From an optimization exercise on the open Yosys and OpenROAD flow, aimed at small area; shortcuts taken in it are not production practice. In this exercise RTL edits were held to simulation tests only and were not proved equivalent to the original. Some runs may be left out. An edit can pass the tests and still lose a function that they never use.

run_1/wires.png
Drawn at 1 px/um. Two of the layers only.
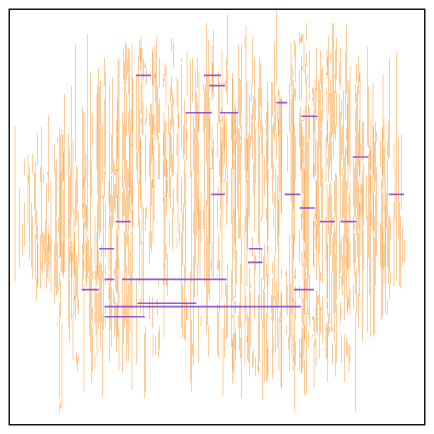
run_1/detail.png
Window x 192 to 222, y 275 to 305 um. Cells in grey, sequential cells in the stronger grey; small squares are vias.
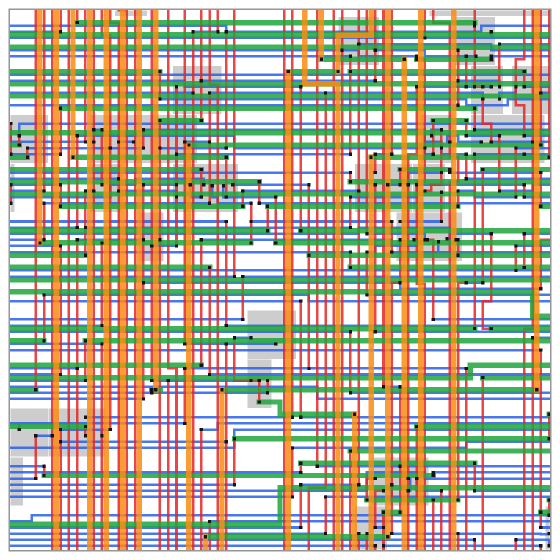
run_1/sizes.png
Drawn at 1.5 px/um.
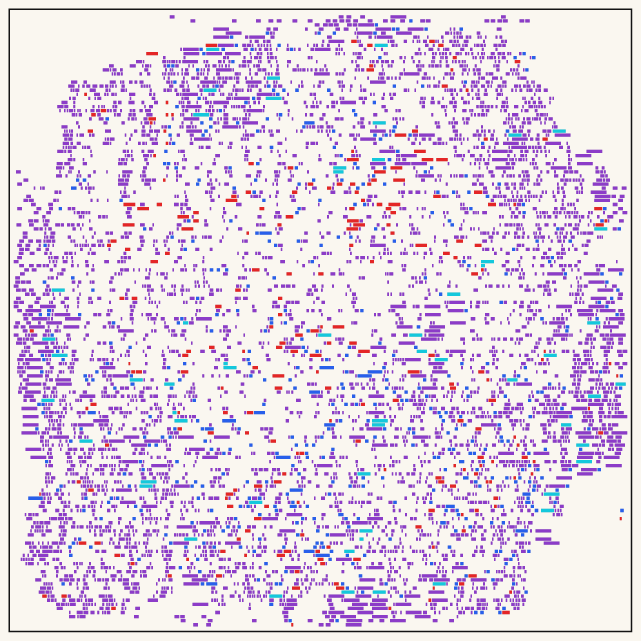
run_1/placement.png
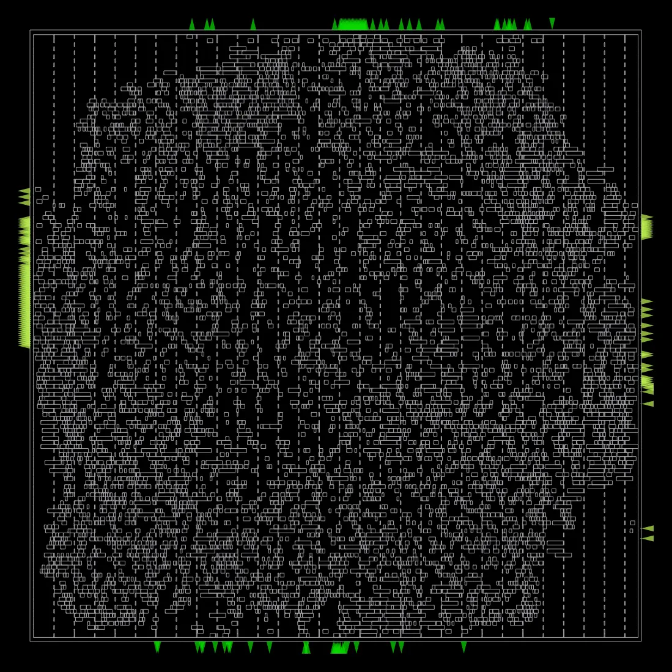
==> design.v <==
`timescale 1ns / 1ns
module mc6809i
#(
    parameter ILLEGAL_INSTRUCTIONS="GHOST"
) 
(
    input   [7:0]  D,
    output  [7:0]  DOut,
    output  [15:0] ADDR,
    output  RnW,
    input   CLK_ROOT,
    input   CE_E_FALL,
    input   CE_Q_FALL,
    output  BS,
    output  BA,
    input   nIRQ,
    input   nFIRQ,
    input   nNMI,
    output  AVMA,
    output  BUSY,
    output  LIC,
    input   nHALT,
    input   nRESET,
    input   nDMABREQ,
    output  [111:0] RegData
);
reg     [7:0]  DOutput;
assign DOut = DOutput;
reg     RnWOut;          
reg     rLIC;
assign LIC = rLIC;
reg     rAVMA;
assign AVMA = rAVMA;
reg     rBUSY;
assign BUSY = rBUSY;
assign RnW = RnWOut;
reg     [7:0]           a;
reg     [7:0]           b;
reg     [15:0]          x;
reg     [15:0]          y;
reg     [15:0]          u;
reg     [15:0]          s;
reg     [15:0]          pc;
reg     [7:0]           dp;
reg     [7:0]           cc;
reg     [15:0]          tmp;
reg     [15:0]          addr;
reg     [15:0]          ea;
assign  RegData[7:0] = a;
assign  RegData[15:8] = b;
assign  RegData[31:16] = x;
assign  RegData[47:32] = y;
assign  RegData[63:48] = s;
assign  RegData[79:64] = u;
assign  RegData[87:80] = cc;
assign  RegData[95:88] = dp;
assign  RegData[111:96] = pc;
reg     [7:0]           a_nxt;
reg     [7:0]           b_nxt;
reg     [15:0]          x_nxt;
reg     [15:0]          y_nxt;
reg     [15:0]          u_nxt;
reg     [15:0]          s_nxt;
reg     [15:0]          pc_nxt;
reg     [7:0]           dp_nxt;
reg     [7:0]           cc_nxt;
reg     [15:0]          addr_nxt;
reg     [15:0]          ea_nxt;
reg     [15:0]          tmp_nxt;
reg                     BS_nxt;
reg                     BA_nxt;
assign BS = BS_nxt;
assign BA = BA_nxt;
assign ADDR=addr_nxt;
localparam CC_E=  8'H80;
localparam CC_F=  8'H40;
localparam CC_H=  8'H20;
localparam CC_I=  8'H10;
localparam CC_N=  8'H08;
localparam CC_Z=  8'H04;
localparam CC_V=  8'H02;
localparam CC_C=  8'H01;
localparam CC_E_BIT=  3'd7;
localparam CC_F_BIT=  3'd6;
localparam CC_H_BIT=  3'd5;
localparam CC_I_BIT=  3'd4;
localparam CC_N_BIT=  3'd3;
localparam CC_Z_BIT=  3'd2;
localparam CC_V_BIT=  3'd1;
localparam CC_C_BIT=  3'd0;
reg     [15:0] pc_p1;
reg     [15:0] pc_p2;
reg     [15:0] pc_p3;
reg     [15:0] s_p1;
reg     [15:0] s_m1;
reg     [15:0] u_p1;
reg     [15:0] u_m1;
reg     [15:0] addr_p1;
reg     [15:0] ea_p1;
reg     NMIMask;
reg     NMILatched;
reg     NMISample;
reg     NMISample2;
reg     NMIClear;
reg     NMIClear_nxt;
reg     IRQLatched;
reg     IRQSample;
reg     IRQSample2;
reg     FIRQLatched;
reg     FIRQSample;
reg     FIRQSample2;
reg     HALTLatched;
reg     HALTSample;
reg     HALTSample2;
reg     DMABREQLatched;
reg     DMABREQSample;
reg     DMABREQSample2;
localparam INTTYPE_NMI      = 3'H0 ;
localparam INTTYPE_IRQ      = 3'H1 ;
localparam INTTYPE_FIRQ     = 3'H2 ;
localparam INTTYPE_SWI      = 3'H3 ;
localparam INTTYPE_SWI2     = 3'H4 ;
localparam INTTYPE_SWI3     = 3'H5 ;
reg [2:0] IntType;
reg [2:0] IntType_nxt;
reg     InstPage2;
reg     InstPage3;
reg     InstPage2_nxt;
reg     InstPage3_nxt;
reg     [7:0]        Inst1;
reg     [7:0]        Inst2;
reg     [7:0]        Inst3;
reg     [7:0]        Inst1_nxt;
reg     [7:0]        Inst2_nxt;
reg     [7:0]        Inst3_nxt;
localparam CPUSTATE_RESET      =  7'd0;
localparam CPUSTATE_RESET0     =  7'd1;
localparam CPUSTATE_RESET2     =  7'd3;
localparam CPUSTATE_FETCH_I1   =  7'd4;
localparam CPUSTATE_FETCH_I1V2 =  7'd5;     
localparam CPUSTATE_FETCH_I2   =  7'd8;
localparam CPUSTATE_LBRA_OFFSETLOW =  7'd17;
localparam CPUSTATE_LBRA_DONTCARE  =  7'd18;
localparam CPUSTATE_LBRA_DONTCARE2 =  7'd19;
localparam CPUSTATE_BRA_DONTCARE   =  7'd20;
localparam CPUSTATE_BSR_DONTCARE1  =  7'd21;
localparam CPUSTATE_BSR_DONTCARE2  =  7'd22;
localparam CPUSTATE_BSR_RETURNLOW  =  7'd23;
localparam CPUSTATE_BSR_RETURNHIGH =  7'd24;
localparam CPUSTATE_TFR_DONTCARE1  =  7'd26;
localparam CPUSTATE_TFR_DONTCARE2  =  7'd27;
localparam CPUSTATE_TFR_DONTCARE3  =  7'd28;
localparam CPUSTATE_TFR_DONTCARE4  =  7'd29;
localparam CPUSTATE_EXG_DONTCARE1      =    7'd30;
localparam CPUSTATE_EXG_DONTCARE2      =    7'd31;
localparam CPUSTATE_EXG_DONTCARE3      =    7'd32;
localparam CPUSTATE_EXG_DONTCARE4      =    7'd33;
localparam CPUSTATE_EXG_DONTCARE5      =    7'd34;
localparam CPUSTATE_EXG_DONTCARE6      =    7'd35;
localparam CPUSTATE_ABX_DONTCARE       =    7'd36;
localparam  CPUSTATE_RTS_HI            =    7'd38;
localparam  CPUSTATE_RTS_LO            =    7'd39;     
localparam  CPUSTATE_RTS_DONTCARE2     =    7'd40;          
localparam  CPUSTATE_16IMM_LO          =    7'd41;
localparam CPUSTATE_ALU16_DONTCARE     =    7'd42;
localparam CPUSTATE_DIRECT_DONTCARE    =    7'd43;
localparam CPUSTATE_ALU_EA             =    7'd44;
localparam CPUSTATE_ALU_DONTCARE       =    7'd46;
localparam CPUSTATE_ALU_WRITEBACK      =    7'd47;
localparam CPUSTATE_LD16_LO            =    7'd48;
localparam CPUSTATE_ST16_LO            =    7'd49;
localparam CPUSTATE_ALU16_LO           =    7'd50;
localparam CPUSTATE_JSR_DONTCARE       =    7'd53;
localparam CPUSTATE_JSR_RETLO          =    7'd54;
localparam CPUSTATE_JSR_RETHI          =    7'd55;      
localparam CPUSTATE_EXTENDED_ADDRLO    =    7'd56;
localparam CPUSTATE_EXTENDED_DONTCARE  =    7'd57;      
localparam CPUSTATE_INDEXED_BASE       =    7'd58;                
localparam CPUSTATE_IDX_DONTCARE3      =    7'd60;
localparam CPUSTATE_IDX_OFFSET_LO      =    7'd61;
localparam CPUSTATE_IDX_16OFFSET_LO    =    7'd62;
localparam CPUSTATE_IDX_16OFF_DONTCARE0=    7'd63;
localparam CPUSTATE_IDX_16OFF_DONTCARE1=    7'd64;
localparam CPUSTATE_IDX_16OFF_DONTCARE2=    7'd65;
localparam CPUSTATE_IDX_16OFF_DONTCARE3=    7'd66;
localparam CPUSTATE_IDX_DOFF_DONTCARE1 =    7'd68;
localparam CPUSTATE_IDX_DOFF_DONTCARE2 =    7'd69;
localparam CPUSTATE_IDX_DOFF_DONTCARE3 =    7'd70;
localparam CPUSTATE_IDX_PC16OFF_DONTCARE =  7'd71;
localparam CPUSTATE_IDX_EXTIND_LO =         7'd72;
localparam CPUSTATE_IDX_EXTIND_DONTCARE =   7'd73;
localparam CPUSTATE_INDIRECT_HI         =   7'd74;
localparam CPUSTATE_INDIRECT_LO         =   7'd75;
localparam CPUSTATE_INDIRECT_DONTCARE   =   7'd76;
localparam CPUSTATE_MUL_ACTION          =   7'd77;
localparam CPUSTATE_PSH_DONTCARE1       =   7'd80;
localparam CPUSTATE_PSH_DONTCARE2       =   7'd81;
localparam CPUSTATE_PSH_DONTCARE3       =   7'd82;
localparam CPUSTATE_PSH_ACTION          =   7'd83;
localparam CPUSTATE_PUL_DONTCARE1       =   7'd84;
localparam CPUSTATE_PUL_DONTCARE2       =   7'd85;
localparam CPUSTATE_PUL_ACTION          =   7'd86;
localparam CPUSTATE_NMI_START           =   7'd87;
localparam CPUSTATE_IRQ_DONTCARE        =   7'd88;
localparam CPUSTATE_IRQ_START           =   7'd89;
localparam CPUSTATE_IRQ_DONTCARE2       =   7'd90;
localparam CPUSTATE_IRQ_VECTOR_HI       =   7'd91;
localparam CPUSTATE_IRQ_VECTOR_LO       =   7'd92;
localparam CPUSTATE_FIRQ_START          =   7'd93;
localparam CPUSTATE_CC_DONTCARE         =   7'd94;
localparam CPUSTATE_SWI_START           =   7'd95;
localparam CPUSTATE_TST_DONTCARE1       =   7'd96;
localparam CPUSTATE_TST_DONTCARE2       =   7'd97;
localparam CPUSTATE_DEBUG               =   7'd98;
localparam CPUSTATE_16IMM_DONTCARE      =   7'd99;
localparam CPUSTATE_HALTED              =  7'd100;
localparam CPUSTATE_HALT_EXIT2          =  7'd102;
localparam CPUSTATE_STOP                =  7'd105;
localparam CPUSTATE_STOP2               =  7'd106;
localparam CPUSTATE_STOP3               =  7'd107;
localparam CPUSTATE_CWAI                =  7'd108;
localparam CPUSTATE_CWAI_DONTCARE1      =  7'd109;
localparam CPUSTATE_CWAI_POST           =  7'd110;
localparam CPUSTATE_DMABREQ             =  7'd111;
localparam CPUSTATE_DMABREQ_EXIT        =  7'd112;
localparam CPUSTATE_SYNC                =  7'd113;
localparam CPUSTATE_SYNC_EXIT           =  7'd114;
localparam CPUSTATE_INT_DONTCARE        =  7'd115;
reg     [6:0]    CpuState;
reg     [6:0]    CpuState_nxt;
reg     [6:0]    NextState;
reg     [6:0]    NextState_nxt;
wire    [6:0]    PostIllegalState;
generate
if (ILLEGAL_INSTRUCTIONS=="STOP")
begin : postillegal
    assign PostIllegalState = CPUSTATE_STOP; 
end
else
begin
    assign PostIllegalState = CPUSTATE_FETCH_I1;
end
endgenerate
function [7:0] MapInstruction(input [7:0] i);
reg [3:0] topnyb;
reg [3:0] btmnyb;
reg [7:0] newinst;
begin
    newinst = i;
    topnyb = i[7:4];
    btmnyb = i[3:0];
    if ( (topnyb == 4'H0) || 
         (topnyb == 4'H4) || 
         (topnyb == 4'H5) || 
         (topnyb == 4'H6) ||
         (topnyb == 4'H7) 
        )
    begin
        if (btmnyb == 4'H1)
            newinst = {topnyb, 4'H0};
        if (btmnyb == 4'H2)
            newinst = {topnyb, 4'H3};
        if (btmnyb == 4'H5)
            newinst = {topnyb, 4'H4};
        if (btmnyb == 4'HB)
            newinst = {topnyb, 4'HA};
    end
    MapInstruction = newinst;
end
endfunction
wire [7:0] MappedInstruction;
generate
if (ILLEGAL_INSTRUCTIONS=="GHOST")
begin : ghost
    assign MappedInstruction = MapInstruction(D);  
end
else
begin
    assign MappedInstruction = D;
end
endgenerate
function IllegalInstruction(input [7:0] i);
reg [3:0] hi;
reg [3:0] lo;
reg       illegal;
begin
    illegal = 1'b0;
    hi = i[7:4];
    lo = i[3:0];
    if ( (hi == 4'H0) || (hi == 4'H4) || (hi == 4'H5) || (hi == 4'H6) || (hi == 4'H7) )
    begin
        if ( (lo == 4'H1) || (lo == 4'H2) || (lo == 4'H5) || (lo == 4'HB) )
            illegal = 1'b1;
        if (lo == 4'HE)
            if ( (hi == 4'H4) || (hi == 4'H5) )
                illegal = 1'b1;
    end
    if (hi == 4'H3)
    begin
        if ( (lo == 4'H8) || (lo == 4'HE) )
            illegal = 1'b1;
    end
    if (hi == 4'H1)
    begin
        if ( (lo == 4'H4) || (lo == 4'H5) || (lo == 4'H8) || (lo == 4'HB) )
            illegal = 1'b1;
    end
    if ( (hi == 4'H8) || (hi == 4'HC) )
    begin
        if ( (lo == 4'H7) || (lo == 4'HF) )
            illegal = 1'b1;
        if ( lo == 4'HD )
            if (hi == 4'HC)
                illegal = 1'b1;
    end
    IllegalInstruction = illegal;
end
endfunction
wire IsIllegalInstruction;
generate
if (ILLEGAL_INSTRUCTIONS=="GHOST")
begin : never_illegal
    assign IsIllegalInstruction = 1'b0; 
end
else
begin
    assign IsIllegalInstruction = IllegalInstruction(Inst1);
end
endgenerate
wire [6:0] IllegalInstructionState;
generate
if (ILLEGAL_INSTRUCTIONS=="IGNORE")
begin : illegal_state
    assign IllegalInstructionState = CPUSTATE_FETCH_I1;
end
else if (ILLEGAL_INSTRUCTIONS=="STOP")
begin
    assign IllegalInstructionState = CPUSTATE_STOP;
end
else
begin
    assign IllegalInstructionState = 7'd0;
end
endgenerate
always @(posedge CLK_ROOT)
begin
    if (CE_E_FALL) begin
        if ((rnRESET == 1'b0) || ((rnRESET == 1'b1) && (NMIClear_nxt == 1'b1)))
            NMILatched <= 1'b1;
        else if ((NMISample2 == 1'b1) && (NMISample == 1'b0))
            NMILatched <= NMIMask;
    end
end
always @(posedge CLK_ROOT)
begin
    if (CE_Q_FALL) begin
        NMISample <= nNMI;
        IRQSample <= nIRQ;
        FIRQSample <= nFIRQ;
        HALTSample <= nHALT;
        DMABREQSample <= nDMABREQ;
    end
end
reg rnRESET;  
always @(posedge CLK_ROOT)
begin
    if (CE_E_FALL) begin
        rnRESET <= nRESET;
        NMISample2 <= NMISample;
        IRQSample2 <= IRQSample;
        IRQLatched <= IRQSample2;
        FIRQSample2 <= FIRQSample;
        FIRQLatched <= FIRQSample2;
        HALTSample2 <= HALTSample;
        HALTLatched <= HALTSample2;
        DMABREQSample2 <= DMABREQSample;
        DMABREQLatched <= DMABREQSample2;
        if (rnRESET == 1)
        begin
            CpuState <= CpuState_nxt;
            NextState <= NextState_nxt;
            a <= a_nxt;
            b <= b_nxt;
            x <= x_nxt;
            y <= y_nxt;
            s <= s_nxt;
            u <= u_nxt;
            cc <= cc_nxt;
            dp <= dp_nxt;
            pc <= pc_nxt;
            tmp <= tmp_nxt;
            addr <= addr_nxt;
            ea <= ea_nxt;
            InstPage2 <= InstPage2_nxt;
            InstPage3 <= InstPage3_nxt;
            Inst1 <= Inst1_nxt;
            Inst2 <= Inst2_nxt;
            Inst3 <= Inst3_nxt;
            NMIClear <= NMIClear_nxt;
            IntType <= IntType_nxt;
            if ((s != s_nxt) && (CpuState != CPUSTATE_RESET))   
                NMIMask <= 1'b0;
        end
        else
        begin
            CpuState <= CPUSTATE_RESET; 
            NMIMask <= 1'b1;  
            NMIClear <= 1'b0;  
        end
    end
end
localparam IDX_REG_X   =  3'd0;
localparam IDX_REG_Y   =  3'd1;
localparam IDX_REG_U   =  3'd2;
localparam IDX_REG_S   =  3'd3;
localparam IDX_REG_PC  =  3'd4;
localparam IDX_MODE_POSTINC1   =  4'd0;
localparam IDX_MODE_POSTINC2   =  4'd1;
localparam IDX_MODE_PREDEC1    =  4'd2;
localparam IDX_MODE_PREDEC2    =  4'd3;
localparam IDX_MODE_NOOFFSET   =  4'd4;
localparam IDX_MODE_B_OFFSET   =  4'd5;
localparam IDX_MODE_A_OFFSET   =  4'd6;
localparam IDX_MODE_5BIT_OFFSET=  4'd7;     
localparam IDX_MODE_8BIT_OFFSET=  4'd8;
localparam IDX_MODE_16BIT_OFFSET   =  4'd9;
localparam IDX_MODE_D_OFFSET       =  4'd11;
localparam IDX_MODE_8BIT_OFFSET_PC =  4'd12;
localparam IDX_MODE_16BIT_OFFSET_PC=  4'd13;
localparam IDX_MODE_EXTENDED_INDIRECT  =  4'd15;
function [7:0] IndexDecode(input   [7:0] postbyte);
reg     [2:0]  regnum;
reg     indirect;
reg     [3:0]  mode;
begin
    indirect   =  0;
    mode       =  0;
    if (postbyte[7] == 0)            
    begin
        mode   =  IDX_MODE_5BIT_OFFSET;
    end
    else
    begin
        mode   =  postbyte[3:0];
        indirect   =  postbyte[4];
    end            
    if ((mode != IDX_MODE_8BIT_OFFSET_PC) && (mode != IDX_MODE_16BIT_OFFSET_PC))
        regnum[2:0]    =  postbyte[6:5];
    else
        regnum[2:0]    =  IDX_REG_PC;
    IndexDecode    =  {indirect, mode, regnum};
end
endfunction
wire    [3:0]  IndexedMode;
wire    IndexedIndirect;
wire    [2:0]  IndexedRegister;
assign  {IndexedIndirect, IndexedMode, IndexedRegister}    =  IndexDecode(Inst2);
function IsJMP(input   [7:0] inst);
reg     [3:0] hi;
reg     [3:0] lo;
begin
    hi =  inst[7:4];
    lo =  inst[3:0];
    IsJMP  =  0;
    if ((hi == 4'H0) || (hi == 4'H6) || (hi == 4'H7))
        if (lo == 4'HE)
            IsJMP  =  1;
end
endfunction
localparam ST8_REG_A   =  1'b0;
localparam ST8_REG_B   =  1'b1;
function [1:0] IsST8(input   [7:0] inst);
reg     regnum;
reg     IsStore;
begin
    IsStore        =  1'b0;
    regnum =  1'b1;
    if ( (Inst1 == 8'H97) || (Inst1 == 8'HA7) || (Inst1 == 8'HB7) )
    begin
        IsStore    =  1'b1;
        regnum     =  1'b0;
    end
    else if ( (Inst1 == 8'HD7) || (Inst1 == 8'HE7) || (Inst1 == 8'HF7) )
    begin
        IsStore    =  1'b1;
        regnum     =  1'b1;
    end
    IsST8  =  {IsStore, regnum};
end
endfunction
wire    IsStore8;
wire    Store8RegisterNum;
assign  {IsStore8, Store8RegisterNum}  =  IsST8(Inst1);        
localparam ST16_REG_X  =  3'd0;
localparam ST16_REG_Y  =  3'd1;
localparam ST16_REG_U  =  3'd2;
localparam ST16_REG_S  =  3'd3;
localparam ST16_REG_D  =  3'd4;
function [3:0] IsST16(input   [7:0] inst);
reg     [3:0] hi;
reg     [3:0] lo;
reg     [2:0] regnum;
reg     IsStore;
begin
    hi =  inst[7:4];
    lo =  inst[3:0];
    IsStore    =  1'b0;
    regnum     =  3'b111;
    if ((inst == 8'H9F) || (inst == 8'HAF) || (inst == 8'HBF))
    begin
        IsStore    =  1;
        if (~InstPage2)
            regnum =  ST16_REG_X;
        else
            regnum =  ST16_REG_Y;
    end
    else if ((inst == 8'HDF) || (inst == 8'HEF) || (inst == 8'HFF))
    begin
        IsStore        =  1;
        if (~InstPage2)
            regnum =  ST16_REG_U;
        else
            regnum =  ST16_REG_S;
    end
    else if ((inst == 8'HDD) || (inst == 8'HED) || (inst == 8'HFD))
    begin
        IsStore        =  1;
        regnum =  ST16_REG_D;
    end
    IsST16 =  {IsStore, regnum};
end
endfunction
wire    IsStore16;
wire    [2:0] StoreRegisterNum;
assign  {IsStore16, StoreRegisterNum}  =  IsST16(Inst1);
function IsSpecialImm(input   [7:0] inst);
reg     is;
reg     [3:0] hi;
reg     [3:0] lo;
begin
    hi =  inst[7:4];
    lo =  inst[3:0];
    is =  0;
    if (hi == 4'H1)
    begin
        if ( (lo == 4'HA) || (lo == 4'HC) || (lo == 4'HE) || (lo == 4'HF) )      
            is =  1;
    end
    else if (hi == 4'H3)
    begin
        if ( (lo >= 4'H3) && (lo <= 4'H7) )      
            is =  1;
    end
    else
        is =  0;
    IsSpecialImm   =  is;
end
endfunction
wire    IsSpecialImmediate =  IsSpecialImm(Inst1);
function IsOneByteInstruction(input   [7:0] inst);
reg     is;
reg     [3:0] hi;
reg     [3:0] lo;
begin
    hi =  inst[7:4];
    lo =  inst[3:0];
    is = 1'b0;
    if ( (hi == 4'H4) || (hi == 4'H5) )
        is =  1'b1;
    else if ( hi == 4'H1)
    begin
        if ( (lo == 4'H2) || (lo == 4'H3) || (lo == 4'H9) || (lo == 4'HD) )
            is =  1'b1;
    end
    else if (hi == 4'H3)
    begin
        if ( (lo >= 4'H9) && (lo != 4'HC) )
            is =  1'b1;
    end
    else
        is =  1'b0;
    IsOneByteInstruction   =  is;           
end
endfunction 
localparam ALU16_REG_X =  3'd0;
localparam ALU16_REG_Y =  3'd1;
localparam ALU16_REG_U =  3'd2;
localparam ALU16_REG_S =  3'd3;
localparam ALU16_REG_D =  3'd4;
function [2:0] ALU16RegFromInst(input   Page2, input   Page3, input   [7:0] inst);
reg     [2:0] srcreg;
begin
    srcreg =  3'b111;        
    casex ({Page2, Page3, inst})  
        10'b1010xx0011:          
            srcreg =  ALU16_REG_D;
        10'b1010xx1100:          
            srcreg =  ALU16_REG_Y;
        10'b0110xx0011:          
            srcreg =  ALU16_REG_U;
        10'b0110xx1100:          
            srcreg =  ALU16_REG_S;
        10'b0010xx1100:          
            srcreg =  ALU16_REG_X;
        10'b0011xx0011:          
            srcreg =  ALU16_REG_D;
        10'b0011xx1100:          
            srcreg =  ALU16_REG_D;            
        10'b0010xx1110:          
            srcreg =  ALU16_REG_X;
        10'b0011xx1110:          
            srcreg =  ALU16_REG_U;        
        10'b1010xx1110:          
            srcreg =  ALU16_REG_Y;
        10'b1011xx1110:          
            srcreg =  ALU16_REG_S;               
        10'b0010xx0011:          
            srcreg =  ALU16_REG_D;
        10'H03A:                 
            srcreg =  ALU16_REG_X;
        10'H030:                 
            srcreg =  ALU16_REG_X;
        10'H031:                 
            srcreg =  ALU16_REG_Y;
        10'H032:                 
            srcreg =  ALU16_REG_S;
        10'H033:                 
            srcreg =  ALU16_REG_U;
        default:
            srcreg =  3'b111;
    endcase
    ALU16RegFromInst   =  srcreg;
end
endfunction
wire    [2:0] ALU16Reg     =  ALU16RegFromInst(InstPage2, InstPage3, Inst1);
localparam  ALUOP16_SUB        =  3'H0;
localparam  ALUOP16_ADD        =  3'H1;
localparam  ALUOP16_LD         =  3'H2;
localparam  ALUOP16_CMP        =  3'H3;
localparam  ALUOP16_LEA        =  3'H4;
localparam  ALUOP16_INVALID    =  3'H7;
function [3:0] ALU16OpFromInst(input   Page2, input   Page3, input   [7:0] inst);
reg     [2:0] aluop;
reg     writeback;
begin
    aluop  =  3'b111;
    writeback  =  1'b1;
    casex ({Page2, Page3, inst})
        10'b1010xx0011:          
        begin 
            aluop  =  ALUOP16_CMP;
            writeback  =  1'b0;
        end                
        10'b1010xx1100:          
        begin 
            aluop      =  ALUOP16_CMP;
            writeback  =  1'b0;
        end                
        10'b0110xx0011:          
        begin 
            aluop      =  ALUOP16_CMP;
            writeback  =  1'b0;
        end                
        10'b0110xx1100:          
        begin 
            aluop      =  ALUOP16_CMP;
            writeback  =  1'b0;
        end                
        10'b0010xx1100:          
        begin 
            aluop      =  ALUOP16_CMP;
            writeback  =  1'b0;
        end                
        10'b0011xx0011:          
            aluop  =  ALUOP16_ADD;
        10'b0011xx1100:          
            aluop  =  ALUOP16_LD;                
        10'b001xxx1110:          
            aluop  =  ALUOP16_LD;
        10'b101xxx1110:          
            aluop  =  ALUOP16_LD;
        10'b0010xx0011:          
            aluop  =  ALUOP16_SUB;
        10'H03A:                 
            aluop  =  ALUOP16_ADD;
        10'b00001100xx:          
            aluop  =  ALUOP16_LEA;
        default:
            aluop  =  ALUOP16_INVALID;
    endcase
    ALU16OpFromInst    =  {writeback, aluop};
end
endfunction
wire    ALU16OpWriteback;
wire    [2:0]  ALU16Opcode;
assign  {ALU16OpWriteback, ALU16Opcode}    =  ALU16OpFromInst(InstPage2, InstPage3, Inst1);  
wire    IsALU16Opcode  =  (ALU16Opcode != 3'b111);          
function [23:0] ALU16Inst(input   [2:0] operation16, input   [15:0] a_arg, input   [15:0] b_arg, input   [7:0] cc_arg);
reg     [7:0]    cc_out;
reg     [15:0]   ALUFn;
reg     carry;
reg     borrow;
begin
    cc_out =  cc_arg;
    case (operation16)
        ALUOP16_ADD:
        begin
            {cc_out[CC_C_BIT], ALUFn} =  {1'b0, a_arg} + b_arg;
            cc_out[CC_V_BIT]   =  (a_arg[15] & b_arg[15] & ~ALUFn[15]) | (~a_arg[15] & ~b_arg[15] & ALUFn[15]);
        end
        ALUOP16_SUB:
        begin
            {cc_out[CC_C_BIT], ALUFn} =  {1'b0, a_arg} - {1'b0, b_arg};
            cc_out[CC_V_BIT]   =  (a_arg[15] & ~b_arg[15] & ~ALUFn[15]) | (~a_arg[15] & b_arg[15] & ALUFn[15]);
        end
        ALUOP16_LD:
        begin
            ALUFn  =  b_arg;
            cc_out[CC_V_BIT]   =  1'b0;
        end
        ALUOP16_CMP:
        begin
            {cc_out[CC_C_BIT], ALUFn} =  {1'b0, a_arg} - {1'b0, b_arg};
            cc_out[CC_V_BIT]   =  (a_arg[15] & ~b_arg[15] & ~ALUFn[15]) | (~a_arg[15] & b_arg[15] & ALUFn[15]);
        end
        ALUOP16_LEA:
        begin
            ALUFn  =  a_arg;
        end
        default:
            ALUFn = 16'H0000;
    endcase
    cc_out[CC_Z_BIT]   =  (ALUFn[15:0] == 16'H0000);
    if (operation16 != ALUOP16_LEA)
        cc_out[CC_N_BIT]   =  ALUFn[15];
    ALU16Inst  =  {cc_out, ALUFn};
end
endfunction
reg     [2:0]   ALU16_OP;
reg     [15:0]  ALU16_A;
reg     [15:0]  ALU16_B;
reg     [7:0]   ALU16_CC;     
wire    [23:0] ALU16   =  ALU16Inst(ALU16_OP, ALU16_A, ALU16_B, ALU16_CC);
localparam        ALUOP_NEG  =  5'd0;
localparam        ALUOP_COM  =  5'd3;
localparam        ALUOP_LSR  =  5'd4;
localparam        ALUOP_ROR  =  5'd6;
localparam        ALUOP_ASR  =  5'd7;
localparam        ALUOP_ASL  =  5'd8;
localparam        ALUOP_LSL  =  5'd8;
localparam        ALUOP_ROL  =  5'd9;
localparam        ALUOP_DEC  =  5'd10;
localparam        ALUOP_INC  =  5'd12;
localparam        ALUOP_TST  =  5'd13;
localparam        ALUOP_CLR  =  5'd15;
localparam        ALUOP_SUB  =  5'd16;
localparam        ALUOP_CMP  =  5'd17;
localparam        ALUOP_SBC  =  5'd18;
localparam        ALUOP_AND  =  5'd20;
localparam        ALUOP_BIT  =  5'd21;
localparam        ALUOP_LD   =  5'd22;
localparam        ALUOP_EOR  =  5'd24;
localparam        ALUOP_ADC  =  5'd25;
localparam        ALUOP_OR   =  5'd26;
localparam        ALUOP_ADD  =  5'd27;
function [5:0] ALUOpFromInst(input   [7:0] inst);
reg     [4:0] op;
reg     writeback;
begin
    op =  {inst[7], inst[3:0]};
    case (op)
        ALUOP_CMP:
            writeback  =  0;
        ALUOP_TST:
            writeback  =  0;
        ALUOP_BIT:
            writeback  =  0;
        default:
            writeback  =  1;
    endcase
    ALUOpFromInst  =  {writeback, op};                        
end
endfunction
wire    [4:0] ALU8Op;
wire    ALU8Writeback;
assign  {ALU8Writeback, ALU8Op}    =  ALUOpFromInst(Inst1);
reg     [7:0] ALU_A;
reg     [7:0] ALU_B;
reg     [7:0] ALU_CC;
reg     [4:0] ALU_OP;
function [15:0] ALUInst(input   [4:0] operation, input   [7:0] a_arg, input   [7:0] b_arg, input   [7:0] cc_arg);
reg     [7:0]    cc_out;
reg     [7:0]    ALUFn;
reg     carry;
reg     borrow;
begin
    cc_out =  cc_arg;
    case (operation)
        ALUOP_NEG:
        begin
            ALUFn[7:0]             =  ~a_arg + 1'b1;
            cc_out[CC_C_BIT]       =  (ALUFn[7:0] != 8'H00);
            cc_out[CC_V_BIT]       =  (a_arg == 8'H80);
        end
        ALUOP_LSL:
        begin
            {cc_out[CC_C_BIT], ALUFn}  =  {a_arg, 1'b0};
            cc_out[CC_V_BIT]   =  a_arg[7] ^ a_arg[6];
        end
        ALUOP_LSR:
        begin
            {ALUFn, cc_out[CC_C_BIT]}  =  {1'b0, a_arg}; 
        end
        ALUOP_ASR:
        begin
            {ALUFn, cc_out[CC_C_BIT]}  =  {a_arg[7], a_arg}; 
        end    
        ALUOP_ROL:
        begin
            {cc_out[CC_C_BIT], ALUFn}  =  {a_arg, cc_arg[CC_C_BIT]};
            cc_out[CC_V_BIT]   =  a_arg[7] ^ a_arg[6];
        end
        ALUOP_ROR:
        begin
            {ALUFn, cc_out[CC_C_BIT]}  =  {cc_arg[CC_C_BIT], a_arg}; 
        end
        ALUOP_OR:
        begin
            ALUFn[7:0] =  (a_arg | b_arg);
            cc_out[CC_V_BIT]   =  1'b0;
        end
        ALUOP_ADD:
        begin
            {cc_out[CC_C_BIT], ALUFn[7:0]} =  {1'b0, a_arg} + {1'b0, b_arg};
            cc_out[CC_V_BIT]   =  (a_arg[7] & b_arg[7] & ~ALUFn[7]) | (~a_arg[7] & ~b_arg[7] & ALUFn[7]);
            cc_out[CC_H_BIT]   =  a_arg[4] ^ b_arg[4] ^ ALUFn[4];
        end
        ALUOP_SUB:
        begin
            {cc_out[CC_C_BIT], ALUFn[7:0]} = {1'b0, a_arg} - {1'b0, b_arg};
            cc_out[CC_V_BIT]   =   (a_arg[7] & ~b_arg[7] & ~ALUFn[7]) | (~a_arg[7] & b_arg[7] & ALUFn[7]);
        end
        ALUOP_AND:
        begin
            ALUFn[7:0] =  (a_arg & b_arg);
            cc_out[CC_V_BIT]   =  1'b0;
        end
        ALUOP_BIT:
        begin
            ALUFn[7:0] =  (a_arg & b_arg);
            cc_out[CC_V_BIT]   =  1'b0;
        end
        ALUOP_EOR:
        begin
            ALUFn[7:0] =  (a_arg ^ b_arg);
            cc_out[CC_V_BIT]   =  1'b0;                
        end
        ALUOP_CMP:
        begin
            {cc_out[CC_C_BIT], ALUFn[7:0]} = {1'b0, a_arg} - {1'b0, b_arg};
            cc_out[CC_V_BIT]   =   (a_arg[7] & ~b_arg[7] & ~ALUFn[7]) | (~a_arg[7] & b_arg[7] & ALUFn[7]);
        end
        ALUOP_COM:
        begin
            ALUFn[7:0] =  ~a_arg;
            cc_out[CC_V_BIT]   =  1'b0;
            cc_out[CC_C_BIT]   =  1'b1;
        end
        ALUOP_ADC:
        begin
            {cc_out[CC_C_BIT], ALUFn[7:0]} =  {1'b0, a_arg} + {1'b0, b_arg} + cc_arg[CC_C_BIT];
            cc_out[CC_V_BIT]   =  (a_arg[7] & b_arg[7] & ~ALUFn[7]) | (~a_arg[7] & ~b_arg[7] & ALUFn[7]);
            cc_out[CC_H_BIT]   =  a_arg[4] ^ b_arg[4] ^ ALUFn[4];
        end
        ALUOP_LD:
        begin
            ALUFn[7:0] =  b_arg;
            cc_out[CC_V_BIT] = 1'b0;
        end
        ALUOP_INC:
        begin
            {carry, ALUFn} =  {1'b0, a_arg} + 1'b1;
            cc_out[CC_V_BIT]   =  (~a_arg[7] & ALUFn[7]);             
        end
        ALUOP_DEC:
        begin
            {carry, ALUFn[7:0]}    =  {1'b0, a_arg} - 1'b1;
            cc_out[CC_V_BIT]       =   (a_arg[7] & ~ALUFn[7]);
        end
        ALUOP_CLR:
        begin
            ALUFn[7:0] =  8'H00;
            cc_out[CC_V_BIT]   =  1'b0;
            cc_out[CC_C_BIT]   =  1'b0;
        end
        ALUOP_TST:
        begin
            ALUFn[7:0] =  a_arg;
            cc_out[CC_V_BIT]   =  1'b0;
        end
        ALUOP_SBC:
        begin
            {cc_out[CC_C_BIT], ALUFn[7:0]} = {1'b0, a_arg} - {1'b0, b_arg} - cc_arg[CC_C_BIT];
            cc_out[CC_V_BIT]   =   (a_arg[7] & ~b_arg[7] & ~ALUFn[7]) | (~a_arg[7] & b_arg[7] & ALUFn[7]);
        end
        default:
            ALUFn = 8'H00;
    endcase
    cc_out[CC_N_BIT]   =  ALUFn[7];
    cc_out[CC_Z_BIT]   =  (ALUFn == 8'H00);
    ALUInst    =  {cc_out[7:0], ALUFn[7:0]};
end
endfunction
wire    [15:0] ALU =  ALUInst(ALU_OP, ALU_A, ALU_B, ALU_CC);
localparam TYPE_INHERENT   =  3'd0;
localparam TYPE_IMMEDIATE  =  3'd1;
localparam TYPE_DIRECT     =  3'd2;
localparam TYPE_RELATIVE   =  3'd3;
localparam TYPE_INDEXED    =  3'd4;
localparam TYPE_EXTENDED   =  3'd5;
localparam TYPE_INVALID    =  3'd7;
function [2:0] addressing_mode_type(input   [7:0] inst);
begin
    casex (inst)
    8'b0000???? :                 addressing_mode_type   =  TYPE_DIRECT;
    8'b0001???? :
    begin
        casex (inst[3:0])
        4'b0010:
            addressing_mode_type   =  TYPE_INHERENT;
        4'b0011:
            addressing_mode_type   =  TYPE_INHERENT;
        4'b1001:
            addressing_mode_type   =  TYPE_INHERENT;
        4'b1101:
            addressing_mode_type   =  TYPE_INHERENT;
        4'b0110:
            addressing_mode_type   =  TYPE_RELATIVE;
        4'b0111:
            addressing_mode_type   =  TYPE_RELATIVE;
        4'b1010:
            addressing_mode_type   =  TYPE_IMMEDIATE;
        4'b1100:
            addressing_mode_type   =  TYPE_IMMEDIATE;
        4'b1110:
            addressing_mode_type   =  TYPE_IMMEDIATE;
        4'b1111:
            addressing_mode_type   =  TYPE_IMMEDIATE;
        default:
            addressing_mode_type   =  TYPE_INVALID;
        endcase
    end
    8'b0010????:                     addressing_mode_type   =  TYPE_RELATIVE;
    8'b0011????:
    begin
        casex(inst[3:0])
        4'b00??:
            addressing_mode_type   =  TYPE_INDEXED;
        4'b01??:
            addressing_mode_type   =  TYPE_IMMEDIATE;
        4'b1001:
            addressing_mode_type   =  TYPE_INHERENT;
        4'b101?:
            addressing_mode_type   =  TYPE_INHERENT;
        4'b1100:
            addressing_mode_type   =  TYPE_INHERENT;
        4'b1101:
            addressing_mode_type   =  TYPE_INHERENT;
        4'b1111:
            addressing_mode_type   =  TYPE_INHERENT;
        default:
            addressing_mode_type   =  TYPE_INVALID;
        endcase
    end
    8'b010?????:                addressing_mode_type   =  TYPE_INHERENT;
    8'b0110????:                addressing_mode_type   =  TYPE_INDEXED;
    8'b0111????:                addressing_mode_type   =  TYPE_EXTENDED;
    8'b1000????:
    begin
        casex (inst[3:0])
        4'b0111:                addressing_mode_type   =  TYPE_INVALID;
        4'b1111:                addressing_mode_type   =  TYPE_INVALID;
        4'b1101:                addressing_mode_type   =  TYPE_RELATIVE;
        default:                addressing_mode_type   =  TYPE_IMMEDIATE;
        endcase
    end
    8'b1001????:                addressing_mode_type   =  TYPE_DIRECT;
    8'b1010????:                addressing_mode_type   =  TYPE_INDEXED;
    8'b1011????:                addressing_mode_type   =  TYPE_EXTENDED;
    8'b1100????:                addressing_mode_type   =  TYPE_IMMEDIATE;
    8'b1101????:                addressing_mode_type   =  TYPE_DIRECT;
    8'b1110????:                addressing_mode_type   =  TYPE_INDEXED;
    8'b1111????:                addressing_mode_type   =  TYPE_EXTENDED;
    endcase
end
endfunction
wire    [2:0]    AddrModeType   =  addressing_mode_type(Inst1);
localparam OPCODE_INH_ABX           =  8'H3A;
localparam OPCODE_INH_RTS           =  8'H39;
localparam OPCODE_INH_RTI           =  8'H3B;
localparam OPCODE_INH_CWAI          =  8'H3C;
localparam OPCODE_INH_MUL           =  8'H3D;
localparam OPCODE_INH_SWI           =  8'H3F;
localparam OPCODE_INH_SEX           =  8'H1D;
localparam OPCODE_INH_NOP           =  8'H12;
localparam OPCODE_INH_SYNC          =  8'H13;
localparam OPCODE_INH_DAA           =  8'H19;
localparam OPCODE_IMM_ORCC          =  8'H1A;
localparam OPCODE_IMM_ANDCC         =  8'H1C;
localparam OPCODE_IMM_EXG           =  8'H1E;
localparam OPCODE_IMM_TFR           =  8'H1F;
localparam OPCODE_IMM_PSHS          =  8'H34;
localparam OPCODE_IMM_PULS          =  8'H35;
localparam OPCODE_IMM_PSHU          =  8'H36;
localparam OPCODE_IMM_PULU          =  8'H37;
localparam OPCODE_IMM_SUBD          =  8'H83;
localparam OPCODE_IMM_CMPX          =  8'H8C;
localparam OPCODE_IMM_LDX           =  8'H8E;
localparam OPCODE_IMM_ADDD          =  8'HC3;
localparam OPCODE_IMM_LDD           =  8'HCC;
localparam OPCODE_IMM_LDU           =  8'HCE;
localparam OPCODE_IMM_CMPD          =  8'H83;     
localparam OPCODE_IMM_CMPY          =  8'H8C;     
localparam OPCODE_IMM_LDY           =  8'H8E;     
localparam OPCODE_IMM_LDS           =  8'HCE;     
localparam OPCODE_IMM_CMPU          =  8'H83;     
localparam OPCODE_IMM_CMPS          =  8'H8C;     
localparam EXGTFR_REG_D             =  4'H0;
localparam EXGTFR_REG_X             =  4'H1;
localparam EXGTFR_REG_Y             =  4'H2;
localparam EXGTFR_REG_U             =  4'H3;
localparam EXGTFR_REG_S             =  4'H4;
localparam EXGTFR_REG_PC            =  4'H5;
localparam EXGTFR_REG_A             =  4'H8;
localparam EXGTFR_REG_B             =  4'H9;
localparam EXGTFR_REG_CC            =  4'HA;
localparam EXGTFR_REG_DP            =  4'HB;
function IsALU8Set0(input   [7:0] instr);
reg     result;
reg     [3:0] hi;
reg     [3:0] lo;
begin
    hi =  instr[7:4];
    lo =  instr[3:0];
    if ( (hi == 4'H0) || (hi == 4'H4) || (hi == 4'H5) || (hi == 4'H6) || (hi == 4'H7) )
    begin
        if ( (lo != 4'H1) && (lo != 4'H2) && (lo != 4'H5) && (lo != 4'HB) && (lo != 4'HE) )      
            result =  1;
        else
            result =  0;
    end
    else
        result =  0;
    IsALU8Set0     =  result;            
end
endfunction    
function IsALU8Set1(input   [7:0] instr);
reg     result;
reg     [3:0] hi;
reg     [3:0] lo;
begin
    hi =  instr[7:4];
    lo =  instr[3:0];
    if ( (hi >= 4'H8) )
    begin
        if ( (lo <= 4'HB) && (lo != 4'H3) && (lo != 4'H7) )      
            result =  1;
        else
            result =  0;
    end
    else
        result =  0;
    IsALU8Set1     =  result;                
end
endfunction
function ALU8BitOp(input   [7:0] instr);
begin
    ALU8BitOp      =  IsALU8Set0(instr) | IsALU8Set1(instr);
end
endfunction
wire    Is8BitInst     =  ALU8BitOp(Inst1);
function IsRegA(input   [7:0] instr);
reg     result;
reg     [3:0]    hi;
begin
    hi =  instr[7:4];
    if ((hi == 4'H4) || (hi == 4'H8) || (hi == 4'H9) || (hi == 4'HA) || (hi == 4'HB) )
        result =  1;
    else
        result =  0;
    IsRegA =  result;
end
endfunction
wire    IsTargetRegA   =  IsRegA(Inst1);
localparam INST_LBRA   =  8'H16;                 
localparam INST_LBSR   =  8'H17;                
localparam INST_BRA    =  8'H20;            
localparam INST_BRN    =  8'H21;            
localparam INST_BHI    =  8'H22;            
localparam INST_BLS    =  8'H23;            
localparam INST_BCC    =  8'H24;            
localparam INST_BHS    =  8'H24;            
localparam INST_BCS    =  8'H25;            
localparam INST_BLO    =  8'H25;            
localparam INST_BNE    =  8'H26;            
localparam INST_BEQ    =  8'H27;            
localparam INST_BVC    =  8'H28;            
localparam INST_BVS    =  8'H29;            
localparam INST_BPL    =  8'H2A;            
localparam INST_BMI    =  8'H2B;            
localparam INST_BGE    =  8'H2C;            
localparam INST_BLT    =  8'H2D;            
localparam INST_BGT    =  8'H2E;            
localparam INST_BLE    =  8'H2F;            
localparam INST_BSR    =  8'H8D;            
localparam NYB_BRA     =  4'H0;             
localparam NYB_BRN     =  4'H1;             
localparam NYB_BHI     =  4'H2;             
localparam NYB_BLS     =  4'H3;             
localparam NYB_BCC     =  4'H4;             
localparam NYB_BHS     =  4'H4;             
localparam NYB_BCS     =  4'H5;             
localparam NYB_BLO     =  4'H5;             
localparam NYB_BNE     =  4'H6;             
localparam NYB_BEQ     =  4'H7;             
localparam NYB_BVC     =  4'H8;             
localparam NYB_BVS     =  4'H9;             
localparam NYB_BPL     =  4'HA;             
localparam NYB_BMI     =  4'HB;             
localparam NYB_BGE     =  4'HC;             
localparam NYB_BLT     =  4'HD;             
localparam NYB_BGT     =  4'HE;             
localparam NYB_BLE     =  4'HF;             
function take_branch(input   [7:0] Inst1, input   [7:0] cc);
begin
    take_branch    =  0;     
    if ( (Inst1 == INST_BSR) || (Inst1 == INST_LBSR) || (Inst1 == INST_LBRA) )
        take_branch    =  1;
    else
        case (Inst1[3:0])
            NYB_BRA:
                take_branch    =  1;
            NYB_BRN:
                take_branch    =  0;
            NYB_BHI:
                if ( ( cc[CC_Z_BIT] | cc[CC_C_BIT] ) == 0)
                    take_branch    =  1;
            NYB_BLS:
                if ( cc[CC_Z_BIT] | cc[CC_C_BIT] )
                    take_branch    =  1;
            NYB_BCC:
                if ( cc[CC_C_BIT] == 0 )
                    take_branch    =  1;
            NYB_BCS:
                if ( cc[CC_C_BIT] == 1 )
                    take_branch    =  1;
            NYB_BNE:
                if ( cc[CC_Z_BIT] == 0 )
                    take_branch    =  1;
            NYB_BEQ:
                if ( cc[CC_Z_BIT] == 1 )
                    take_branch    =  1;
            NYB_BVC:
                if ( cc[CC_V_BIT] == 0)
                    take_branch    =  1;
            NYB_BVS:
                if ( cc[CC_V_BIT] == 1)
                    take_branch    =  1;
            NYB_BPL:
                if ( cc[CC_N_BIT] == 0 )
                    take_branch    =  1;
            NYB_BMI:
                if (cc[CC_N_BIT] == 1)
                    take_branch    =  1;
            NYB_BGE:
                if ((cc[CC_N_BIT] ^ cc[CC_V_BIT]) == 0)
                    take_branch    =  1;
            NYB_BLT:
                if ((cc[CC_N_BIT] ^ cc[CC_V_BIT]) == 1)
                    take_branch    =  1;
            NYB_BGT:
                if ( ((cc[CC_N_BIT] ^ cc[CC_V_BIT]) == 0) & (cc[CC_Z_BIT] == 0) )
                    take_branch    =  1;
            NYB_BLE:
                if ( ((cc[CC_N_BIT] ^ cc[CC_V_BIT]) == 1) | (cc[CC_Z_BIT] == 1) )
                    take_branch    =  1;
    endcase
end
endfunction
wire    TakeBranch =  take_branch(Inst1, cc);
function [15:0] EXGTFRRegister(input [3:0] regid);
begin
        case (regid)
            EXGTFR_REG_D:
                EXGTFRRegister   =  {a, b};
            EXGTFR_REG_X:
                EXGTFRRegister   =  x;
            EXGTFR_REG_Y:
                EXGTFRRegister   =  y;
            EXGTFR_REG_U:
                EXGTFRRegister   =  u;
            EXGTFR_REG_S:
                EXGTFRRegister   =  s;
            EXGTFR_REG_PC:
                EXGTFRRegister   =  pc_p1;  
            EXGTFR_REG_DP:
                EXGTFRRegister   =  {8'HFF, dp};
            EXGTFR_REG_A:
                EXGTFRRegister   =  {8'HFF, a};
            EXGTFR_REG_B:
                EXGTFRRegister   =  {8'HFF, b};
            EXGTFR_REG_CC:
                EXGTFRRegister   =  {8'HFF, cc};
            default:
                EXGTFRRegister   =  16'H0;                                       
        endcase
end
endfunction
wire [15:0] EXGTFRRegA = EXGTFRRegister(D[7:4]);
wire [15:0] EXGTFRRegB = EXGTFRRegister(D[3:0]);
always @(*)
begin
    rLIC       =  1'b0;
    rAVMA      =  1'b1;
    rBUSY      =  1'b0;
    addr_nxt   =  16'HFFFF;
    pc_p1      =  (pc+16'H1);
    pc_p2      =  (pc+16'H2);
    pc_p3      =  (pc+16'H3);
    s_p1       =  (s+16'H1);
    s_m1       =  (s-16'H1);
    u_p1       =  (u+16'H1);
    u_m1       =  (u-16'H1);
    addr_p1    =  (addr+16'H1);
    ea_p1      =  (ea+16'H1);
    BS_nxt     =  1'b0;
    BA_nxt     =  1'b0;
    IntType_nxt = IntType;
    NMIClear_nxt = NMIClear;
    NextState_nxt = NextState;
    a_nxt      =  a;
    b_nxt      =  b;
    x_nxt      =  x;
    y_nxt      =  y;
    s_nxt      =  s;
    u_nxt      =  u;
    cc_nxt     =  cc;
    dp_nxt     =  dp;
    pc_nxt     =  pc;
    tmp_nxt    =  tmp;
    ea_nxt     =  ea;
    ALU_A      =  8'H00;
    ALU_B      =  8'H00;
    ALU_CC     =  8'H00;
    ALU_OP     =  5'H00;
    ALU16_OP   =  3'H0;
    ALU16_A    =  16'H0000;
    ALU16_B    =  16'H0000;
    ALU16_CC   =  8'H00;
    DOutput       =  8'H00;
    RnWOut     =  1'b1;      
    Inst1_nxt  =  Inst1;
    Inst2_nxt  =  Inst2;
    Inst3_nxt  =  Inst3;
    InstPage2_nxt  =  InstPage2;
    InstPage3_nxt  =  InstPage3;
    CpuState_nxt   =  CpuState;
    case (CpuState)
    CPUSTATE_RESET:
    begin
        addr_nxt   =  16'HFFFF;
        a_nxt      =  0;
        b_nxt      =  0;
        x_nxt      =  0;
        y_nxt      =  0;
        s_nxt      =  16'HFFFD;     
        u_nxt      =  0;
        cc_nxt     =  CC_F | CC_I;  
        dp_nxt     =  0;
        ea_nxt     =  16'HFFFF;
        RnWOut     =  1;         
        rLIC       =  1'b0;      
        NMIClear_nxt= 1'b0;
        IntType_nxt = 3'b111;
        rAVMA = 1'b1;
        CpuState_nxt   =  CPUSTATE_RESET0;
    end
    CPUSTATE_RESET0:
    begin
        addr_nxt       =  16'HFFFE;
        rBUSY          =  1'b1;
        pc_nxt[15:8]   =  D[7:0];
        BS_nxt         =  1'b1;  
        rAVMA = 1'b1;
        rLIC = 1'b1;
        CpuState_nxt   =  CPUSTATE_RESET2;
    end
    CPUSTATE_RESET2:
    begin
        addr_nxt       =  addr_p1;
        BS_nxt         =  1'b1;  
        pc_nxt[7:0]    =  D[7:0];
        rAVMA = 1'b1;
        rLIC = 1'b1;
        CpuState_nxt   =  CPUSTATE_FETCH_I1;
    end
    CPUSTATE_FETCH_I1:
    begin
        if (~DMABREQLatched)
        begin
            addr_nxt      = pc;
            RnWOut        = 1'b1;
            rAVMA         = 1'b0;
            tmp_nxt       = {tmp[15:4], 4'b1111};
            BS_nxt         = 1'b1;
            BA_nxt         = 1'b1;
            rLIC           = 1'b1;
            CpuState_nxt  = CPUSTATE_DMABREQ;
        end
        else if (~HALTLatched)
        begin
            addr_nxt       = pc;
            RnWOut         = 1'b1;
            rAVMA          = 1'b0;
            BS_nxt         = 1'b1;
            BA_nxt         = 1'b1;
            rLIC           = 1'b1;            
            CpuState_nxt = CPUSTATE_HALTED;
        end
        else  
        begin
            addr_nxt       =  pc;    
            pc_nxt =  pc_p1;
            RnWOut =  1;             
            Inst1_nxt  =  MappedInstruction;
            InstPage2_nxt  =  0;
            InstPage3_nxt  =  0;
            if (NMILatched == 0)
            begin
                pc_nxt = pc;        
                rAVMA = 1'b1;
                CpuState_nxt = CPUSTATE_NMI_START;
            end
            else if ((FIRQLatched == 0) && (cc[CC_F_BIT] == 0))
            begin
                pc_nxt = pc;
                rAVMA = 1'b1;
                CpuState_nxt = CPUSTATE_FIRQ_START;
            end
            else if ((IRQLatched == 0) && (cc[CC_I_BIT] == 0))
            begin
                pc_nxt = pc; 
                rAVMA = 1'b1;                
                CpuState_nxt = CPUSTATE_IRQ_START;
            end
            else if (Inst1_nxt == 8'H10)  
            begin
                InstPage2_nxt  =  1;
                rAVMA = 1'b1;
                CpuState_nxt   =  CPUSTATE_FETCH_I1V2;
            end
            else if (Inst1_nxt == 8'H11)     
            begin
                InstPage3_nxt  =  1;
                rAVMA = 1'b1;
                CpuState_nxt   =  CPUSTATE_FETCH_I1V2;
            end
            else
            begin
                rAVMA = 1'b1;
                CpuState_nxt   =  CPUSTATE_FETCH_I2;
            end
        end  
    end
    CPUSTATE_FETCH_I1V2:
    begin
        addr_nxt   =  pc;             
        pc_nxt     =  pc_p1;
        RnWOut     =  1;             
        Inst1_nxt  =  MappedInstruction;
        if (Inst1_nxt == 8'H10)          
        begin
            if (InstPage3 == 0)              
                InstPage2_nxt  =  1;
            rAVMA = 1'b1;
            CpuState_nxt   =  CPUSTATE_FETCH_I1V2;
        end
        else if (Inst1_nxt == 8'H11)     
        begin
            if (InstPage2 == 0)              
                InstPage3_nxt  =  1;
            rAVMA = 1'b1;
            CpuState_nxt   =  CPUSTATE_FETCH_I1V2;
        end
        else
        begin
            rAVMA = 1'b1;
            CpuState_nxt   =  CPUSTATE_FETCH_I2;
        end
    end
    CPUSTATE_FETCH_I2:       
    begin
        addr_nxt   =  addr_p1;     
        pc_nxt     =  pc_p1;
        Inst2_nxt  =  D[7:0];
        rAVMA = 1'b1;
        CpuState_nxt   =  CPUSTATE_FETCH_I1;
        if (IsIllegalInstruction)            
        begin
            rAVMA = 1'b1;
            CpuState_nxt = IllegalInstructionState;
            rLIC = 1'b1;
        end
        else
        begin
            case (AddrModeType)
                TYPE_INDEXED:
                begin
                    rAVMA = 1'b1;
                    CpuState_nxt   =  CPUSTATE_INDEXED_BASE;
                end
                TYPE_EXTENDED:
                begin
                    ea_nxt[15:8]   =  Inst2_nxt;
                    rAVMA = 1'b1;
                    CpuState_nxt   =  CPUSTATE_EXTENDED_ADDRLO;
                end
                TYPE_DIRECT:
                begin
                    ea_nxt =  {dp, Inst2_nxt};
                    rAVMA = 1'b0;
                    CpuState_nxt   =  CPUSTATE_DIRECT_DONTCARE;
                end
                TYPE_INHERENT:
                begin
                    if (Inst1 == OPCODE_INH_NOP)
                    begin
                        rLIC = 1'b1;  
                        rAVMA = 1'b1;
                        CpuState_nxt = CPUSTATE_FETCH_I1;    
                    end
                    else if (Inst1 == OPCODE_INH_DAA)        
                    begin
                        if ( ((cc[CC_C_BIT]) || (a[7:4] > 4'H9)) ||
                             ((a[7:4] > 4'H8) && (a[3:0] > 4'H9)) )
                            tmp_nxt[7:4] = 4'H6;
                        else
                            tmp_nxt[7:4] = 4'H0;
                        if ((cc[CC_H_BIT]) || (a[3:0] > 4'H9))
                            tmp_nxt[3:0] = 4'H6;
                        else
                            tmp_nxt[3:0] = 4'H0;
                        {tmp_nxt[8], a_nxt} = {1'b0, a} + tmp_nxt[7:0];
                        cc_nxt[CC_C_BIT] = cc_nxt[CC_C_BIT] | tmp_nxt[8];
                        cc_nxt[CC_N_BIT] = a_nxt[7];
                        cc_nxt[CC_Z_BIT] = (a_nxt == 8'H00);
                        rLIC = 1'b1;  
                        rAVMA = 1'b1;
                        CpuState_nxt = CPUSTATE_FETCH_I1;    
                    end
                    else if (Inst1 == OPCODE_INH_SYNC)
                    begin
                        CpuState_nxt = CPUSTATE_SYNC;
                        rLIC = 1'b1;
                        rAVMA = 1'b0;
                    end
                    else if (Inst1 == OPCODE_INH_MUL)
                    begin
                        tmp_nxt = 16'H0000;
                        ea_nxt[15:8] = 8'H00;
                        ea_nxt[7:0] = a;
                        a_nxt = 8;
                        rAVMA = 1'b0;
                        CpuState_nxt = CPUSTATE_MUL_ACTION;
                    end
                    else if (Inst1 == OPCODE_INH_RTS)
                    begin
                        rAVMA = 1'b1;
                        CpuState_nxt   =  CPUSTATE_RTS_HI;
                    end
                    else if (Inst1 == OPCODE_INH_RTI)
                    begin
                        rAVMA = 1'b1;
                        tmp_nxt = 16'H1001;  
                        CpuState_nxt = CPUSTATE_PUL_ACTION;
                        NextState_nxt = CPUSTATE_FETCH_I1;
                    end
                    else if (Inst1 == OPCODE_INH_SWI)
                    begin
                        rAVMA = 1'b1;
                        CpuState_nxt = CPUSTATE_SWI_START;
                    end
                    else if (Inst1 == OPCODE_INH_CWAI)
                    begin
                        rAVMA = 1'b1;
                        CpuState_nxt = CPUSTATE_CWAI;
                    end
                    else if (Inst1 == OPCODE_INH_SEX)
                    begin
                        a_nxt = {8{b[7]}};
                        rLIC = 1'b1;  
                        rAVMA = 1'b1;
                        CpuState_nxt = CPUSTATE_FETCH_I1;
                        end
                    else if (Inst1 == OPCODE_INH_ABX)
                    begin
                        x_nxt  =  x + b;
                        rAVMA = 1'b0;
                        CpuState_nxt   =  CPUSTATE_ABX_DONTCARE;
                    end                                                                        
                    else
                    begin
                        ALU_OP =  ALU8Op; 
                        if (IsTargetRegA)
                            ALU_A  =  a;
                        else
                            ALU_A  =  b;
                        ALU_B  =  0;
                        ALU_CC =  cc;
                        cc_nxt =  ALU[15:8];
                        if (ALU8Writeback)
                        begin
                            if (IsTargetRegA)
                                a_nxt  =  ALU[7:0];
                            else
                                b_nxt  =  ALU[7:0];
                        end
                        rLIC = 1'b1;  
                        rAVMA = 1'b1;
                        CpuState_nxt = CPUSTATE_FETCH_I1;  
                    end
                    if (IsOneByteInstruction(Inst1))         
                        pc_nxt =  pc;                        
                 end
                TYPE_IMMEDIATE:
                begin
                    if (IsSpecialImmediate)
                    begin
                        if (Inst1 == OPCODE_IMM_ANDCC)
                        begin
                            pc_nxt = pc_p1;
                            cc_nxt = cc & D;  
                            rAVMA = 1'b1;
                            CpuState_nxt = CPUSTATE_CC_DONTCARE;
                        end
                        else if (Inst1 == OPCODE_IMM_ORCC)
                        begin
                            pc_nxt = pc_p1;
                            cc_nxt = cc | D;  
                            rAVMA = 1'b1;
                            CpuState_nxt = CPUSTATE_CC_DONTCARE;
                        end
                        else if ( (Inst1 == OPCODE_IMM_PSHS) | (Inst1 == OPCODE_IMM_PSHU) )
                        begin
                            pc_nxt = pc_p1;
                            tmp_nxt[15] = 1'b0;
                            tmp_nxt[14] = Inst1[1];  
                            tmp_nxt[13] = 1'b0;  
                            tmp_nxt[13:8] = 6'H00;
                            tmp_nxt[7:0] = Inst2_nxt;
                            rAVMA = 1'b0;
                            CpuState_nxt = CPUSTATE_PSH_DONTCARE1;
                            NextState_nxt = CPUSTATE_FETCH_I1;
                        end
                        else if ( (Inst1 == OPCODE_IMM_PULS) | (Inst1 == OPCODE_IMM_PULU) )
                        begin
                            pc_nxt = pc_p1;
                            tmp_nxt[15] = 1'b0;
                            tmp_nxt[14] = Inst1[1];  
                            tmp_nxt[13:8] = 6'H00;
                            tmp_nxt[7:0] = Inst2_nxt;
                            rAVMA = 1'b0;
                            CpuState_nxt = CPUSTATE_PUL_DONTCARE1;
                            NextState_nxt = CPUSTATE_FETCH_I1;
                        end
                        else if (Inst1 == OPCODE_IMM_TFR)
                        begin
                            case (Inst2_nxt[3:0])
                                EXGTFR_REG_D:
                                    {a_nxt,b_nxt}  =  EXGTFRRegA;
                                EXGTFR_REG_X:
                                    x_nxt  =  EXGTFRRegA;
                                EXGTFR_REG_Y:
                                    y_nxt  =  EXGTFRRegA;
                                EXGTFR_REG_U:
                                    u_nxt  =  EXGTFRRegA;
                                EXGTFR_REG_S:
                                    s_nxt  =  EXGTFRRegA;
                                EXGTFR_REG_PC:
                                    pc_nxt =  EXGTFRRegA;
                                EXGTFR_REG_DP:
                                    dp_nxt =  EXGTFRRegA[7:0];
                                EXGTFR_REG_A:
                                    a_nxt  =  EXGTFRRegA[7:0];
                                EXGTFR_REG_B:
                                    b_nxt  =  EXGTFRRegA[7:0];
                                EXGTFR_REG_CC:
                                    cc_nxt =  EXGTFRRegA[7:0];
                                default:
                                begin
                                end
                            endcase                          
                            rAVMA = 1'b0;
                            CpuState_nxt   =  CPUSTATE_TFR_DONTCARE1;
                        end
                        else if (Inst1 == OPCODE_IMM_EXG)
                        begin
                            case (Inst2_nxt[7:4])
                                EXGTFR_REG_D:
                                    {a_nxt,b_nxt}  =  EXGTFRRegB;
                                EXGTFR_REG_X:
                                    x_nxt  =  EXGTFRRegB;
                                EXGTFR_REG_Y:
                                    y_nxt  =  EXGTFRRegB;
                                EXGTFR_REG_U:
                                    u_nxt  =  EXGTFRRegB;
                                EXGTFR_REG_S:
                                    s_nxt  =  EXGTFRRegB;
                                EXGTFR_REG_PC:
                                    pc_nxt =  EXGTFRRegB;
                                EXGTFR_REG_DP:
                                    dp_nxt =  EXGTFRRegB[7:0];
                                EXGTFR_REG_A:
                                    a_nxt  =  EXGTFRRegB[7:0];
                                EXGTFR_REG_B:
                                    b_nxt  =  EXGTFRRegB[7:0];
                                EXGTFR_REG_CC:
                                    cc_nxt =  EXGTFRRegB[7:0];
                                default:
                                begin
                                end
                            endcase
                            case (Inst2_nxt[3:0])
                                EXGTFR_REG_D:
                                    {a_nxt,b_nxt}  =  EXGTFRRegA;
                                EXGTFR_REG_X:
                                    x_nxt  =  EXGTFRRegA;
                                EXGTFR_REG_Y:
                                    y_nxt  =  EXGTFRRegA;
                                EXGTFR_REG_U:
                                    u_nxt  =  EXGTFRRegA;
                                EXGTFR_REG_S:
                                    s_nxt  =  EXGTFRRegA;
                                EXGTFR_REG_PC:
                                    pc_nxt =  EXGTFRRegA;
                                EXGTFR_REG_DP:
                                    dp_nxt =  EXGTFRRegA[7:0];
                                EXGTFR_REG_A:
                                    a_nxt  =  EXGTFRRegA[7:0];
                                EXGTFR_REG_B:
                                    b_nxt  =  EXGTFRRegA[7:0];
                                EXGTFR_REG_CC:
                                    cc_nxt =  EXGTFRRegA[7:0];
                                default:
                                begin
                                end
                            endcase                               
                            rAVMA = 1'b0;
                            CpuState_nxt   =  CPUSTATE_EXG_DONTCARE1;  
                        end
                    end
                    else if (Is8BitInst)
                    begin
                        ALU_OP =  ALU8Op;     
                        if (IsTargetRegA)
                            ALU_A  =  a;
                        else
                            ALU_A  =  b;
                        ALU_B  =  Inst2_nxt;
                        ALU_CC =  cc;
                        cc_nxt =  ALU[15:8];
                        if (ALU8Writeback)
                        begin
                            if (IsTargetRegA)
                                a_nxt  =  ALU[7:0];
                            else
                                b_nxt  =  ALU[7:0];
                        end
                        rLIC = 1'b1;  
                        rAVMA = 1'b1;
                        CpuState_nxt   =  CPUSTATE_FETCH_I1;
                    end
                    else             
                    begin
                        if (IsALU16Opcode)
                        begin
                            rAVMA = 1'b1;
                            CpuState_nxt   =  CPUSTATE_16IMM_LO;
                        end
                    end
                end
                TYPE_RELATIVE:
                begin
                    if ( (InstPage2) || (Inst1 == INST_LBRA) || (Inst1 == INST_LBSR) )
                    begin
                        rAVMA = 1'b1;
                        CpuState_nxt   =  CPUSTATE_LBRA_OFFSETLOW;
                    end
                    else
                    begin
                        rAVMA = 1'b0;
                        CpuState_nxt   =  CPUSTATE_BRA_DONTCARE;
                    end
                end
                default:
                begin
                    CpuState_nxt = CPUSTATE_FETCH_I1;
                end
            endcase
        end
    end
    CPUSTATE_LBRA_OFFSETLOW:
    begin
        addr_nxt   =  pc;
        pc_nxt     =  pc_p1;
        Inst3_nxt  =  D[7:0];
        rAVMA = 1'b0;
        CpuState_nxt   =  CPUSTATE_LBRA_DONTCARE;
    end
    CPUSTATE_LBRA_DONTCARE:
    begin
        addr_nxt       =  16'HFFFF;
        if ( TakeBranch )
        begin
            rAVMA = 1'b0;
            CpuState_nxt   =  CPUSTATE_LBRA_DONTCARE2;
        end
        else
        begin
            rLIC = 1'b1;  
            rAVMA = 1'b1;            
            CpuState_nxt   =  CPUSTATE_FETCH_I1;
        end            
    end
    CPUSTATE_BRA_DONTCARE:
    begin
        addr_nxt   =  16'HFFFF;
        tmp_nxt    =  pc;
        if (TakeBranch)
        begin
            pc_nxt =  pc + { {8{Inst2[7]}}, Inst2[7:0]};  
            if (Inst1 == INST_BSR)
            begin
                rAVMA = 1'b1;
                CpuState_nxt   =  CPUSTATE_BSR_DONTCARE1;
            end
            else
            begin
                rLIC = 1'b1;  
                rAVMA = 1'b1;                
                CpuState_nxt   =  CPUSTATE_FETCH_I1;
            end
        end
        else
        begin
            rLIC = 1'b1;
            rAVMA = 1'b1;
            CpuState_nxt   =  CPUSTATE_FETCH_I1;
        end
    end
    CPUSTATE_LBRA_DONTCARE2:
    begin
        tmp_nxt=  pc;
        addr_nxt   =  16'HFFFF;
        pc_nxt     =  pc + {Inst2[7:0], Inst3[7:0]};
        if (Inst1 == INST_LBSR)
        begin
            rAVMA = 1'b1;
            CpuState_nxt   =  CPUSTATE_BSR_DONTCARE1;
        end
        else
        begin
            rLIC = 1'b1;  
            rAVMA = 1'b1;
            CpuState_nxt   =  CPUSTATE_FETCH_I1;
        end
    end
    CPUSTATE_BSR_DONTCARE1:
    begin
        addr_nxt   =  pc;
        rAVMA = 1'b0;
        CpuState_nxt   =  CPUSTATE_BSR_DONTCARE2;
    end
    CPUSTATE_BSR_DONTCARE2:
    begin
        addr_nxt       =  16'HFFFF;
        rAVMA = 1'b1;
        CpuState_nxt   =  CPUSTATE_BSR_RETURNLOW;
    end
    CPUSTATE_BSR_RETURNLOW:
    begin
        addr_nxt       =  s_m1;
        s_nxt  =  s_m1;
        DOutput[7:0]  =  tmp[7:0];
        RnWOut     =  0;
        rAVMA = 1'b1;
        CpuState_nxt   =  CPUSTATE_BSR_RETURNHIGH;
    end
    CPUSTATE_BSR_RETURNHIGH:
    begin
        addr_nxt       =  s_m1;
        s_nxt  =  s_m1;
        DOutput[7:0]  =  tmp[15:8];
        RnWOut     =  0;
        rLIC = 1'b1;  
        rAVMA = 1'b1;
        CpuState_nxt   =  CPUSTATE_FETCH_I1;     
    end
    CPUSTATE_TFR_DONTCARE1:
    begin
        addr_nxt       =  16'HFFFF;
        rAVMA = 1'b0;
        CpuState_nxt   =  CPUSTATE_TFR_DONTCARE2;
    end            
    CPUSTATE_TFR_DONTCARE2:
    begin
        addr_nxt       =  16'HFFFF;
        rAVMA = 1'b0;
        CpuState_nxt   =  CPUSTATE_TFR_DONTCARE3;
    end            
    CPUSTATE_TFR_DONTCARE3:
    begin
        addr_nxt       =  16'HFFFF;
        rAVMA = 1'b0;
        CpuState_nxt   =  CPUSTATE_TFR_DONTCARE4;
    end            
    CPUSTATE_TFR_DONTCARE4:
    begin
        addr_nxt       =  16'HFFFF;
        rAVMA = 1'b1;
        rLIC = 1'b1;  
        CpuState_nxt   =  CPUSTATE_FETCH_I1;
    end            
    CPUSTATE_EXG_DONTCARE1:
    begin
        addr_nxt       =  16'HFFFF;
        rAVMA = 1'b0;
        CpuState_nxt   =  CPUSTATE_EXG_DONTCARE2;
    end            
    CPUSTATE_EXG_DONTCARE2:
    begin
        addr_nxt       =  16'HFFFF;
        rAVMA = 1'b0;
        CpuState_nxt   =  CPUSTATE_EXG_DONTCARE3;
    end            
    CPUSTATE_EXG_DONTCARE3:
    begin
        addr_nxt       =  16'HFFFF;
        rAVMA = 1'b0;
        CpuState_nxt   =  CPUSTATE_EXG_DONTCARE4;
    end            
    CPUSTATE_EXG_DONTCARE4:
    begin
        addr_nxt       =  16'HFFFF;
        rAVMA = 1'b0;
        CpuState_nxt   =  CPUSTATE_EXG_DONTCARE5;
    end    
    CPUSTATE_EXG_DONTCARE5:
    begin
        rAVMA = 1'b0;
        addr_nxt       =  16'HFFFF;
        CpuState_nxt   =  CPUSTATE_EXG_DONTCARE6;
    end    
    CPUSTATE_EXG_DONTCARE6:
    begin
        addr_nxt       =  16'HFFFF;
        rAVMA = 1'b1;
        rLIC = 1'b1;  
        CpuState_nxt   =  CPUSTATE_FETCH_I1;
    end            
    CPUSTATE_ABX_DONTCARE:
    begin
        addr_nxt       =  16'HFFFF;
        rAVMA = 1'b1;
        rLIC = 1'b1;  
        CpuState_nxt   =  CPUSTATE_FETCH_I1;
    end            
    CPUSTATE_RTS_HI:
    begin
        addr_nxt       =  s;
        s_nxt  =  s_p1;
        pc_nxt[15:8]   =  D[7:0];
        rAVMA = 1'b1;
        CpuState_nxt   =  CPUSTATE_RTS_LO;
    end
    CPUSTATE_RTS_LO:
    begin
        addr_nxt       =  s;
        s_nxt  =  s_p1;
        pc_nxt[7:0]    =  D[7:0];
        rAVMA = 1'b0;
        CpuState_nxt   =  CPUSTATE_RTS_DONTCARE2;
    end
    CPUSTATE_RTS_DONTCARE2:
    begin
        addr_nxt       =  16'HFFFF;
        rLIC = 1'b1;  
        rAVMA = 1'b1;
        CpuState_nxt   =  CPUSTATE_FETCH_I1;
    end
    CPUSTATE_16IMM_LO:
    begin
        addr_nxt       =  pc;
        pc_nxt =  pc_p1;
        ALU16_OP   =  ALU16Opcode;
        ALU16_CC   =  cc;
        ALU16_B    =  {Inst2, D[7:0]};
        case (ALU16Reg)
            ALU16_REG_X:
                ALU16_A    =  x;
            ALU16_REG_D:
                ALU16_A    =  {a, b};
            ALU16_REG_Y:
                ALU16_A    =  y;
            ALU16_REG_U:
                ALU16_A    =  u;
            ALU16_REG_S:
                ALU16_A    =  s;
            default:
                ALU16_A    =  16'H0;
        endcase
        if (ALU16OpWriteback)
        begin
            case (ALU16Reg)
                ALU16_REG_X:
                    {cc_nxt, x_nxt}        =  ALU16; 
                ALU16_REG_D:
                    {cc_nxt, a_nxt, b_nxt} =  ALU16;
                ALU16_REG_Y:
                    {cc_nxt, y_nxt}        =  ALU16;
                ALU16_REG_U:
                    {cc_nxt, u_nxt}        =  ALU16;
                ALU16_REG_S:
                    {cc_nxt, s_nxt}        =  ALU16;
                default:
                begin
                end
            endcase
        end
        else
            cc_nxt = ALU16[23:16];
        if (ALU16_OP == ALUOP16_LD)
        begin
            rLIC = 1'b1;  
            rAVMA = 1'b1;
            CpuState_nxt   =  CPUSTATE_FETCH_I1;
        end
        else
        begin
            rAVMA = 1'b0;
            CpuState_nxt   =  CPUSTATE_16IMM_DONTCARE;
        end
    end   
    CPUSTATE_DIRECT_DONTCARE:
    begin
        addr_nxt       =  16'HFFFF;
        if (IsJMP(Inst1))
        begin
            pc_nxt =  ea;
            rLIC = 1'b1;  
            rAVMA = 1'b1;
            CpuState_nxt   =  CPUSTATE_FETCH_I1;
        end
        else
        begin
            rAVMA = 1'b1;
            CpuState_nxt   =  CPUSTATE_ALU_EA;
        end
    end
    CPUSTATE_ALU_EA:
    begin
        if (IsALU8Set1(Inst1))
        begin
            addr_nxt   =  ea;
            ALU_OP     =  ALU8Op;
            ALU_B      =  D[7:0];
            ALU_CC     =  cc;
            if (IsTargetRegA)
                ALU_A  =  a;
            else
                ALU_A  =  b;
            cc_nxt =  ALU[15:8];
            if ( (ALU8Writeback) )
            begin
                if (IsTargetRegA)
                    a_nxt  =  ALU[7:0];
                else
                    b_nxt  =  ALU[7:0];
            end
            rLIC = 1'b1;  
            rAVMA = 1'b1;
            CpuState_nxt   =  CPUSTATE_FETCH_I1;
        end
        else if (IsStore8)
        begin
            addr_nxt       =  ea;
            RnWOut =  0;     
            ALU_OP     =  ALUOP_LD;   
            ALU_A      =  8'H00;
            ALU_CC     =  cc;
            case (Store8RegisterNum)
                ST8_REG_A:
                begin
                    DOutput   =  a;
                    ALU_B  =  a;
                end
                ST8_REG_B:
                begin
                    DOutput   =  b;                                                
                    ALU_B  =  b;
                end
            endcase
            cc_nxt =  ALU[15:8];
            rLIC = 1'b1;  
            rAVMA = 1'b1;
            CpuState_nxt   =  CPUSTATE_FETCH_I1;
        end
        else if (IsALU16Opcode & (ALU16Opcode == ALUOP16_LD))
        begin
            addr_nxt   =  ea;
            ea_nxt     =  ea_p1;
            case (ALU16Reg)
                ALU16_REG_X:
                    x_nxt[15:8]    =  D[7:0];
                ALU16_REG_D:
                    a_nxt          =  D[7:0];
                ALU16_REG_Y:
                    y_nxt[15:8]    =  D[7:0];
                ALU16_REG_S:
                    s_nxt[15:8]    =  D[7:0];                                
                ALU16_REG_U:
                    u_nxt[15:8]    =  D[7:0];
                default:
                begin
                end
            endcase
            rAVMA = 1'b1;
            rBUSY = 1'b1;
            CpuState_nxt   =  CPUSTATE_LD16_LO;
        end
        else if (IsStore16)
        begin
            addr_nxt       =  ea;
            ea_nxt         =  ea_p1;
            ALU16_OP       =  ALUOP16_LD;    
            ALU16_CC       =  cc;
            ALU16_A        =  8'H00;
            case (StoreRegisterNum)
                ST16_REG_X:
                begin
                    DOutput[7:0]  =  x[15:8];
                    ALU16_B    =  x;
                end
                ST16_REG_Y:
                begin
                    DOutput[7:0]  =  y[15:8];
                    ALU16_B    =  y;
                end
                ST16_REG_U:
                begin
                    DOutput[7:0]  =  u[15:8];
                    ALU16_B    =  u;                    
                end
                ST16_REG_S:
                begin
                    DOutput[7:0]  =  s[15:8];
                    ALU16_B    =  s;                    
                end
                ST16_REG_D:
                begin
                    DOutput[7:0]  =  a[7:0];
                    ALU16_B    =  {a,b};
                end
                default:
                begin
                end
            endcase
            cc_nxt = ALU16[23:16];
            RnWOut         =  0;         
            rAVMA          =  1'b1;
            rBUSY          =  1'b1;
            CpuState_nxt   =  CPUSTATE_ST16_LO;
        end
        else if (IsALU8Set0(Inst1))
        begin
            addr_nxt       =  ea;
            ALU_OP =  ALU8Op;       
            ALU_A  =  D[7:0];
            ALU_CC =  cc;
            tmp_nxt[15:8] = cc;   
            tmp_nxt[7:0]   =  ALU[7:0];
            cc_nxt =  ALU[15:8];
            if (ALU8Op == ALUOP_TST)
            begin
                rAVMA = 1'b0;
                CpuState_nxt = CPUSTATE_TST_DONTCARE1;
            end
            else
            begin
                rAVMA = 1'b0;
                rBUSY = 1'b1;
                CpuState_nxt   =  CPUSTATE_ALU_DONTCARE;
            end
        end
        else if (IsALU16Opcode && (ALU16Opcode != ALUOP16_LD) && ((Inst1 < 8'H30) || (Inst1 > 8'H33)) )  
        begin
            addr_nxt       =  ea;
            ea_nxt =  ea_p1;
            tmp_nxt[15:8]  =  D[7:0];
            rAVMA = 1'b1;
            rBUSY = 1'b1;
            CpuState_nxt   =  CPUSTATE_ALU16_LO;
        end
        else if ((Inst1 == 8'H9D) || (Inst1 == 8'HAD) || (Inst1 == 8'HBD))       
        begin
            pc_nxt =  ea;
            addr_nxt   =  ea;
            tmp_nxt    =  pc;
            rAVMA = 1'b0;
            CpuState_nxt   =  CPUSTATE_JSR_DONTCARE;
        end
        else if ((Inst1 >= 8'H30) && (Inst1<= 8'H33))
        begin
            addr_nxt = 16'HFFFF;  
            ALU16_OP       =  ALU16Opcode;
            ALU16_CC       =  cc;
            ALU16_A        =  ea;
            case (ALU16Reg)
                ALU16_REG_X:
                    {cc_nxt, x_nxt}    =  ALU16; 
                ALU16_REG_Y:
                    {cc_nxt, y_nxt}    =  ALU16;
                ALU16_REG_U:
                    u_nxt = ALU16[15:0];
                ALU16_REG_S:
                    s_nxt = ALU16[15:0];
                default:
                begin
                end
            endcase
            rLIC = 1'b1;  
            rAVMA = 1'b1;
            CpuState_nxt   =  CPUSTATE_FETCH_I1;
        end
    end         
    CPUSTATE_ALU_DONTCARE:
    begin
        addr_nxt       =  16'HFFFF;
        rAVMA = 1'b1;
        rBUSY = 1'b1;  
        CpuState_nxt   =  CPUSTATE_ALU_WRITEBACK;
    end
    CPUSTATE_ALU_WRITEBACK:
    begin
        addr_nxt       =  ea;
        RnWOut =  0;     
        DOutput   =  tmp[7:0];
        rLIC = 1'b1;  
        rAVMA = 1'b1;
        CpuState_nxt   =  CPUSTATE_FETCH_I1;
    end
    CPUSTATE_LD16_LO:
    begin
        addr_nxt       =  ea;
        case (ALU16Reg)
            ALU16_REG_X:
            begin
                x_nxt[7:0] =  D[7:0];
                ALU16_B[15:8] = x[15:8];
            end
            ALU16_REG_D:
            begin
                b_nxt      =  D[7:0];
                ALU16_B[15:8] = a;
            end
            ALU16_REG_Y:
            begin
                y_nxt[7:0] =  D[7:0];
                ALU16_B[15:8] = y[15:8];                
            end
            ALU16_REG_S:
            begin
                s_nxt[7:0] =  D[7:0];                                
                ALU16_B[15:8] = s[15:8];                
            end
            ALU16_REG_U:
            begin
                u_nxt[7:0] =  D[7:0];                                
                ALU16_B[15:8] = u[15:8];                
            end
            default:
            begin
            end
        endcase
        ALU16_OP       =    ALU16Opcode;
        ALU16_CC       =    cc;
        ALU16_A        =    8'H00;        
        ALU16_B[7:0]   =    D[7:0];
        cc_nxt         =    ALU16[23:16];
        rLIC = 1'b1;  
        rAVMA = 1'b1;
        CpuState_nxt   =  CPUSTATE_FETCH_I1;
    end
    CPUSTATE_ST16_LO:
    begin
        addr_nxt       =  ea;
        ea_nxt =  ea_p1;
        case (StoreRegisterNum)
            ST16_REG_X:
                DOutput[7:0]  =  x[7:0];
            ST16_REG_Y:
                DOutput[7:0]  =  y[7:0];
            ST16_REG_U:
                DOutput[7:0]  =  u[7:0];
            ST16_REG_S:
                DOutput[7:0]  =  s[7:0];
            ST16_REG_D:
                DOutput[7:0]  =  b[7:0];
            default:
            begin
            end
        endcase
        RnWOut     =  0;         
        rLIC = 1'b1;  
        rAVMA = 1'b1;
        CpuState_nxt   =  CPUSTATE_FETCH_I1;                
    end
    CPUSTATE_ALU16_LO:
    begin
        addr_nxt       =  ea;
        ALU16_OP       =  ALU16Opcode;
        ALU16_CC       =  cc;
        ALU16_B        =  {tmp[15:8], D[7:0]};
        case (ALU16Reg)
            ALU16_REG_X:
                ALU16_A        =  x;
            ALU16_REG_D:
                ALU16_A        =  {a, b};
            ALU16_REG_Y:
                ALU16_A        =  y;
            ALU16_REG_S:
                ALU16_A        =  s;                                
            ALU16_REG_U:
                ALU16_A        =  u;      
            default:
                ALU16_A        =  16'H0;
        endcase
        if (ALU16OpWriteback)
        begin
            case (ALU16Reg)
                ALU16_REG_X:
                    {cc_nxt, x_nxt}        =  ALU16; 
                ALU16_REG_D:
                    {cc_nxt, a_nxt, b_nxt} =  ALU16;
                ALU16_REG_Y:
                    {cc_nxt, y_nxt}        =  ALU16;
                ALU16_REG_U:
                    {cc_nxt, u_nxt}        =  ALU16;
                ALU16_REG_S:
                    {cc_nxt, s_nxt}        =  ALU16;
                default:
                begin
                end
            endcase
        end
        else
            cc_nxt = ALU16[23:16];
        rAVMA = 1'b0;
        CpuState_nxt   =  CPUSTATE_ALU16_DONTCARE;
    end
    CPUSTATE_ALU16_DONTCARE:
    begin
        addr_nxt = 16'HFFFF;
        rLIC = 1'b1;  
        rAVMA = 1'b1;
        CpuState_nxt   =  CPUSTATE_FETCH_I1;
    end
    CPUSTATE_JSR_DONTCARE:
    begin
        addr_nxt       =  16'HFFFF;
        rAVMA = 1'b1;
        CpuState_nxt   =  CPUSTATE_JSR_RETLO;
    end
    CPUSTATE_JSR_RETLO:
    begin
        addr_nxt       =  s_m1;
        s_nxt  =  s_m1;
        RnWOut =  0;
        DOutput   =  tmp[7:0];
        rAVMA = 1'b1;
        CpuState_nxt   =  CPUSTATE_JSR_RETHI;
    end
    CPUSTATE_JSR_RETHI:
    begin
        addr_nxt       =  s_m1;
        s_nxt  =  s_m1;
        RnWOut =  0;
        DOutput   =  tmp[15:8];
        rLIC = 1'b1;  
        rAVMA = 1'b1;
        CpuState_nxt   =  CPUSTATE_FETCH_I1;
    end
    CPUSTATE_EXTENDED_ADDRLO:
    begin
        addr_nxt       =  pc;
        pc_nxt =  pc_p1;
        ea_nxt[7:0]    =  D[7:0];
        rAVMA = 1'b0;
        CpuState_nxt   =  CPUSTATE_EXTENDED_DONTCARE;
    end
    CPUSTATE_EXTENDED_DONTCARE:
    begin
        addr_nxt       =  16'HFFFF;
        if (IsJMP(Inst1))
        begin
            pc_nxt =  ea;
            rLIC = 1'b1;  
            rAVMA = 1'b1;
            CpuState_nxt   =  CPUSTATE_FETCH_I1;
        end
        else
        begin
            rAVMA = 1'b1;
            CpuState_nxt   =  CPUSTATE_ALU_EA;
        end
    end
    CPUSTATE_INDEXED_BASE:
    begin
        addr_nxt       =  pc;
        Inst3_nxt      =  D[7:0];
        case (IndexedRegister)
            IDX_REG_X:
                ALU16_A        =  x;
            IDX_REG_Y:
                ALU16_A        =  y;
            IDX_REG_U:
                ALU16_A        =  u;
            IDX_REG_S:
                ALU16_A        =  s;
            IDX_REG_PC:
                ALU16_A        =  pc_p1;
            default:
                ALU16_A        =  16'H0;
        endcase
        ALU16_OP       =  ALUOP16_ADD;                    
        case (IndexedMode)
            IDX_MODE_NOOFFSET:
            begin
                case (IndexedRegister)
                    IDX_REG_X:
                        ea_nxt =  x;
                    IDX_REG_Y:
                        ea_nxt =  y;
                    IDX_REG_U:
                        ea_nxt =  u;
                    IDX_REG_S:
                        ea_nxt =  s;
                    default:
                        ea_nxt =  16'H0;
                endcase
                if (IndexedIndirect)
                begin
                    rAVMA = 1'b1;
                    CpuState_nxt   =  CPUSTATE_INDIRECT_HI;
                end
                else
                begin
                    if (IsJMP(Inst1))
                    begin
                        pc_nxt =  ea_nxt;
                        rLIC = 1'b1;  
                        rAVMA = 1'b1;
                        CpuState_nxt   =  CPUSTATE_FETCH_I1;
                    end
                    else
                    begin
                        rAVMA = 1'b1;
                        CpuState_nxt   =  CPUSTATE_ALU_EA;
                    end
                end
            end
            IDX_MODE_5BIT_OFFSET:
            begin
                ALU16_B    =  { {11{Inst2[4]}}, Inst2[4:0] };
                ea_nxt     =  ALU16[15:0]; 
                rAVMA = 1'b0;
                CpuState_nxt   =  CPUSTATE_IDX_DONTCARE3;
            end
            IDX_MODE_8BIT_OFFSET_PC:
            begin
                ALU16_B        =  { {8{D[7]}}, D[7:0] };
                pc_nxt =  pc_p1;
                ea_nxt =  ALU16[15:0];
                rAVMA = 1'b0;
                CpuState_nxt   =  CPUSTATE_IDX_DONTCARE3;
            end
            IDX_MODE_8BIT_OFFSET:
            begin
                ALU16_B        =  { {8{D[7]}}, D[7:0] };
                pc_nxt =  pc_p1;
                ea_nxt =  ALU16[15:0];
                rAVMA = 1'b0;
                CpuState_nxt   =  CPUSTATE_IDX_DONTCARE3;
            end
            IDX_MODE_A_OFFSET:
            begin
                ALU16_B        =  { {8{a[7]}}, a[7:0] };
                rAVMA = 1'b0;
                CpuState_nxt   =  CPUSTATE_IDX_DONTCARE3;
                ea_nxt =  ALU16[15:0];
            end
            IDX_MODE_B_OFFSET:
            begin
                ALU16_B    =  { {8{b[7]}}, b[7:0] };
                rAVMA = 1'b0;
                CpuState_nxt   =  CPUSTATE_IDX_DONTCARE3;
                ea_nxt =  ALU16[15:0];
            end
            IDX_MODE_D_OFFSET:
            begin
                ALU16_B    =  {a, b};
                ea_nxt     =  ALU16[15:0];
                rAVMA = 1'b1;
                CpuState_nxt = CPUSTATE_IDX_DOFF_DONTCARE1;
            end
            IDX_MODE_POSTINC1:
            begin
                ALU16_B    =  16'H1;
                ea_nxt     =  ALU16_A;
                case (IndexedRegister)
                IDX_REG_X:
                    x_nxt      =  ALU16[15:0];
                IDX_REG_Y:
                    y_nxt      =  ALU16[15:0];
                IDX_REG_U:
                    u_nxt      =  ALU16[15:0];
                IDX_REG_S:
                    s_nxt      =  ALU16[15:0];
                default:
                begin
                end
                endcase
                rAVMA = 1'b0;
                CpuState_nxt   =  CPUSTATE_IDX_16OFF_DONTCARE2;  
            end
            IDX_MODE_POSTINC2:
            begin
                ALU16_B        =  16'H2;
                ea_nxt =  ALU16_A;
                case (IndexedRegister)
                    IDX_REG_X:
                        x_nxt  =  ALU16[15:0];
                    IDX_REG_Y:
                        y_nxt  =  ALU16[15:0];
                    IDX_REG_U:
                        u_nxt  =  ALU16[15:0];
                    IDX_REG_S:
                        s_nxt  =  ALU16[15:0];
                    default:
                    begin
                    end
                endcase
                rAVMA = 1'b0;
                CpuState_nxt   =  CPUSTATE_IDX_16OFF_DONTCARE0;
            end
            IDX_MODE_PREDEC1:
            begin
                ALU16_B        =  16'HFFFF;      
                case (IndexedRegister)
                    IDX_REG_X:
                        x_nxt  =  ALU16[15:0];
                    IDX_REG_Y:
                        y_nxt  =  ALU16[15:0];
                    IDX_REG_U:
                        u_nxt  =  ALU16[15:0];
                    IDX_REG_S:
                        s_nxt  =  ALU16[15:0];
                    default:
                    begin
                    end
                endcase
                ea_nxt =  ALU16[15:0];
                rAVMA = 1'b0;
                CpuState_nxt   =  CPUSTATE_IDX_16OFF_DONTCARE2;                              
            end
            IDX_MODE_PREDEC2:
            begin
                ALU16_B        =  16'HFFFE;      
                case (IndexedRegister)
                    IDX_REG_X:
                        x_nxt  =  ALU16[15:0];
                    IDX_REG_Y:
                        y_nxt  =  ALU16[15:0];
                    IDX_REG_U:
                        u_nxt  =  ALU16[15:0];
                    IDX_REG_S:
                        s_nxt  =  ALU16[15:0];
                    default:
                    begin
                    end
                endcase
                ea_nxt =  ALU16[15:0];
                rAVMA = 1'b1;
                CpuState_nxt   =  CPUSTATE_IDX_16OFF_DONTCARE0;                            
            end
            IDX_MODE_16BIT_OFFSET_PC:            
            begin
                tmp_nxt[15:8]  =  D[7:0];
                pc_nxt =  pc_p1;
                rAVMA = 1'b1;
                CpuState_nxt   =  CPUSTATE_IDX_16OFFSET_LO;
            end
            IDX_MODE_16BIT_OFFSET:
            begin
                tmp_nxt[15:8]  =  D[7:0];
                pc_nxt =  pc_p1;
                rAVMA = 1'b1;
                CpuState_nxt   =  CPUSTATE_IDX_16OFFSET_LO;
            end
            IDX_MODE_EXTENDED_INDIRECT:
            begin
                ea_nxt[15:8] = D[7:0];
                pc_nxt =  pc_p1;
                rAVMA = 1'b1;
                CpuState_nxt   =  CPUSTATE_IDX_EXTIND_LO;
            end
            default:
            begin
                rLIC = 1'b1;
                CpuState_nxt = PostIllegalState;
            end
        endcase
    end
    CPUSTATE_IDX_OFFSET_LO:
    begin
        tmp_nxt[7:0]   =  D[7:0];
        addr_nxt       =  pc;
        pc_nxt =  pc_p1;
        ALU16_B    =  tmp_nxt;
        case (IndexedRegister)
            IDX_REG_X:
                ALU16_A    =  x;
            IDX_REG_Y:
                ALU16_A    =  y;
            IDX_REG_U:
                ALU16_A    =  u;
            IDX_REG_S:
                ALU16_A    =  s;
            IDX_REG_PC:
                ALU16_A    =  pc;
            default:
                ALU16_A    =  16'H0;
        endcase
        ALU16_OP   =  ALUOP16_ADD;                    
        ea_nxt     =  ALU16[15:0];
        rAVMA = 1'b1;
        CpuState_nxt   =  CPUSTATE_IDX_16OFF_DONTCARE1;
    end
    CPUSTATE_IDX_DONTCARE3:
    begin
        addr_nxt   =  16'HFFFF;
        if (IndexedIndirect)
        begin
            rAVMA = 1'b1;
            CpuState_nxt = CPUSTATE_INDIRECT_HI;
        end
        else
        begin
            if (IsJMP(Inst1))
            begin
                pc_nxt =  ea;
                rLIC = 1'b1;  
                rAVMA = 1'b1;
                CpuState_nxt   =  CPUSTATE_FETCH_I1;
            end
            else
            begin
                rAVMA = 1'b1;
                CpuState_nxt   =  CPUSTATE_ALU_EA;
            end
        end
    end                
    CPUSTATE_IDX_16OFFSET_LO:
    begin
        addr_nxt       =  pc;
        pc_nxt =  pc_p1;
        case (IndexedRegister)
            IDX_REG_X:
                ALU16_A    =  x;
            IDX_REG_Y:
                ALU16_A    =  y;
            IDX_REG_U:
                ALU16_A    =  u;
            IDX_REG_S:
                ALU16_A    =  s;
            IDX_REG_PC:
                ALU16_A    =  pc_nxt;   
            default:
                ALU16_A    =  x;  
        endcase
        ALU16_OP   =  ALUOP16_ADD;                    
        ALU16_B    =  {tmp[15:8], D[7:0]};
        ea_nxt     =  ALU16[15:0];
        rAVMA = 1'b1;
        CpuState_nxt   =  CPUSTATE_IDX_16OFF_DONTCARE1;
    end
    CPUSTATE_IDX_16OFF_DONTCARE1:
    begin
        addr_nxt       =  pc;
        rAVMA = 1'b0;
        CpuState_nxt   =  CPUSTATE_IDX_16OFF_DONTCARE2;
    end
    CPUSTATE_IDX_16OFF_DONTCARE0:
    begin
        addr_nxt       =  16'HFFFF;
        rAVMA = 1'b0;
        CpuState_nxt   =  CPUSTATE_IDX_16OFF_DONTCARE2;
    end
    CPUSTATE_IDX_16OFF_DONTCARE2:
    begin
        addr_nxt       =  16'HFFFF;
        if (IndexedRegister == IDX_REG_PC)
        begin
            rAVMA = 1'b0;
            CpuState_nxt = CPUSTATE_IDX_PC16OFF_DONTCARE;
        end
        else        
        begin
            rAVMA = 1'b0;
            CpuState_nxt   =  CPUSTATE_IDX_16OFF_DONTCARE3;
        end
    end
    CPUSTATE_IDX_PC16OFF_DONTCARE:
    begin
        addr_nxt       =  16'HFFFF;
        rAVMA = 1'b0;
        CpuState_nxt   =  CPUSTATE_IDX_16OFF_DONTCARE3;
    end
    CPUSTATE_IDX_16OFF_DONTCARE3:
    begin
        addr_nxt       =  16'HFFFF;
        if (IndexedIndirect)
        begin
            rAVMA = 1'b1;
            CpuState_nxt = CPUSTATE_INDIRECT_HI;
        end
        else
        begin
            if (IsJMP(Inst1))
            begin
                pc_nxt =  ea;
                rLIC = 1'b1;  
                rAVMA = 1'b1;
                CpuState_nxt   =  CPUSTATE_FETCH_I1;
            end
            else
            begin
                rAVMA = 1'b1;
                CpuState_nxt   =  CPUSTATE_ALU_EA;        
            end
        end
    end
    CPUSTATE_IDX_DOFF_DONTCARE1:
    begin
        addr_nxt = pc_p1;
        rAVMA = 1'b1;
        CpuState_nxt = CPUSTATE_IDX_DOFF_DONTCARE2;
    end
    CPUSTATE_IDX_DOFF_DONTCARE2:
    begin
        addr_nxt = pc_p2;
        rAVMA = 1'b0;
        CpuState_nxt = CPUSTATE_IDX_16OFF_DONTCARE2;
    end
    CPUSTATE_IDX_DOFF_DONTCARE3:
    begin
        addr_nxt = pc_p3;
        rAVMA = 1'b1;
        CpuState_nxt = CPUSTATE_IDX_DOFF_DONTCARE2;
    end
    CPUSTATE_IDX_EXTIND_LO:
    begin
        ea_nxt[7:0]   =  D[7:0];
        addr_nxt       =  pc;
        pc_nxt =  pc_p1;
        rAVMA = 1'b1;
        CpuState_nxt = CPUSTATE_IDX_EXTIND_DONTCARE;        
    end
    CPUSTATE_IDX_EXTIND_DONTCARE:
    begin
        addr_nxt = pc;
        if (IndexedIndirect)
        begin
            rAVMA = 1'b1;
            CpuState_nxt = CPUSTATE_INDIRECT_HI;
        end
        else
        begin
            if (IsJMP(Inst1))
            begin
                pc_nxt =  ea;
                rLIC = 1'b1;  
                rAVMA = 1'b1;
                CpuState_nxt   =  CPUSTATE_FETCH_I1;
            end
            else
            begin
                rAVMA = 1'b1;
                CpuState_nxt   =  CPUSTATE_ALU_EA;        
            end
        end
    end
    CPUSTATE_INDIRECT_HI:
    begin
        addr_nxt = ea;
        tmp_nxt[15:8] = D[7:0];
        rAVMA = 1'b1;
        rBUSY = 1'b1;
        CpuState_nxt = CPUSTATE_INDIRECT_LO;
    end                        
    CPUSTATE_INDIRECT_LO:
    begin
        addr_nxt = ea_p1;
        ea_nxt[15:8] = tmp_nxt[15:8];
        ea_nxt[7:0] = D[7:0];
        rAVMA = 1'b0;
        CpuState_nxt = CPUSTATE_INDIRECT_DONTCARE;
    end
    CPUSTATE_INDIRECT_DONTCARE:
    begin
        addr_nxt = 16'HFFFF;
        if (IsJMP(Inst1))
        begin
            pc_nxt =  ea;
            rLIC = 1'b1;  
            rAVMA = 1'b1;
            CpuState_nxt   =  CPUSTATE_FETCH_I1;
        end
        else
        begin
            rAVMA = 1'b1;
            CpuState_nxt   =  CPUSTATE_ALU_EA;
        end
    end
    CPUSTATE_MUL_ACTION:
    begin
        addr_nxt = 16'HFFFF;
        rAVMA = 1'b0;
        if (a != 8'H00)
        begin
            if (b[0])
            begin
                tmp_nxt = tmp + ea;
            end
            ea_nxt = {ea[14:0], 1'b0};
            b_nxt = {1'b0, b[7:1]};
            a_nxt = a - 8'H1;
        end
        else
        begin
            {a_nxt, b_nxt} = tmp;
            cc_nxt[CC_Z_BIT] = (tmp == 0);
            cc_nxt[CC_C_BIT] = tmp[7];
            rLIC = 1'b1;  
            rAVMA = 1'b1;
            CpuState_nxt = CPUSTATE_FETCH_I1;
        end
    end
    CPUSTATE_PSH_DONTCARE1:
    begin
        addr_nxt = 16'HFFFF;
        rAVMA = 1'b0;
        CpuState_nxt = CPUSTATE_PSH_DONTCARE2;
    end
    CPUSTATE_PSH_DONTCARE2:
    begin
        addr_nxt = 16'HFFFF;
        rAVMA = 1'b1;
        CpuState_nxt = CPUSTATE_PSH_DONTCARE3;
    end
    CPUSTATE_PSH_DONTCARE3:
    begin
        addr_nxt = (Inst1[1]) ? u : s;
        CpuState_nxt = CPUSTATE_PSH_ACTION;
    end    
    CPUSTATE_PSH_ACTION:
    begin
        rAVMA = 1'b1;
        if (tmp[7] & ~(tmp[15]))                     
        begin
            addr_nxt = (tmp[14]) ? u_m1 : s_m1;
            if (tmp[14])
                u_nxt = u_m1;
            else
                s_nxt = s_m1;
            DOutput = pc[7:0];
            RnWOut = 1'b0;  
            tmp_nxt[15] = 1'b1;            
        end
        else if (tmp[7] & (tmp[15]))                     
        begin
            addr_nxt = (tmp[14]) ? u_m1 : s_m1;
            if (tmp[14])
                u_nxt = u_m1;
            else
                s_nxt = s_m1;
            DOutput = pc[15:8];
            RnWOut = 1'b0;  
            tmp_nxt[7] = 1'b0;
            tmp_nxt[15] = 1'b0;            
        end
        else if (tmp[6] & ~(tmp[15]))                     
        begin
            addr_nxt = (tmp[14]) ? u_m1 : s_m1;
            if (tmp[14])
                u_nxt = u_m1;
            else
                s_nxt = s_m1;
            DOutput = (tmp[14]) ? s[7:0] : u[7:0]; 
            RnWOut = 1'b0;  
            tmp_nxt[15] = 1'b1;            
        end
        else if (tmp[6] & (tmp[15]))                     
        begin
            addr_nxt = (tmp[14]) ? u_m1 : s_m1;
            if (tmp[14])
                u_nxt = u_m1;
            else
                s_nxt = s_m1;
            DOutput = (tmp[14]) ? s[15:8] : u[15:8]; 
            RnWOut = 1'b0;  
            tmp_nxt[6] = 1'b0;
            tmp_nxt[15] = 1'b0;            
        end
        else if (tmp[5] & ~(tmp[15]))                     
        begin
            addr_nxt = (tmp[14]) ? u_m1 : s_m1;
            if (tmp[14])
                u_nxt = u_m1;
            else
                s_nxt = s_m1;
            DOutput = y[7:0];
            RnWOut = 1'b0;  
            tmp_nxt[15] = 1'b1;            
        end
        else if (tmp[5] & (tmp[15]))                     
        begin
            addr_nxt = (tmp[14]) ? u_m1 : s_m1;
            if (tmp[14])
                u_nxt = u_m1;
            else
                s_nxt = s_m1;
            DOutput = y[15:8];
            RnWOut = 1'b0;  
            tmp_nxt[5] = 1'b0;
            tmp_nxt[15] = 1'b0;            
        end        
        else if (tmp[4] & ~(tmp[15]))                     
        begin
            addr_nxt = (tmp[14]) ? u_m1 : s_m1;
            if (tmp[14])
                u_nxt = u_m1;
            else
                s_nxt = s_m1;
            DOutput = x[7:0];
            RnWOut = 1'b0;  
            tmp_nxt[15] = 1'b1;            
        end
        else if (tmp[4] & (tmp[15]))                     
        begin
            addr_nxt = (tmp[14]) ? u_m1 : s_m1;
            if (tmp[14])
                u_nxt = u_m1;
            else
                s_nxt = s_m1;
            DOutput = x[15:8];
            RnWOut = 1'b0;  
            tmp_nxt[4] = 1'b0;
            tmp_nxt[15] = 1'b0;            
        end
        else if (tmp[3])                     
        begin
            addr_nxt = (tmp[14]) ? u_m1 : s_m1;
            if (tmp[14])
                u_nxt = u_m1;
            else
                s_nxt = s_m1;
            DOutput = dp;
            RnWOut = 1'b0;  
            tmp_nxt[3] = 1'b0;        
        end
        else if (tmp[2])                     
        begin
            addr_nxt = (tmp[14]) ? u_m1 : s_m1;
            if (tmp[14])
                u_nxt = u_m1;
            else
                s_nxt = s_m1;
            DOutput = b;
            RnWOut = 1'b0;  
            tmp_nxt[2] = 1'b0;        
        end
        else if (tmp[1])                     
        begin
            addr_nxt = (tmp[14]) ? u_m1 : s_m1;
            if (tmp[14])
                u_nxt = u_m1;
            else
                s_nxt = s_m1;
            DOutput = a;
            RnWOut = 1'b0;  
            tmp_nxt[1] = 1'b0;        
        end
        else if (tmp[0])                     
        begin
            addr_nxt = (tmp[14]) ? u_m1 : s_m1;
            if (tmp[14])
                u_nxt = u_m1;
            else
                s_nxt = s_m1;
            DOutput = cc;
            RnWOut = 1'b0;  
            tmp_nxt[0] = 1'b0;        
        end
        if (tmp[13])  
            rLIC = 1'b1;
        if (tmp_nxt[7:0] == 8'H00)
        begin
            if (NextState == CPUSTATE_FETCH_I1)
            begin
                rAVMA = 1'b1;
                rLIC = 1'b1;
            end
            else if (RnWOut)
                rAVMA = 1'b0;
            else
                rAVMA = 1'b1;
            CpuState_nxt  = NextState;
        end                                           
    end
    CPUSTATE_PUL_DONTCARE1:
    begin
        addr_nxt = 16'HFFFF;
        rAVMA = 1'b0;
        CpuState_nxt = CPUSTATE_PUL_DONTCARE2;
    end
    CPUSTATE_PUL_DONTCARE2:
    begin
        addr_nxt = 16'HFFFF;
        rAVMA = 1'b1;
        CpuState_nxt = CPUSTATE_PUL_ACTION;
    end
    CPUSTATE_PUL_ACTION:
    begin
        rAVMA = 1'b1;
        if (tmp[0])                     
        begin
            addr_nxt = (tmp[14]) ? u : s;
            if (tmp[14])
                u_nxt = u_p1;
            else
                s_nxt = s_p1;
            cc_nxt = D[7:0];
            if (tmp[12] == 1'b1)  
            begin
                if (D[CC_E_BIT])
                    tmp_nxt[7:0] = 8'HFE;      
                else
                    tmp_nxt[7:0] = 8'H80;      
            end
            else
                tmp_nxt[0] = 1'b0;
        end 
        else if (tmp[1])                     
        begin
            addr_nxt = (tmp[14]) ? u : s;
            if (tmp[14])
                u_nxt = u_p1;
            else
                s_nxt = s_p1;
            a_nxt = D[7:0];
            tmp_nxt[1] = 1'b0;
        end         
        else if (tmp[2])                     
        begin
            addr_nxt = (tmp[14]) ? u : s;
            if (tmp[14])
                u_nxt = u_p1;
            else
                s_nxt = s_p1;
            b_nxt = D[7:0];
            tmp_nxt[2] = 1'b0;
        end 
        else if (tmp[3])                     
        begin
            addr_nxt = (tmp[14]) ? u : s;
            if (tmp[14])
                u_nxt = u_p1;
            else
                s_nxt = s_p1;
            dp_nxt = D[7:0];
            tmp_nxt[3] = 1'b0;
        end        
        else if (tmp[4] & (~tmp[15]))                     
        begin
            addr_nxt = (tmp[14]) ? u : s;
            if (tmp[14])
                u_nxt = u_p1;
            else
                s_nxt = s_p1;
            x_nxt[15:8] = D[7:0];
            tmp_nxt[15] = 1'b1;            
        end
        else if (tmp[4] & tmp[15])                     
        begin
            addr_nxt = (tmp[14]) ? u : s;
            if (tmp[14])
                u_nxt = u_p1;
            else
                s_nxt = s_p1;
            x_nxt[7:0] = D[7:0];
            tmp_nxt[4] = 1'b0;
            tmp_nxt[15] = 1'b0;            
        end
        else if (tmp[5] & (~tmp[15]))                     
        begin
            addr_nxt = (tmp[14]) ? u : s;
            if (tmp[14])
                u_nxt = u_p1;
            else
                s_nxt = s_p1;
            y_nxt[15:8] = D[7:0];
            tmp_nxt[15] = 1'b1;            
        end
        else if (tmp[5] & tmp[15])                     
        begin
            addr_nxt = (tmp[14]) ? u : s;
            if (tmp[14])
                u_nxt = u_p1;
            else
                s_nxt = s_p1;
            y_nxt[7:0] = D[7:0];
            tmp_nxt[5] = 1'b0;
            tmp_nxt[15] = 1'b0;            
        end
        else if (tmp[6] & (~tmp[15]))                     
        begin
            addr_nxt = (tmp[14]) ? u : s;
            if (tmp[14])
                u_nxt = u_p1;
            else
                s_nxt = s_p1;
            if (tmp[14])
                s_nxt[15:8] = D[7:0];
            else
                u_nxt[15:8] = D[7:0];
            tmp_nxt[15] = 1'b1;            
        end
        else if (tmp[6] & tmp[15])                     
        begin
            addr_nxt = (tmp[14]) ? u : s;
            if (tmp[14])
                u_nxt = u_p1;
            else
                s_nxt = s_p1;
            if (tmp[14])
                s_nxt[7:0] = D[7:0];
            else
                u_nxt[7:0] = D[7:0];
            tmp_nxt[6] = 1'b0;
            tmp_nxt[15] = 1'b0;            
        end
        else if (tmp[7] & (~tmp[15]))                     
        begin
            addr_nxt = (tmp[14]) ? u : s;
            if (tmp[14])
                u_nxt = u_p1;
            else
                s_nxt = s_p1;
            pc_nxt[15:8] = D[7:0];
            tmp_nxt[15] = 1'b1;            
        end
        else if (tmp[7] & tmp[15])                     
        begin
            addr_nxt = (tmp[14]) ? u : s;
            if (tmp[14])
                u_nxt = u_p1;
            else
                s_nxt = s_p1;
            pc_nxt[7:0] = D[7:0];
            tmp_nxt[7] = 1'b0;
            tmp_nxt[15] = 1'b0;            
        end
        else
        begin
            addr_nxt = (tmp[14]) ? u : s;
            if (NextState == CPUSTATE_FETCH_I1)
            begin
                rAVMA = 1'b1;
                rLIC = 1'b1;
            end
            else
                rAVMA = 1'b0;
            CpuState_nxt  = NextState;
        end  
    end
    CPUSTATE_NMI_START:
    begin
        NMIClear_nxt = 1'b1;
        addr_nxt = pc;
        tmp_nxt = 16'H20FF;  
        NextState_nxt = CPUSTATE_IRQ_DONTCARE2;
        rAVMA = 1'b0;
        CpuState_nxt = CPUSTATE_IRQ_DONTCARE;
        IntType_nxt = INTTYPE_NMI;
        cc_nxt[CC_E_BIT] = 1'b1;
    end
    CPUSTATE_IRQ_START:
    begin
        addr_nxt = pc;
        tmp_nxt = 16'H20FF;  
        NextState_nxt = CPUSTATE_IRQ_DONTCARE2;
        rAVMA = 1'b1;
        CpuState_nxt = CPUSTATE_IRQ_DONTCARE;
        IntType_nxt = INTTYPE_IRQ;        
        cc_nxt[CC_E_BIT] = 1'b1;
    end
    CPUSTATE_FIRQ_START:
    begin
        addr_nxt = pc;
        tmp_nxt = 16'H2081;  
        NextState_nxt = CPUSTATE_IRQ_DONTCARE2;
        rAVMA = 1'b1;
        CpuState_nxt = CPUSTATE_IRQ_DONTCARE;
        IntType_nxt = INTTYPE_FIRQ;        
        cc_nxt[CC_E_BIT] = 1'b0;
    end
    CPUSTATE_SWI_START:
    begin
        addr_nxt = pc;
        tmp_nxt = 16'H00FF;  
        NextState_nxt = CPUSTATE_IRQ_DONTCARE2;
        rAVMA = 1'b1;
        CpuState_nxt = CPUSTATE_IRQ_DONTCARE;
        if (InstPage3)
            IntType_nxt = INTTYPE_SWI3;
        if (InstPage2)
            IntType_nxt = INTTYPE_SWI2;
        else
            IntType_nxt = INTTYPE_SWI;        
        cc_nxt[CC_E_BIT] = 1'b1;
    end
    CPUSTATE_IRQ_DONTCARE:
    begin
        NMIClear_nxt = 1'b0;    
        addr_nxt = 16'HFFFF;
        rAVMA = 1'b1;
        CpuState_nxt = CPUSTATE_PSH_ACTION;
    end
    CPUSTATE_IRQ_DONTCARE2:
    begin
        addr_nxt = 16'HFFFF;
        rAVMA = 1'b1;
        CpuState_nxt = CPUSTATE_IRQ_VECTOR_HI;
        rLIC = 1'b1;
    end
    CPUSTATE_IRQ_VECTOR_HI:
    begin
        case (IntType)
            INTTYPE_NMI:
            begin
                addr_nxt = 16'HFFFC;
                BS_nxt         =  1'b1;  
            end
            INTTYPE_IRQ:
            begin
                addr_nxt = 16'HFFF8;
                BS_nxt         =  1'b1;  
            end
            INTTYPE_SWI:
            begin
                addr_nxt = 16'HFFFA;
            end
            INTTYPE_FIRQ:
            begin
                addr_nxt = 16'HFFF6;
                BS_nxt         =  1'b1;  
            end
            INTTYPE_SWI2:
            begin
                addr_nxt = 16'HFFF4;
            end
            INTTYPE_SWI3:
            begin
                addr_nxt = 16'HFFF2;
            end
            default:  
            begin
                addr_nxt = 16'HFFF8;
                BS_nxt         =  1'b1;  
            end
        endcase
        pc_nxt[15:8] = D[7:0];
        rAVMA = 1'b1;
        rBUSY = 1'b1;
        rLIC = 1'b1;
        CpuState_nxt = CPUSTATE_IRQ_VECTOR_LO;
    end
    CPUSTATE_IRQ_VECTOR_LO:
    begin
        case (IntType)
            INTTYPE_NMI:
            begin
                addr_nxt = 16'HFFFC+16'H1;
                cc_nxt[CC_I_BIT] = 1'b1;
                cc_nxt[CC_F_BIT] = 1'b1;
                BS_nxt         =  1'b1;  
            end                
            INTTYPE_IRQ:
            begin
                addr_nxt = 16'HFFF8+16'H1;
                cc_nxt[CC_I_BIT] = 1'b1;                
                BS_nxt         =  1'b1;  
            end  
            INTTYPE_SWI:
            begin
                addr_nxt = 16'HFFFA+16'H1;
                cc_nxt[CC_F_BIT] = 1'b1;
                cc_nxt[CC_I_BIT] = 1'b1;
                rLIC = 1'b1;
            end                  
            INTTYPE_FIRQ:
            begin
                addr_nxt = 16'HFFF6+16'H1;
                cc_nxt[CC_F_BIT] = 1'b1;                                
                cc_nxt[CC_I_BIT] = 1'b1;
                BS_nxt         =  1'b1;  
            end                  
            INTTYPE_SWI2:
            begin
                addr_nxt = 16'HFFF4+16'H1;
                rLIC = 1'b1;                
            end                  
            INTTYPE_SWI3:
            begin
                addr_nxt = 16'HFFF2+16'H1;
                rLIC = 1'b1;
            end                
            default:
            begin
            end
        endcase
        pc_nxt[7:0] = D[7:0];
        rAVMA = 1'b1;
        rLIC = 1'b1;
        CpuState_nxt = CPUSTATE_INT_DONTCARE;
    end
    CPUSTATE_INT_DONTCARE:
    begin
        addr_nxt = 16'HFFFF;
        rAVMA = 1'b1;
        rLIC = 1'b1;
        CpuState_nxt = CPUSTATE_FETCH_I1;
    end
    CPUSTATE_CC_DONTCARE:
    begin
        addr_nxt = pc;
        rLIC = 1'b1;
        rAVMA = 1'b1;
        CpuState_nxt = CPUSTATE_FETCH_I1;
    end
    CPUSTATE_TST_DONTCARE1:
    begin
        addr_nxt = 16'HFFFF;
        rAVMA = 1'b0;
        CpuState_nxt = CPUSTATE_TST_DONTCARE2;
    end
    CPUSTATE_TST_DONTCARE2:
    begin
        addr_nxt = 16'HFFFF;
        rLIC = 1'b1;
        rAVMA = 1'b1;
        CpuState_nxt = CPUSTATE_FETCH_I1;
    end
    CPUSTATE_DEBUG:
    begin
        addr_nxt = tmp;
        rLIC = 1'b1;
        rAVMA = 1'b1;
        CpuState_nxt = CPUSTATE_FETCH_I1;
    end
    CPUSTATE_16IMM_DONTCARE:
    begin
        addr_nxt = 16'HFFFF;
        rLIC = 1'b1;
        rAVMA = 1'b1;
        CpuState_nxt = CPUSTATE_FETCH_I1;
    end
    CPUSTATE_SYNC:
    begin
        addr_nxt = 16'HFFFF;
        BA_nxt = 1'b1;
        rLIC   = 1'b1;
        rAVMA  = 1'b0;
        if (~(NMILatched & FIRQLatched & IRQLatched))
        begin
            CpuState_nxt = CPUSTATE_SYNC_EXIT;
        end
    end
    CPUSTATE_SYNC_EXIT:
    begin
        addr_nxt = 16'HFFFF;
        BA_nxt = 1'b1;
        rLIC   = 1'b1;
        rAVMA = 1'b1;
        CpuState_nxt = CPUSTATE_FETCH_I1;
    end
    CPUSTATE_DMABREQ:
    begin
        rAVMA = 1'b0;
        addr_nxt = 16'HFFFF;
        BS_nxt = 1'b1;
        BA_nxt = 1'b1;
        rLIC   = 1'b1;
        tmp_nxt[3:0] = tmp[3:0] - 1'b1;
        if ( (tmp[3:0] == 4'H0) | (DMABREQSample2) )
        begin
            CpuState_nxt = CPUSTATE_DMABREQ_EXIT;
        end
    end
    CPUSTATE_DMABREQ_EXIT:
    begin
        addr_nxt = 16'HFFFF;
        rAVMA = 1'b1;
        CpuState_nxt = CPUSTATE_FETCH_I1;
    end
    CPUSTATE_HALTED:
    begin
        rAVMA = 1'b0;
        addr_nxt = 16'HFFFF;
        BS_nxt = 1'b1;
        BA_nxt = 1'b1;
        rLIC   = 1'b1;
        if (HALTSample2)
        begin
            CpuState_nxt = CPUSTATE_HALT_EXIT2;
        end
    end
    CPUSTATE_HALT_EXIT2:
    begin
        addr_nxt = 16'HFFFF;
        rAVMA = 1'b1;
        CpuState_nxt = CPUSTATE_FETCH_I1;
    end
    CPUSTATE_STOP:
    begin
        addr_nxt = 16'HDEAD;
        rAVMA = 1'b1;
        CpuState_nxt = CPUSTATE_STOP2;
    end
    CPUSTATE_STOP2:
    begin
        addr_nxt = pc;
        rAVMA = 1'b1;
        CpuState_nxt = CPUSTATE_STOP3;
    end
    CPUSTATE_STOP3:
    begin
        addr_nxt = 16'H0000;  
        rAVMA = 1'b1;
        CpuState_nxt = CPUSTATE_STOP;
    end
    CPUSTATE_CWAI:
    begin
        addr_nxt = pc;
        cc_nxt = {1'b1, (cc[6:0] & Inst2[6:0])};  
        tmp_nxt = 16'H00FF;  
        NextState_nxt = CPUSTATE_CWAI_POST;
        rAVMA = 1'b0;
        CpuState_nxt = CPUSTATE_CWAI_DONTCARE1;
    end
    CPUSTATE_CWAI_DONTCARE1:
    begin
        addr_nxt = 16'HFFFF;
        rAVMA = 1'b1;
        CpuState_nxt = CPUSTATE_PSH_ACTION;
    end
    CPUSTATE_CWAI_POST:
    begin
        addr_nxt = 16'HFFFF;
        rAVMA = 1'b0;
        CpuState_nxt = CPUSTATE_CWAI_POST;
        if (NMILatched == 0)
        begin
            rAVMA = 1'b1;
            IntType_nxt = INTTYPE_NMI;
            cc_nxt[CC_F_BIT] = 1'b1;
            cc_nxt[CC_I_BIT] = 1'b1;
            CpuState_nxt = CPUSTATE_IRQ_VECTOR_HI;
        end
        else if ((FIRQLatched == 0) && (cc[CC_F_BIT] == 0))
        begin
            rAVMA = 1'b1;
            cc_nxt[CC_F_BIT] = 1'b1;
            cc_nxt[CC_I_BIT] = 1'b1;
            IntType_nxt = INTTYPE_FIRQ;
            CpuState_nxt = CPUSTATE_IRQ_VECTOR_HI;
        end
        else if ((IRQLatched == 0) && (cc[CC_I_BIT] == 0))
        begin
            rAVMA = 1'b1;
            cc_nxt[CC_I_BIT] = 1'b1;
            IntType_nxt = INTTYPE_IRQ;
            CpuState_nxt = CPUSTATE_IRQ_VECTOR_HI;
        end
    end
    default:  
    begin
        CpuState_nxt = PostIllegalState;
    end
    endcase
end
endmodule
==> run.sh <==
#!/bin/bash
# synth_recipe.tcl (not shown) runs the flow's synth.tcl, then flattens the netlist and writes it again
# the make line also repeats each setting of config.mk as NAME=value (left out here)
make -C /OpenROAD-flow-scripts/flow DESIGN_CONFIG=/design/flow/config.mk WORK_HOME=/design/flow/orfs CLKGATE_MAP_FILE= SYNTH_SCRIPT=/design/flow/synth_recipe.tcl finish
==> config.mk <==
export PLATFORM = sky130hd
export DESIGN_NAME = mc6809i
export DESIGN_NICKNAME = mc6809i
export VERILOG_FILES = /design/flow/design.v
export SDC_FILE = /design/flow/constraint.sdc
export NUM_CORES = 8
export LEC_CHECK = 0
export CAP_MARGIN = 20
export CORE_MARGIN = 2
export CORE_UTILIZATION = 25
export SLEW_MARGIN = 20
==> constraint.sdc <==
create_clock -name core_clock -period 10.0 [get_ports {CLK_ROOT}]
set_input_delay 2.0000 -clock core_clock [delete_from_list [all_inputs] [get_ports {CLK_ROOT}]]
set_output_delay 2.0000 -clock core_clock [all_outputs]
set_load 0.01 [all_outputs]
==> impl_metrics.yaml, run 1 <==
setup_path:
  arrival_ns: 9.22
  critPathMaxFanout: 26
  critPathRequiredTime_ns: 10.36
  critPathKind: "flop to flop"
  end_kind: "flop"
  worst_setup_path_start_kind: "flop"
logic_synthesis:
  synth_area_sq_um: 42000
  syn_avg_cell_area_sq_um: 6.92
  yosysWarningCount: 1
  synth_seq_area_share_pct: 15.7
  synthFlopType: "edfxtp_1"
  synthCells: 6071
  ys_async_sr_fraction_pct: 0
  ys_ff_latch: 221
  synthesis.nets: 6239
  synth_edf_count: 218
  synth.distinct_cells: 126
clocking:
  cts_resized: 0
  clk_latency_ns: 0.68
  cts_tree: "yes"
  cts_buffers: 37
  clk_path_buf_depth: 3
  cts_max_level: 2
  cts_sinks: 221
  postCtsSetupRepairBufs: 0
  hold_buffers: 0
  path_clk_slew_ns: 0.06
  cts_root_buf: "clkbuf_16"
global_routing:
  overflow: 0
  grt_pass1_wl_um: 570000
  grt_max_degree: 76
  track_usage_pct: 49.9
  antenna_found_initial: 91
  grt_pass1_vias: 56400
sta:
  period_needed_ns: 8.86
  finalMaxSlewViolations: 0
  slew_headroom_pct: 5.01
  fin_skew_ns: 0.0587
  tightest_slew_ns: 1.41
  rsz0062_at_grt: "no"
  timing.final.crit_share_pct: 88.6
  hold_viol_final: 0
  setup_viol: 0
  fmax_mhz: 113
  setup_tns_ns: 0
drt:
  drcViolationCount: 0
  drtIter0Drc: 13500
  vias: 64000
  ant_nets: 0
  dr.pass1.iters: 12
  routed_via_density: 7.53
floorplanning:
  die_h_um: 414
  ioPinCount: 159
  core-area_sq_um: 167000
  rows: 150
  start_util_pct: 25.1
  die_x_um: 414
  die_area_sq_um: 171000
cells_and_area:
  nets: 6366
  multi_input_area_sq_um: 33100
  regArea_sq_um: 6610
  drive_above_1_share_pct: 13.2
placement:
  gp_congestion: 1.16
  portBuffers: 158
  dp.final_hpwl_um: 340000
worst_hold_path:
  min_path_type: "flop to flop"
outcome:
  outcome: "complete, no violations"
flow_run:
  drv_cap: 0
Back to the opening pictures, wires.png:
metal 4 -> orange  # wire length 45.5 mm
metal 5 -> purple  # wire length 692 um
WL final: 446,000 um
wire per inst: 52.5 um

Back to the opening pictures, detail.png:
metal 4 -> orange
metal 1 -> blue
metal 3 -> green
metal 2 -> red
sequential cells in the window = 0
most frequent = buf_4 (5), o21ai_0 (3)
cells with their middle in the window = 22

Back to the opening pictures, sizes.png:
_6 and larger -> cyan  # cells 56
_3 and _4 cells -> blue  # cells 527
_2 cells -> red  # cells 236
_0 and _1 cells -> purple  # cells 5,407
final setup margin: 1.14 ns
cell area after layout: 49,800 sq um
Synth-to-Final Area Change: 18.7%
Non-CTS buffers: 652

Back to the opening pictures, placement.png:
FF+latch count: 221
# fillers: 18,500

run 1: layer usage:
metal	wire, um	GRT usage [%]
met5	692	1.39
met4	45500	39.9
met3	70000	26.0
met2	167000	66.1
met1	163000	59.1
run 1: state kept, by name, indices dropped and copies added (netlist names), 16 cells and up, named ones only:
register,count
s,16
u,16
pc,16
addr,16
y,16
tmp,16
ea,16
x,16
run 1: cells by family (layout without fill, tap and decap cells):
group           Yosys count  in the layout  share of synthesized area [%]
compound gates         2350           2350                           37.5
xor+xnor                219            219                           4.58
fa+ha+maj               153            153                           4.71
buf+inv                 715            870                           6.87
flops                   221            221                           15.7
mux                     166            166                           4.82
other cells               0             67                              0
simple gates           2247           2247                           25.8
run 1: synth_stat cells (all sizes together), types with 22 or more instances:
library cell    n  area share [%]
nand2b         47            0.70
mux2           29            0.78
nor2          646             5.8
a22oi          82             1.5
a211oi        115             2.1
a31oi          85             1.3
buf           137             1.7
nand3b         26            0.46
a32oi          23            0.48
o22ai          93             1.4
nand2         662             5.9
nor3          163             2.0
a222oi         45             1.1
a21o           46            0.82
clkbuf        427             3.8
o2111ai        30            0.63
xor2           87             1.8
a221oi        118             2.5
o221ai         78             1.6
o21bai         34            0.61
mux2i         111             2.6
mux4           26             1.4
nor2b          61            0.91
and2           44            0.66
a2111oi        48             1.1
edfxtp        218              16
nand3         202             2.4
or2            29            0.43
o31ai          30            0.58
nor4           65             1.0
a211o          27            0.56
o21ai         510             6.1
or4            22            0.39
nand4          66            0.98
inv           140             1.3
or3            33            0.49
a221o          39            0.93
o211ai         91             1.6
ha            142             4.2
a21oi         611             7.3
xnor2         132             2.8
o21a           37            0.66
and3           71             1.1
run 1: final timing paths:
check                   from         end  slack, ns  cells after the start
setup / recovery    Inst1[3]     NMIMask       1.14                     25
hold / removal    IRQSample2  IRQLatched       0.42                      0
setup reg to reg    Inst1[3]     NMIMask       1.14                     25
hold reg to reg   IRQSample2  IRQLatched       0.42                      0
run 1: placed cells by master, fill, tap and decap left out, types with 27 or more instances in the layout:
master / n
edfxtp_1: 218
nor4_1: 51
a2111oi_0: 34
nand4_1: 66
a221oi_1: 114
o21a_1: 37
o22ai_1: 88
buf_4: 490
o2111ai_1: 30
clkbuf_16: 37
or3_1: 33
a31oi_1: 84
a211oi_1: 110
o21bai_1: 34
o211ai_1: 90
xnor2_1: 132
a222oi_1: 45
xor2_1: 83
and2_1: 40
diode_2: 67
nor2_1: 622
nand2_1: 659
nand2b_1: 47
mux2_2: 29
a211o_1: 27
o221ai_1: 76
or2_2: 28
a21o_1: 46
mux2i_1: 107
a22oi_1: 81
clkdlybuf4s50_1: 150
a21oi_1: 597
nor3_1: 149
nand3_1: 201
a221o_1: 39
inv_1: 139
nor2b_1: 61
ha_1: 142
and3_1: 71
o21ai_0: 488
run 1: through the flow:
| stage | hold slack [ns] | setup WS, ns | instances | utilization (%) | cell area, sq um |
|---|---|---|---|---|---|
| 2_1_floorplan | 0.400 | 2.44 | 6071 | - | 42000 |
| 3_3_place_gp | 0.404 | 1.38 | 8360 | 28.9 | 48200 |
| 3_5_place_dp | 0.406 | 1.45 | 8362 | 28.9 | 48300 |
| 4_1_cts | 0.420 | 1.48 | 8429 | 29.7 | 49600 |
| 5_1_grt | 0.435 | 0.794 | 8442 | 29.8 | 49700 |
| 6_report | 0.418 | 1.14 | 8497 | 29.8 | 49800 |
run 1: cell type report:
class / instances / area share (%)
antenna: 67 / 0.336
clock buffer: 39 / 1.87
timing repair buffer: 652 / 10.7
sequential: 221 / 13.3
tap: 2204 / 5.53
multi-input combinational: 5135 / 66.4
inverter: 151 / 1.14
clock inverter: 28 / 0.728
run 1: critical path: stages (launching register included):
cell and delay (ns):
edfxtp_1 0.80, buf_4 0.37, nor4_1 0.80, nand3_1 0.74, nor2_1 0.32, a2111oi_0 0.12
a21o_1 0.23, and2_1 0.20, inv_1 0.08, ha_1 0.26, inv_1 0.10, fa_1 0.48
or3_1 0.36, and3_1 0.20, o311ai_0 0.36, xnor2_1 0.12, a221o_1 0.36, a221oi_2 0.49
nor3_1 0.11, a221o_1 0.28, or3_1 0.37, or4_1 0.43, nor4_1 0.36, nand3_1 0.15
a2111oi_2 0.24, a41oi_1 0.18
run_1/io_placement.png
Drawn at 1 px/um. Pins as bars across the die edge, other pins in grey.
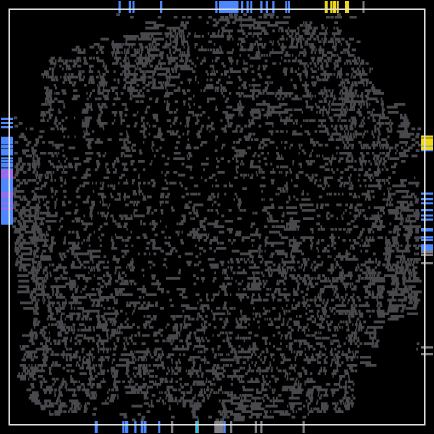

--- run 2 (changed files replaced; the others as in run 1) ---
==> design.v <==
`timescale 1ns / 1ns
module mc6809i
#(
    parameter ILLEGAL_INSTRUCTIONS="GHOST"
)
(
    input   [7:0]  D,
    output  [7:0]  DOut,
    output  [15:0] ADDR,
    output  RnW,
    input   CLK_ROOT,
    input   CE_E_FALL,
    input   CE_Q_FALL,
    output  BS,
    output  BA,
    input   nIRQ,
    input   nFIRQ,
    input   nNMI,
    output  AVMA,
    output  BUSY,
    output  LIC,
    input   nHALT,
    input   nRESET,
    input   nDMABREQ,
    output  [111:0] RegData
);
reg     [7:0]   a;
reg     [7:0]   b;
reg     [15:0]  x;
reg     [15:0]  y;
reg     [15:0]  u;
reg     [15:0]  s;
reg     [15:0]  pc;
reg     [7:0]   dp;
reg     [7:0]   cc;
reg     [15:0]  tmp;
reg     [15:0]  ea;
reg     [7:0]   Inst1;
reg     [7:0]   Inst2;
reg             InstPage2;
reg             InstPage3;
reg     [5:0]   CpuState;
reg     [1:0]   NextState;       
reg     [2:0]   IntType;         
reg     NMIMask;
reg     NMILatched;
reg     NMISample;
reg     NMISample2;
reg     IRQLatched;
reg     IRQSample;
reg     IRQSample2;
reg     FIRQLatched;
reg     FIRQSample;
reg     FIRQSample2;
reg     HALTLatched;
reg     HALTSample;
reg     HALTSample2;
reg     DMABREQLatched;
reg     DMABREQSample;
reg     DMABREQSample2;
reg     rnRESET;
assign  RegData[7:0]    = a;
assign  RegData[15:8]   = b;
assign  RegData[31:16]  = x;
assign  RegData[47:32]  = y;
assign  RegData[63:48]  = s;
assign  RegData[79:64]  = u;
assign  RegData[87:80]  = cc;
assign  RegData[95:88]  = dp;
assign  RegData[111:96] = pc;
localparam CC_E_BIT=  3'd7;
localparam CC_F_BIT=  3'd6;
localparam CC_H_BIT=  3'd5;
localparam CC_I_BIT=  3'd4;
localparam CC_N_BIT=  3'd3;
localparam CC_Z_BIT=  3'd2;
localparam CC_V_BIT=  3'd1;
localparam CC_C_BIT=  3'd0;
localparam INT_NMI  = 3'b110;
localparam INT_SWI  = 3'b101;
localparam INT_IRQ  = 3'b100;
localparam INT_FIRQ = 3'b011;
localparam INT_SWI2 = 3'b010;
localparam INT_RST  = 3'b111;
localparam NS_FETCH = 2'd0;
localparam NS_IRQ   = 2'd1;
localparam NS_CWAI  = 2'd2;
localparam S_RESET              = 6'd0;
localparam S_FETCH_I1           = 6'd1;
localparam S_FETCH_I1V2         = 6'd2;
localparam S_FETCH_I2           = 6'd3;
localparam S_LBRA_OFFSETLOW     = 6'd4;
localparam S_LBRA_DONTCARE      = 6'd5;
localparam S_LBRA_DONTCARE2     = 6'd6;
localparam S_BRA_DONTCARE       = 6'd7;
localparam S_BSR_DONTCARE1      = 6'd8;
localparam S_RET_DC             = 6'd9;
localparam S_RET_LO             = 6'd10;
localparam S_RET_HI             = 6'd11;
localparam S_TFR_DC1            = 6'd12;
localparam S_TFR_DC2            = 6'd13;
localparam S_TFR_DC3            = 6'd14;
localparam S_EXG_DC1            = 6'd15;
localparam S_EXG_DC2            = 6'd16;
localparam S_DONE               = 6'd17;
localparam S_RTS_HI             = 6'd18;
localparam S_RTS_LO             = 6'd19;
localparam S_IMM16_LO           = 6'd20;
localparam S_JMPCHK             = 6'd21;
localparam S_IDXCHK             = 6'd22;
localparam S_ALU_EA             = 6'd23;
localparam S_ALU_DONTCARE       = 6'd24;
localparam S_ALU_WRITEBACK      = 6'd25;
localparam S_LD16_LO            = 6'd26;
localparam S_ST16_LO            = 6'd27;
localparam S_ALU16_LO           = 6'd28;
localparam S_EXTENDED_ADDRLO    = 6'd29;
localparam S_INDEXED_BASE       = 6'd30;
localparam S_IDX_16OFFSET_LO    = 6'd31;
localparam S_IDX_16OFF_DC0      = 6'd32;
localparam S_IDX_16OFF_DC1      = 6'd33;
localparam S_IDX_16OFF_DC2      = 6'd34;
localparam S_IDX_PC16OFF_DC     = 6'd35;
localparam S_IDX_DOFF_DC1       = 6'd36;
localparam S_IDX_DOFF_DC2       = 6'd37;
localparam S_IDX_EXTIND_LO      = 6'd38;
localparam S_IDX_EXTIND_DC      = 6'd39;
localparam S_INDIRECT_HI        = 6'd40;
localparam S_INDIRECT_LO        = 6'd41;
localparam S_MUL_ACTION         = 6'd42;
localparam S_PP_DC1             = 6'd43;
localparam S_PP_DC2             = 6'd44;
localparam S_PSH_DC3            = 6'd45;
localparam S_PSH_ACTION         = 6'd46;
localparam S_PUL_ACTION         = 6'd47;
localparam S_INT_START          = 6'd48;
localparam S_PSHI               = 6'd49;
localparam S_IRQ_DONTCARE2      = 6'd50;
localparam S_VEC_HI             = 6'd51;
localparam S_VEC_LO             = 6'd52;
localparam S_CC_DONTCARE        = 6'd53;
localparam S_SYNC               = 6'd54;
localparam S_SYNC_EXIT          = 6'd55;
localparam S_DMABREQ            = 6'd56;
localparam S_HALTED             = 6'd57;
localparam S_BUS_EXIT           = 6'd58;
localparam S_CWAI               = 6'd59;
localparam S_CWAI_POST          = 6'd60;
wire [3:0] hi = Inst1[7:4];
wire [3:0] lo = Inst1[3:0];
wire hi0 = (hi == 4'h0);
wire hi1 = (hi == 4'h1);
wire hi2 = (hi == 4'h2);
wire hi3 = (hi == 4'h3);
wire hi4 = (hi == 4'h4);
wire hi5 = (hi == 4'h5);
wire hi6 = (hi == 4'h6);
wire hi7 = (hi == 4'h7);
wire hi8 = (hi == 4'h8);
wire hiC = (hi == 4'hC);
wire        d_ghost_hi = (D[7:4] == 4'h0) | (D[7:4] == 4'h4) | (D[7:4] == 4'h5) |
                         (D[7:4] == 4'h6) | (D[7:4] == 4'h7);
reg  [7:0]  MappedInstruction;
always @(*)
begin
    MappedInstruction = D;
    if (d_ghost_hi)
    begin
        if (D[3:0] == 4'h1) MappedInstruction[3:0] = 4'h0;
        if (D[3:0] == 4'h2) MappedInstruction[3:0] = 4'h3;
        if (D[3:0] == 4'h5) MappedInstruction[3:0] = 4'h4;
        if (D[3:0] == 4'hB) MappedInstruction[3:0] = 4'hA;
    end
end
wire mapped_is10 = (D == 8'h10);
wire mapped_is11 = (D == 8'h11);
localparam TYPE_INHERENT   =  3'd0;
localparam TYPE_IMMEDIATE  =  3'd1;
localparam TYPE_DIRECT     =  3'd2;
localparam TYPE_RELATIVE   =  3'd3;
localparam TYPE_INDEXED    =  3'd4;
localparam TYPE_EXTENDED   =  3'd5;
localparam TYPE_INVALID    =  3'd7;
reg [2:0] AddrModeType;
always @(*)
begin
    casez (Inst1)
    8'b0000????: AddrModeType = TYPE_DIRECT;
    8'b0001????:
        casez (lo)
        4'b0010, 4'b0011, 4'b1001, 4'b1101: AddrModeType = TYPE_INHERENT;
        4'b0110, 4'b0111:                   AddrModeType = TYPE_RELATIVE;
        4'b1010, 4'b1100, 4'b1110, 4'b1111: AddrModeType = TYPE_IMMEDIATE;
        default:                            AddrModeType = TYPE_INVALID;
        endcase
    8'b0010????: AddrModeType = TYPE_RELATIVE;
    8'b0011????:
        casez (lo)
        4'b00??:                            AddrModeType = TYPE_INDEXED;
        4'b01??:                            AddrModeType = TYPE_IMMEDIATE;
        4'b1001, 4'b101?, 4'b1100, 4'b1101, 4'b1111: AddrModeType = TYPE_INHERENT;
        default:                            AddrModeType = TYPE_INVALID;
        endcase
    8'b010?????: AddrModeType = TYPE_INHERENT;
    8'b0110????: AddrModeType = TYPE_INDEXED;
    8'b0111????: AddrModeType = TYPE_EXTENDED;
    8'b1000????:
        casez (lo)
        4'b0111, 4'b1111:                   AddrModeType = TYPE_INVALID;
        4'b1101:                            AddrModeType = TYPE_RELATIVE;
        default:                            AddrModeType = TYPE_IMMEDIATE;
        endcase
    8'b1001????: AddrModeType = TYPE_DIRECT;
    8'b1010????: AddrModeType = TYPE_INDEXED;
    8'b1011????: AddrModeType = TYPE_EXTENDED;
    8'b1100????: AddrModeType = TYPE_IMMEDIATE;
    8'b1101????: AddrModeType = TYPE_DIRECT;
    8'b1110????: AddrModeType = TYPE_INDEXED;
    default:     AddrModeType = TYPE_EXTENDED;
    endcase
end
wire IsJMP = (hi0 | hi6 | hi7) & (lo == 4'hE);
wire IsStore8 = Inst1[7] & (Inst1[5:4] != 2'b00) & (lo == 4'h7);
wire Store8B  = Inst1[6];
wire st16_hiok = Inst1[7] & (Inst1[5:4] != 2'b00);
wire IsStore16 = st16_hiok & ((lo == 4'hF) | (Inst1[6] & (lo == 4'hD)));
reg [3:0] st16_code;
always @(*)
begin
    if (lo == 4'hD)             st16_code = 4'd0;
    else if (~Inst1[6])         st16_code = InstPage2 ? 4'd2 : 4'd1;
    else                        st16_code = InstPage2 ? 4'd4 : 4'd3;
end
wire IsSpecialImmediate = (hi1 & ((lo == 4'hA) | (lo == 4'hC) | (lo == 4'hE) | (lo == 4'hF))) |
                          (hi3 & ((lo == 4'h3) | (lo[3:2] == 2'b01)));
wire IsOneByteInstruction = hi4 | hi5 |
                            (hi1 & ((lo == 4'h2) | (lo == 4'h3) | (lo == 4'h9) | (lo == 4'hD))) |
                            (hi3 & lo[3] & (lo[2:0] != 3'b000) & (lo != 4'hC));
localparam ALUOP16_SUB        =  3'H0;
localparam ALUOP16_ADD        =  3'H1;
localparam ALUOP16_LD         =  3'H2;
localparam ALUOP16_CMP        =  3'H3;
localparam ALUOP16_LEA        =  3'H4;
localparam ALUOP16_INVALID    =  3'H7;
reg [3:0] ALU16Reg;
reg [2:0] ALU16Opcode;
reg       ALU16OpWriteback;
always @(*)
begin
    ALU16Reg = 4'd15;
    ALU16Opcode = ALUOP16_INVALID;
    ALU16OpWriteback = 1'b1;
    casez ({InstPage2, InstPage3, Inst1})
        10'b1010??0011: begin ALU16Reg = 4'd0; ALU16Opcode = ALUOP16_CMP; ALU16OpWriteback = 1'b0; end  
        10'b1010??1100: begin ALU16Reg = 4'd2; ALU16Opcode = ALUOP16_CMP; ALU16OpWriteback = 1'b0; end  
        10'b0110??0011: begin ALU16Reg = 4'd3; ALU16Opcode = ALUOP16_CMP; ALU16OpWriteback = 1'b0; end  
        10'b0110??1100: begin ALU16Reg = 4'd4; ALU16Opcode = ALUOP16_CMP; ALU16OpWriteback = 1'b0; end  
        10'b0010??1100: begin ALU16Reg = 4'd1; ALU16Opcode = ALUOP16_CMP; ALU16OpWriteback = 1'b0; end  
        10'b0011??0011: begin ALU16Reg = 4'd0; ALU16Opcode = ALUOP16_ADD; end  
        10'b0011??1100: begin ALU16Reg = 4'd0; ALU16Opcode = ALUOP16_LD;  end  
        10'b0010??1110: begin ALU16Reg = 4'd1; ALU16Opcode = ALUOP16_LD;  end  
        10'b0011??1110: begin ALU16Reg = 4'd3; ALU16Opcode = ALUOP16_LD;  end  
        10'b1010??1110: begin ALU16Reg = 4'd2; ALU16Opcode = ALUOP16_LD;  end  
        10'b1011??1110: begin ALU16Reg = 4'd4; ALU16Opcode = ALUOP16_LD;  end  
        10'b0010??0011: begin ALU16Reg = 4'd0; ALU16Opcode = ALUOP16_SUB; end  
        10'h03A:        begin ALU16Reg = 4'd1; ALU16Opcode = ALUOP16_ADD; end  
        10'h030:        begin ALU16Reg = 4'd1; ALU16Opcode = ALUOP16_LEA; end  
        10'h031:        begin ALU16Reg = 4'd2; ALU16Opcode = ALUOP16_LEA; end  
        10'h032:        begin ALU16Reg = 4'd4; ALU16Opcode = ALUOP16_LEA; end  
        10'h033:        begin ALU16Reg = 4'd3; ALU16Opcode = ALUOP16_LEA; end  
        default: ;
    endcase
end
wire IsALU16Opcode = (ALU16Opcode != ALUOP16_INVALID);
localparam ALUOP_NEG  =  5'd0;
localparam ALUOP_COM  =  5'd3;
localparam ALUOP_LSR  =  5'd4;
localparam ALUOP_ROR  =  5'd6;
localparam ALUOP_ASR  =  5'd7;
localparam ALUOP_ASL  =  5'd8;
localparam ALUOP_ROL  =  5'd9;
localparam ALUOP_DEC  =  5'd10;
localparam ALUOP_INC  =  5'd12;
localparam ALUOP_TST  =  5'd13;
localparam ALUOP_CLR  =  5'd15;
localparam ALUOP_SUB  =  5'd16;
localparam ALUOP_CMP  =  5'd17;
localparam ALUOP_SBC  =  5'd18;
localparam ALUOP_AND  =  5'd20;
localparam ALUOP_BIT  =  5'd21;
localparam ALUOP_LD   =  5'd22;
localparam ALUOP_EOR  =  5'd24;
localparam ALUOP_ADC  =  5'd25;
localparam ALUOP_OR   =  5'd26;
localparam ALUOP_ADD  =  5'd27;
wire [4:0] ALU8Op = {Inst1[7], lo};
wire ALU8Writeback = ~((ALU8Op == ALUOP_CMP) | (ALU8Op == ALUOP_TST) | (ALU8Op == ALUOP_BIT));
wire IsALU8Set0 = (hi0 | hi4 | hi5 | hi6 | hi7) &
                  ~((lo == 4'h1) | (lo == 4'h2) | (lo == 4'h5) | (lo == 4'hB) | (lo == 4'hE));
wire IsALU8Set1 = Inst1[7] & ~(lo[3] & lo[2]) & (lo != 4'h3) & (lo != 4'h7);
wire Is8BitInst = IsALU8Set0 | IsALU8Set1;
wire IsTargetRegA = hi4 | hi8 | (hi == 4'h9) | (hi == 4'hA) | (hi == 4'hB);
wire IsLEA  = hi3 & (lo[3:2] == 2'b00);
wire IsJSR  = (Inst1 == 8'h9D) | (Inst1 == 8'hAD) | (Inst1 == 8'hBD);
reg TakeBranch;
always @(*)
begin
    if ((Inst1 == 8'h8D) || (Inst1 == 8'h17) || (Inst1 == 8'h16))
        TakeBranch = 1'b1;
    else
        case (lo[3:1])
            3'd0: TakeBranch = 1'b1;
            3'd1: TakeBranch = ~(cc[CC_Z_BIT] | cc[CC_C_BIT]);
            3'd2: TakeBranch = ~cc[CC_C_BIT];
            3'd3: TakeBranch = ~cc[CC_Z_BIT];
            3'd4: TakeBranch = ~cc[CC_V_BIT];
            3'd5: TakeBranch = ~cc[CC_N_BIT];
            3'd6: TakeBranch = ~(cc[CC_N_BIT] ^ cc[CC_V_BIT]);
            default: TakeBranch = ~((cc[CC_N_BIT] ^ cc[CC_V_BIT]) | cc[CC_Z_BIT]);
        endcase
    if (!((Inst1 == 8'h8D) || (Inst1 == 8'h17) || (Inst1 == 8'h16)) && lo[0])
        TakeBranch = ~TakeBranch;
end
wire [3:0] IndexedMode     = Inst2[7] ? Inst2[3:0] : 4'd7;
wire       IndexedIndirect = Inst2[7] & Inst2[4];
wire       IndexedPC       = Inst2[7] & (Inst2[3:1] == 3'b110);    
reg  [3:0] idx_code;
always @(*)
begin
    if (IndexedPC)
        idx_code = 4'd5;
    else
        case (Inst2[6:5])
            2'b00:   idx_code = 4'd1;
            2'b01:   idx_code = 4'd2;
            2'b10:   idx_code = 4'd3;
            default: idx_code = 4'd4;
        endcase
end
function [16:0] radd16(input [15:0] p, input [15:0] q, input ci);
    integer i, k;
    reg [15:0] pp, gg;
    reg [3:0] bp, bg;
    reg [4:0] bc;
    reg c;
    begin
        pp = p ^ q;
        gg = p & q;
        for (k = 0; k < 4; k = k + 1)
        begin
            bp[k] = pp[4*k] & pp[4*k+1] & pp[4*k+2] & pp[4*k+3];
            bg[k] = gg[4*k+3] | (pp[4*k+3] & gg[4*k+2]) | (pp[4*k+3] & pp[4*k+2] & gg[4*k+1]) |
                    (pp[4*k+3] & pp[4*k+2] & pp[4*k+1] & gg[4*k]);
        end
        bc[0] = ci;
        for (k = 0; k < 4; k = k + 1)
            bc[k+1] = bg[k] | (bp[k] & bc[k]);
        for (k = 0; k < 4; k = k + 1)
        begin
            c = bc[k];
            for (i = 4*k; i < 4*k+4; i = i + 1)
            begin
                radd16[i] = pp[i] ^ c;
                c = gg[i] | (pp[i] & c);
            end
        end
        radd16[16] = bc[4];
    end
endfunction
function [15:0] rinc16(input [15:0] p);
    integer i;
    reg c;
    begin
        c = 1'b1;
        for (i = 0; i < 16; i = i + 1)
        begin
            rinc16[i] = p[i] ^ c;
            c = p[i] & c;
        end
    end
endfunction
function [8:0] radd8(input [7:0] p, input [7:0] q, input ci);
    integer i, k;
    reg [7:0] pp, gg;
    reg [1:0] bp, bg;
    reg [2:0] bc;
    reg c;
    begin
        pp = p ^ q;
        gg = p & q;
        for (k = 0; k < 2; k = k + 1)
        begin
            bp[k] = pp[4*k] & pp[4*k+1] & pp[4*k+2] & pp[4*k+3];
            bg[k] = gg[4*k+3] | (pp[4*k+3] & gg[4*k+2]) | (pp[4*k+3] & pp[4*k+2] & gg[4*k+1]) |
                    (pp[4*k+3] & pp[4*k+2] & pp[4*k+1] & gg[4*k]);
        end
        bc[0] = ci;
        for (k = 0; k < 2; k = k + 1)
            bc[k+1] = bg[k] | (bp[k] & bc[k]);
        for (k = 0; k < 2; k = k + 1)
        begin
            c = bc[k];
            for (i = 4*k; i < 4*k+4; i = i + 1)
            begin
                radd8[i] = pp[i] ^ c;
                c = gg[i] | (pp[i] & c);
            end
        end
        radd8[8] = bc[2];
    end
endfunction
wire [15:0] pc_inc = rinc16(pc);
reg  [3:0]  xsel;        
reg  [3:0]  ysel;        
reg         yinv;
reg         cin;
reg  [3:0]  rsel;        
reg         dout_hi;
localparam Y_ZERO = 4'd0;
localparam Y_TD   = 4'd1;    
localparam Y_TMP  = 4'd2;
localparam Y_SI2  = 4'd3;    
localparam Y_SD   = 4'd4;    
localparam Y_SA   = 4'd5;    
localparam Y_SB   = 4'd6;    
localparam Y_S5   = 4'd7;    
localparam Y_AB   = 4'd8;    
localparam Y_B    = 4'd9;    
localparam Y_ONE  = 4'd10;
reg  [15:0] xop;
always @(*)
begin
    case (xsel)
        4'd0:    xop = {a, b};
        4'd1:    xop = x;
        4'd2:    xop = y;
        4'd3:    xop = u;
        4'd4:    xop = s;
        4'd5:    xop = pc;
        4'd6:    xop = ea;
        4'd8:    xop = {8'hFF, a};
        4'd9:    xop = {8'hFF, b};
        4'd10:   xop = {8'hFF, cc};
        4'd11:   xop = {8'hFF, dp};
        default: xop = 16'h0000;
    endcase
end
reg  [15:0] yraw;
always @(*)
begin
    case (ysel)
        Y_TD:    yraw = {tmp[15:8], D};
        Y_TMP:   yraw = tmp;
        Y_SI2:   yraw = {{8{Inst2[7]}}, Inst2};
        Y_SD:    yraw = {{8{D[7]}}, D};
        Y_SA:    yraw = {{8{a[7]}}, a};
        Y_SB:    yraw = {{8{b[7]}}, b};
        Y_S5:    yraw = {{11{Inst2[4]}}, Inst2[4:0]};
        Y_AB:    yraw = {a, b};
        Y_B:     yraw = {8'h00, b};
        Y_ONE:   yraw = 16'h0001;
        default: yraw = 16'h0000;
    endcase
end
wire [15:0] yop = yraw ^ {16{yinv}};
wire [16:0] add16 = radd16(xop, yop, cin);
wire [15:0] r16 = add16[15:0];
wire        c16 = add16[16];
wire        v16 = (xop[15] & yop[15] & ~r16[15]) | (~xop[15] & ~yop[15] & r16[15]);
wire        z16 = (r16 == 16'h0000);
reg  [15:0] rdp;
always @(*)
begin
    case (rsel)
        4'd0:    rdp = {a, b};
        4'd1:    rdp = x;
        4'd2:    rdp = y;
        4'd3:    rdp = u;
        4'd4:    rdp = s;
        4'd5:    rdp = pc_inc;
        4'd6:    rdp = tmp;
        4'd7:    rdp = pc;
        4'd8:    rdp = {8'hFF, a};
        4'd9:    rdp = {8'hFF, b};
        4'd10:   rdp = {8'hFF, cc};
        4'd11:   rdp = {8'hFF, dp};
        default: rdp = 16'h0000;
    endcase
end
assign DOut = dout_hi ? rdp[15:8] : rdp[7:0];
reg  [4:0]  alu_op;
reg  [1:0]  alu_asel;    
reg  [1:0]  alu_bsel;    
reg         alu_daa;
reg         alu_mul;
wire [7:0] alu_a = (alu_asel == 2'd0) ? a : (alu_asel == 2'd1) ? b : D;
wire daa_hi = cc[CC_C_BIT] | (a[7] & (a[6] | a[5])) | (a[7] & (a[6] | a[5] | a[4]) & a[3] & (a[2] | a[1]));
wire daa_lo = cc[CC_H_BIT] | (a[3] & (a[2] | a[1]));
wire [7:0] daa_corr = {1'b0, daa_hi, daa_hi, 1'b0, 1'b0, daa_lo, daa_lo, 1'b0};
wire [7:0] alu_b = (alu_bsel == 2'd0) ? D : (alu_bsel == 2'd1) ? daa_corr : (ea[7:0] & {8{tmp[0]}});
wire op_add = (alu_op == ALUOP_ADD) | (alu_op == ALUOP_ADC);
wire op_sub = (alu_op == ALUOP_SUB) | (alu_op == ALUOP_CMP) | (alu_op == ALUOP_SBC);
wire op_neg = (alu_op == ALUOP_NEG);
wire op_inc = (alu_op == ALUOP_INC);
wire op_dec = (alu_op == ALUOP_DEC);
reg  [7:0] ax8, ay8;
reg        aci;
always @(*)
begin
    ax8 = alu_a;
    ay8 = alu_b;
    aci = 1'b0;
    if (alu_daa)
    begin
        ax8 = a;
    end
    else if (alu_mul)
    begin
        ax8 = tmp[15:8];
    end
    else if (op_neg)
    begin
        ax8 = 8'h00; ay8 = ~alu_a; aci = 1'b1;
    end
    else if (op_sub)
    begin
        ay8 = ~alu_b;
        aci = (alu_op == ALUOP_SBC) ? ~cc[CC_C_BIT] : 1'b1;
    end
    else if (op_inc)
    begin
        ay8 = 8'h00; aci = 1'b1;
    end
    else if (op_dec)
    begin
        ay8 = 8'hFF;
    end
    else
    begin
        aci = (alu_op == ALUOP_ADC) ? cc[CC_C_BIT] : 1'b0;
    end
end
wire [8:0] add8 = radd8(ax8, ay8, aci);
wire [7:0] s8 = add8[7:0];
wire       c8 = add8[8];
wire       v8 = (ax8[7] & ay8[7] & ~s8[7]) | (~ax8[7] & ~ay8[7] & s8[7]);
wire       h8 = ax8[4] ^ ay8[4] ^ s8[4];
reg  [7:0] r8;
reg  [7:0] cc8;
always @(*)
begin
    cc8 = cc;
    case (alu_op)
        ALUOP_NEG, ALUOP_SUB, ALUOP_CMP, ALUOP_SBC:
        begin
            r8 = s8; cc8[CC_C_BIT] = ~c8; cc8[CC_V_BIT] = v8;
        end
        ALUOP_ADD, ALUOP_ADC:
        begin
            r8 = s8; cc8[CC_C_BIT] = c8; cc8[CC_V_BIT] = v8; cc8[CC_H_BIT] = h8;
        end
        ALUOP_INC, ALUOP_DEC:
        begin
            r8 = s8; cc8[CC_V_BIT] = v8;
        end
        ALUOP_COM:
        begin
            r8 = ~alu_a; cc8[CC_V_BIT] = 1'b0; cc8[CC_C_BIT] = 1'b1;
        end
        ALUOP_LSR:
        begin
            r8 = {1'b0, alu_a[7:1]}; cc8[CC_C_BIT] = alu_a[0];
        end
        ALUOP_ROR:
        begin
            r8 = {cc[CC_C_BIT], alu_a[7:1]}; cc8[CC_C_BIT] = alu_a[0];
        end
        ALUOP_ASR:
        begin
            r8 = {alu_a[7], alu_a[7:1]}; cc8[CC_C_BIT] = alu_a[0];
        end
        ALUOP_ASL:
        begin
            r8 = {alu_a[6:0], 1'b0}; cc8[CC_C_BIT] = alu_a[7]; cc8[CC_V_BIT] = alu_a[7] ^ alu_a[6];
        end
        ALUOP_ROL:
        begin
            r8 = {alu_a[6:0], cc[CC_C_BIT]}; cc8[CC_C_BIT] = alu_a[7]; cc8[CC_V_BIT] = alu_a[7] ^ alu_a[6];
        end
        ALUOP_AND, ALUOP_BIT:
        begin
            r8 = alu_a & alu_b; cc8[CC_V_BIT] = 1'b0;
        end
        ALUOP_EOR:
        begin
            r8 = alu_a ^ alu_b; cc8[CC_V_BIT] = 1'b0;
        end
        ALUOP_OR:
        begin
            r8 = alu_a | alu_b; cc8[CC_V_BIT] = 1'b0;
        end
        ALUOP_LD:
        begin
            r8 = alu_b; cc8[CC_V_BIT] = 1'b0;
        end
        ALUOP_TST:
        begin
            r8 = alu_a; cc8[CC_V_BIT] = 1'b0;
        end
        ALUOP_CLR:
        begin
            r8 = 8'h00; cc8[CC_V_BIT] = 1'b0; cc8[CC_C_BIT] = 1'b0;
        end
        default:
            r8 = 8'h00;
    endcase
    if (alu_daa)
    begin
        r8 = s8;
        cc8 = cc;
        cc8[CC_C_BIT] = cc[CC_C_BIT] | c8;
    end
    cc8[CC_N_BIT] = r8[7];
    cc8[CC_Z_BIT] = (r8 == 8'h00);
end
reg  [5:0]  CpuState_nxt;
reg         rLIC, rAVMA, rBUSY, rBS, rBA, rRnW;
reg  [1:0]  addr_sel;        
reg  [3:0]  addr_lo4;
reg  [1:0]  au_sel;          
reg  [1:0]  au_mode;         
localparam AS_CONST = 2'd0;
localparam AS_BASE  = 2'd1;
localparam AS_AU    = 2'd2;
localparam AU_PC    = 2'd0;
localparam AU_EA    = 2'd1;
localparam AU_S     = 2'd2;
localparam AU_U     = 2'd3;
localparam AU_INC   = 2'd0;
localparam AU_DEC   = 2'd1;
localparam AU_INC2  = 2'd2;
reg         rst_regs;        
reg         pc_inc_we;       
reg         pc_r16_we;       
reg         pc_hi_d, pc_lo_d;
reg         ea_r16_we, ea_xop_we, ea_dir_we, ea_hi_d, ea_lo_d;
reg  [3:0]  wr16_code;       
reg  [3:0]  wrhd_code;       
reg  [3:0]  wrld_code;       
reg         tfr_we;          
reg  [3:0]  tdest;
reg  [3:0]  tkeep;           
reg         tmp_rdp;         
reg         a_alu, b_alu, a_sex, a_zero, b_zero, a_d, b_d, dp_d;
reg         ea_mul_init, ea_mul_shift;
reg         cc_alu8, cc_alu16, cc_d, cc_andd, cc_ord, cc_cwai, cc_mulf;
reg  [1:0]  f16_mode;        
reg         cc_set_e, cc_clr_e, cc_set_i, cc_set_f;
reg  [15:0] tmp_nxt;
reg  [1:0]  NextState_nxt;
reg  [2:0]  IntType_nxt;
reg         inst1_we, inst2_we;
reg         InstPage2_nxt, InstPage3_nxt;
wire        stk_u  = tmp[14];
wire [3:0]  stk_code = stk_u ? 4'd3 : 4'd4;
function [3:0] tcode(input [3:0] c);
    tcode = ((c[2:0] == 3'd6) | (c[2:0] == 3'd7) | (c[3] & c[2])) ? 4'd15 : c;
endfunction
wire        exg_swap_d  = (D[7:4] == 4'd4);
wire [3:0]  exg_p_d     = exg_swap_d ? D[3:0] : D[7:4];
wire [3:0]  exg_q_d     = exg_swap_d ? D[7:4] : D[3:0];
wire        exg_swap_i  = (Inst2[7:4] == 4'd4);
wire [3:0]  exg_p_i     = exg_swap_i ? Inst2[3:0] : Inst2[7:4];
wire [3:0]  exg_q_i     = exg_swap_i ? Inst2[7:4] : Inst2[3:0];
wire        int_bs = (IntType == INT_NMI) | (IntType == INT_IRQ) | (IntType == INT_FIRQ) | (IntType == INT_RST);
wire [5:0]  ns_state = (NextState == NS_FETCH) ? S_FETCH_I1 :
                       (NextState == NS_IRQ)   ? S_IRQ_DONTCARE2 : S_CWAI_POST;
always @(*)
begin
    CpuState_nxt = CpuState;
    rLIC  = 1'b0;
    rAVMA = 1'b1;
    rBUSY = 1'b0;
    rBS   = 1'b0;
    rBA   = 1'b0;
    rRnW  = 1'b1;
    addr_sel = AS_CONST;
    addr_lo4 = 4'hF;
    au_sel = AU_PC;
    au_mode = AU_INC;
    xsel = 4'd15;
    ysel = Y_ZERO;
    yinv = 1'b0;
    cin  = 1'b0;
    rsel = 4'd6;
    dout_hi = 1'b0;
    alu_op = ALU8Op;
    alu_asel = IsTargetRegA ? 2'd0 : 2'd1;
    alu_bsel = 2'd0;
    alu_daa = 1'b0;
    alu_mul = 1'b0;
    rst_regs = 1'b0;
    pc_inc_we = 1'b0; pc_r16_we = 1'b0; pc_hi_d = 1'b0; pc_lo_d = 1'b0;
    ea_r16_we = 1'b0; ea_xop_we = 1'b0; ea_dir_we = 1'b0; ea_hi_d = 1'b0; ea_lo_d = 1'b0;
    wr16_code = 4'd15; wrhd_code = 4'd15; wrld_code = 4'd15;
    tfr_we = 1'b0; tdest = 4'd15; tkeep = 4'd15; tmp_rdp = 1'b0;
    a_alu = 1'b0; b_alu = 1'b0; a_sex = 1'b0; a_zero = 1'b0; b_zero = 1'b0; a_d = 1'b0; b_d = 1'b0; dp_d = 1'b0;
    ea_mul_init = 1'b0; ea_mul_shift = 1'b0;
    cc_alu8 = 1'b0; cc_alu16 = 1'b0; cc_d = 1'b0; cc_andd = 1'b0; cc_ord = 1'b0; cc_cwai = 1'b0; cc_mulf = 1'b0;
    f16_mode = 2'd2;
    cc_set_e = 1'b0; cc_clr_e = 1'b0; cc_set_i = 1'b0; cc_set_f = 1'b0;
    tmp_nxt = tmp;
    NextState_nxt = NextState;
    IntType_nxt = IntType;
    inst1_we = 1'b0; inst2_we = 1'b0;
    InstPage2_nxt = InstPage2;
    InstPage3_nxt = InstPage3;
    case (CpuState)
    S_RESET:
    begin
        rst_regs = 1'b1;
        IntType_nxt = INT_RST;
        CpuState_nxt = S_VEC_HI;
    end
    S_FETCH_I1:
    begin
        addr_sel = AS_BASE; au_sel = AU_PC;
        if (~DMABREQLatched)
        begin
            rAVMA = 1'b0;
            tmp_nxt[3:0] = 4'b1111;
            rBS = 1'b1;
            rBA = 1'b1;
            rLIC = 1'b1;
            CpuState_nxt = S_DMABREQ;
        end
        else if (~HALTLatched)
        begin
            rAVMA = 1'b0;
            rBS = 1'b1;
            rBA = 1'b1;
            rLIC = 1'b1;
            CpuState_nxt = S_HALTED;
        end
        else
        begin
            inst1_we = 1'b1;
            InstPage2_nxt = 1'b0;
            InstPage3_nxt = 1'b0;
            if (NMILatched == 1'b0)
            begin
                IntType_nxt = INT_NMI;
                CpuState_nxt = S_INT_START;
            end
            else if ((FIRQLatched == 1'b0) && (cc[CC_F_BIT] == 1'b0))
            begin
                IntType_nxt = INT_FIRQ;
                CpuState_nxt = S_INT_START;
            end
            else if ((IRQLatched == 1'b0) && (cc[CC_I_BIT] == 1'b0))
            begin
                IntType_nxt = INT_IRQ;
                CpuState_nxt = S_INT_START;
            end
            else
            begin
                pc_inc_we = 1'b1;
                if (mapped_is10)
                begin
                    InstPage2_nxt = 1'b1;
                    CpuState_nxt = S_FETCH_I1V2;
                end
                else if (mapped_is11)
                begin
                    InstPage3_nxt = 1'b1;
                    CpuState_nxt = S_FETCH_I1V2;
                end
                else
                    CpuState_nxt = S_FETCH_I2;
            end
        end
    end
    S_FETCH_I1V2:
    begin
        addr_sel = AS_BASE; au_sel = AU_PC;
        pc_inc_we = 1'b1;
        inst1_we = 1'b1;
        if (mapped_is10)
        begin
            if (InstPage3 == 1'b0)
                InstPage2_nxt = 1'b1;
            CpuState_nxt = S_FETCH_I1V2;
        end
        else if (mapped_is11)
        begin
            if (InstPage2 == 1'b0)
                InstPage3_nxt = 1'b1;
            CpuState_nxt = S_FETCH_I1V2;
        end
        else
            CpuState_nxt = S_FETCH_I2;
    end
    S_FETCH_I2:
    begin
        addr_sel = AS_BASE; au_sel = AU_PC;    
        pc_inc_we = 1'b1;
        inst2_we = 1'b1;
        tmp_nxt[15:8] = D;
        CpuState_nxt = S_FETCH_I1;
        case (AddrModeType)
            TYPE_INDEXED:
                CpuState_nxt = S_INDEXED_BASE;
            TYPE_EXTENDED:
            begin
                ea_hi_d = 1'b1;
                CpuState_nxt = S_EXTENDED_ADDRLO;
            end
            TYPE_DIRECT:
            begin
                ea_dir_we = 1'b1;
                rAVMA = 1'b0;
                CpuState_nxt = S_JMPCHK;
            end
            TYPE_INHERENT:
            begin
                if (IsOneByteInstruction)
                    pc_inc_we = 1'b0;
                if (Inst1 == 8'h12)          
                begin
                    rLIC = 1'b1;
                end
                else if (Inst1 == 8'h19)     
                begin
                    alu_daa = 1'b1;
                    alu_bsel = 2'd1;
                    a_alu = 1'b1;
                    cc_alu8 = 1'b1;
                    rLIC = 1'b1;
                end
                else if (Inst1 == 8'h13)     
                begin
                    CpuState_nxt = S_SYNC;
                    rLIC = 1'b1;
                    rAVMA = 1'b0;
                end
                else if (Inst1 == 8'h3D)     
                begin
                    tmp_nxt = {8'h00, b};
                    ea_mul_init = 1'b1;
                    a_zero = 1'b1;
                    b_zero = 1'b1;
                    rAVMA = 1'b0;
                    CpuState_nxt = S_MUL_ACTION;
                end
                else if (Inst1 == 8'h39)     
                begin
                    CpuState_nxt = S_RTS_HI;
                end
                else if (Inst1 == 8'h3B)     
                begin
                    tmp_nxt = 16'h1001;
                    CpuState_nxt = S_PUL_ACTION;
                    NextState_nxt = NS_FETCH;
                end
                else if (Inst1 == 8'h3F)     
                begin
                    IntType_nxt = InstPage2 ? INT_SWI2 : INT_SWI;
                    CpuState_nxt = S_INT_START;
                end
                else if (Inst1 == 8'h3C)     
                begin
                    CpuState_nxt = S_CWAI;
                end
                else if (Inst1 == 8'h1D)     
                begin
                    a_sex = 1'b1;
                    rLIC = 1'b1;
                end
                else if (Inst1 == 8'h3A)     
                begin
                    xsel = 4'd1;
                    ysel = Y_B;
                    wr16_code = 4'd1;
                    rAVMA = 1'b0;
                    CpuState_nxt = S_DONE;
                end
                else
                begin
                    a_alu = IsTargetRegA & ALU8Writeback;
                    b_alu = ~IsTargetRegA & ALU8Writeback;
                    cc_alu8 = 1'b1;
                    rLIC = 1'b1;
                end
            end
            TYPE_IMMEDIATE:
            begin
                if (IsSpecialImmediate)
                begin
                    if (Inst1 == 8'h1C)          
                    begin
                        cc_andd = 1'b1;
                        CpuState_nxt = S_CC_DONTCARE;
                    end
                    else if (Inst1 == 8'h1A)     
                    begin
                        cc_ord = 1'b1;
                        CpuState_nxt = S_CC_DONTCARE;
                    end
                    else if (hi3)                
                    begin
                        tmp_nxt = {1'b0, Inst1[1], 6'b000000, D};
                        rAVMA = 1'b0;
                        NextState_nxt = NS_FETCH;
                        CpuState_nxt = S_PP_DC1;
                    end
                    else if (Inst1[0])           
                    begin
                        tfr_we = 1'b1;
                        tdest = D[3:0];
                        xsel = tcode(D[7:4]);
                        cin = (D[7:4] == 4'd5);
                        rAVMA = 1'b0;
                        CpuState_nxt = S_TFR_DC1;
                    end
                    else                         
                    begin
                        tfr_we = 1'b1;
                        tdest = exg_q_d;
                        xsel = tcode(exg_p_d);
                        cin = (exg_p_d == 4'd5);
                        rsel = tcode(exg_q_d);
                        tmp_rdp = 1'b1;
                        rAVMA = 1'b0;
                        CpuState_nxt = S_EXG_DC1;
                    end
                end
                else if (Is8BitInst)
                begin
                    a_alu = IsTargetRegA & ALU8Writeback;
                    b_alu = ~IsTargetRegA & ALU8Writeback;
                    cc_alu8 = 1'b1;
                    rLIC = 1'b1;
                end
                else if (IsALU16Opcode)
                begin
                    CpuState_nxt = S_IMM16_LO;
                end
            end
            TYPE_RELATIVE:
            begin
                if (InstPage2 || (Inst1 == 8'h16) || (Inst1 == 8'h17))
                    CpuState_nxt = S_LBRA_OFFSETLOW;
                else
                begin
                    rAVMA = 1'b0;
                    CpuState_nxt = S_BRA_DONTCARE;
                end
            end
            default: ;
        endcase
    end
    S_LBRA_OFFSETLOW:
    begin
        addr_sel = AS_BASE; au_sel = AU_PC;
        pc_inc_we = 1'b1;
        tmp_nxt[7:0] = D;
        rAVMA = 1'b0;
        CpuState_nxt = S_LBRA_DONTCARE;
    end
    S_LBRA_DONTCARE:
    begin
        if (TakeBranch)
        begin
            rAVMA = 1'b0;
            CpuState_nxt = S_LBRA_DONTCARE2;
        end
        else
        begin
            rLIC = 1'b1;
            CpuState_nxt = S_FETCH_I1;
        end
    end
    S_BRA_DONTCARE:
    begin
        tmp_nxt = pc;
        xsel = 4'd5;
        ysel = Y_SI2;
        if (TakeBranch)
        begin
            pc_r16_we = 1'b1;
            if (Inst1 == 8'h8D)
                CpuState_nxt = S_BSR_DONTCARE1;
            else
            begin
                rLIC = 1'b1;
                CpuState_nxt = S_FETCH_I1;
            end
        end
        else
        begin
            rLIC = 1'b1;
            CpuState_nxt = S_FETCH_I1;
        end
    end
    S_LBRA_DONTCARE2:
    begin
        tmp_nxt = pc;
        xsel = 4'd5;
        ysel = Y_TMP;
        pc_r16_we = 1'b1;
        if (Inst1 == 8'h17)
            CpuState_nxt = S_BSR_DONTCARE1;
        else
        begin
            rLIC = 1'b1;
            CpuState_nxt = S_FETCH_I1;
        end
    end
    S_BSR_DONTCARE1:
    begin
        addr_sel = AS_BASE; au_sel = AU_PC;
        rAVMA = 1'b0;
        CpuState_nxt = S_RET_DC;
    end
    S_RET_DC:
        CpuState_nxt = S_RET_LO;
    S_RET_LO, S_RET_HI:
    begin
        xsel = 4'd4;
        yinv = 1'b1;
        addr_sel = AS_AU; au_sel = AU_S; au_mode = AU_DEC;
        wr16_code = 4'd4;
        rsel = 4'd6;
        rRnW = 1'b0;
        if (CpuState == S_RET_LO)
            CpuState_nxt = S_RET_HI;
        else
        begin
            dout_hi = 1'b1;
            rLIC = 1'b1;
            CpuState_nxt = S_FETCH_I1;
        end
    end
    S_TFR_DC1:
    begin
        rAVMA = 1'b0;
        CpuState_nxt = S_TFR_DC2;
    end
    S_TFR_DC2:
    begin
        rAVMA = 1'b0;
        CpuState_nxt = S_TFR_DC3;
    end
    S_TFR_DC3:
    begin
        rAVMA = 1'b0;
        CpuState_nxt = S_DONE;
    end
    S_EXG_DC1:       
    begin
        rAVMA = 1'b0;
        xsel = 4'd15;
        ysel = Y_TMP;
        tfr_we = 1'b1;
        tdest = exg_p_i;
        tkeep = exg_q_i;
        CpuState_nxt = S_EXG_DC2;
    end
    S_EXG_DC2:
    begin
        rAVMA = 1'b0;
        CpuState_nxt = S_TFR_DC1;
    end
    S_DONE:
    begin
        rLIC = 1'b1;
        CpuState_nxt = S_FETCH_I1;
    end
    S_RTS_HI, S_RTS_LO:
    begin
        xsel = 4'd4;
        cin = 1'b1;
        addr_sel = AS_BASE; au_sel = AU_S;
        wr16_code = 4'd4;
        if (CpuState == S_RTS_HI)
        begin
            pc_hi_d = 1'b1;
            CpuState_nxt = S_RTS_LO;
        end
        else
        begin
            pc_lo_d = 1'b1;
            rAVMA = 1'b0;
            CpuState_nxt = S_DONE;
        end
    end
    S_IMM16_LO, S_ALU16_LO:
    begin
        ysel = Y_TD;
        cc_alu16 = 1'b1;
        case (ALU16Opcode)
            ALUOP16_LD:  begin xsel = 4'd15;   f16_mode = 2'd2; end
            ALUOP16_ADD: begin xsel = ALU16Reg; f16_mode = 2'd1; end
            default:     begin xsel = ALU16Reg; f16_mode = 2'd0; yinv = 1'b1; cin = 1'b1; end
        endcase
        if (ALU16OpWriteback)
            wr16_code = ALU16Reg;
        if (CpuState == S_IMM16_LO)
        begin
            addr_sel = AS_BASE; au_sel = AU_PC;
            pc_inc_we = 1'b1;
            if (ALU16Opcode == ALUOP16_LD)
            begin
                rLIC = 1'b1;
                CpuState_nxt = S_FETCH_I1;
            end
            else
            begin
                rAVMA = 1'b0;
                CpuState_nxt = S_DONE;
            end
        end
        else
        begin
            addr_sel = AS_BASE; au_sel = AU_EA;
            rAVMA = 1'b0;
            CpuState_nxt = S_DONE;
        end
    end
    S_JMPCHK, S_IDXCHK:
    begin
        xsel = 4'd6;
        if ((CpuState == S_IDXCHK) && IndexedIndirect)
            CpuState_nxt = S_INDIRECT_HI;
        else if (IsJMP)
        begin
            pc_r16_we = 1'b1;
            rLIC = 1'b1;
            CpuState_nxt = S_FETCH_I1;
        end
        else
            CpuState_nxt = S_ALU_EA;
    end
    S_ALU_EA:
    begin
        if (IsALU8Set1)
        begin
            addr_sel = AS_BASE; au_sel = AU_EA;
            a_alu = IsTargetRegA & ALU8Writeback;
            b_alu = ~IsTargetRegA & ALU8Writeback;
            cc_alu8 = 1'b1;
            rLIC = 1'b1;
            CpuState_nxt = S_FETCH_I1;
        end
        else if (IsStore8)
        begin
            addr_sel = AS_BASE; au_sel = AU_EA;
            rRnW = 1'b0;
            alu_op = ALUOP_TST;
            alu_asel = Store8B ? 2'd1 : 2'd0;
            rsel = Store8B ? 4'd9 : 4'd8;
            cc_alu8 = 1'b1;
            rLIC = 1'b1;
            CpuState_nxt = S_FETCH_I1;
        end
        else if (IsALU16Opcode & (ALU16Opcode == ALUOP16_LD))
        begin
            addr_sel = AS_BASE; au_sel = AU_EA;
            xsel = 4'd6;
            cin = 1'b1;
            ea_r16_we = 1'b1;
            wrhd_code = ALU16Reg;
            tmp_nxt[15:8] = D;
            rBUSY = 1'b1;
            CpuState_nxt = S_LD16_LO;
        end
        else if (IsStore16)
        begin
            addr_sel = AS_BASE; au_sel = AU_EA;
            xsel = st16_code;
            cc_alu16 = 1'b1;
            f16_mode = 2'd2;
            rsel = st16_code;
            dout_hi = 1'b1;
            rRnW = 1'b0;
            rBUSY = 1'b1;
            CpuState_nxt = S_ST16_LO;
        end
        else if (IsALU8Set0)
        begin
            addr_sel = AS_BASE; au_sel = AU_EA;
            alu_asel = 2'd2;
            tmp_nxt[7:0] = r8;
            cc_alu8 = 1'b1;
            rAVMA = 1'b0;
            if (ALU8Op == ALUOP_TST)
                CpuState_nxt = S_TFR_DC3;
            else
            begin
                rBUSY = 1'b1;
                CpuState_nxt = S_ALU_DONTCARE;
            end
        end
        else if (IsALU16Opcode && (ALU16Opcode != ALUOP16_LD) && !IsLEA)
        begin
            addr_sel = AS_BASE; au_sel = AU_EA;
            xsel = 4'd6;
            cin = 1'b1;
            ea_r16_we = 1'b1;
            tmp_nxt[15:8] = D;
            rBUSY = 1'b1;
            CpuState_nxt = S_ALU16_LO;
        end
        else if (IsJSR)
        begin
            addr_sel = AS_BASE; au_sel = AU_EA;
            xsel = 4'd6;
            pc_r16_we = 1'b1;
            tmp_nxt = pc;
            rAVMA = 1'b0;
            CpuState_nxt = S_RET_DC;
        end
        else if (IsLEA)
        begin
            xsel = 4'd6;
            if (~InstPage2 & ~InstPage3)
            begin
                wr16_code = ALU16Reg;
                cc_alu16 = ~Inst1[1];
                f16_mode = 2'd3;
            end
            rLIC = 1'b1;
            CpuState_nxt = S_FETCH_I1;
        end
    end
    S_ALU_DONTCARE:
    begin
        rBUSY = 1'b1;
        CpuState_nxt = S_ALU_WRITEBACK;
    end
    S_ALU_WRITEBACK:
    begin
        addr_sel = AS_BASE; au_sel = AU_EA;
        rRnW = 1'b0;
        rsel = 4'd6;
        rLIC = 1'b1;
        CpuState_nxt = S_FETCH_I1;
    end
    S_LD16_LO:
    begin
        addr_sel = AS_BASE; au_sel = AU_EA;
        xsel = 4'd15;
        ysel = Y_TD;
        wr16_code = ALU16Reg;
        cc_alu16 = 1'b1;
        f16_mode = 2'd2;
        rLIC = 1'b1;
        CpuState_nxt = S_FETCH_I1;
    end
    S_ST16_LO:
    begin
        addr_sel = AS_AU; au_sel = AU_EA; au_mode = AU_INC;
        rsel = st16_code;
        rRnW = 1'b0;
        rLIC = 1'b1;
        CpuState_nxt = S_FETCH_I1;
    end
    S_EXTENDED_ADDRLO:
    begin
        addr_sel = AS_BASE; au_sel = AU_PC;
        pc_inc_we = 1'b1;
        ea_lo_d = 1'b1;
        rAVMA = 1'b0;
        CpuState_nxt = S_JMPCHK;
    end
    S_INDEXED_BASE:
    begin
        addr_sel = AS_BASE; au_sel = AU_PC;
        xsel = idx_code;
        case (IndexedMode)
            4'd4:    
            begin
                ea_r16_we = 1'b1;
                if (IndexedIndirect)
                    CpuState_nxt = S_INDIRECT_HI;
                else if (IsJMP)
                begin
                    pc_r16_we = 1'b1;
                    rLIC = 1'b1;
                    CpuState_nxt = S_FETCH_I1;
                end
                else
                    CpuState_nxt = S_ALU_EA;
            end
            4'd7:    
            begin
                ysel = Y_S5;
                ea_r16_we = 1'b1;
                rAVMA = 1'b0;
                CpuState_nxt = S_IDXCHK;
            end
            4'd8, 4'd12:     
            begin
                ysel = Y_SD;
                cin = IndexedPC;
                pc_inc_we = 1'b1;
                ea_r16_we = 1'b1;
                rAVMA = 1'b0;
                CpuState_nxt = S_IDXCHK;
            end
            4'd6, 4'd5:      
            begin
                ysel = IndexedMode[0] ? Y_SB : Y_SA;
                ea_r16_we = 1'b1;
                rAVMA = 1'b0;
                CpuState_nxt = S_IDXCHK;
            end
            4'd11:           
            begin
                ysel = Y_AB;
                ea_r16_we = 1'b1;
                CpuState_nxt = S_IDX_DOFF_DC1;
            end
            4'd0:            
            begin
                cin = 1'b1;
                ea_xop_we = 1'b1;
                wr16_code = idx_code;
                rAVMA = 1'b0;
                CpuState_nxt = S_IDX_16OFF_DC2;
            end
            4'd1:            
            begin
                ysel = Y_ONE;
                cin = 1'b1;
                ea_xop_we = 1'b1;
                wr16_code = idx_code;
                rAVMA = 1'b0;
                CpuState_nxt = S_IDX_16OFF_DC0;
            end
            4'd2:            
            begin
                yinv = 1'b1;
                ea_r16_we = 1'b1;
                wr16_code = idx_code;
                rAVMA = 1'b0;
                CpuState_nxt = S_IDX_16OFF_DC2;
            end
            4'd3:            
            begin
                ysel = Y_ONE;
                yinv = 1'b1;
                ea_r16_we = 1'b1;
                wr16_code = idx_code;
                CpuState_nxt = S_IDX_16OFF_DC0;
            end
            4'd9, 4'd13:     
            begin
                tmp_nxt[15:8] = D;
                pc_inc_we = 1'b1;
                CpuState_nxt = S_IDX_16OFFSET_LO;
            end
            4'd15:           
            begin
                ea_hi_d = 1'b1;
                pc_inc_we = 1'b1;
                CpuState_nxt = S_IDX_EXTIND_LO;
            end
            default:
            begin
                rLIC = 1'b1;
                CpuState_nxt = S_FETCH_I1;
            end
        endcase
    end
    S_IDX_EXTIND_DC:
    begin
        xsel = 4'd6;
        addr_sel = AS_BASE; au_sel = AU_PC;
        if (IndexedIndirect)
            CpuState_nxt = S_INDIRECT_HI;
        else if (IsJMP)
        begin
            pc_r16_we = 1'b1;
            rLIC = 1'b1;
            CpuState_nxt = S_FETCH_I1;
        end
        else
            CpuState_nxt = S_ALU_EA;
    end
    S_IDX_16OFFSET_LO:
    begin
        addr_sel = AS_BASE; au_sel = AU_PC;
        pc_inc_we = 1'b1;
        xsel = idx_code;
        cin = IndexedPC;
        ysel = Y_TD;
        ea_r16_we = 1'b1;
        CpuState_nxt = S_IDX_16OFF_DC1;
    end
    S_IDX_16OFF_DC1:
    begin
        addr_sel = AS_BASE; au_sel = AU_PC;
        rAVMA = 1'b0;
        CpuState_nxt = S_IDX_16OFF_DC2;
    end
    S_IDX_16OFF_DC0:
    begin
        rAVMA = 1'b0;
        CpuState_nxt = S_IDX_16OFF_DC2;
    end
    S_IDX_16OFF_DC2:
    begin
        rAVMA = 1'b0;
        CpuState_nxt = IndexedPC ? S_IDX_PC16OFF_DC : S_IDXCHK;
    end
    S_IDX_PC16OFF_DC:
    begin
        rAVMA = 1'b0;
        CpuState_nxt = S_IDXCHK;
    end
    S_IDX_DOFF_DC1:
    begin
        addr_sel = AS_AU; au_sel = AU_PC; au_mode = AU_INC;
        CpuState_nxt = S_IDX_DOFF_DC2;
    end
    S_IDX_DOFF_DC2:
    begin
        addr_sel = AS_AU; au_sel = AU_PC; au_mode = AU_INC2;
        rAVMA = 1'b0;
        CpuState_nxt = S_IDX_16OFF_DC2;
    end
    S_IDX_EXTIND_LO:
    begin
        addr_sel = AS_BASE; au_sel = AU_PC;
        pc_inc_we = 1'b1;
        ea_lo_d = 1'b1;
        CpuState_nxt = S_IDX_EXTIND_DC;
    end
    S_INDIRECT_HI:
    begin
        addr_sel = AS_BASE; au_sel = AU_EA;
        tmp_nxt[15:8] = D;
        xsel = 4'd6;
        cin = 1'b1;
        ea_r16_we = 1'b1;
        rBUSY = 1'b1;
        CpuState_nxt = S_INDIRECT_LO;
    end
    S_INDIRECT_LO:
    begin
        addr_sel = AS_BASE; au_sel = AU_EA;
        xsel = 4'd15;
        ysel = Y_TD;
        ea_r16_we = 1'b1;
        rAVMA = 1'b0;
        CpuState_nxt = S_JMPCHK;
    end
    S_MUL_ACTION:
    begin
        rAVMA = 1'b0;
        if (ea[15:8] != 8'h00)
        begin
            alu_mul = 1'b1;
            alu_bsel = 2'd2;
            tmp_nxt = {c8, s8, tmp[7:1]};
            ea_mul_shift = 1'b1;
        end
        else
        begin
            xsel = 4'd15;
            ysel = Y_TMP;
            wr16_code = 4'd0;
            cc_mulf = 1'b1;
            rLIC = 1'b1;
            rAVMA = 1'b1;
            CpuState_nxt = S_FETCH_I1;
        end
    end
    S_PP_DC1:
    begin
        rAVMA = 1'b0;
        CpuState_nxt = S_PP_DC2;
    end
    S_PP_DC2:
        CpuState_nxt = Inst1[0] ? S_PUL_ACTION : S_PSH_DC3;
    S_PSH_DC3:
    begin
        addr_sel = AS_BASE; au_sel = Inst1[1] ? AU_U : AU_S;
        CpuState_nxt = S_PSH_ACTION;
    end
    S_PSH_ACTION:
    begin
        xsel = stk_code;
        yinv = 1'b1;
        if (tmp[7:0] != 8'h00)
        begin
            addr_sel = AS_AU; au_sel = stk_u ? AU_U : AU_S; au_mode = AU_DEC;
            wr16_code = stk_code;
            rRnW = 1'b0;
        end
        if (tmp[7])
        begin
            rsel = 4'd7;
            dout_hi = tmp[15];
            tmp_nxt[15] = ~tmp[15];
            if (tmp[15]) tmp_nxt[7] = 1'b0;
        end
        else if (tmp[6])
        begin
            rsel = stk_u ? 4'd4 : 4'd3;
            dout_hi = tmp[15];
            tmp_nxt[15] = ~tmp[15];
            if (tmp[15]) tmp_nxt[6] = 1'b0;
        end
        else if (tmp[5])
        begin
            rsel = 4'd2;
            dout_hi = tmp[15];
            tmp_nxt[15] = ~tmp[15];
            if (tmp[15]) tmp_nxt[5] = 1'b0;
        end
        else if (tmp[4])
        begin
            rsel = 4'd1;
            dout_hi = tmp[15];
            tmp_nxt[15] = ~tmp[15];
            if (tmp[15]) tmp_nxt[4] = 1'b0;
        end
        else if (tmp[3])
        begin
            rsel = 4'd11;
            tmp_nxt[3] = 1'b0;
        end
        else if (tmp[2])
        begin
            rsel = 4'd9;
            tmp_nxt[2] = 1'b0;
        end
        else if (tmp[1])
        begin
            rsel = 4'd8;
            tmp_nxt[1] = 1'b0;
        end
        else if (tmp[0])
        begin
            rsel = 4'd10;
            tmp_nxt[0] = 1'b0;
        end
        if (tmp[13])
            rLIC = 1'b1;
        if (tmp_nxt[7:0] == 8'h00)
        begin
            if (NextState == NS_FETCH)
                rLIC = 1'b1;
            else if (tmp[7:0] == 8'h00)
                rAVMA = 1'b0;
            CpuState_nxt = ns_state;
        end
    end
    S_PUL_ACTION:
    begin
        xsel = stk_code;
        cin = 1'b1;
        addr_sel = AS_BASE; au_sel = stk_u ? AU_U : AU_S;
        if (tmp[7:0] != 8'h00)
            wr16_code = stk_code;
        if (tmp[0])
        begin
            cc_d = 1'b1;
            if (tmp[12])
                tmp_nxt[7:0] = D[CC_E_BIT] ? 8'hFE : 8'h80;
            else
                tmp_nxt[0] = 1'b0;
        end
        else if (tmp[1])
        begin
            a_d = 1'b1;
            tmp_nxt[1] = 1'b0;
        end
        else if (tmp[2])
        begin
            b_d = 1'b1;
            tmp_nxt[2] = 1'b0;
        end
        else if (tmp[3])
        begin
            dp_d = 1'b1;
            tmp_nxt[3] = 1'b0;
        end
        else if (tmp[4])
        begin
            if (tmp[15]) wrld_code = 4'd1; else wrhd_code = 4'd1;
            tmp_nxt[15] = ~tmp[15];
            if (tmp[15]) tmp_nxt[4] = 1'b0;
        end
        else if (tmp[5])
        begin
            if (tmp[15]) wrld_code = 4'd2; else wrhd_code = 4'd2;
            tmp_nxt[15] = ~tmp[15];
            if (tmp[15]) tmp_nxt[5] = 1'b0;
        end
        else if (tmp[6])
        begin
            if (tmp[15]) wrld_code = stk_u ? 4'd4 : 4'd3; else wrhd_code = stk_u ? 4'd4 : 4'd3;
            tmp_nxt[15] = ~tmp[15];
            if (tmp[15]) tmp_nxt[6] = 1'b0;
        end
        else if (tmp[7])
        begin
            if (tmp[15]) wrld_code = 4'd5; else wrhd_code = 4'd5;
            tmp_nxt[15] = ~tmp[15];
            if (tmp[15]) tmp_nxt[7] = 1'b0;
        end
        else
        begin
            if (NextState == NS_FETCH)
                rLIC = 1'b1;
            else
                rAVMA = 1'b0;
            CpuState_nxt = ns_state;
        end
    end
    S_INT_START:
    begin
        addr_sel = AS_BASE; au_sel = AU_PC;
        NextState_nxt = NS_IRQ;
        CpuState_nxt = S_PSHI;
        if (IntType == INT_FIRQ)
        begin
            tmp_nxt = 16'h2081;
            cc_clr_e = 1'b1;
        end
        else
        begin
            tmp_nxt = ((IntType == INT_NMI) | (IntType == INT_IRQ)) ? 16'h20FF : 16'h00FF;
            cc_set_e = 1'b1;
        end
        if (IntType == INT_NMI)
            rAVMA = 1'b0;
    end
    S_PSHI:
        CpuState_nxt = S_PSH_ACTION;
    S_IRQ_DONTCARE2:
    begin
        rLIC = 1'b1;
        CpuState_nxt = S_VEC_HI;
    end
    S_VEC_HI:
    begin
        addr_lo4 = {IntType, 1'b0};
        rBS = int_bs;
        pc_hi_d = 1'b1;
        rBUSY = 1'b1;
        rLIC = 1'b1;
        CpuState_nxt = S_VEC_LO;
    end
    S_VEC_LO:
    begin
        addr_lo4 = {IntType, 1'b1};
        rBS = int_bs;
        cc_set_i = (IntType == INT_NMI) | (IntType == INT_IRQ) | (IntType == INT_SWI) | (IntType == INT_FIRQ);
        cc_set_f = (IntType == INT_NMI) | (IntType == INT_SWI) | (IntType == INT_FIRQ);
        pc_lo_d = 1'b1;
        rLIC = 1'b1;
        CpuState_nxt = (IntType == INT_RST) ? S_FETCH_I1 : S_DONE;
    end
    S_CC_DONTCARE:
    begin
        addr_sel = AS_BASE; au_sel = AU_PC;
        rLIC = 1'b1;
        CpuState_nxt = S_FETCH_I1;
    end
    S_SYNC:
    begin
        rBA = 1'b1;
        rLIC = 1'b1;
        rAVMA = 1'b0;
        if (~(NMILatched & FIRQLatched & IRQLatched))
            CpuState_nxt = S_SYNC_EXIT;
    end
    S_SYNC_EXIT:
    begin
        rBA = 1'b1;
        rLIC = 1'b1;
        CpuState_nxt = S_FETCH_I1;
    end
    S_DMABREQ:
    begin
        rAVMA = 1'b0;
        rBS = 1'b1;
        rBA = 1'b1;
        rLIC = 1'b1;
        tmp_nxt[3:0] = tmp[3:0] - 4'd1;
        if ((tmp[3:0] == 4'h0) | DMABREQSample2)
            CpuState_nxt = S_BUS_EXIT;
    end
    S_BUS_EXIT:
        CpuState_nxt = S_FETCH_I1;
    S_HALTED:
    begin
        rAVMA = 1'b0;
        rBS = 1'b1;
        rBA = 1'b1;
        rLIC = 1'b1;
        if (HALTSample2)
            CpuState_nxt = S_BUS_EXIT;
    end
    S_CWAI:
    begin
        addr_sel = AS_BASE; au_sel = AU_PC;
        cc_cwai = 1'b1;
        tmp_nxt = 16'h00FF;
        NextState_nxt = NS_CWAI;
        rAVMA = 1'b0;
        CpuState_nxt = S_PSHI;
    end
    S_CWAI_POST:
    begin
        rAVMA = 1'b0;
        if (NMILatched == 1'b0)
        begin
            rAVMA = 1'b1;
            IntType_nxt = INT_NMI;
            cc_set_f = 1'b1;
            cc_set_i = 1'b1;
            CpuState_nxt = S_VEC_HI;
        end
        else if ((FIRQLatched == 1'b0) && (cc[CC_F_BIT] == 1'b0))
        begin
            rAVMA = 1'b1;
            cc_set_f = 1'b1;
            cc_set_i = 1'b1;
            IntType_nxt = INT_FIRQ;
            CpuState_nxt = S_VEC_HI;
        end
        else if ((IRQLatched == 1'b0) && (cc[CC_I_BIT] == 1'b0))
        begin
            rAVMA = 1'b1;
            cc_set_i = 1'b1;
            IntType_nxt = INT_IRQ;
            CpuState_nxt = S_VEC_HI;
        end
    end
    default:
        CpuState_nxt = S_FETCH_I1;
    endcase
end
reg [15:0] au_base;
always @(*)
begin
    case (au_sel)
        AU_PC:   au_base = pc;
        AU_EA:   au_base = ea;
        AU_S:    au_base = s;
        default: au_base = u;
    endcase
end
reg [15:0] au_r;
always @(*)
begin : au_incdec
    integer i;
    reg c;
    if (au_mode == AU_INC2)
    begin
        au_r[0] = au_base[0];
        c = 1'b1;
    end
    else
    begin
        au_r[0] = ~au_base[0];
        c = au_base[0] ^ au_mode[0];
    end
    for (i = 1; i < 16; i = i + 1)
    begin
        au_r[i] = au_base[i] ^ c;
        c = c & (au_base[i] ^ au_mode[0]);
    end
end
reg [15:0] addr_out;
always @(*)
begin
    case (addr_sel)
        AS_BASE:  addr_out = au_base;
        AS_AU:    addr_out = au_r;
        default:  addr_out = {12'hFFF, addr_lo4};
    endcase
end
assign ADDR = addr_out;
assign RnW  = rRnW;
assign BS   = rBS;
assign BA   = rBA;
assign LIC  = rLIC;
assign AVMA = rAVMA;
assign BUSY = rBUSY;
wire t_d  = tfr_we & (tdest == 4'd0);
wire t_a  = tfr_we & ((tdest == 4'd8) | t_d) & ~((tkeep == 4'd8) | (tkeep == 4'd0));
wire t_b  = tfr_we & ((tdest == 4'd9) | t_d) & ~((tkeep == 4'd9) | (tkeep == 4'd0));
wire t_x  = tfr_we & (tdest == 4'd1)  & (tkeep != 4'd1);
wire t_y  = tfr_we & (tdest == 4'd2)  & (tkeep != 4'd2);
wire t_u  = tfr_we & (tdest == 4'd3)  & (tkeep != 4'd3);
wire t_s  = tfr_we & (tdest == 4'd4)  & (tkeep != 4'd4);
wire t_pc = tfr_we & (tdest == 4'd5)  & (tkeep != 4'd5);
wire t_cc = tfr_we & (tdest == 4'd10) & (tkeep != 4'd10);
wire t_dp = tfr_we & (tdest == 4'd11) & (tkeep != 4'd11);
reg [7:0] a_n, b_n, dp_n, cc_n;
always @(*)
begin
    if (rst_regs | a_zero)              a_n = 8'h00;
    else if (t_a)                       a_n = t_d ? r16[15:8] : r16[7:0];
    else if (wr16_code == 4'd0)         a_n = r16[15:8];
    else if (a_alu)                     a_n = r8;
    else if (a_sex)                     a_n = {8{b[7]}};
    else if (a_d | (wrhd_code == 4'd0)) a_n = D;
    else                                a_n = a;
    if (rst_regs | b_zero)              b_n = 8'h00;
    else if (t_b)                       b_n = r16[7:0];
    else if (wr16_code == 4'd0)         b_n = r16[7:0];
    else if (b_alu)                     b_n = r8;
    else if (b_d | (wrld_code == 4'd0)) b_n = D;
    else                                b_n = b;
    if (rst_regs)                       dp_n = 8'h00;
    else if (t_dp)                      dp_n = r16[7:0];
    else if (dp_d)                      dp_n = D;
    else                                dp_n = dp;
    cc_n = cc;
    if (rst_regs)                       cc_n = 8'h50;
    else if (t_cc)                      cc_n = r16[7:0];
    else if (cc_alu8)                   cc_n = cc8;
    else if (cc_alu16)
    begin
        cc_n[CC_Z_BIT] = z16;
        if (f16_mode != 2'd3)
        begin
            cc_n[CC_N_BIT] = r16[15];
            cc_n[CC_V_BIT] = (f16_mode[1]) ? 1'b0 : v16;
            if (f16_mode == 2'd0) cc_n[CC_C_BIT] = ~c16;
            if (f16_mode == 2'd1) cc_n[CC_C_BIT] = c16;
        end
    end
    else if (cc_d)                      cc_n = D;
    else if (cc_andd)                   cc_n = cc & D;
    else if (cc_ord)                    cc_n = cc | D;
    else if (cc_cwai)                   cc_n = {1'b1, cc[6:0] & Inst2[6:0]};
    else if (cc_mulf)
    begin
        cc_n[CC_Z_BIT] = z16;
        cc_n[CC_C_BIT] = tmp[7];
    end
    if (cc_set_e) cc_n[CC_E_BIT] = 1'b1;
    if (cc_clr_e) cc_n[CC_E_BIT] = 1'b0;
    if (cc_set_i) cc_n[CC_I_BIT] = 1'b1;
    if (cc_set_f) cc_n[CC_F_BIT] = 1'b1;
end
function [16:0] nxt16(input [15:0] cur, input [3:0] code, input rst, input [15:0] rstval,
                      input t, input [3:0] w16, input [3:0] whd, input [3:0] wld,
                      input [15:0] r16v, input [7:0] dv);
    begin
        nxt16 = {1'b1, cur};
        if (rst)                  nxt16[15:0] = rstval;
        else if (t)               nxt16[15:0] = r16v;
        else if (w16 == code)     nxt16[15:0] = r16v;
        else if (whd == code)     nxt16[15:8] = dv;
        else if (wld == code)     nxt16[7:0]  = dv;
        else                      nxt16[16]   = 1'b0;
    end
endfunction
wire [16:0] x_n = nxt16(x, 4'd1, rst_regs, 16'h0000, t_x, wr16_code, wrhd_code, wrld_code, r16, D);
wire [16:0] y_n = nxt16(y, 4'd2, rst_regs, 16'h0000, t_y, wr16_code, wrhd_code, wrld_code, r16, D);
wire [16:0] u_n = nxt16(u, 4'd3, rst_regs, 16'h0000, t_u, wr16_code, wrhd_code, wrld_code, r16, D);
wire [16:0] s_n = nxt16(s, 4'd4, rst_regs, 16'hFFFD, t_s, wr16_code, wrhd_code, wrld_code, r16, D);
reg [15:0] pc_n;
always @(*)
begin
    pc_n = pc;
    if (t_pc | pc_r16_we)       pc_n = r16;
    else if (pc_hi_d | (wrhd_code == 4'd5)) pc_n[15:8] = D;
    else if (pc_lo_d | (wrld_code == 4'd5)) pc_n[7:0] = D;
    else if (pc_inc_we)         pc_n = pc_inc;
end
reg [15:0] ea_n;
always @(*)
begin
    ea_n = ea;
    if (ea_r16_we)         ea_n = r16;
    else if (ea_xop_we)    ea_n = xop;
    else if (ea_dir_we)    ea_n = {dp, D};
    else if (ea_hi_d)      ea_n[15:8] = D;
    else if (ea_lo_d)      ea_n[7:0] = D;
    else if (ea_mul_init)  ea_n = {8'h80, a};
    else if (ea_mul_shift) ea_n[15:8] = {1'b0, ea[15:9]};
end
wire [15:0] tmp_n = tmp_rdp ? rdp : tmp_nxt;
wire s_changes = s_n[16] & (s_n[15:0] != s);
always @(posedge CLK_ROOT)
begin
    if (CE_Q_FALL) begin
        NMISample <= nNMI;
        IRQSample <= nIRQ;
        FIRQSample <= nFIRQ;
        HALTSample <= nHALT;
        DMABREQSample <= nDMABREQ;
    end
end
always @(posedge CLK_ROOT)
begin
    if (CE_E_FALL) begin
        if ((rnRESET == 1'b0) || ((CpuState == S_INT_START) && (IntType == INT_NMI)))
            NMILatched <= 1'b1;
        else if ((NMISample2 == 1'b1) && (NMISample == 1'b0))
            NMILatched <= NMIMask;
        rnRESET <= nRESET;
        NMISample2 <= NMISample;
        IRQSample2 <= IRQSample;
        IRQLatched <= IRQSample2;
        FIRQSample2 <= FIRQSample;
        FIRQLatched <= FIRQSample2;
        HALTSample2 <= HALTSample;
        HALTLatched <= HALTSample2;
        DMABREQSample2 <= DMABREQSample;
        DMABREQLatched <= DMABREQSample2;
        if (rnRESET == 1'b1)
        begin
            CpuState <= CpuState_nxt;
            NextState <= NextState_nxt;
            a <= a_n;
            b <= b_n;
            x <= x_n[15:0];
            y <= y_n[15:0];
            s <= s_n[15:0];
            u <= u_n[15:0];
            cc <= cc_n;
            dp <= dp_n;
            pc <= pc_n;
            tmp <= tmp_n;
            ea <= ea_n;
            if (inst1_we) Inst1 <= MappedInstruction;
            if (inst2_we) Inst2 <= D;
            InstPage2 <= InstPage2_nxt;
            InstPage3 <= InstPage3_nxt;
            IntType <= IntType_nxt;
            if (s_changes && (CpuState != S_RESET))
                NMIMask <= 1'b0;
        end
        else
        begin
            CpuState <= S_RESET;
            NMIMask <= 1'b1;
        end
    end
end
endmodule
run_2/io_placement.png
Drawn at 1 px/um. Pins as bars across the die edge, other pins in grey.
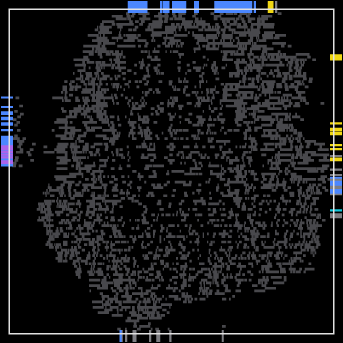
LIC -> cyan  # pins 1, direction output, edge east
ADDR -> yellow  # pins 16, direction output, edge 13 east, 3 north
DOut -> purple  # pins 8, direction output, edge west
RegData -> blue  # pins 112, direction output, edge 81 north, 23 west, 7 east, 1 south
PortBufs: 158
Die Width: 323 um
Die Ht: 323 um

==> run 2 against run 1 <==
Effect of this change:
- maximum frequency is 6.2% lower
- die area is 39% lower
- via count is 49% lower
- hold slack improved by 0.018 ns
- critical endpoint unchanged
- highest routed layer unchanged
==> impl_metrics.yaml, run 2 <==
logic_synthesis:
  synth_edf_count: 190
  synthCells: 3349
  synthesis.nets: 3452
  yosysWarningCount: 1
  ys_async_sr_fraction_pct: 0
  syn_avg_cell_area_sq_um: 7.60
  synth.distinct_cells: 120
  yosys-top-cells-area: "edfxtp_1 (22%), nand2_1 (5.5%), nor2_1 (5.1%)"
  synth_commonest_cells: "nand2_1 (374), nor2_1 (349), a21oi_1 (255), o21ai_0 (222)"
  yosysTopAreaCell: "edfxtp_1"
  synth_most_common_cell: "nand2_1"
  synth_seq_area_share_pct: 22.6
  synth_top_area_share_pct: 22.4
global_routing:
  grt_util_met1_pct: 47.3
  grt_max_degree: 54
  grt_pass1_vias: 29700
  top_usage_layer: "met2"
  grt_use_met2_pct: 49.6
  grt_pass1_wl_um: 257000
  overflow: 0
  track_usage_pct: 35.6
  antenna_found_initial: 15
cells_and_area:
  area_growth_syn_to_layout_pct: 18.9
  multi_input_area_sq_um: 18300
  fin_area_sq_um: 30300
  mostFrequentLayoutCell: "nand2_1"
  nets: 3609
  drive_above_1_share_pct: 12.9
floorplanning:
  die_area_sq_um: 104000
  ioPinCount: 159
  rows: 117
clocking:
  path_clk_slew_ns: 0.09
  cts_root_buf: "clkbuf_16"
  cts_buffers: 17
  hold_buffers: 0
  cts_max_level: 4
  cts_resized: 0
  cts_sinks: 193
  cts_tree: "yes"
  clk_path_buf_depth: 2
setup_path:
  critPathKind: "input port to flop"
  worst_setup_path_start_kind: "input port"
  critPathMaxFanout: 12
  arrival_ns: 9.74
sta:
  finalMaxSlewViolations: 0
  slew_headroom_pct: 16.4
  fmax_mhz: 106
  setup_tns_ns: 0
  tightest_slew_ns: 1.25
  period_needed_ns: 9.44
  fin_skew_ns: 0.0300
  timing.final.crit_share_pct: 94.4
  setup_viol: 0
flow_run:
  drv_cap: 0
worst_hold_path:
  min_path_type: "flop to flop"
placement:
  dp.final_hpwl_um: 148000
  gp_congestion: 1.08
drt:
  wl_per_cell_um: 39.0
  drtIter0Drc: 6114
  dr.pass1.iters: 8
  routed_via_density: 6.68
outcome:
  outcome: "complete, no violations"
run_2/placement.png
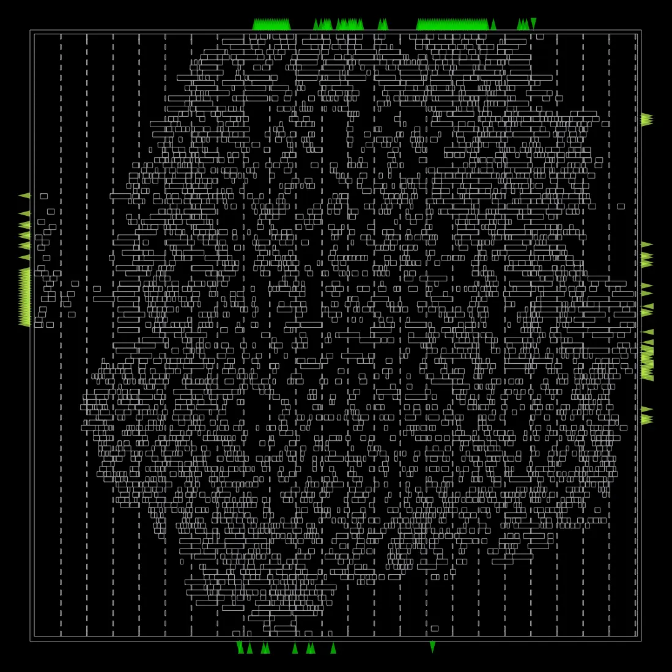
Cell Count, Final, Fillers Out: 4,894
# fillers: 10,900
FF+latch count: 193

[run 2: cell count changes in the layout (fill, tap and decap cells not counted), sizes merged, moves of 87 or more]
cell / before / now
xnor2: 132 / 45
a21oi: 611 / 260
buf: 501 / 271
nand2: 662 / 374
o21ai: 510 / 237
nor2: 646 / 355
[run 2: critical path: stages]
cell             delay, ns
clkdlybuf4s50_1       0.72
nand2b_1              0.12
o21a_1                0.19
o21ai_0               0.17
a211oi_1              0.12
nor3_1                0.74
a2111o_1              0.39
nor4b_2               0.14
buf_4                 0.22
a222oi_1              0.41
nand3_1               0.31
ha_1                  0.40
and4_1                0.20
o31a_1                0.19
o211ai_1              0.17
nand2_1               0.10
nand2_1               0.06
fa_1                  0.38
fa_1                  0.42
fa_1                  0.45
xor2_1                0.18
a222oi_1              0.25
o221ai_1              0.15
a21oi_1               0.17
o211ai_1              0.30
a21oi_1               0.26
nor4b_1               0.36
a31oi_1               0.15
[run 2: routing by layer]
layer | vias to the layer above | part of all wire, %
met3 | 622 | 14
met5 | - | 0.029
met2 | 2858 | 39
met4 | 8 | 7.3
li1 | 13200 | -
met1 | 16000 | 39
[run 2: path summary, 6_finish.rpt]
| kind | startpoint | end | slack (ns) | cells past startpoint |
|---|---|---|---|---|
| setup / recovery | D[6] | NMIMask | 0.56 | 28 |
| hold / removal | FIRQSample2 | FIRQLatched | 0.44 | 0 |
| setup reg to reg | Inst1[0] | NMIMask | 0.82 | 27 |
| hold reg to reg | FIRQSample2 | FIRQLatched | 0.44 | 0 |
[run 2: per-stage QoR]
| step | utilization (%) | setup WS, ns | instances | hold slack, ns |
|---|---|---|---|---|
| global placement | 29.2 | 0.370 | 4853 | 0.405 |
| detailed placement | 29.2 | 0.324 | 4854 | 0.405 |
| finish | 29.8 | 0.559 | 4894 | 0.436 |
| floorplan | - | 1.81 | 3349 | 0.400 |
| CTS | 29.8 | 0.872 | 4886 | 0.433 |
| global route | 29.8 | 0.275 | 4887 | 0.448 |
[run 2: cell families (layout without fill, tap and decap cells)]
kind of cell,after synthesis,after routing,share of synthesized area (%)
AOI/OAI and AO/OA,1192,1192,33.0
xor gates and xnor gates,66,66,2.27
adders and majority gates,87,87,4.80
buffers and inverters,374,544,6.15
DFF,193,193,22.6
muxes,157,157,6.61
other,0,7,0
and+or+nand+nor,1280,1280,24.5
[run 2: area by class of cell]
type / instances / area share [%]
diodes: 7 / 0.0579
inverters: 87 / 1.08
well taps: 1368 / 5.65
flip-flops and latches: 193 / 19.0
multi-input cells: 2782 / 60.4
clock inverters: 15 / 0.558
clock buffers: 17 / 1.41
repair buffers: 425 / 11.8
run_2/sizes.png
Drawn at 2 px/um.
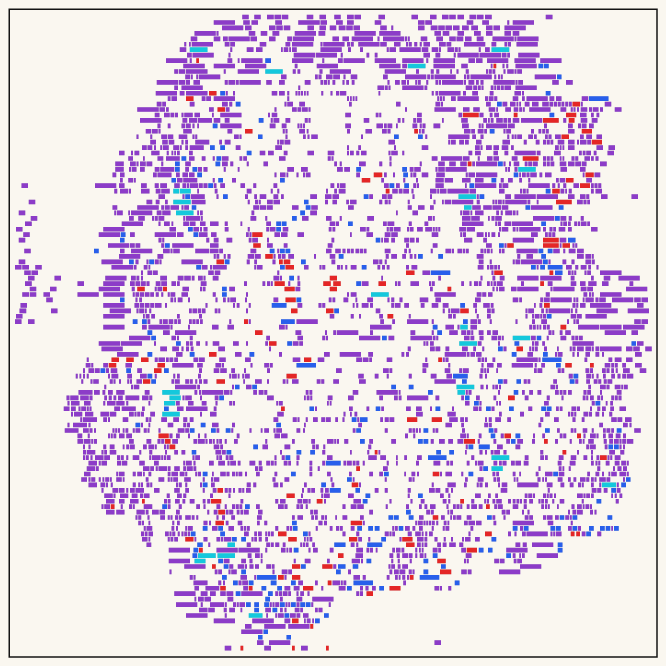

## Run 3: large edit since run 2, in outline
design.v: 1952 -> 1932 lines; modules unchanged: 0
  mc6809i: edited, 1951 -> 1931 lines
--- a/config.mk
+++ b/config.mk
@@ -6,6 +6,7 @@
 export NUM_CORES = 8
 export LEC_CHECK = 0
+export ABC_AREA = 1
 export CAP_MARGIN = 20
 export CORE_MARGIN = 2
-export CORE_UTILIZATION = 25
+export CORE_UTILIZATION = 40
 export SLEW_MARGIN = 20
run_3/sizes.png
Drawn at 2 px/um.
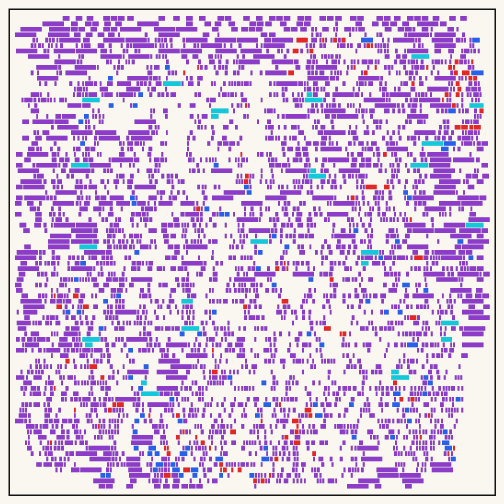
Non-CTS buffers: 236
cell area after layout: 25,900 sq um
Synth-to-Final Area Change: 14.0%
final setup margin: 0.622 ns

==> run 3 against run 2 <==
Effect of this change:
- die area shrank 44%
- via count fell by 9.9%
- cell count is 9.7% lower
==> impl_metrics.yaml, run 3 <==
outcome:
  outcome: "complete, no violations"
drt:
  routed_via_density: 6.67
  wl_per_cell_um: 32.6
  drtIter0Drc: 5653
logic_synthesis:
  synthCells: 3518
  synth_seq_area_share_pct: 25.5
  ys_ff_latch: 194
  yosysTopAreaCell: "edfxtp_1"
  ys_async_sr_fraction_pct: 0
  synth_edf_count: 191
  synth_top_area_share_pct: 25.3
  yosys-top-cells-area: "edfxtp_1 (25%), nand2_1 (11%), inv_1 (8.2%)"
  synthFlopType: "edfxtp_1"
  yosysWarningCount: 1
  synthesis.nets: 3607
  syn_avg_cell_area_sq_um: 6.45
  synth.distinct_cells: 74
  synth_area_sq_um: 22700
placement:
  portBuffers: 158
  placed_cells: 4381
  gp_congestion: 1.13
floorplanning:
  die_x_um: 242
  core-area_sq_um: 56300
  rows: 87
  die_h_um: 242
sta:
  finalMaxSlewViolations: 0
  rsz0062_at_grt: "no"
  slew_headroom_pct: 18.5
  setup_tns_ns: 0
  setup_viol: 0
cells_and_area:
  n_fill_cell: 6080
  most-common-layout-cells: "nand2_1 (679), inv_1 (495), nor2_1 (427)"
  stdcell_count: 4419
  multi_input_area_sq_um: 14300
  regArea_sq_um: 5800
setup_path:
  critPathMaxFanout: 13
  worst_setup_path_start_kind: "flop"
  slowest_delay_ns: 0.61
  slowest_stage: "nor2_1"
  reg2reg_slack_ns: 0.62
  ff2ff_path_depth: 40
  path_common_cell: "nor2_1"
  critPathKind: "flop to flop"
  end_kind: "flop"
clocking:
  path_clk_slew_ns: 0.08
  postCtsSetupRepairBufs: 0
  cts_root_buf: "clkbuf_16"
  cts_tree: "yes"
  cts_sinks: 194
  cts_max_level: 4
global_routing:
  track_usage_pct: 47.6
  antenna_found_initial: 7
  grt_max_degree: 48
  grt_pass1_wl_um: 200000
  grt_pass1_vias: 27100
worst_hold_path:
  min_path_type: "flop to flop"
  hold_depth: 0
run_3/detail.png
Window x 106 to 136, y 155 to 185 um. Cells in grey, sequential cells in the stronger grey; small squares are vias.
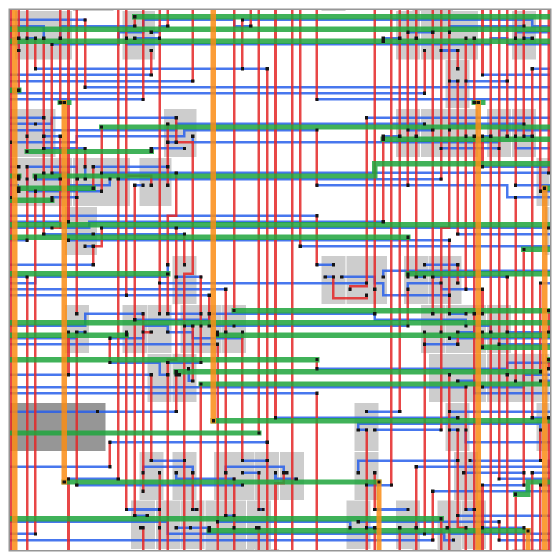
metal 4 -> orange
metal 3 -> green
metal 1 -> blue
metal 2 -> red
most frequent = nand2_1 (19), inv_1 (7), nor2_1 (7)
cells with their middle in the window = 52
sequential cells in the window = 0

## run 3: changes by cell type after synthesis, sizes merged, moves of 49 or more
cell    previous run  this run
clkbuf           190        95
nand2            374       705
o21ai            237       340
nor2             355       459
mux2i            121         0
buf               96        34
inv               83       535
a211oi            76        27
## run 3: routing by layer
layer	vias to the layer above	track usage, %	part of all wire, %
met4	6	29.8	7.8
met2	2580	66.0	39
met5	-	0	0.031
li1	12400	-	-
met3	657	20.7	16
met1	13800	60.2	38
## run 3: final cells by class
cell class / count / share of cell area [%]
Antenna cell: 6 / 0.0580
Clock buffer: 17 / 1.64
Clock inverter: 15 / 0.648
Inverter: 546 / 7.94
Multi-Input combinational cell: 2649 / 55.3
Sequential cell: 194 / 22.4
Tap cell: 756 / 3.65
Timing Repair Buffer: 236 / 8.37
## run 3: kinds of logic (layout without fill, tap and decap cells)
family / count (synthesis) / count (layout) / synth area share (%)
flip-flops: 194 / 194 / 25.5
other: 0 / 6 / 0
adder cells (fa/ha/maj): 72 / 72 / 4.56
AND/OR/NAND/NOR: 1545 / 1545 / 29.8
XOR/XNOR: 60 / 60 / 2.35
multiplexers: 1 / 1 / 0.0496
buffers and inverters: 675 / 814 / 11.5
AO/OA/AOI/OAI: 971 / 971 / 26.2
## run 3: path summary, 6_finish.rpt
| path | startpoint | endpoint |
|---|---|---|
| hold reg to reg | IRQSample2 | IRQLatched |
| setup reg to reg | CpuState[5] | cc[2] |
| hold / removal | IRQSample2 | IRQLatched |
| setup / recovery | CpuState[5] | cc[2] |
## run 3: stage by stage
| stage | worst slack (ns) | hold slack, ns |
|---|---|---|
| 4_1_cts | 0.956 | 0.424 |
| 2_1_floorplan | 3.09 | 0.400 |
| 6_report | 0.622 | 0.428 |
| 3_3_place_gp | 1.25 | 0.404 |
| 3_5_place_dp | 0.995 | 0.407 |
| 5_1_grt | 0.133 | 0.427 |
## run 3: worst max-delay path: cells and delay by family, from the launching register on
kind	cells	cell delay (ns)
buffers and inverters	8	1.52
AOI/OAI and AO/OA	12	2.34
DFF	1	0.52
and+or+nand+nor	16	3.35
adders and majority gates	4	1.34
run_3/placement.png
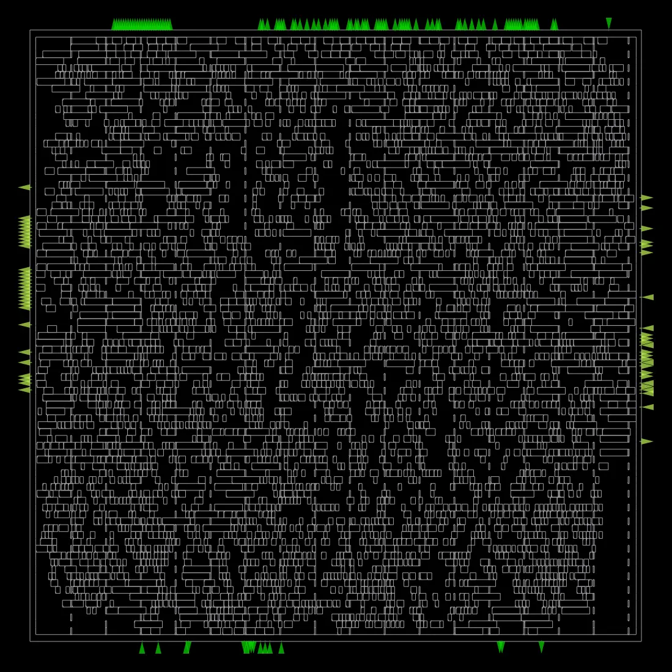

==> run 4, diff against run 3 <==
--- a/design.v
+++ b/design.v
@@ -40,8 +40,8 @@
 reg             InstPage2;
 reg             InstPage3;
 reg     [5:0]   CpuState;
-reg     [1:0]   NextState;       
-reg     [2:0]   IntType;         
+wire    [1:0]   NextState = tmp[12:11];      
+wire    [2:0]   IntType   = tmp[10:8];       
 reg             PcPending;       
 reg     NMIMask;
 reg     NMILatched;
@@ -187,13 +187,15 @@
 begin
     casez (Inst1)
     8'b0000????: AddrModeType = TYPE_DIRECT;
-    8'b0001????:
-        casez (lo)
-        4'b0010, 4'b0011, 4'b1001, 4'b1101: AddrModeType = TYPE_INHERENT;
-        4'b0110, 4'b0111:                   AddrModeType = TYPE_RELATIVE;
-        4'b1010, 4'b1100, 4'b1110, 4'b1111: AddrModeType = TYPE_IMMEDIATE;
-        default:                            AddrModeType = TYPE_INVALID;
-        endcase
+    8'b0001????:     
+        if ((lo == 4'h2) || (lo == 4'h3) || (lo == 4'h9) || (lo == 4'hD))
+            AddrModeType = TYPE_INHERENT;
+        else if ((lo == 4'h6) || (lo == 4'h7))
+            AddrModeType = TYPE_RELATIVE;
+        else if ((lo == 4'hA) || (lo == 4'hC) || (lo == 4'hE) || (lo == 4'hF))
+            AddrModeType = TYPE_IMMEDIATE;
+        else
+            AddrModeType = TYPE_INVALID;
     8'b0010????: AddrModeType = TYPE_RELATIVE;
     8'b0011????:
         casez (lo)
@@ -325,19 +327,8 @@
 wire [3:0] IndexedMode     = Inst2[7] ? Inst2[3:0] : 4'd7;
 wire       IndexedIndirect = Inst2[7] & Inst2[4];
 wire       IndexedPC       = Inst2[7] & (Inst2[3:1] == 3'b110);    
-reg  [3:0] idx_code;
-always @(*)
-begin
-    if (IndexedPC)
-        idx_code = 4'd5;
-    else
-        case (Inst2[6:5])
-            2'b00:   idx_code = 4'd1;
-            2'b01:   idx_code = 4'd2;
-            2'b10:   idx_code = 4'd3;
-            default: idx_code = 4'd4;
-        endcase
-end
+wire [3:0] idx_code = IndexedPC ? 4'd5 :
+                      {1'b0, Inst2[6] & Inst2[5], Inst2[6] ^ Inst2[5], ~Inst2[5]};
 function [16:0] radd16(input [15:0] p, input [15:0] q, input ci);
     integer i, k;
     reg [15:0] pp, gg;
@@ -621,6 +612,7 @@
 reg         pc_hi_d, pc_lo_d;
 reg         ea_r16_we, ea_xop_we, ea_dir_we, ea_hi_d, ea_lo_d;
 reg  [3:0]  wr16_code;       
+reg         wr16_step;       
 reg  [3:0]  wrhd_code;       
 reg  [3:0]  wrld_code;       
 reg         tfr_we;          
@@ -628,14 +620,15 @@
 reg         tmp_r16;         
 reg  [1:0]  au_we;           
 reg         exg_scmp;        
-reg         a_alu, b_alu, a_sex, a_eight, b_shr, a_d, b_d, dp_d;
-reg         ea_mul_init, ea_mul_shift;
+reg         a_alu, b_alu, b_eight, a_shr, a_d, b_d, dp_d;
+reg         ea_mul_shift;
 reg         cc_alu8, cc_alu16, cc_d, cc_andd, cc_ord, cc_cwai, cc_mulf;
 reg  [1:0]  f16_mode;        
 reg         cc_set_e, cc_clr_e, cc_set_i, cc_set_f;
 reg  [15:0] tmp_nxt;
 reg  [1:0]  NextState_nxt;
 reg  [2:0]  IntType_nxt;
+reg         ns_we, it_we;
 reg         inst1_we, inst2_we;
 reg         InstPage2_nxt, InstPage3_nxt;
 wire        stk_u  = tmp[14];
@@ -673,16 +666,18 @@
     rst_regs = 1'b0;
     pc_inc_we = 1'b0; pc_r16_we = 1'b0; pc_hi_d = 1'b0; pc_lo_d = 1'b0;
     ea_r16_we = 1'b0; ea_xop_we = 1'b0; ea_dir_we = 1'b0; ea_hi_d = 1'b0; ea_lo_d = 1'b0;
-    wr16_code = 4'd15; wrhd_code = 4'd15; wrld_code = 4'd15;
+    wr16_code = 4'd15; wrhd_code = 4'd15; wrld_code = 4'd15; wr16_step = 1'b0;
     tfr_we = 1'b0; tdest = 4'd15; tmp_r16 = 1'b0; au_we = 2'd0; exg_scmp = 1'b0;
-    a_alu = 1'b0; b_alu = 1'b0; a_sex = 1'b0; a_eight = 1'b0; b_shr = 1'b0; a_d = 1'b0; b_d = 1'b0; dp_d = 1'b0;
-    ea_mul_init = 1'b0; ea_mul_shift = 1'b0;
+    a_alu = 1'b0; b_alu = 1'b0; b_eight = 1'b0; a_shr = 1'b0; a_d = 1'b0; b_d = 1'b0; dp_d = 1'b0;
+    ea_mul_shift = 1'b0;
     cc_alu8 = 1'b0; cc_alu16 = 1'b0; cc_d = 1'b0; cc_andd = 1'b0; cc_ord = 1'b0; cc_cwai = 1'b0; cc_mulf = 1'b0;
     f16_mode = 2'd2;
     cc_set_e = 1'b0; cc_clr_e = 1'b0; cc_set_i = 1'b0; cc_set_f = 1'b0;
     tmp_nxt = tmp;
     NextState_nxt = NextState;
     IntType_nxt = IntType;
+    ns_we = 1'b0;
+    it_we = 1'b0;
     inst1_we = 1'b0; inst2_we = 1'b0;
     InstPage2_nxt = InstPage2;
     InstPage3_nxt = InstPage3;
@@ -693,7 +688,7 @@
         tfr_we = PcPending;
         tdest = 4'd5;
         xsel = Inst1[0] ? tcode(Inst2[7:4]) : tcode(exg_q_i);
-        IntType_nxt = INT_RST;
+        IntType_nxt = INT_RST; it_we = 1'b1;
         CpuState_nxt = S_VEC_HI;
     end
     S_FETCH_I1:
@@ -723,17 +718,17 @@
             InstPage3_nxt = 1'b0;
             if (NMILatched == 1'b0)
             begin
-                IntType_nxt = INT_NMI;
+                IntType_nxt = INT_NMI; it_we = 1'b1;
                 CpuState_nxt = S_INT_START;
             end
             else if ((FIRQLatched == 1'b0) && (cc[CC_F_BIT] == 1'b0))
             begin
-                IntType_nxt = INT_FIRQ;
+                IntType_nxt = INT_FIRQ; it_we = 1'b1;
                 CpuState_nxt = S_INT_START;
             end
             else if ((IRQLatched == 1'b0) && (cc[CC_I_BIT] == 1'b0))
             begin
-                IntType_nxt = INT_IRQ;
+                IntType_nxt = INT_IRQ; it_we = 1'b1;
                 CpuState_nxt = S_INT_START;
             end
             else
@@ -819,9 +814,11 @@
                 end
                 else if (Inst1 == 8'h3D)     
                 begin
-                    tmp_nxt = 16'h0000;
-                    ea_mul_init = 1'b1;
-                    a_eight = 1'b1;
+                    tmp_nxt = 16'h0000;      
+                    xsel = 4'd15;            
+                    ysel = Y_B;              
+                    ea_r16_we = 1'b1;        
+                    b_eight = 1'b1;
                     rAVMA = 1'b0;
                     CpuState_nxt = S_MUL_ACTION;
                 end
@@ -833,20 +830,23 @@
                 begin
                     tmp_nxt = 16'h1001;
                     CpuState_nxt = S_PUL_ACTION;
-                    NextState_nxt = NS_FETCH;
                 end
                 else if (Inst1 == 8'h3F)     
                 begin
-                    IntType_nxt = InstPage2 ? INT_SWI2 : INT_SWI;
+                    IntType_nxt = InstPage2 ? INT_SWI2 : INT_SWI; it_we = 1'b1;
                     CpuState_nxt = S_INT_START;
                 end
                 else if (Inst1 == 8'h3C)     
-                begin
+                begin                        
+                    cc_andd = 1'b1;
+                    cc_set_e = 1'b1;
                     CpuState_nxt = S_CWAI;
                 end
                 else if (Inst1 == 8'h1D)     
                 begin
-                    a_sex = 1'b1;
+                    xsel = 4'd15;
+                    ysel = Y_SB;
+                    wr16_code = 4'd0;
                     rLIC = 1'b1;
                 end
                 else if (Inst1 == 8'h3A)     
@@ -883,7 +883,7 @@
                     begin
                         tmp_nxt = {1'b0, Inst1[1], 6'b000000, D};
                         rAVMA = 1'b0;
-                        NextState_nxt = NS_FETCH;
+                        NextState_nxt = NS_FETCH; ns_we = 1'b1;
                         CpuState_nxt = S_PP_DC1;
                     end
                     else                         
@@ -1289,6 +1289,7 @@
             end
             4'd0:            
             begin
+                wr16_step = 1'b1;
                 cin = 1'b1;
                 ea_xop_we = 1'b1;
                 wr16_code = idx_code;
@@ -1297,6 +1298,7 @@
             end
             4'd1:            
             begin
+                wr16_step = 1'b1;
                 ysel = Y_ONE;
                 cin = 1'b1;
                 ea_xop_we = 1'b1;
@@ -1306,6 +1308,7 @@
             end
             4'd2:            
             begin
+                wr16_step = 1'b1;
                 yinv = 1'b1;
                 ea_r16_we = 1'b1;
                 wr16_code = idx_code;
@@ -1314,6 +1317,7 @@
             end
             4'd3:            
             begin
+                wr16_step = 1'b1;
                 ysel = Y_ONE;
                 yinv = 1'b1;
                 ea_r16_we = 1'b1;
@@ -1425,16 +1429,16 @@
     S_MUL_ACTION:
     begin
         rAVMA = 1'b0;
-        if (a != 8'h00)      
+        if (b != 8'h00)      
         begin
             xsel = 4'd6;
             ysel = Y_TMP;
-            tmp_r16 = b[0];
+            tmp_r16 = a[0];
             ea_mul_shift = 1'b1;
-            b_shr = 1'b1;
+            a_shr = 1'b1;
             alu_op = ALUOP_DEC;
-            alu_asel = 2'd0;
-            a_alu = 1'b1;
+            alu_asel = 2'd1;
+            b_alu = 1'b1;
         end
         else
         begin
@@ -1578,28 +1582,26 @@
             tmp_nxt[15] = ~tmp[15];
             if (tmp[15]) tmp_nxt[7] = 1'b0;
         end
-        else
+        else                 
         begin
-            if (NextState == NS_FETCH)
-                rLIC = 1'b1;
-            else
-                rAVMA = 1'b0;
-            CpuState_nxt = ns_state;
+            rLIC = 1'b1;
+            CpuState_nxt = S_FETCH_I1;
         end
     end
     S_INT_START:
     begin
         addr_sel = AS_BASE; au_sel = AU_PC;
-        NextState_nxt = NS_IRQ;
+        NextState_nxt = NS_IRQ; ns_we = 1'b1;
         CpuState_nxt = S_PSHI;
+        tmp_nxt[15:13] = {2'b00, (IntType != INT_SWI) & (IntType != INT_SWI2)};
         if (IntType == INT_FIRQ)
         begin
-            tmp_nxt = 16'h2081;
+            tmp_nxt[7:0] = 8'h81;
             cc_clr_e = 1'b1;
         end
         else
         begin
-            tmp_nxt = ((IntType == INT_NMI) | (IntType == INT_IRQ)) ? 16'h20FF : 16'h00FF;
+            tmp_nxt[7:0] = 8'hFF;
             cc_set_e = 1'b1;
         end
         if (IntType == INT_NMI)
@@ -1675,9 +1677,8 @@
     S_CWAI:
     begin
         addr_sel = AS_BASE; au_sel = AU_PC;
-        cc_cwai = 1'b1;
         tmp_nxt = 16'h00FF;
-        NextState_nxt = NS_CWAI;
+        NextState_nxt = NS_CWAI; ns_we = 1'b1;
         rAVMA = 1'b0;
         CpuState_nxt = S_PSHI;
     end
@@ -1687,7 +1688,7 @@
         if (NMILatched == 1'b0)
         begin
             rAVMA = 1'b1;
-            IntType_nxt = INT_NMI;
+            IntType_nxt = INT_NMI; it_we = 1'b1;
             cc_set_f = 1'b1;
             cc_set_i = 1'b1;
             CpuState_nxt = S_VEC_HI;
@@ -1697,20 +1698,22 @@
             rAVMA = 1'b1;
             cc_set_f = 1'b1;
             cc_set_i = 1'b1;
-            IntType_nxt = INT_FIRQ;
+            IntType_nxt = INT_FIRQ; it_we = 1'b1;
             CpuState_nxt = S_VEC_HI;
         end
         else if ((IRQLatched == 1'b0) && (cc[CC_I_BIT] == 1'b0))
         begin
             rAVMA = 1'b1;
             cc_set_i = 1'b1;
-            IntType_nxt = INT_IRQ;
+            IntType_nxt = INT_IRQ; it_we = 1'b1;
             CpuState_nxt = S_VEC_HI;
         end
     end
     default:
         CpuState_nxt = S_FETCH_I1;
     endcase
+    if (ns_we) tmp_nxt[12:11] = NextState_nxt;
+    if (it_we) tmp_nxt[10:8]  = IntType_nxt;
 end
 reg [15:0] au_base;
 always @(*)
@@ -1727,6 +1730,8 @@
 begin : au_incdec
     integer i;
     reg c;
+    reg [15:0] t;
+    reg [3:0] bc;
     if (au_mode == AU_INC2)
     begin
         au_r[0] = au_base[0];
@@ -1737,10 +1742,17 @@
         au_r[0] = ~au_base[0];
         c = au_base[0] ^ au_mode[0];
     end
+    t = au_base ^ {16{au_mode[0]}};
+    bc[0] = c;
+    bc[1] = c & t[1] & t[2] & t[3];
+    bc[2] = bc[1] & t[4] & t[5] & t[6] & t[7];
+    bc[3] = bc[2] & t[8] & t[9] & t[10] & t[11];
     for (i = 1; i < 16; i = i + 1)
     begin
+        if (i == 4 || i == 8 || i == 12)
+            c = bc[i / 4];
         au_r[i] = au_base[i] ^ c;
-        c = c & (au_base[i] ^ au_mode[0]);
+        c = c & t[i];
     end
 end
 reg [15:0] addr_out;
@@ -1773,15 +1785,14 @@
 always @(*)
 begin
     if (rst_regs)                       a_n = 8'h00;
-    else if (a_eight)                   a_n = 8'h08;
+    else if (a_shr)                     a_n = {1'b0, a[7:1]};
     else if (t_a)                       a_n = t_d ? r16[15:8] : r16[7:0];
     else if (wr16_code == 4'd0)         a_n = r16[15:8];
     else if (a_alu)                     a_n = r8;
-    else if (a_sex)                     a_n = {8{b[7]}};
     else if (a_d | (wrhd_code == 4'd0)) a_n = D;
     else                                a_n = a;
     if (rst_regs)                       b_n = 8'h00;
-    else if (b_shr)                     b_n = {1'b0, b[7:1]};
+    else if (b_eight)                   b_n = 8'h08;
     else if (t_b)                       b_n = r16[7:0];
     else if (wr16_code == 4'd0)         b_n = r16[7:0];
     else if (b_alu)                     b_n = r8;
@@ -1809,7 +1820,6 @@
     else if (cc_d)                      cc_n = D;
     else if (cc_andd)                   cc_n = cc & D;
     else if (cc_ord)                    cc_n = cc | D;
-    else if (cc_cwai)                   cc_n = {1'b1, cc[6:0] & Inst2[6:0]};
     else if (cc_mulf)
     begin
         cc_n[CC_Z_BIT] = z16;
@@ -1856,7 +1866,6 @@
     else if (ea_dir_we)    ea_n = {dp, D};
     else if (ea_hi_d)      ea_n[15:8] = D;
     else if (ea_lo_d)      ea_n[7:0] = D;
-    else if (ea_mul_init)  ea_n = {8'h00, a};
     else if (ea_mul_shift) ea_n = {ea[14:0], 1'b0};
 end
 wire [15:0] tmp_n = tmp_r16 ? r16 : tmp_nxt;
@@ -1865,9 +1874,11 @@
 wire PcPending_nxt = (CpuState == S_FETCH_I2) ? tfrexg_pc_d :
                      ((CpuState == S_RESET) | (CpuState == S_TFR_DC1) | (CpuState == S_EXG_DC1)) ? 1'b0 :
                      PcPending;
-wire s_r16 = t_s | (wr16_code == 4'd4) | exg_scmp;
+wire s_r16 = t_s | ((wr16_code == 4'd4) & ~wr16_step) | exg_scmp;
+wire [15:0] s_load = xop | yop;
 wire s_deferred = (CpuState == S_TFR_DC1) | (CpuState == S_EXG_DC0);
-wire s_changes = (s_r16 & (r16 != s)) |
+wire s_changes = (s_r16 & (s_load != s)) |
+                 ((wr16_code == 4'd4) & wr16_step) |
                  au_we[1] |
                  ((wrhd_code == 4'd4) & (D != s[15:8])) |
                  ((wrld_code == 4'd4) & (D != s[7:0]));
@@ -1901,7 +1912,6 @@
         if (rnRESET == 1'b1)
         begin
             CpuState <= CpuState_nxt;
-            NextState <= NextState_nxt;
             a <= a_n;
             b <= b_n;
             x <= x_n[15:0];
@@ -1917,7 +1927,6 @@
             if (inst2_we) Inst2 <= D;
             InstPage2 <= InstPage2_nxt;
             InstPage3 <= InstPage3_nxt;
-            IntType <= IntType_nxt;
             PcPending <= PcPending_nxt;
             if (s_changes && (CpuState != S_RESET))
                 NMIMask <= 1'b0;
==> flow/run.sh (new file) <==
#!/bin/bash
set -euo pipefail
WORK=$(cd "$(dirname "$0")/.." && pwd)
rm -rf "$WORK/orfs_scripts"
cp -r "$FLOW_HOME/scripts" "$WORK/orfs_scripts"
cp "$WORK/flow/abc_area.script" "$WORK/orfs_scripts/abc_area.script"
bash "$WORK/standard.sh" SCRIPTS_DIR="$WORK/orfs_scripts" finish > "$WORK/standard.log" 2>&1
==> flow/abc_area.script (new file) <==
strash
&get -n
&deepsyn -T 120
&put
dch -f
amap -m
topo
==> standard.sh (new file) <==
#!/bin/bash
# synth_recipe.tcl (not shown) runs the flow's synth.tcl, then flattens the netlist and writes it again
# the make line also repeats each setting of config.mk as NAME=value (left out here)
make -C /OpenROAD-flow-scripts/flow DESIGN_CONFIG=/design/flow/config.mk WORK_HOME=/design/flow/orfs CLKGATE_MAP_FILE= SYNTH_SCRIPT=/design/flow/synth_recipe.tcl "${@:-finish}"
--- a/config.mk
+++ b/config.mk
@@ -9,4 +9,6 @@
 export CAP_MARGIN = 20
 export CORE_MARGIN = 2
 export CORE_UTILIZATION = 40
+export GPL_TIMING_DRIVEN = 0
+export SETUP_SLACK_MARGIN = 0.7
 export SLEW_MARGIN = 20
removed: run.sh
run_4/placement.png
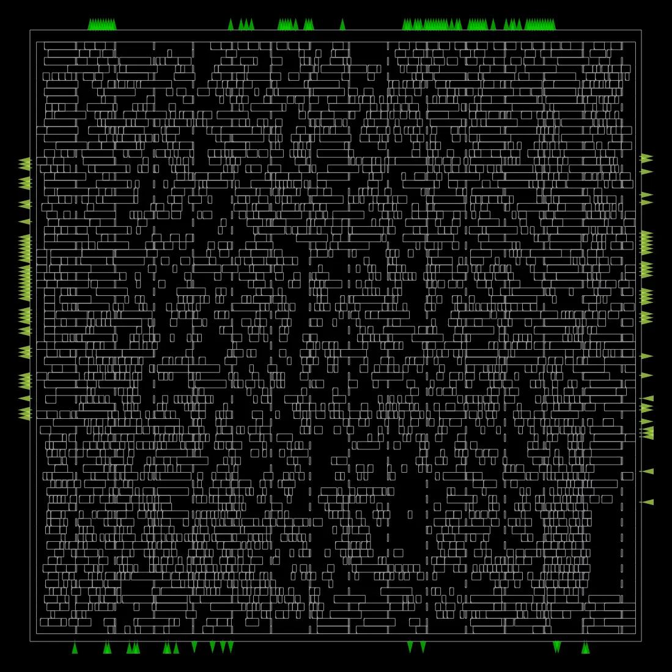
Post-Route Utilization: 50.8%
FF+latch count: 186

run_4/io_placement.png
Drawn at 1.5 px/um. Pins as bars across the die edge, other pins in grey.
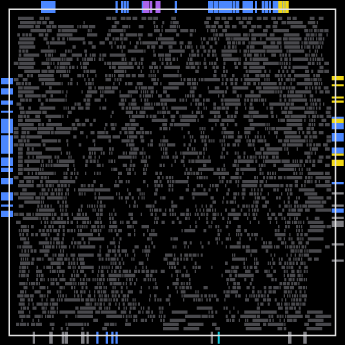
Die Width: 216 um
Die Ht: 216 um

==> run 4 against run 3 <==
Effect of this change:
- still clean
- sequential share of layout area is 2.4 points higher
- global-route usage up 3.0 points
- die area shrank 20%
- utilization up 4.8 points
- synthesized cell count decreased by 30%
- cell area fell by 13%
- critical endpoint unchanged
- highest routed layer unchanged
==> impl_metrics.yaml, run 4 <==
outcome:
  outcome: "complete, no violations"
clocking:
  cts_tree: "yes"
  cts_max_level: 4
  cts_root_buf: "clkbuf_16"
  hold_buffers: 0
  cts_sinks: 186
logic_synthesis:
  synth_seq_area_share_pct: 30.9
  synth_most_common_cell: "nor2_1"
  syn_avg_cell_area_sq_um: 7.38
  synthFlopType: "edfxtp_1"
  synth_edf_count: 186
  yosysTopAreaCell: "edfxtp_1"
  ys_ff_latch: 186
  synthCells: 2446
placement:
  dp_slack_ns: -3.03
  gp_congestion: 1.12
  dp.final_hpwl_um: 91800
sta:
  finalMaxSlewViolations: 0
  slew_headroom_pct: 14.1
  timing.final.crit_share_pct: 95.4
  tightest_slew_ns: 1.28
  period_needed_ns: 9.54
  setup_viol: 0
  fin_skew_ns: 0.0204
setup_path:
  arrival_ns: 9.88
  worst_setup_path_start_kind: "flop"
  critPathKind: "flop to flop"
  end_kind: "flop"
  critPathMaxFanout: 23
cells_and_area:
  drive_above_1_share_pct: 10.7
  mostFrequentLayoutCell: "nor2_1"
  area_growth_syn_to_layout_pct: 24.9
drt:
  drcViolationCount: 0
  drtIter0Drc: 5050
  routed_via_density: 7.51
  wl_um: 122000
  vias: 24900
global_routing:
  grt_max_degree: 24
  antenna_found_initial: 5
  grt_pass1_wl_um: 167000
  overflow: 0
  grt_pass1_vias: 22600
worst_hold_path:
  min_path_type: "flop to flop"
floorplanning:
  rows: 77
-- run 4: through the flow --
step | instance area, sq um | TNS [ns] | std cells
2_1_floorplan | 18100 | 0 | 2446
3_3_place_gp | 20400 | -496.87 | 3196
3_5_place_dp | 20600 | -123.05 | 3214
4_1_cts | 22100 | 0 | 3281
5_1_grt | 22500 | 0 | 3304
6_report | 22600 | 0 | 3309
-- run 4: cell families after synthesis --
family | synth area share (%)
AOI/OAI and AO/OA | 34.1
and+or+nand+nor | 19.9
buffers and inverters | 8.40
adders and majority gates | 6.64
DFF | 30.9
-- run 4: layout make-up --
| cell class | instances | area [sq um] |
|---|---|---|
| Multi-Input combinational cell | 1857 | 11800 |
| Inverter | 400 | 1630 |
| Timing Repair Buffer | 235 | 2130 |
| Fill cell | 4421 | 21900 |
| Antenna cell | 5 | 12.5 |
| Buffer | 4 | 15.0 |
| Tap cell | 592 | 741 |
| Clock inverter | 12 | 189 |
| Sequential cell | 186 | 5590 |
| Clock buffer | 18 | 429 |
-- run 4: timing repair --
item	in CTS	in global routing
resized for setup	157	75
setup buffers	36	22
endpoints found under the setup margin	158	36
pin swaps	12	15
endpoints found under the hold margin	0	0
gates cloned	1	0
-- run 4: worst max-delay path, delay by kind of cell (launching register included) --
kind | cells | cell delay (ns)
AOI/OAI and AO/OA | 10 | 1.41
buffers and inverters | 11 | 2.37
adders and majority gates | 4 | 1.67
and+or+nand+nor | 13 | 3.40
DFF | 1 | 0.45
-- run 4: metal layers --
layer | vias up | global-route usage, % | routed length (um)
met5 | - | 0.833 | 202
met4 | 10 | 30.8 | 9760
met3 | 652 | 24.8 | 21700
met2 | 2621 | 68.8 | 46800
met1 | 11700 | 63.6 | 43900
li1 | 9859 | - | -
-- run 4: final timing paths --
kind,end,slack (ns),from,cells after the start
hold reg to reg,DMABREQSample2,0.42,DMABREQSample,0
setup reg to reg,cc[2],0.46,CpuState[5],38
hold / removal,DMABREQSample2,0.42,DMABREQSample,0
setup / recovery,cc[2],0.46,CpuState[5],38
run_4/sizes.png
Drawn at 3 px/um.
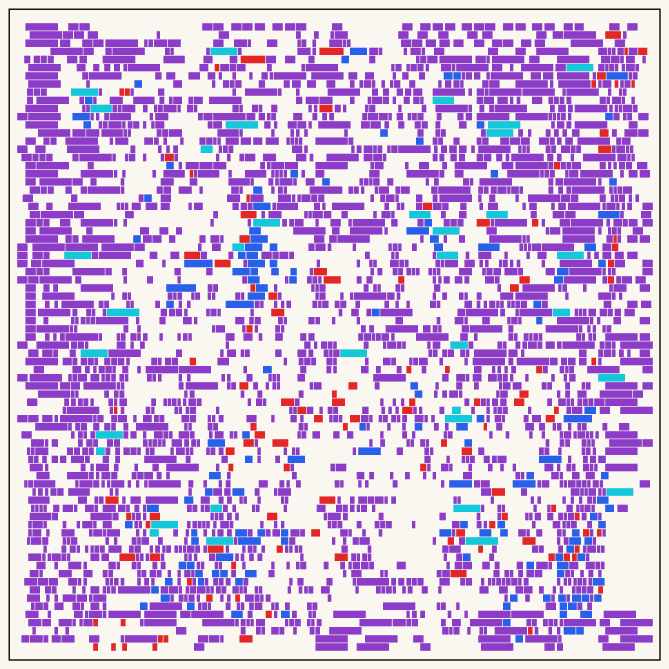

==> run 5, diff against run 4 <==
--- a/config.mk
+++ b/config.mk
@@ -10,5 +10,5 @@
 export CORE_MARGIN = 2
 export CORE_UTILIZATION = 40
 export GPL_TIMING_DRIVEN = 0
-export SETUP_SLACK_MARGIN = 0.7
+export SETUP_SLACK_MARGIN = 0.45
 export SLEW_MARGIN = 20
run_5/sizes.png
Drawn at 3 px/um.
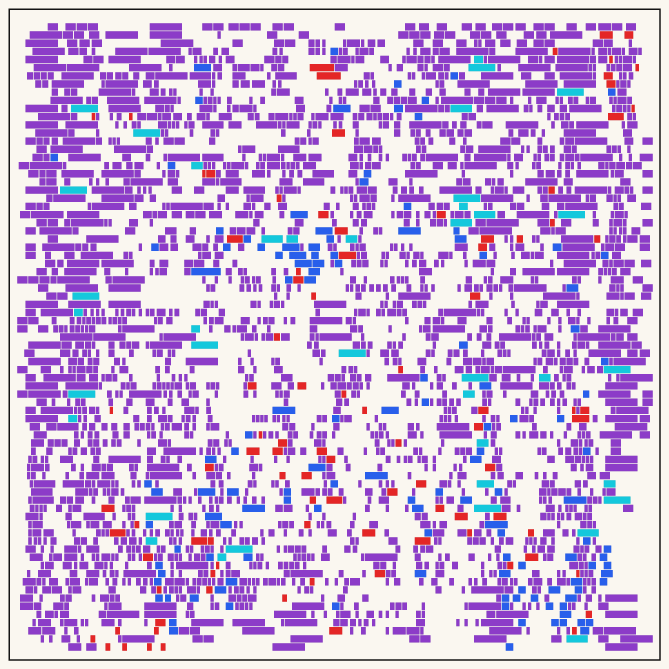
Synth-to-Final Area Change: 23.9%
final setup margin: 0.495 ns

==> run 5 against run 4 <==
Effect of this change:
- critical path depth down 2
- count of clock-buffer cells in the layout unchanged
- area after synthesis unchanged
- first-iteration DRC count up 0.18%
- sequential cell count unchanged
- sequential share of layout area up 0.20 points
- hold slack better by 0.0022 ns
- register-to-register slack better by 0.03 ns
- worst setup slack better by 0.033 ns
==> impl_metrics.yaml, run 5 <==
outcome:
  outcome: "complete, no violations"
drt:
  dr.pass1.iters: 12
  ant_nets: 0
  drtIter0Drc: 5059
  routed_via_density: 7.53
sta:
  slew_headroom_pct: 15.1
  finalMaxSlewViolations: 0
  setup_viol: 0
  timing.final.crit_share_pct: 95.1
  period_needed_ns: 9.51
  hold_viol_final: 0
  rsz0062_at_grt: "yes"
worst_hold_path:
  holdCritStartpoint: "DMABREQSample"
  min_path_type: "flop to flop"
clocking:
  cts_root_buf: "clkbuf_16"
  cts_tree: "yes"
  cts_sinks: 186
  clk_latency_ns: 0.52
  cts_buffers: 17
  cts_max_level: 4
  path_clk_slew_ns: 0.08
  hold_buffers: 0
setup_path:
  slowest_stage: "fa_1"
  critPathKind: "flop to flop"
  reg2reg_from: "CpuState[4]"
  slowest_delay_ns: 1.27
  timing.critical_path.from: "CpuState[4]"
  critPathMaxFanout: 10
  end_kind: "flop"
placement:
  portBuffers: 158
  gp_congestion: 1.16
  placed_cell_area_sq_um: 20600
  dp.final_hpwl_um: 91300
floorplanning:
  die_h_um: 216
  core-area_sq_um: 44400
  die_area_sq_um: 46800
  ioPinCount: 159
  start_util_pct: 40.6
global_routing:
  antenna_found_initial: 10
  grt_pass1_wl_um: 167000
  overflow: 0
cells_and_area:
  fin_area_sq_um: 22400
  most-common-layout-cells: "nor2_1 (442), clkinv_1 (359), o22ai_1 (199)"
  final_core_utilization_pct: 50.4
  drive_above_1_share_pct: 9.69
logic_synthesis:
  synth_most_common_cell: "nor2_1"
  synth_edf_count: 186
  ys_async_sr_fraction_pct: 0
  synthesis.nets: 2548
  yosys-top-cells-area: "edfxtp_1 (31%), nor2_1 (9.8%), clkinv_1 (8.3%)"
  synth_area_sq_um: 18100
  ys_ff_latch: 186
  syn_avg_cell_area_sq_um: 7.38
  synth_commonest_cells: "nor2_1 (469), clkinv_1 (400), o22ai_1 (205), edfxtp_1 (186), o21ai_0 (185)"
  synth_top_area_share_pct: 30.9
  synthCells: 2446
  synth.distinct_cells: 51
  synth_seq_area_share_pct: 30.9
  synthFlopType: "edfxtp_1"
  yosysTopAreaCell: "edfxtp_1"
  yosysWarningCount: 1
run_5/wires.png
Drawn at 2 px/um. Two of the layers only.
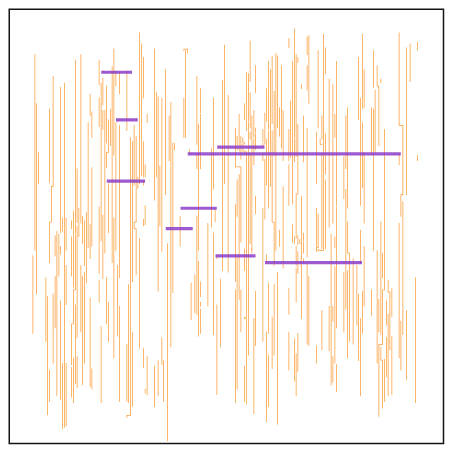
metal 4 -> orange  # wire length 10,700 um
metal 5 -> purple  # wire length 261 um
WL final: 121,000 um
wire per inst: 36.5 um
routed via count: 24,900
Tot GR Track Use: 50.1%

## run 5: logic make-up (layout without fill, tap and decap cells)
family / after synthesis / in the layout / synth area share, %
compound gates: 931 / 931 / 34.1
simple gates: 840 / 841 / 19.9
buf+inv: 404 / 672 / 8.40
flops: 186 / 186 / 30.9
fa+ha+maj: 85 / 85 / 6.64
other cells: 0 / 5 / 0
## run 5: final cells by class
type | instances | area, sq um | area share [%]
Timing Repair Buffer | 236 | 2190 | 9.78
Clock inverter | 14 | 128 | 0.570
Buffer | 4 | 15.0 | 0.0671
Multi-Input combinational cell | 1857 | 11700 | 52.2
Antenna cell | 5 | 12.5 | 0.0559
Inverter | 400 | 1590 | 7.12
Sequential cell | 186 | 5590 | 25.0
Clock buffer | 18 | 429 | 1.92
Tap cell | 592 | 741 | 3.31
## run 5: through the flow
step	setup slack, ns	cells	hold slack [ns]	TNS, ns
after CTS	0.442	3290	0.430	0
after global placement	-6.06	3196	0.412	-525.78
after detailed placement	-2.89	3216	0.413	-127.78
after floorplan	0.495	2446	0.400	0
final	0.495	3312	0.425	0
after global routing	0.238	3307	0.445	0
## run 5: what timing repair did
item | CTS | global route
setup endpoints to repair | 154 | 41
pin swaps | 12 | 9
setup buffers | 41 | 16
cloned | 1 | 0
resized for setup | 112 | 80
hold endpoints to repair | 0 | 0
## run 5: final timing paths
path                                        to  slack [ns]  cells past startpoint
worst max-delay path                     cc[2]        0.49                     36
worst min-delay path            DMABREQSample2        0.43                      0
worst max register to register           cc[2]        0.49                     36
worst min register to register  DMABREQSample2        0.43                      0
## run 5: critical path, delay by kind of cell (launching register included)
kind	cells	cell delay, ns
buf+inv	8	1.19
fa+ha+maj	2	1.56
flops	1	0.46
simple gates	14	3.84
compound gates	12	2.26
## run 5: layer usage
metal / wire length, um / part of all wire [%] / vias up / GRT usage, %
met5: 261 / 0.22 / - / 2.40
met2: 45500 / 38 / 2576 / 67.4
met3: 21200 / 18 / 684 / 22.8
met4: 10700 / 8.9 / 19 / 33.1
li1: - / - / 9866 / -
met1: 43100 / 36 / 11800 / 63.5

==> screenshots <==
Wiring by layer.
image #1
Drawn at 1.5 px/um. Two of the layers only.
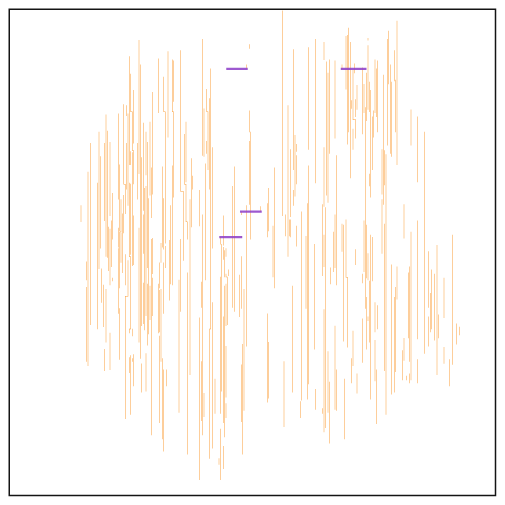
image #2
Drawn at 2 px/um. Two of the layers only.
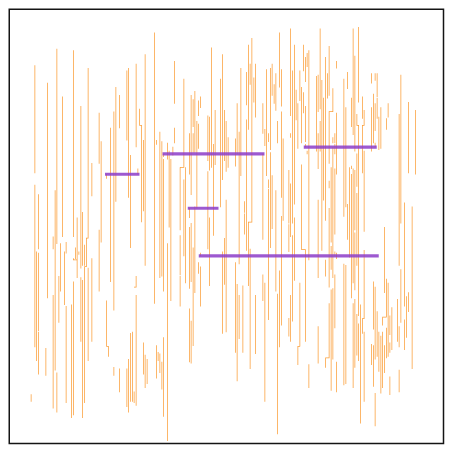
image #3
Drawn at 2 px/um. Two of the layers only.
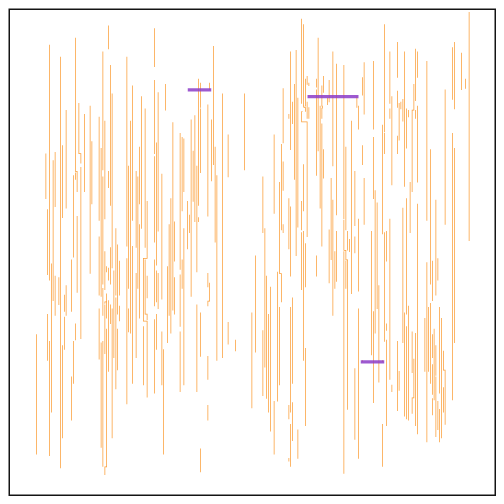
image #3 -> run 3
image #2 -> run 4
image #1 -> run 2
Of these, most wire: image #1

[re-timing with driven ports]
In the flow no input, the clock included, has a driving cell. The finished layouts below were timed again as built, in two steps.
Step 1 sets driving cells, clkbuf_16 on the clock port and buf_2 on the other inputs (assumed; they add their load-dependent delay and slew).
Step 2 times the ports against the registers' clock, not the clock port: input delays grow and output delays shrink by t, the midpoint of the rising clock arrivals with the driver on.
a / b / c = no drivers / after step 1 / after step 2; a / b = the first two.
run | shift t [ns] | setup slack, ns | hold slack, ns | worst setup path at the end | worst register clock-pin slew, ns
run 1 | 0.741 | 1.140 / 1.081 / 1.140 | 0.418 / 0.418 / 0.418 | register to register | 0.09 / 0.09
run 2 | 0.608 | 0.559 / 0.598 / -0.010 | 0.436 / 0.436 / 0.436 | input to register | 0.10 / 0.10
run 3 | 0.591 | 0.622 / 0.622 / 0.622 | 0.428 / 0.428 / 0.428 | register to register | 0.09 / 0.09
run 4 | 0.577 | 0.462 / 0.462 / 0.178 | 0.423 / 0.423 / 0.423 | input to register | 0.09 / 0.09
run 5 | 0.565 | 0.495 / 0.476 / 0.209 | 0.425 / 0.425 / 0.425 | input to register | 0.08 / 0.08
Met with ideal ports but missed after step 2: setup timing in run 2. The setup slack of run 2, which loses most, moves by +0.039 ns with the drivers and by -0.569 ns with both steps.
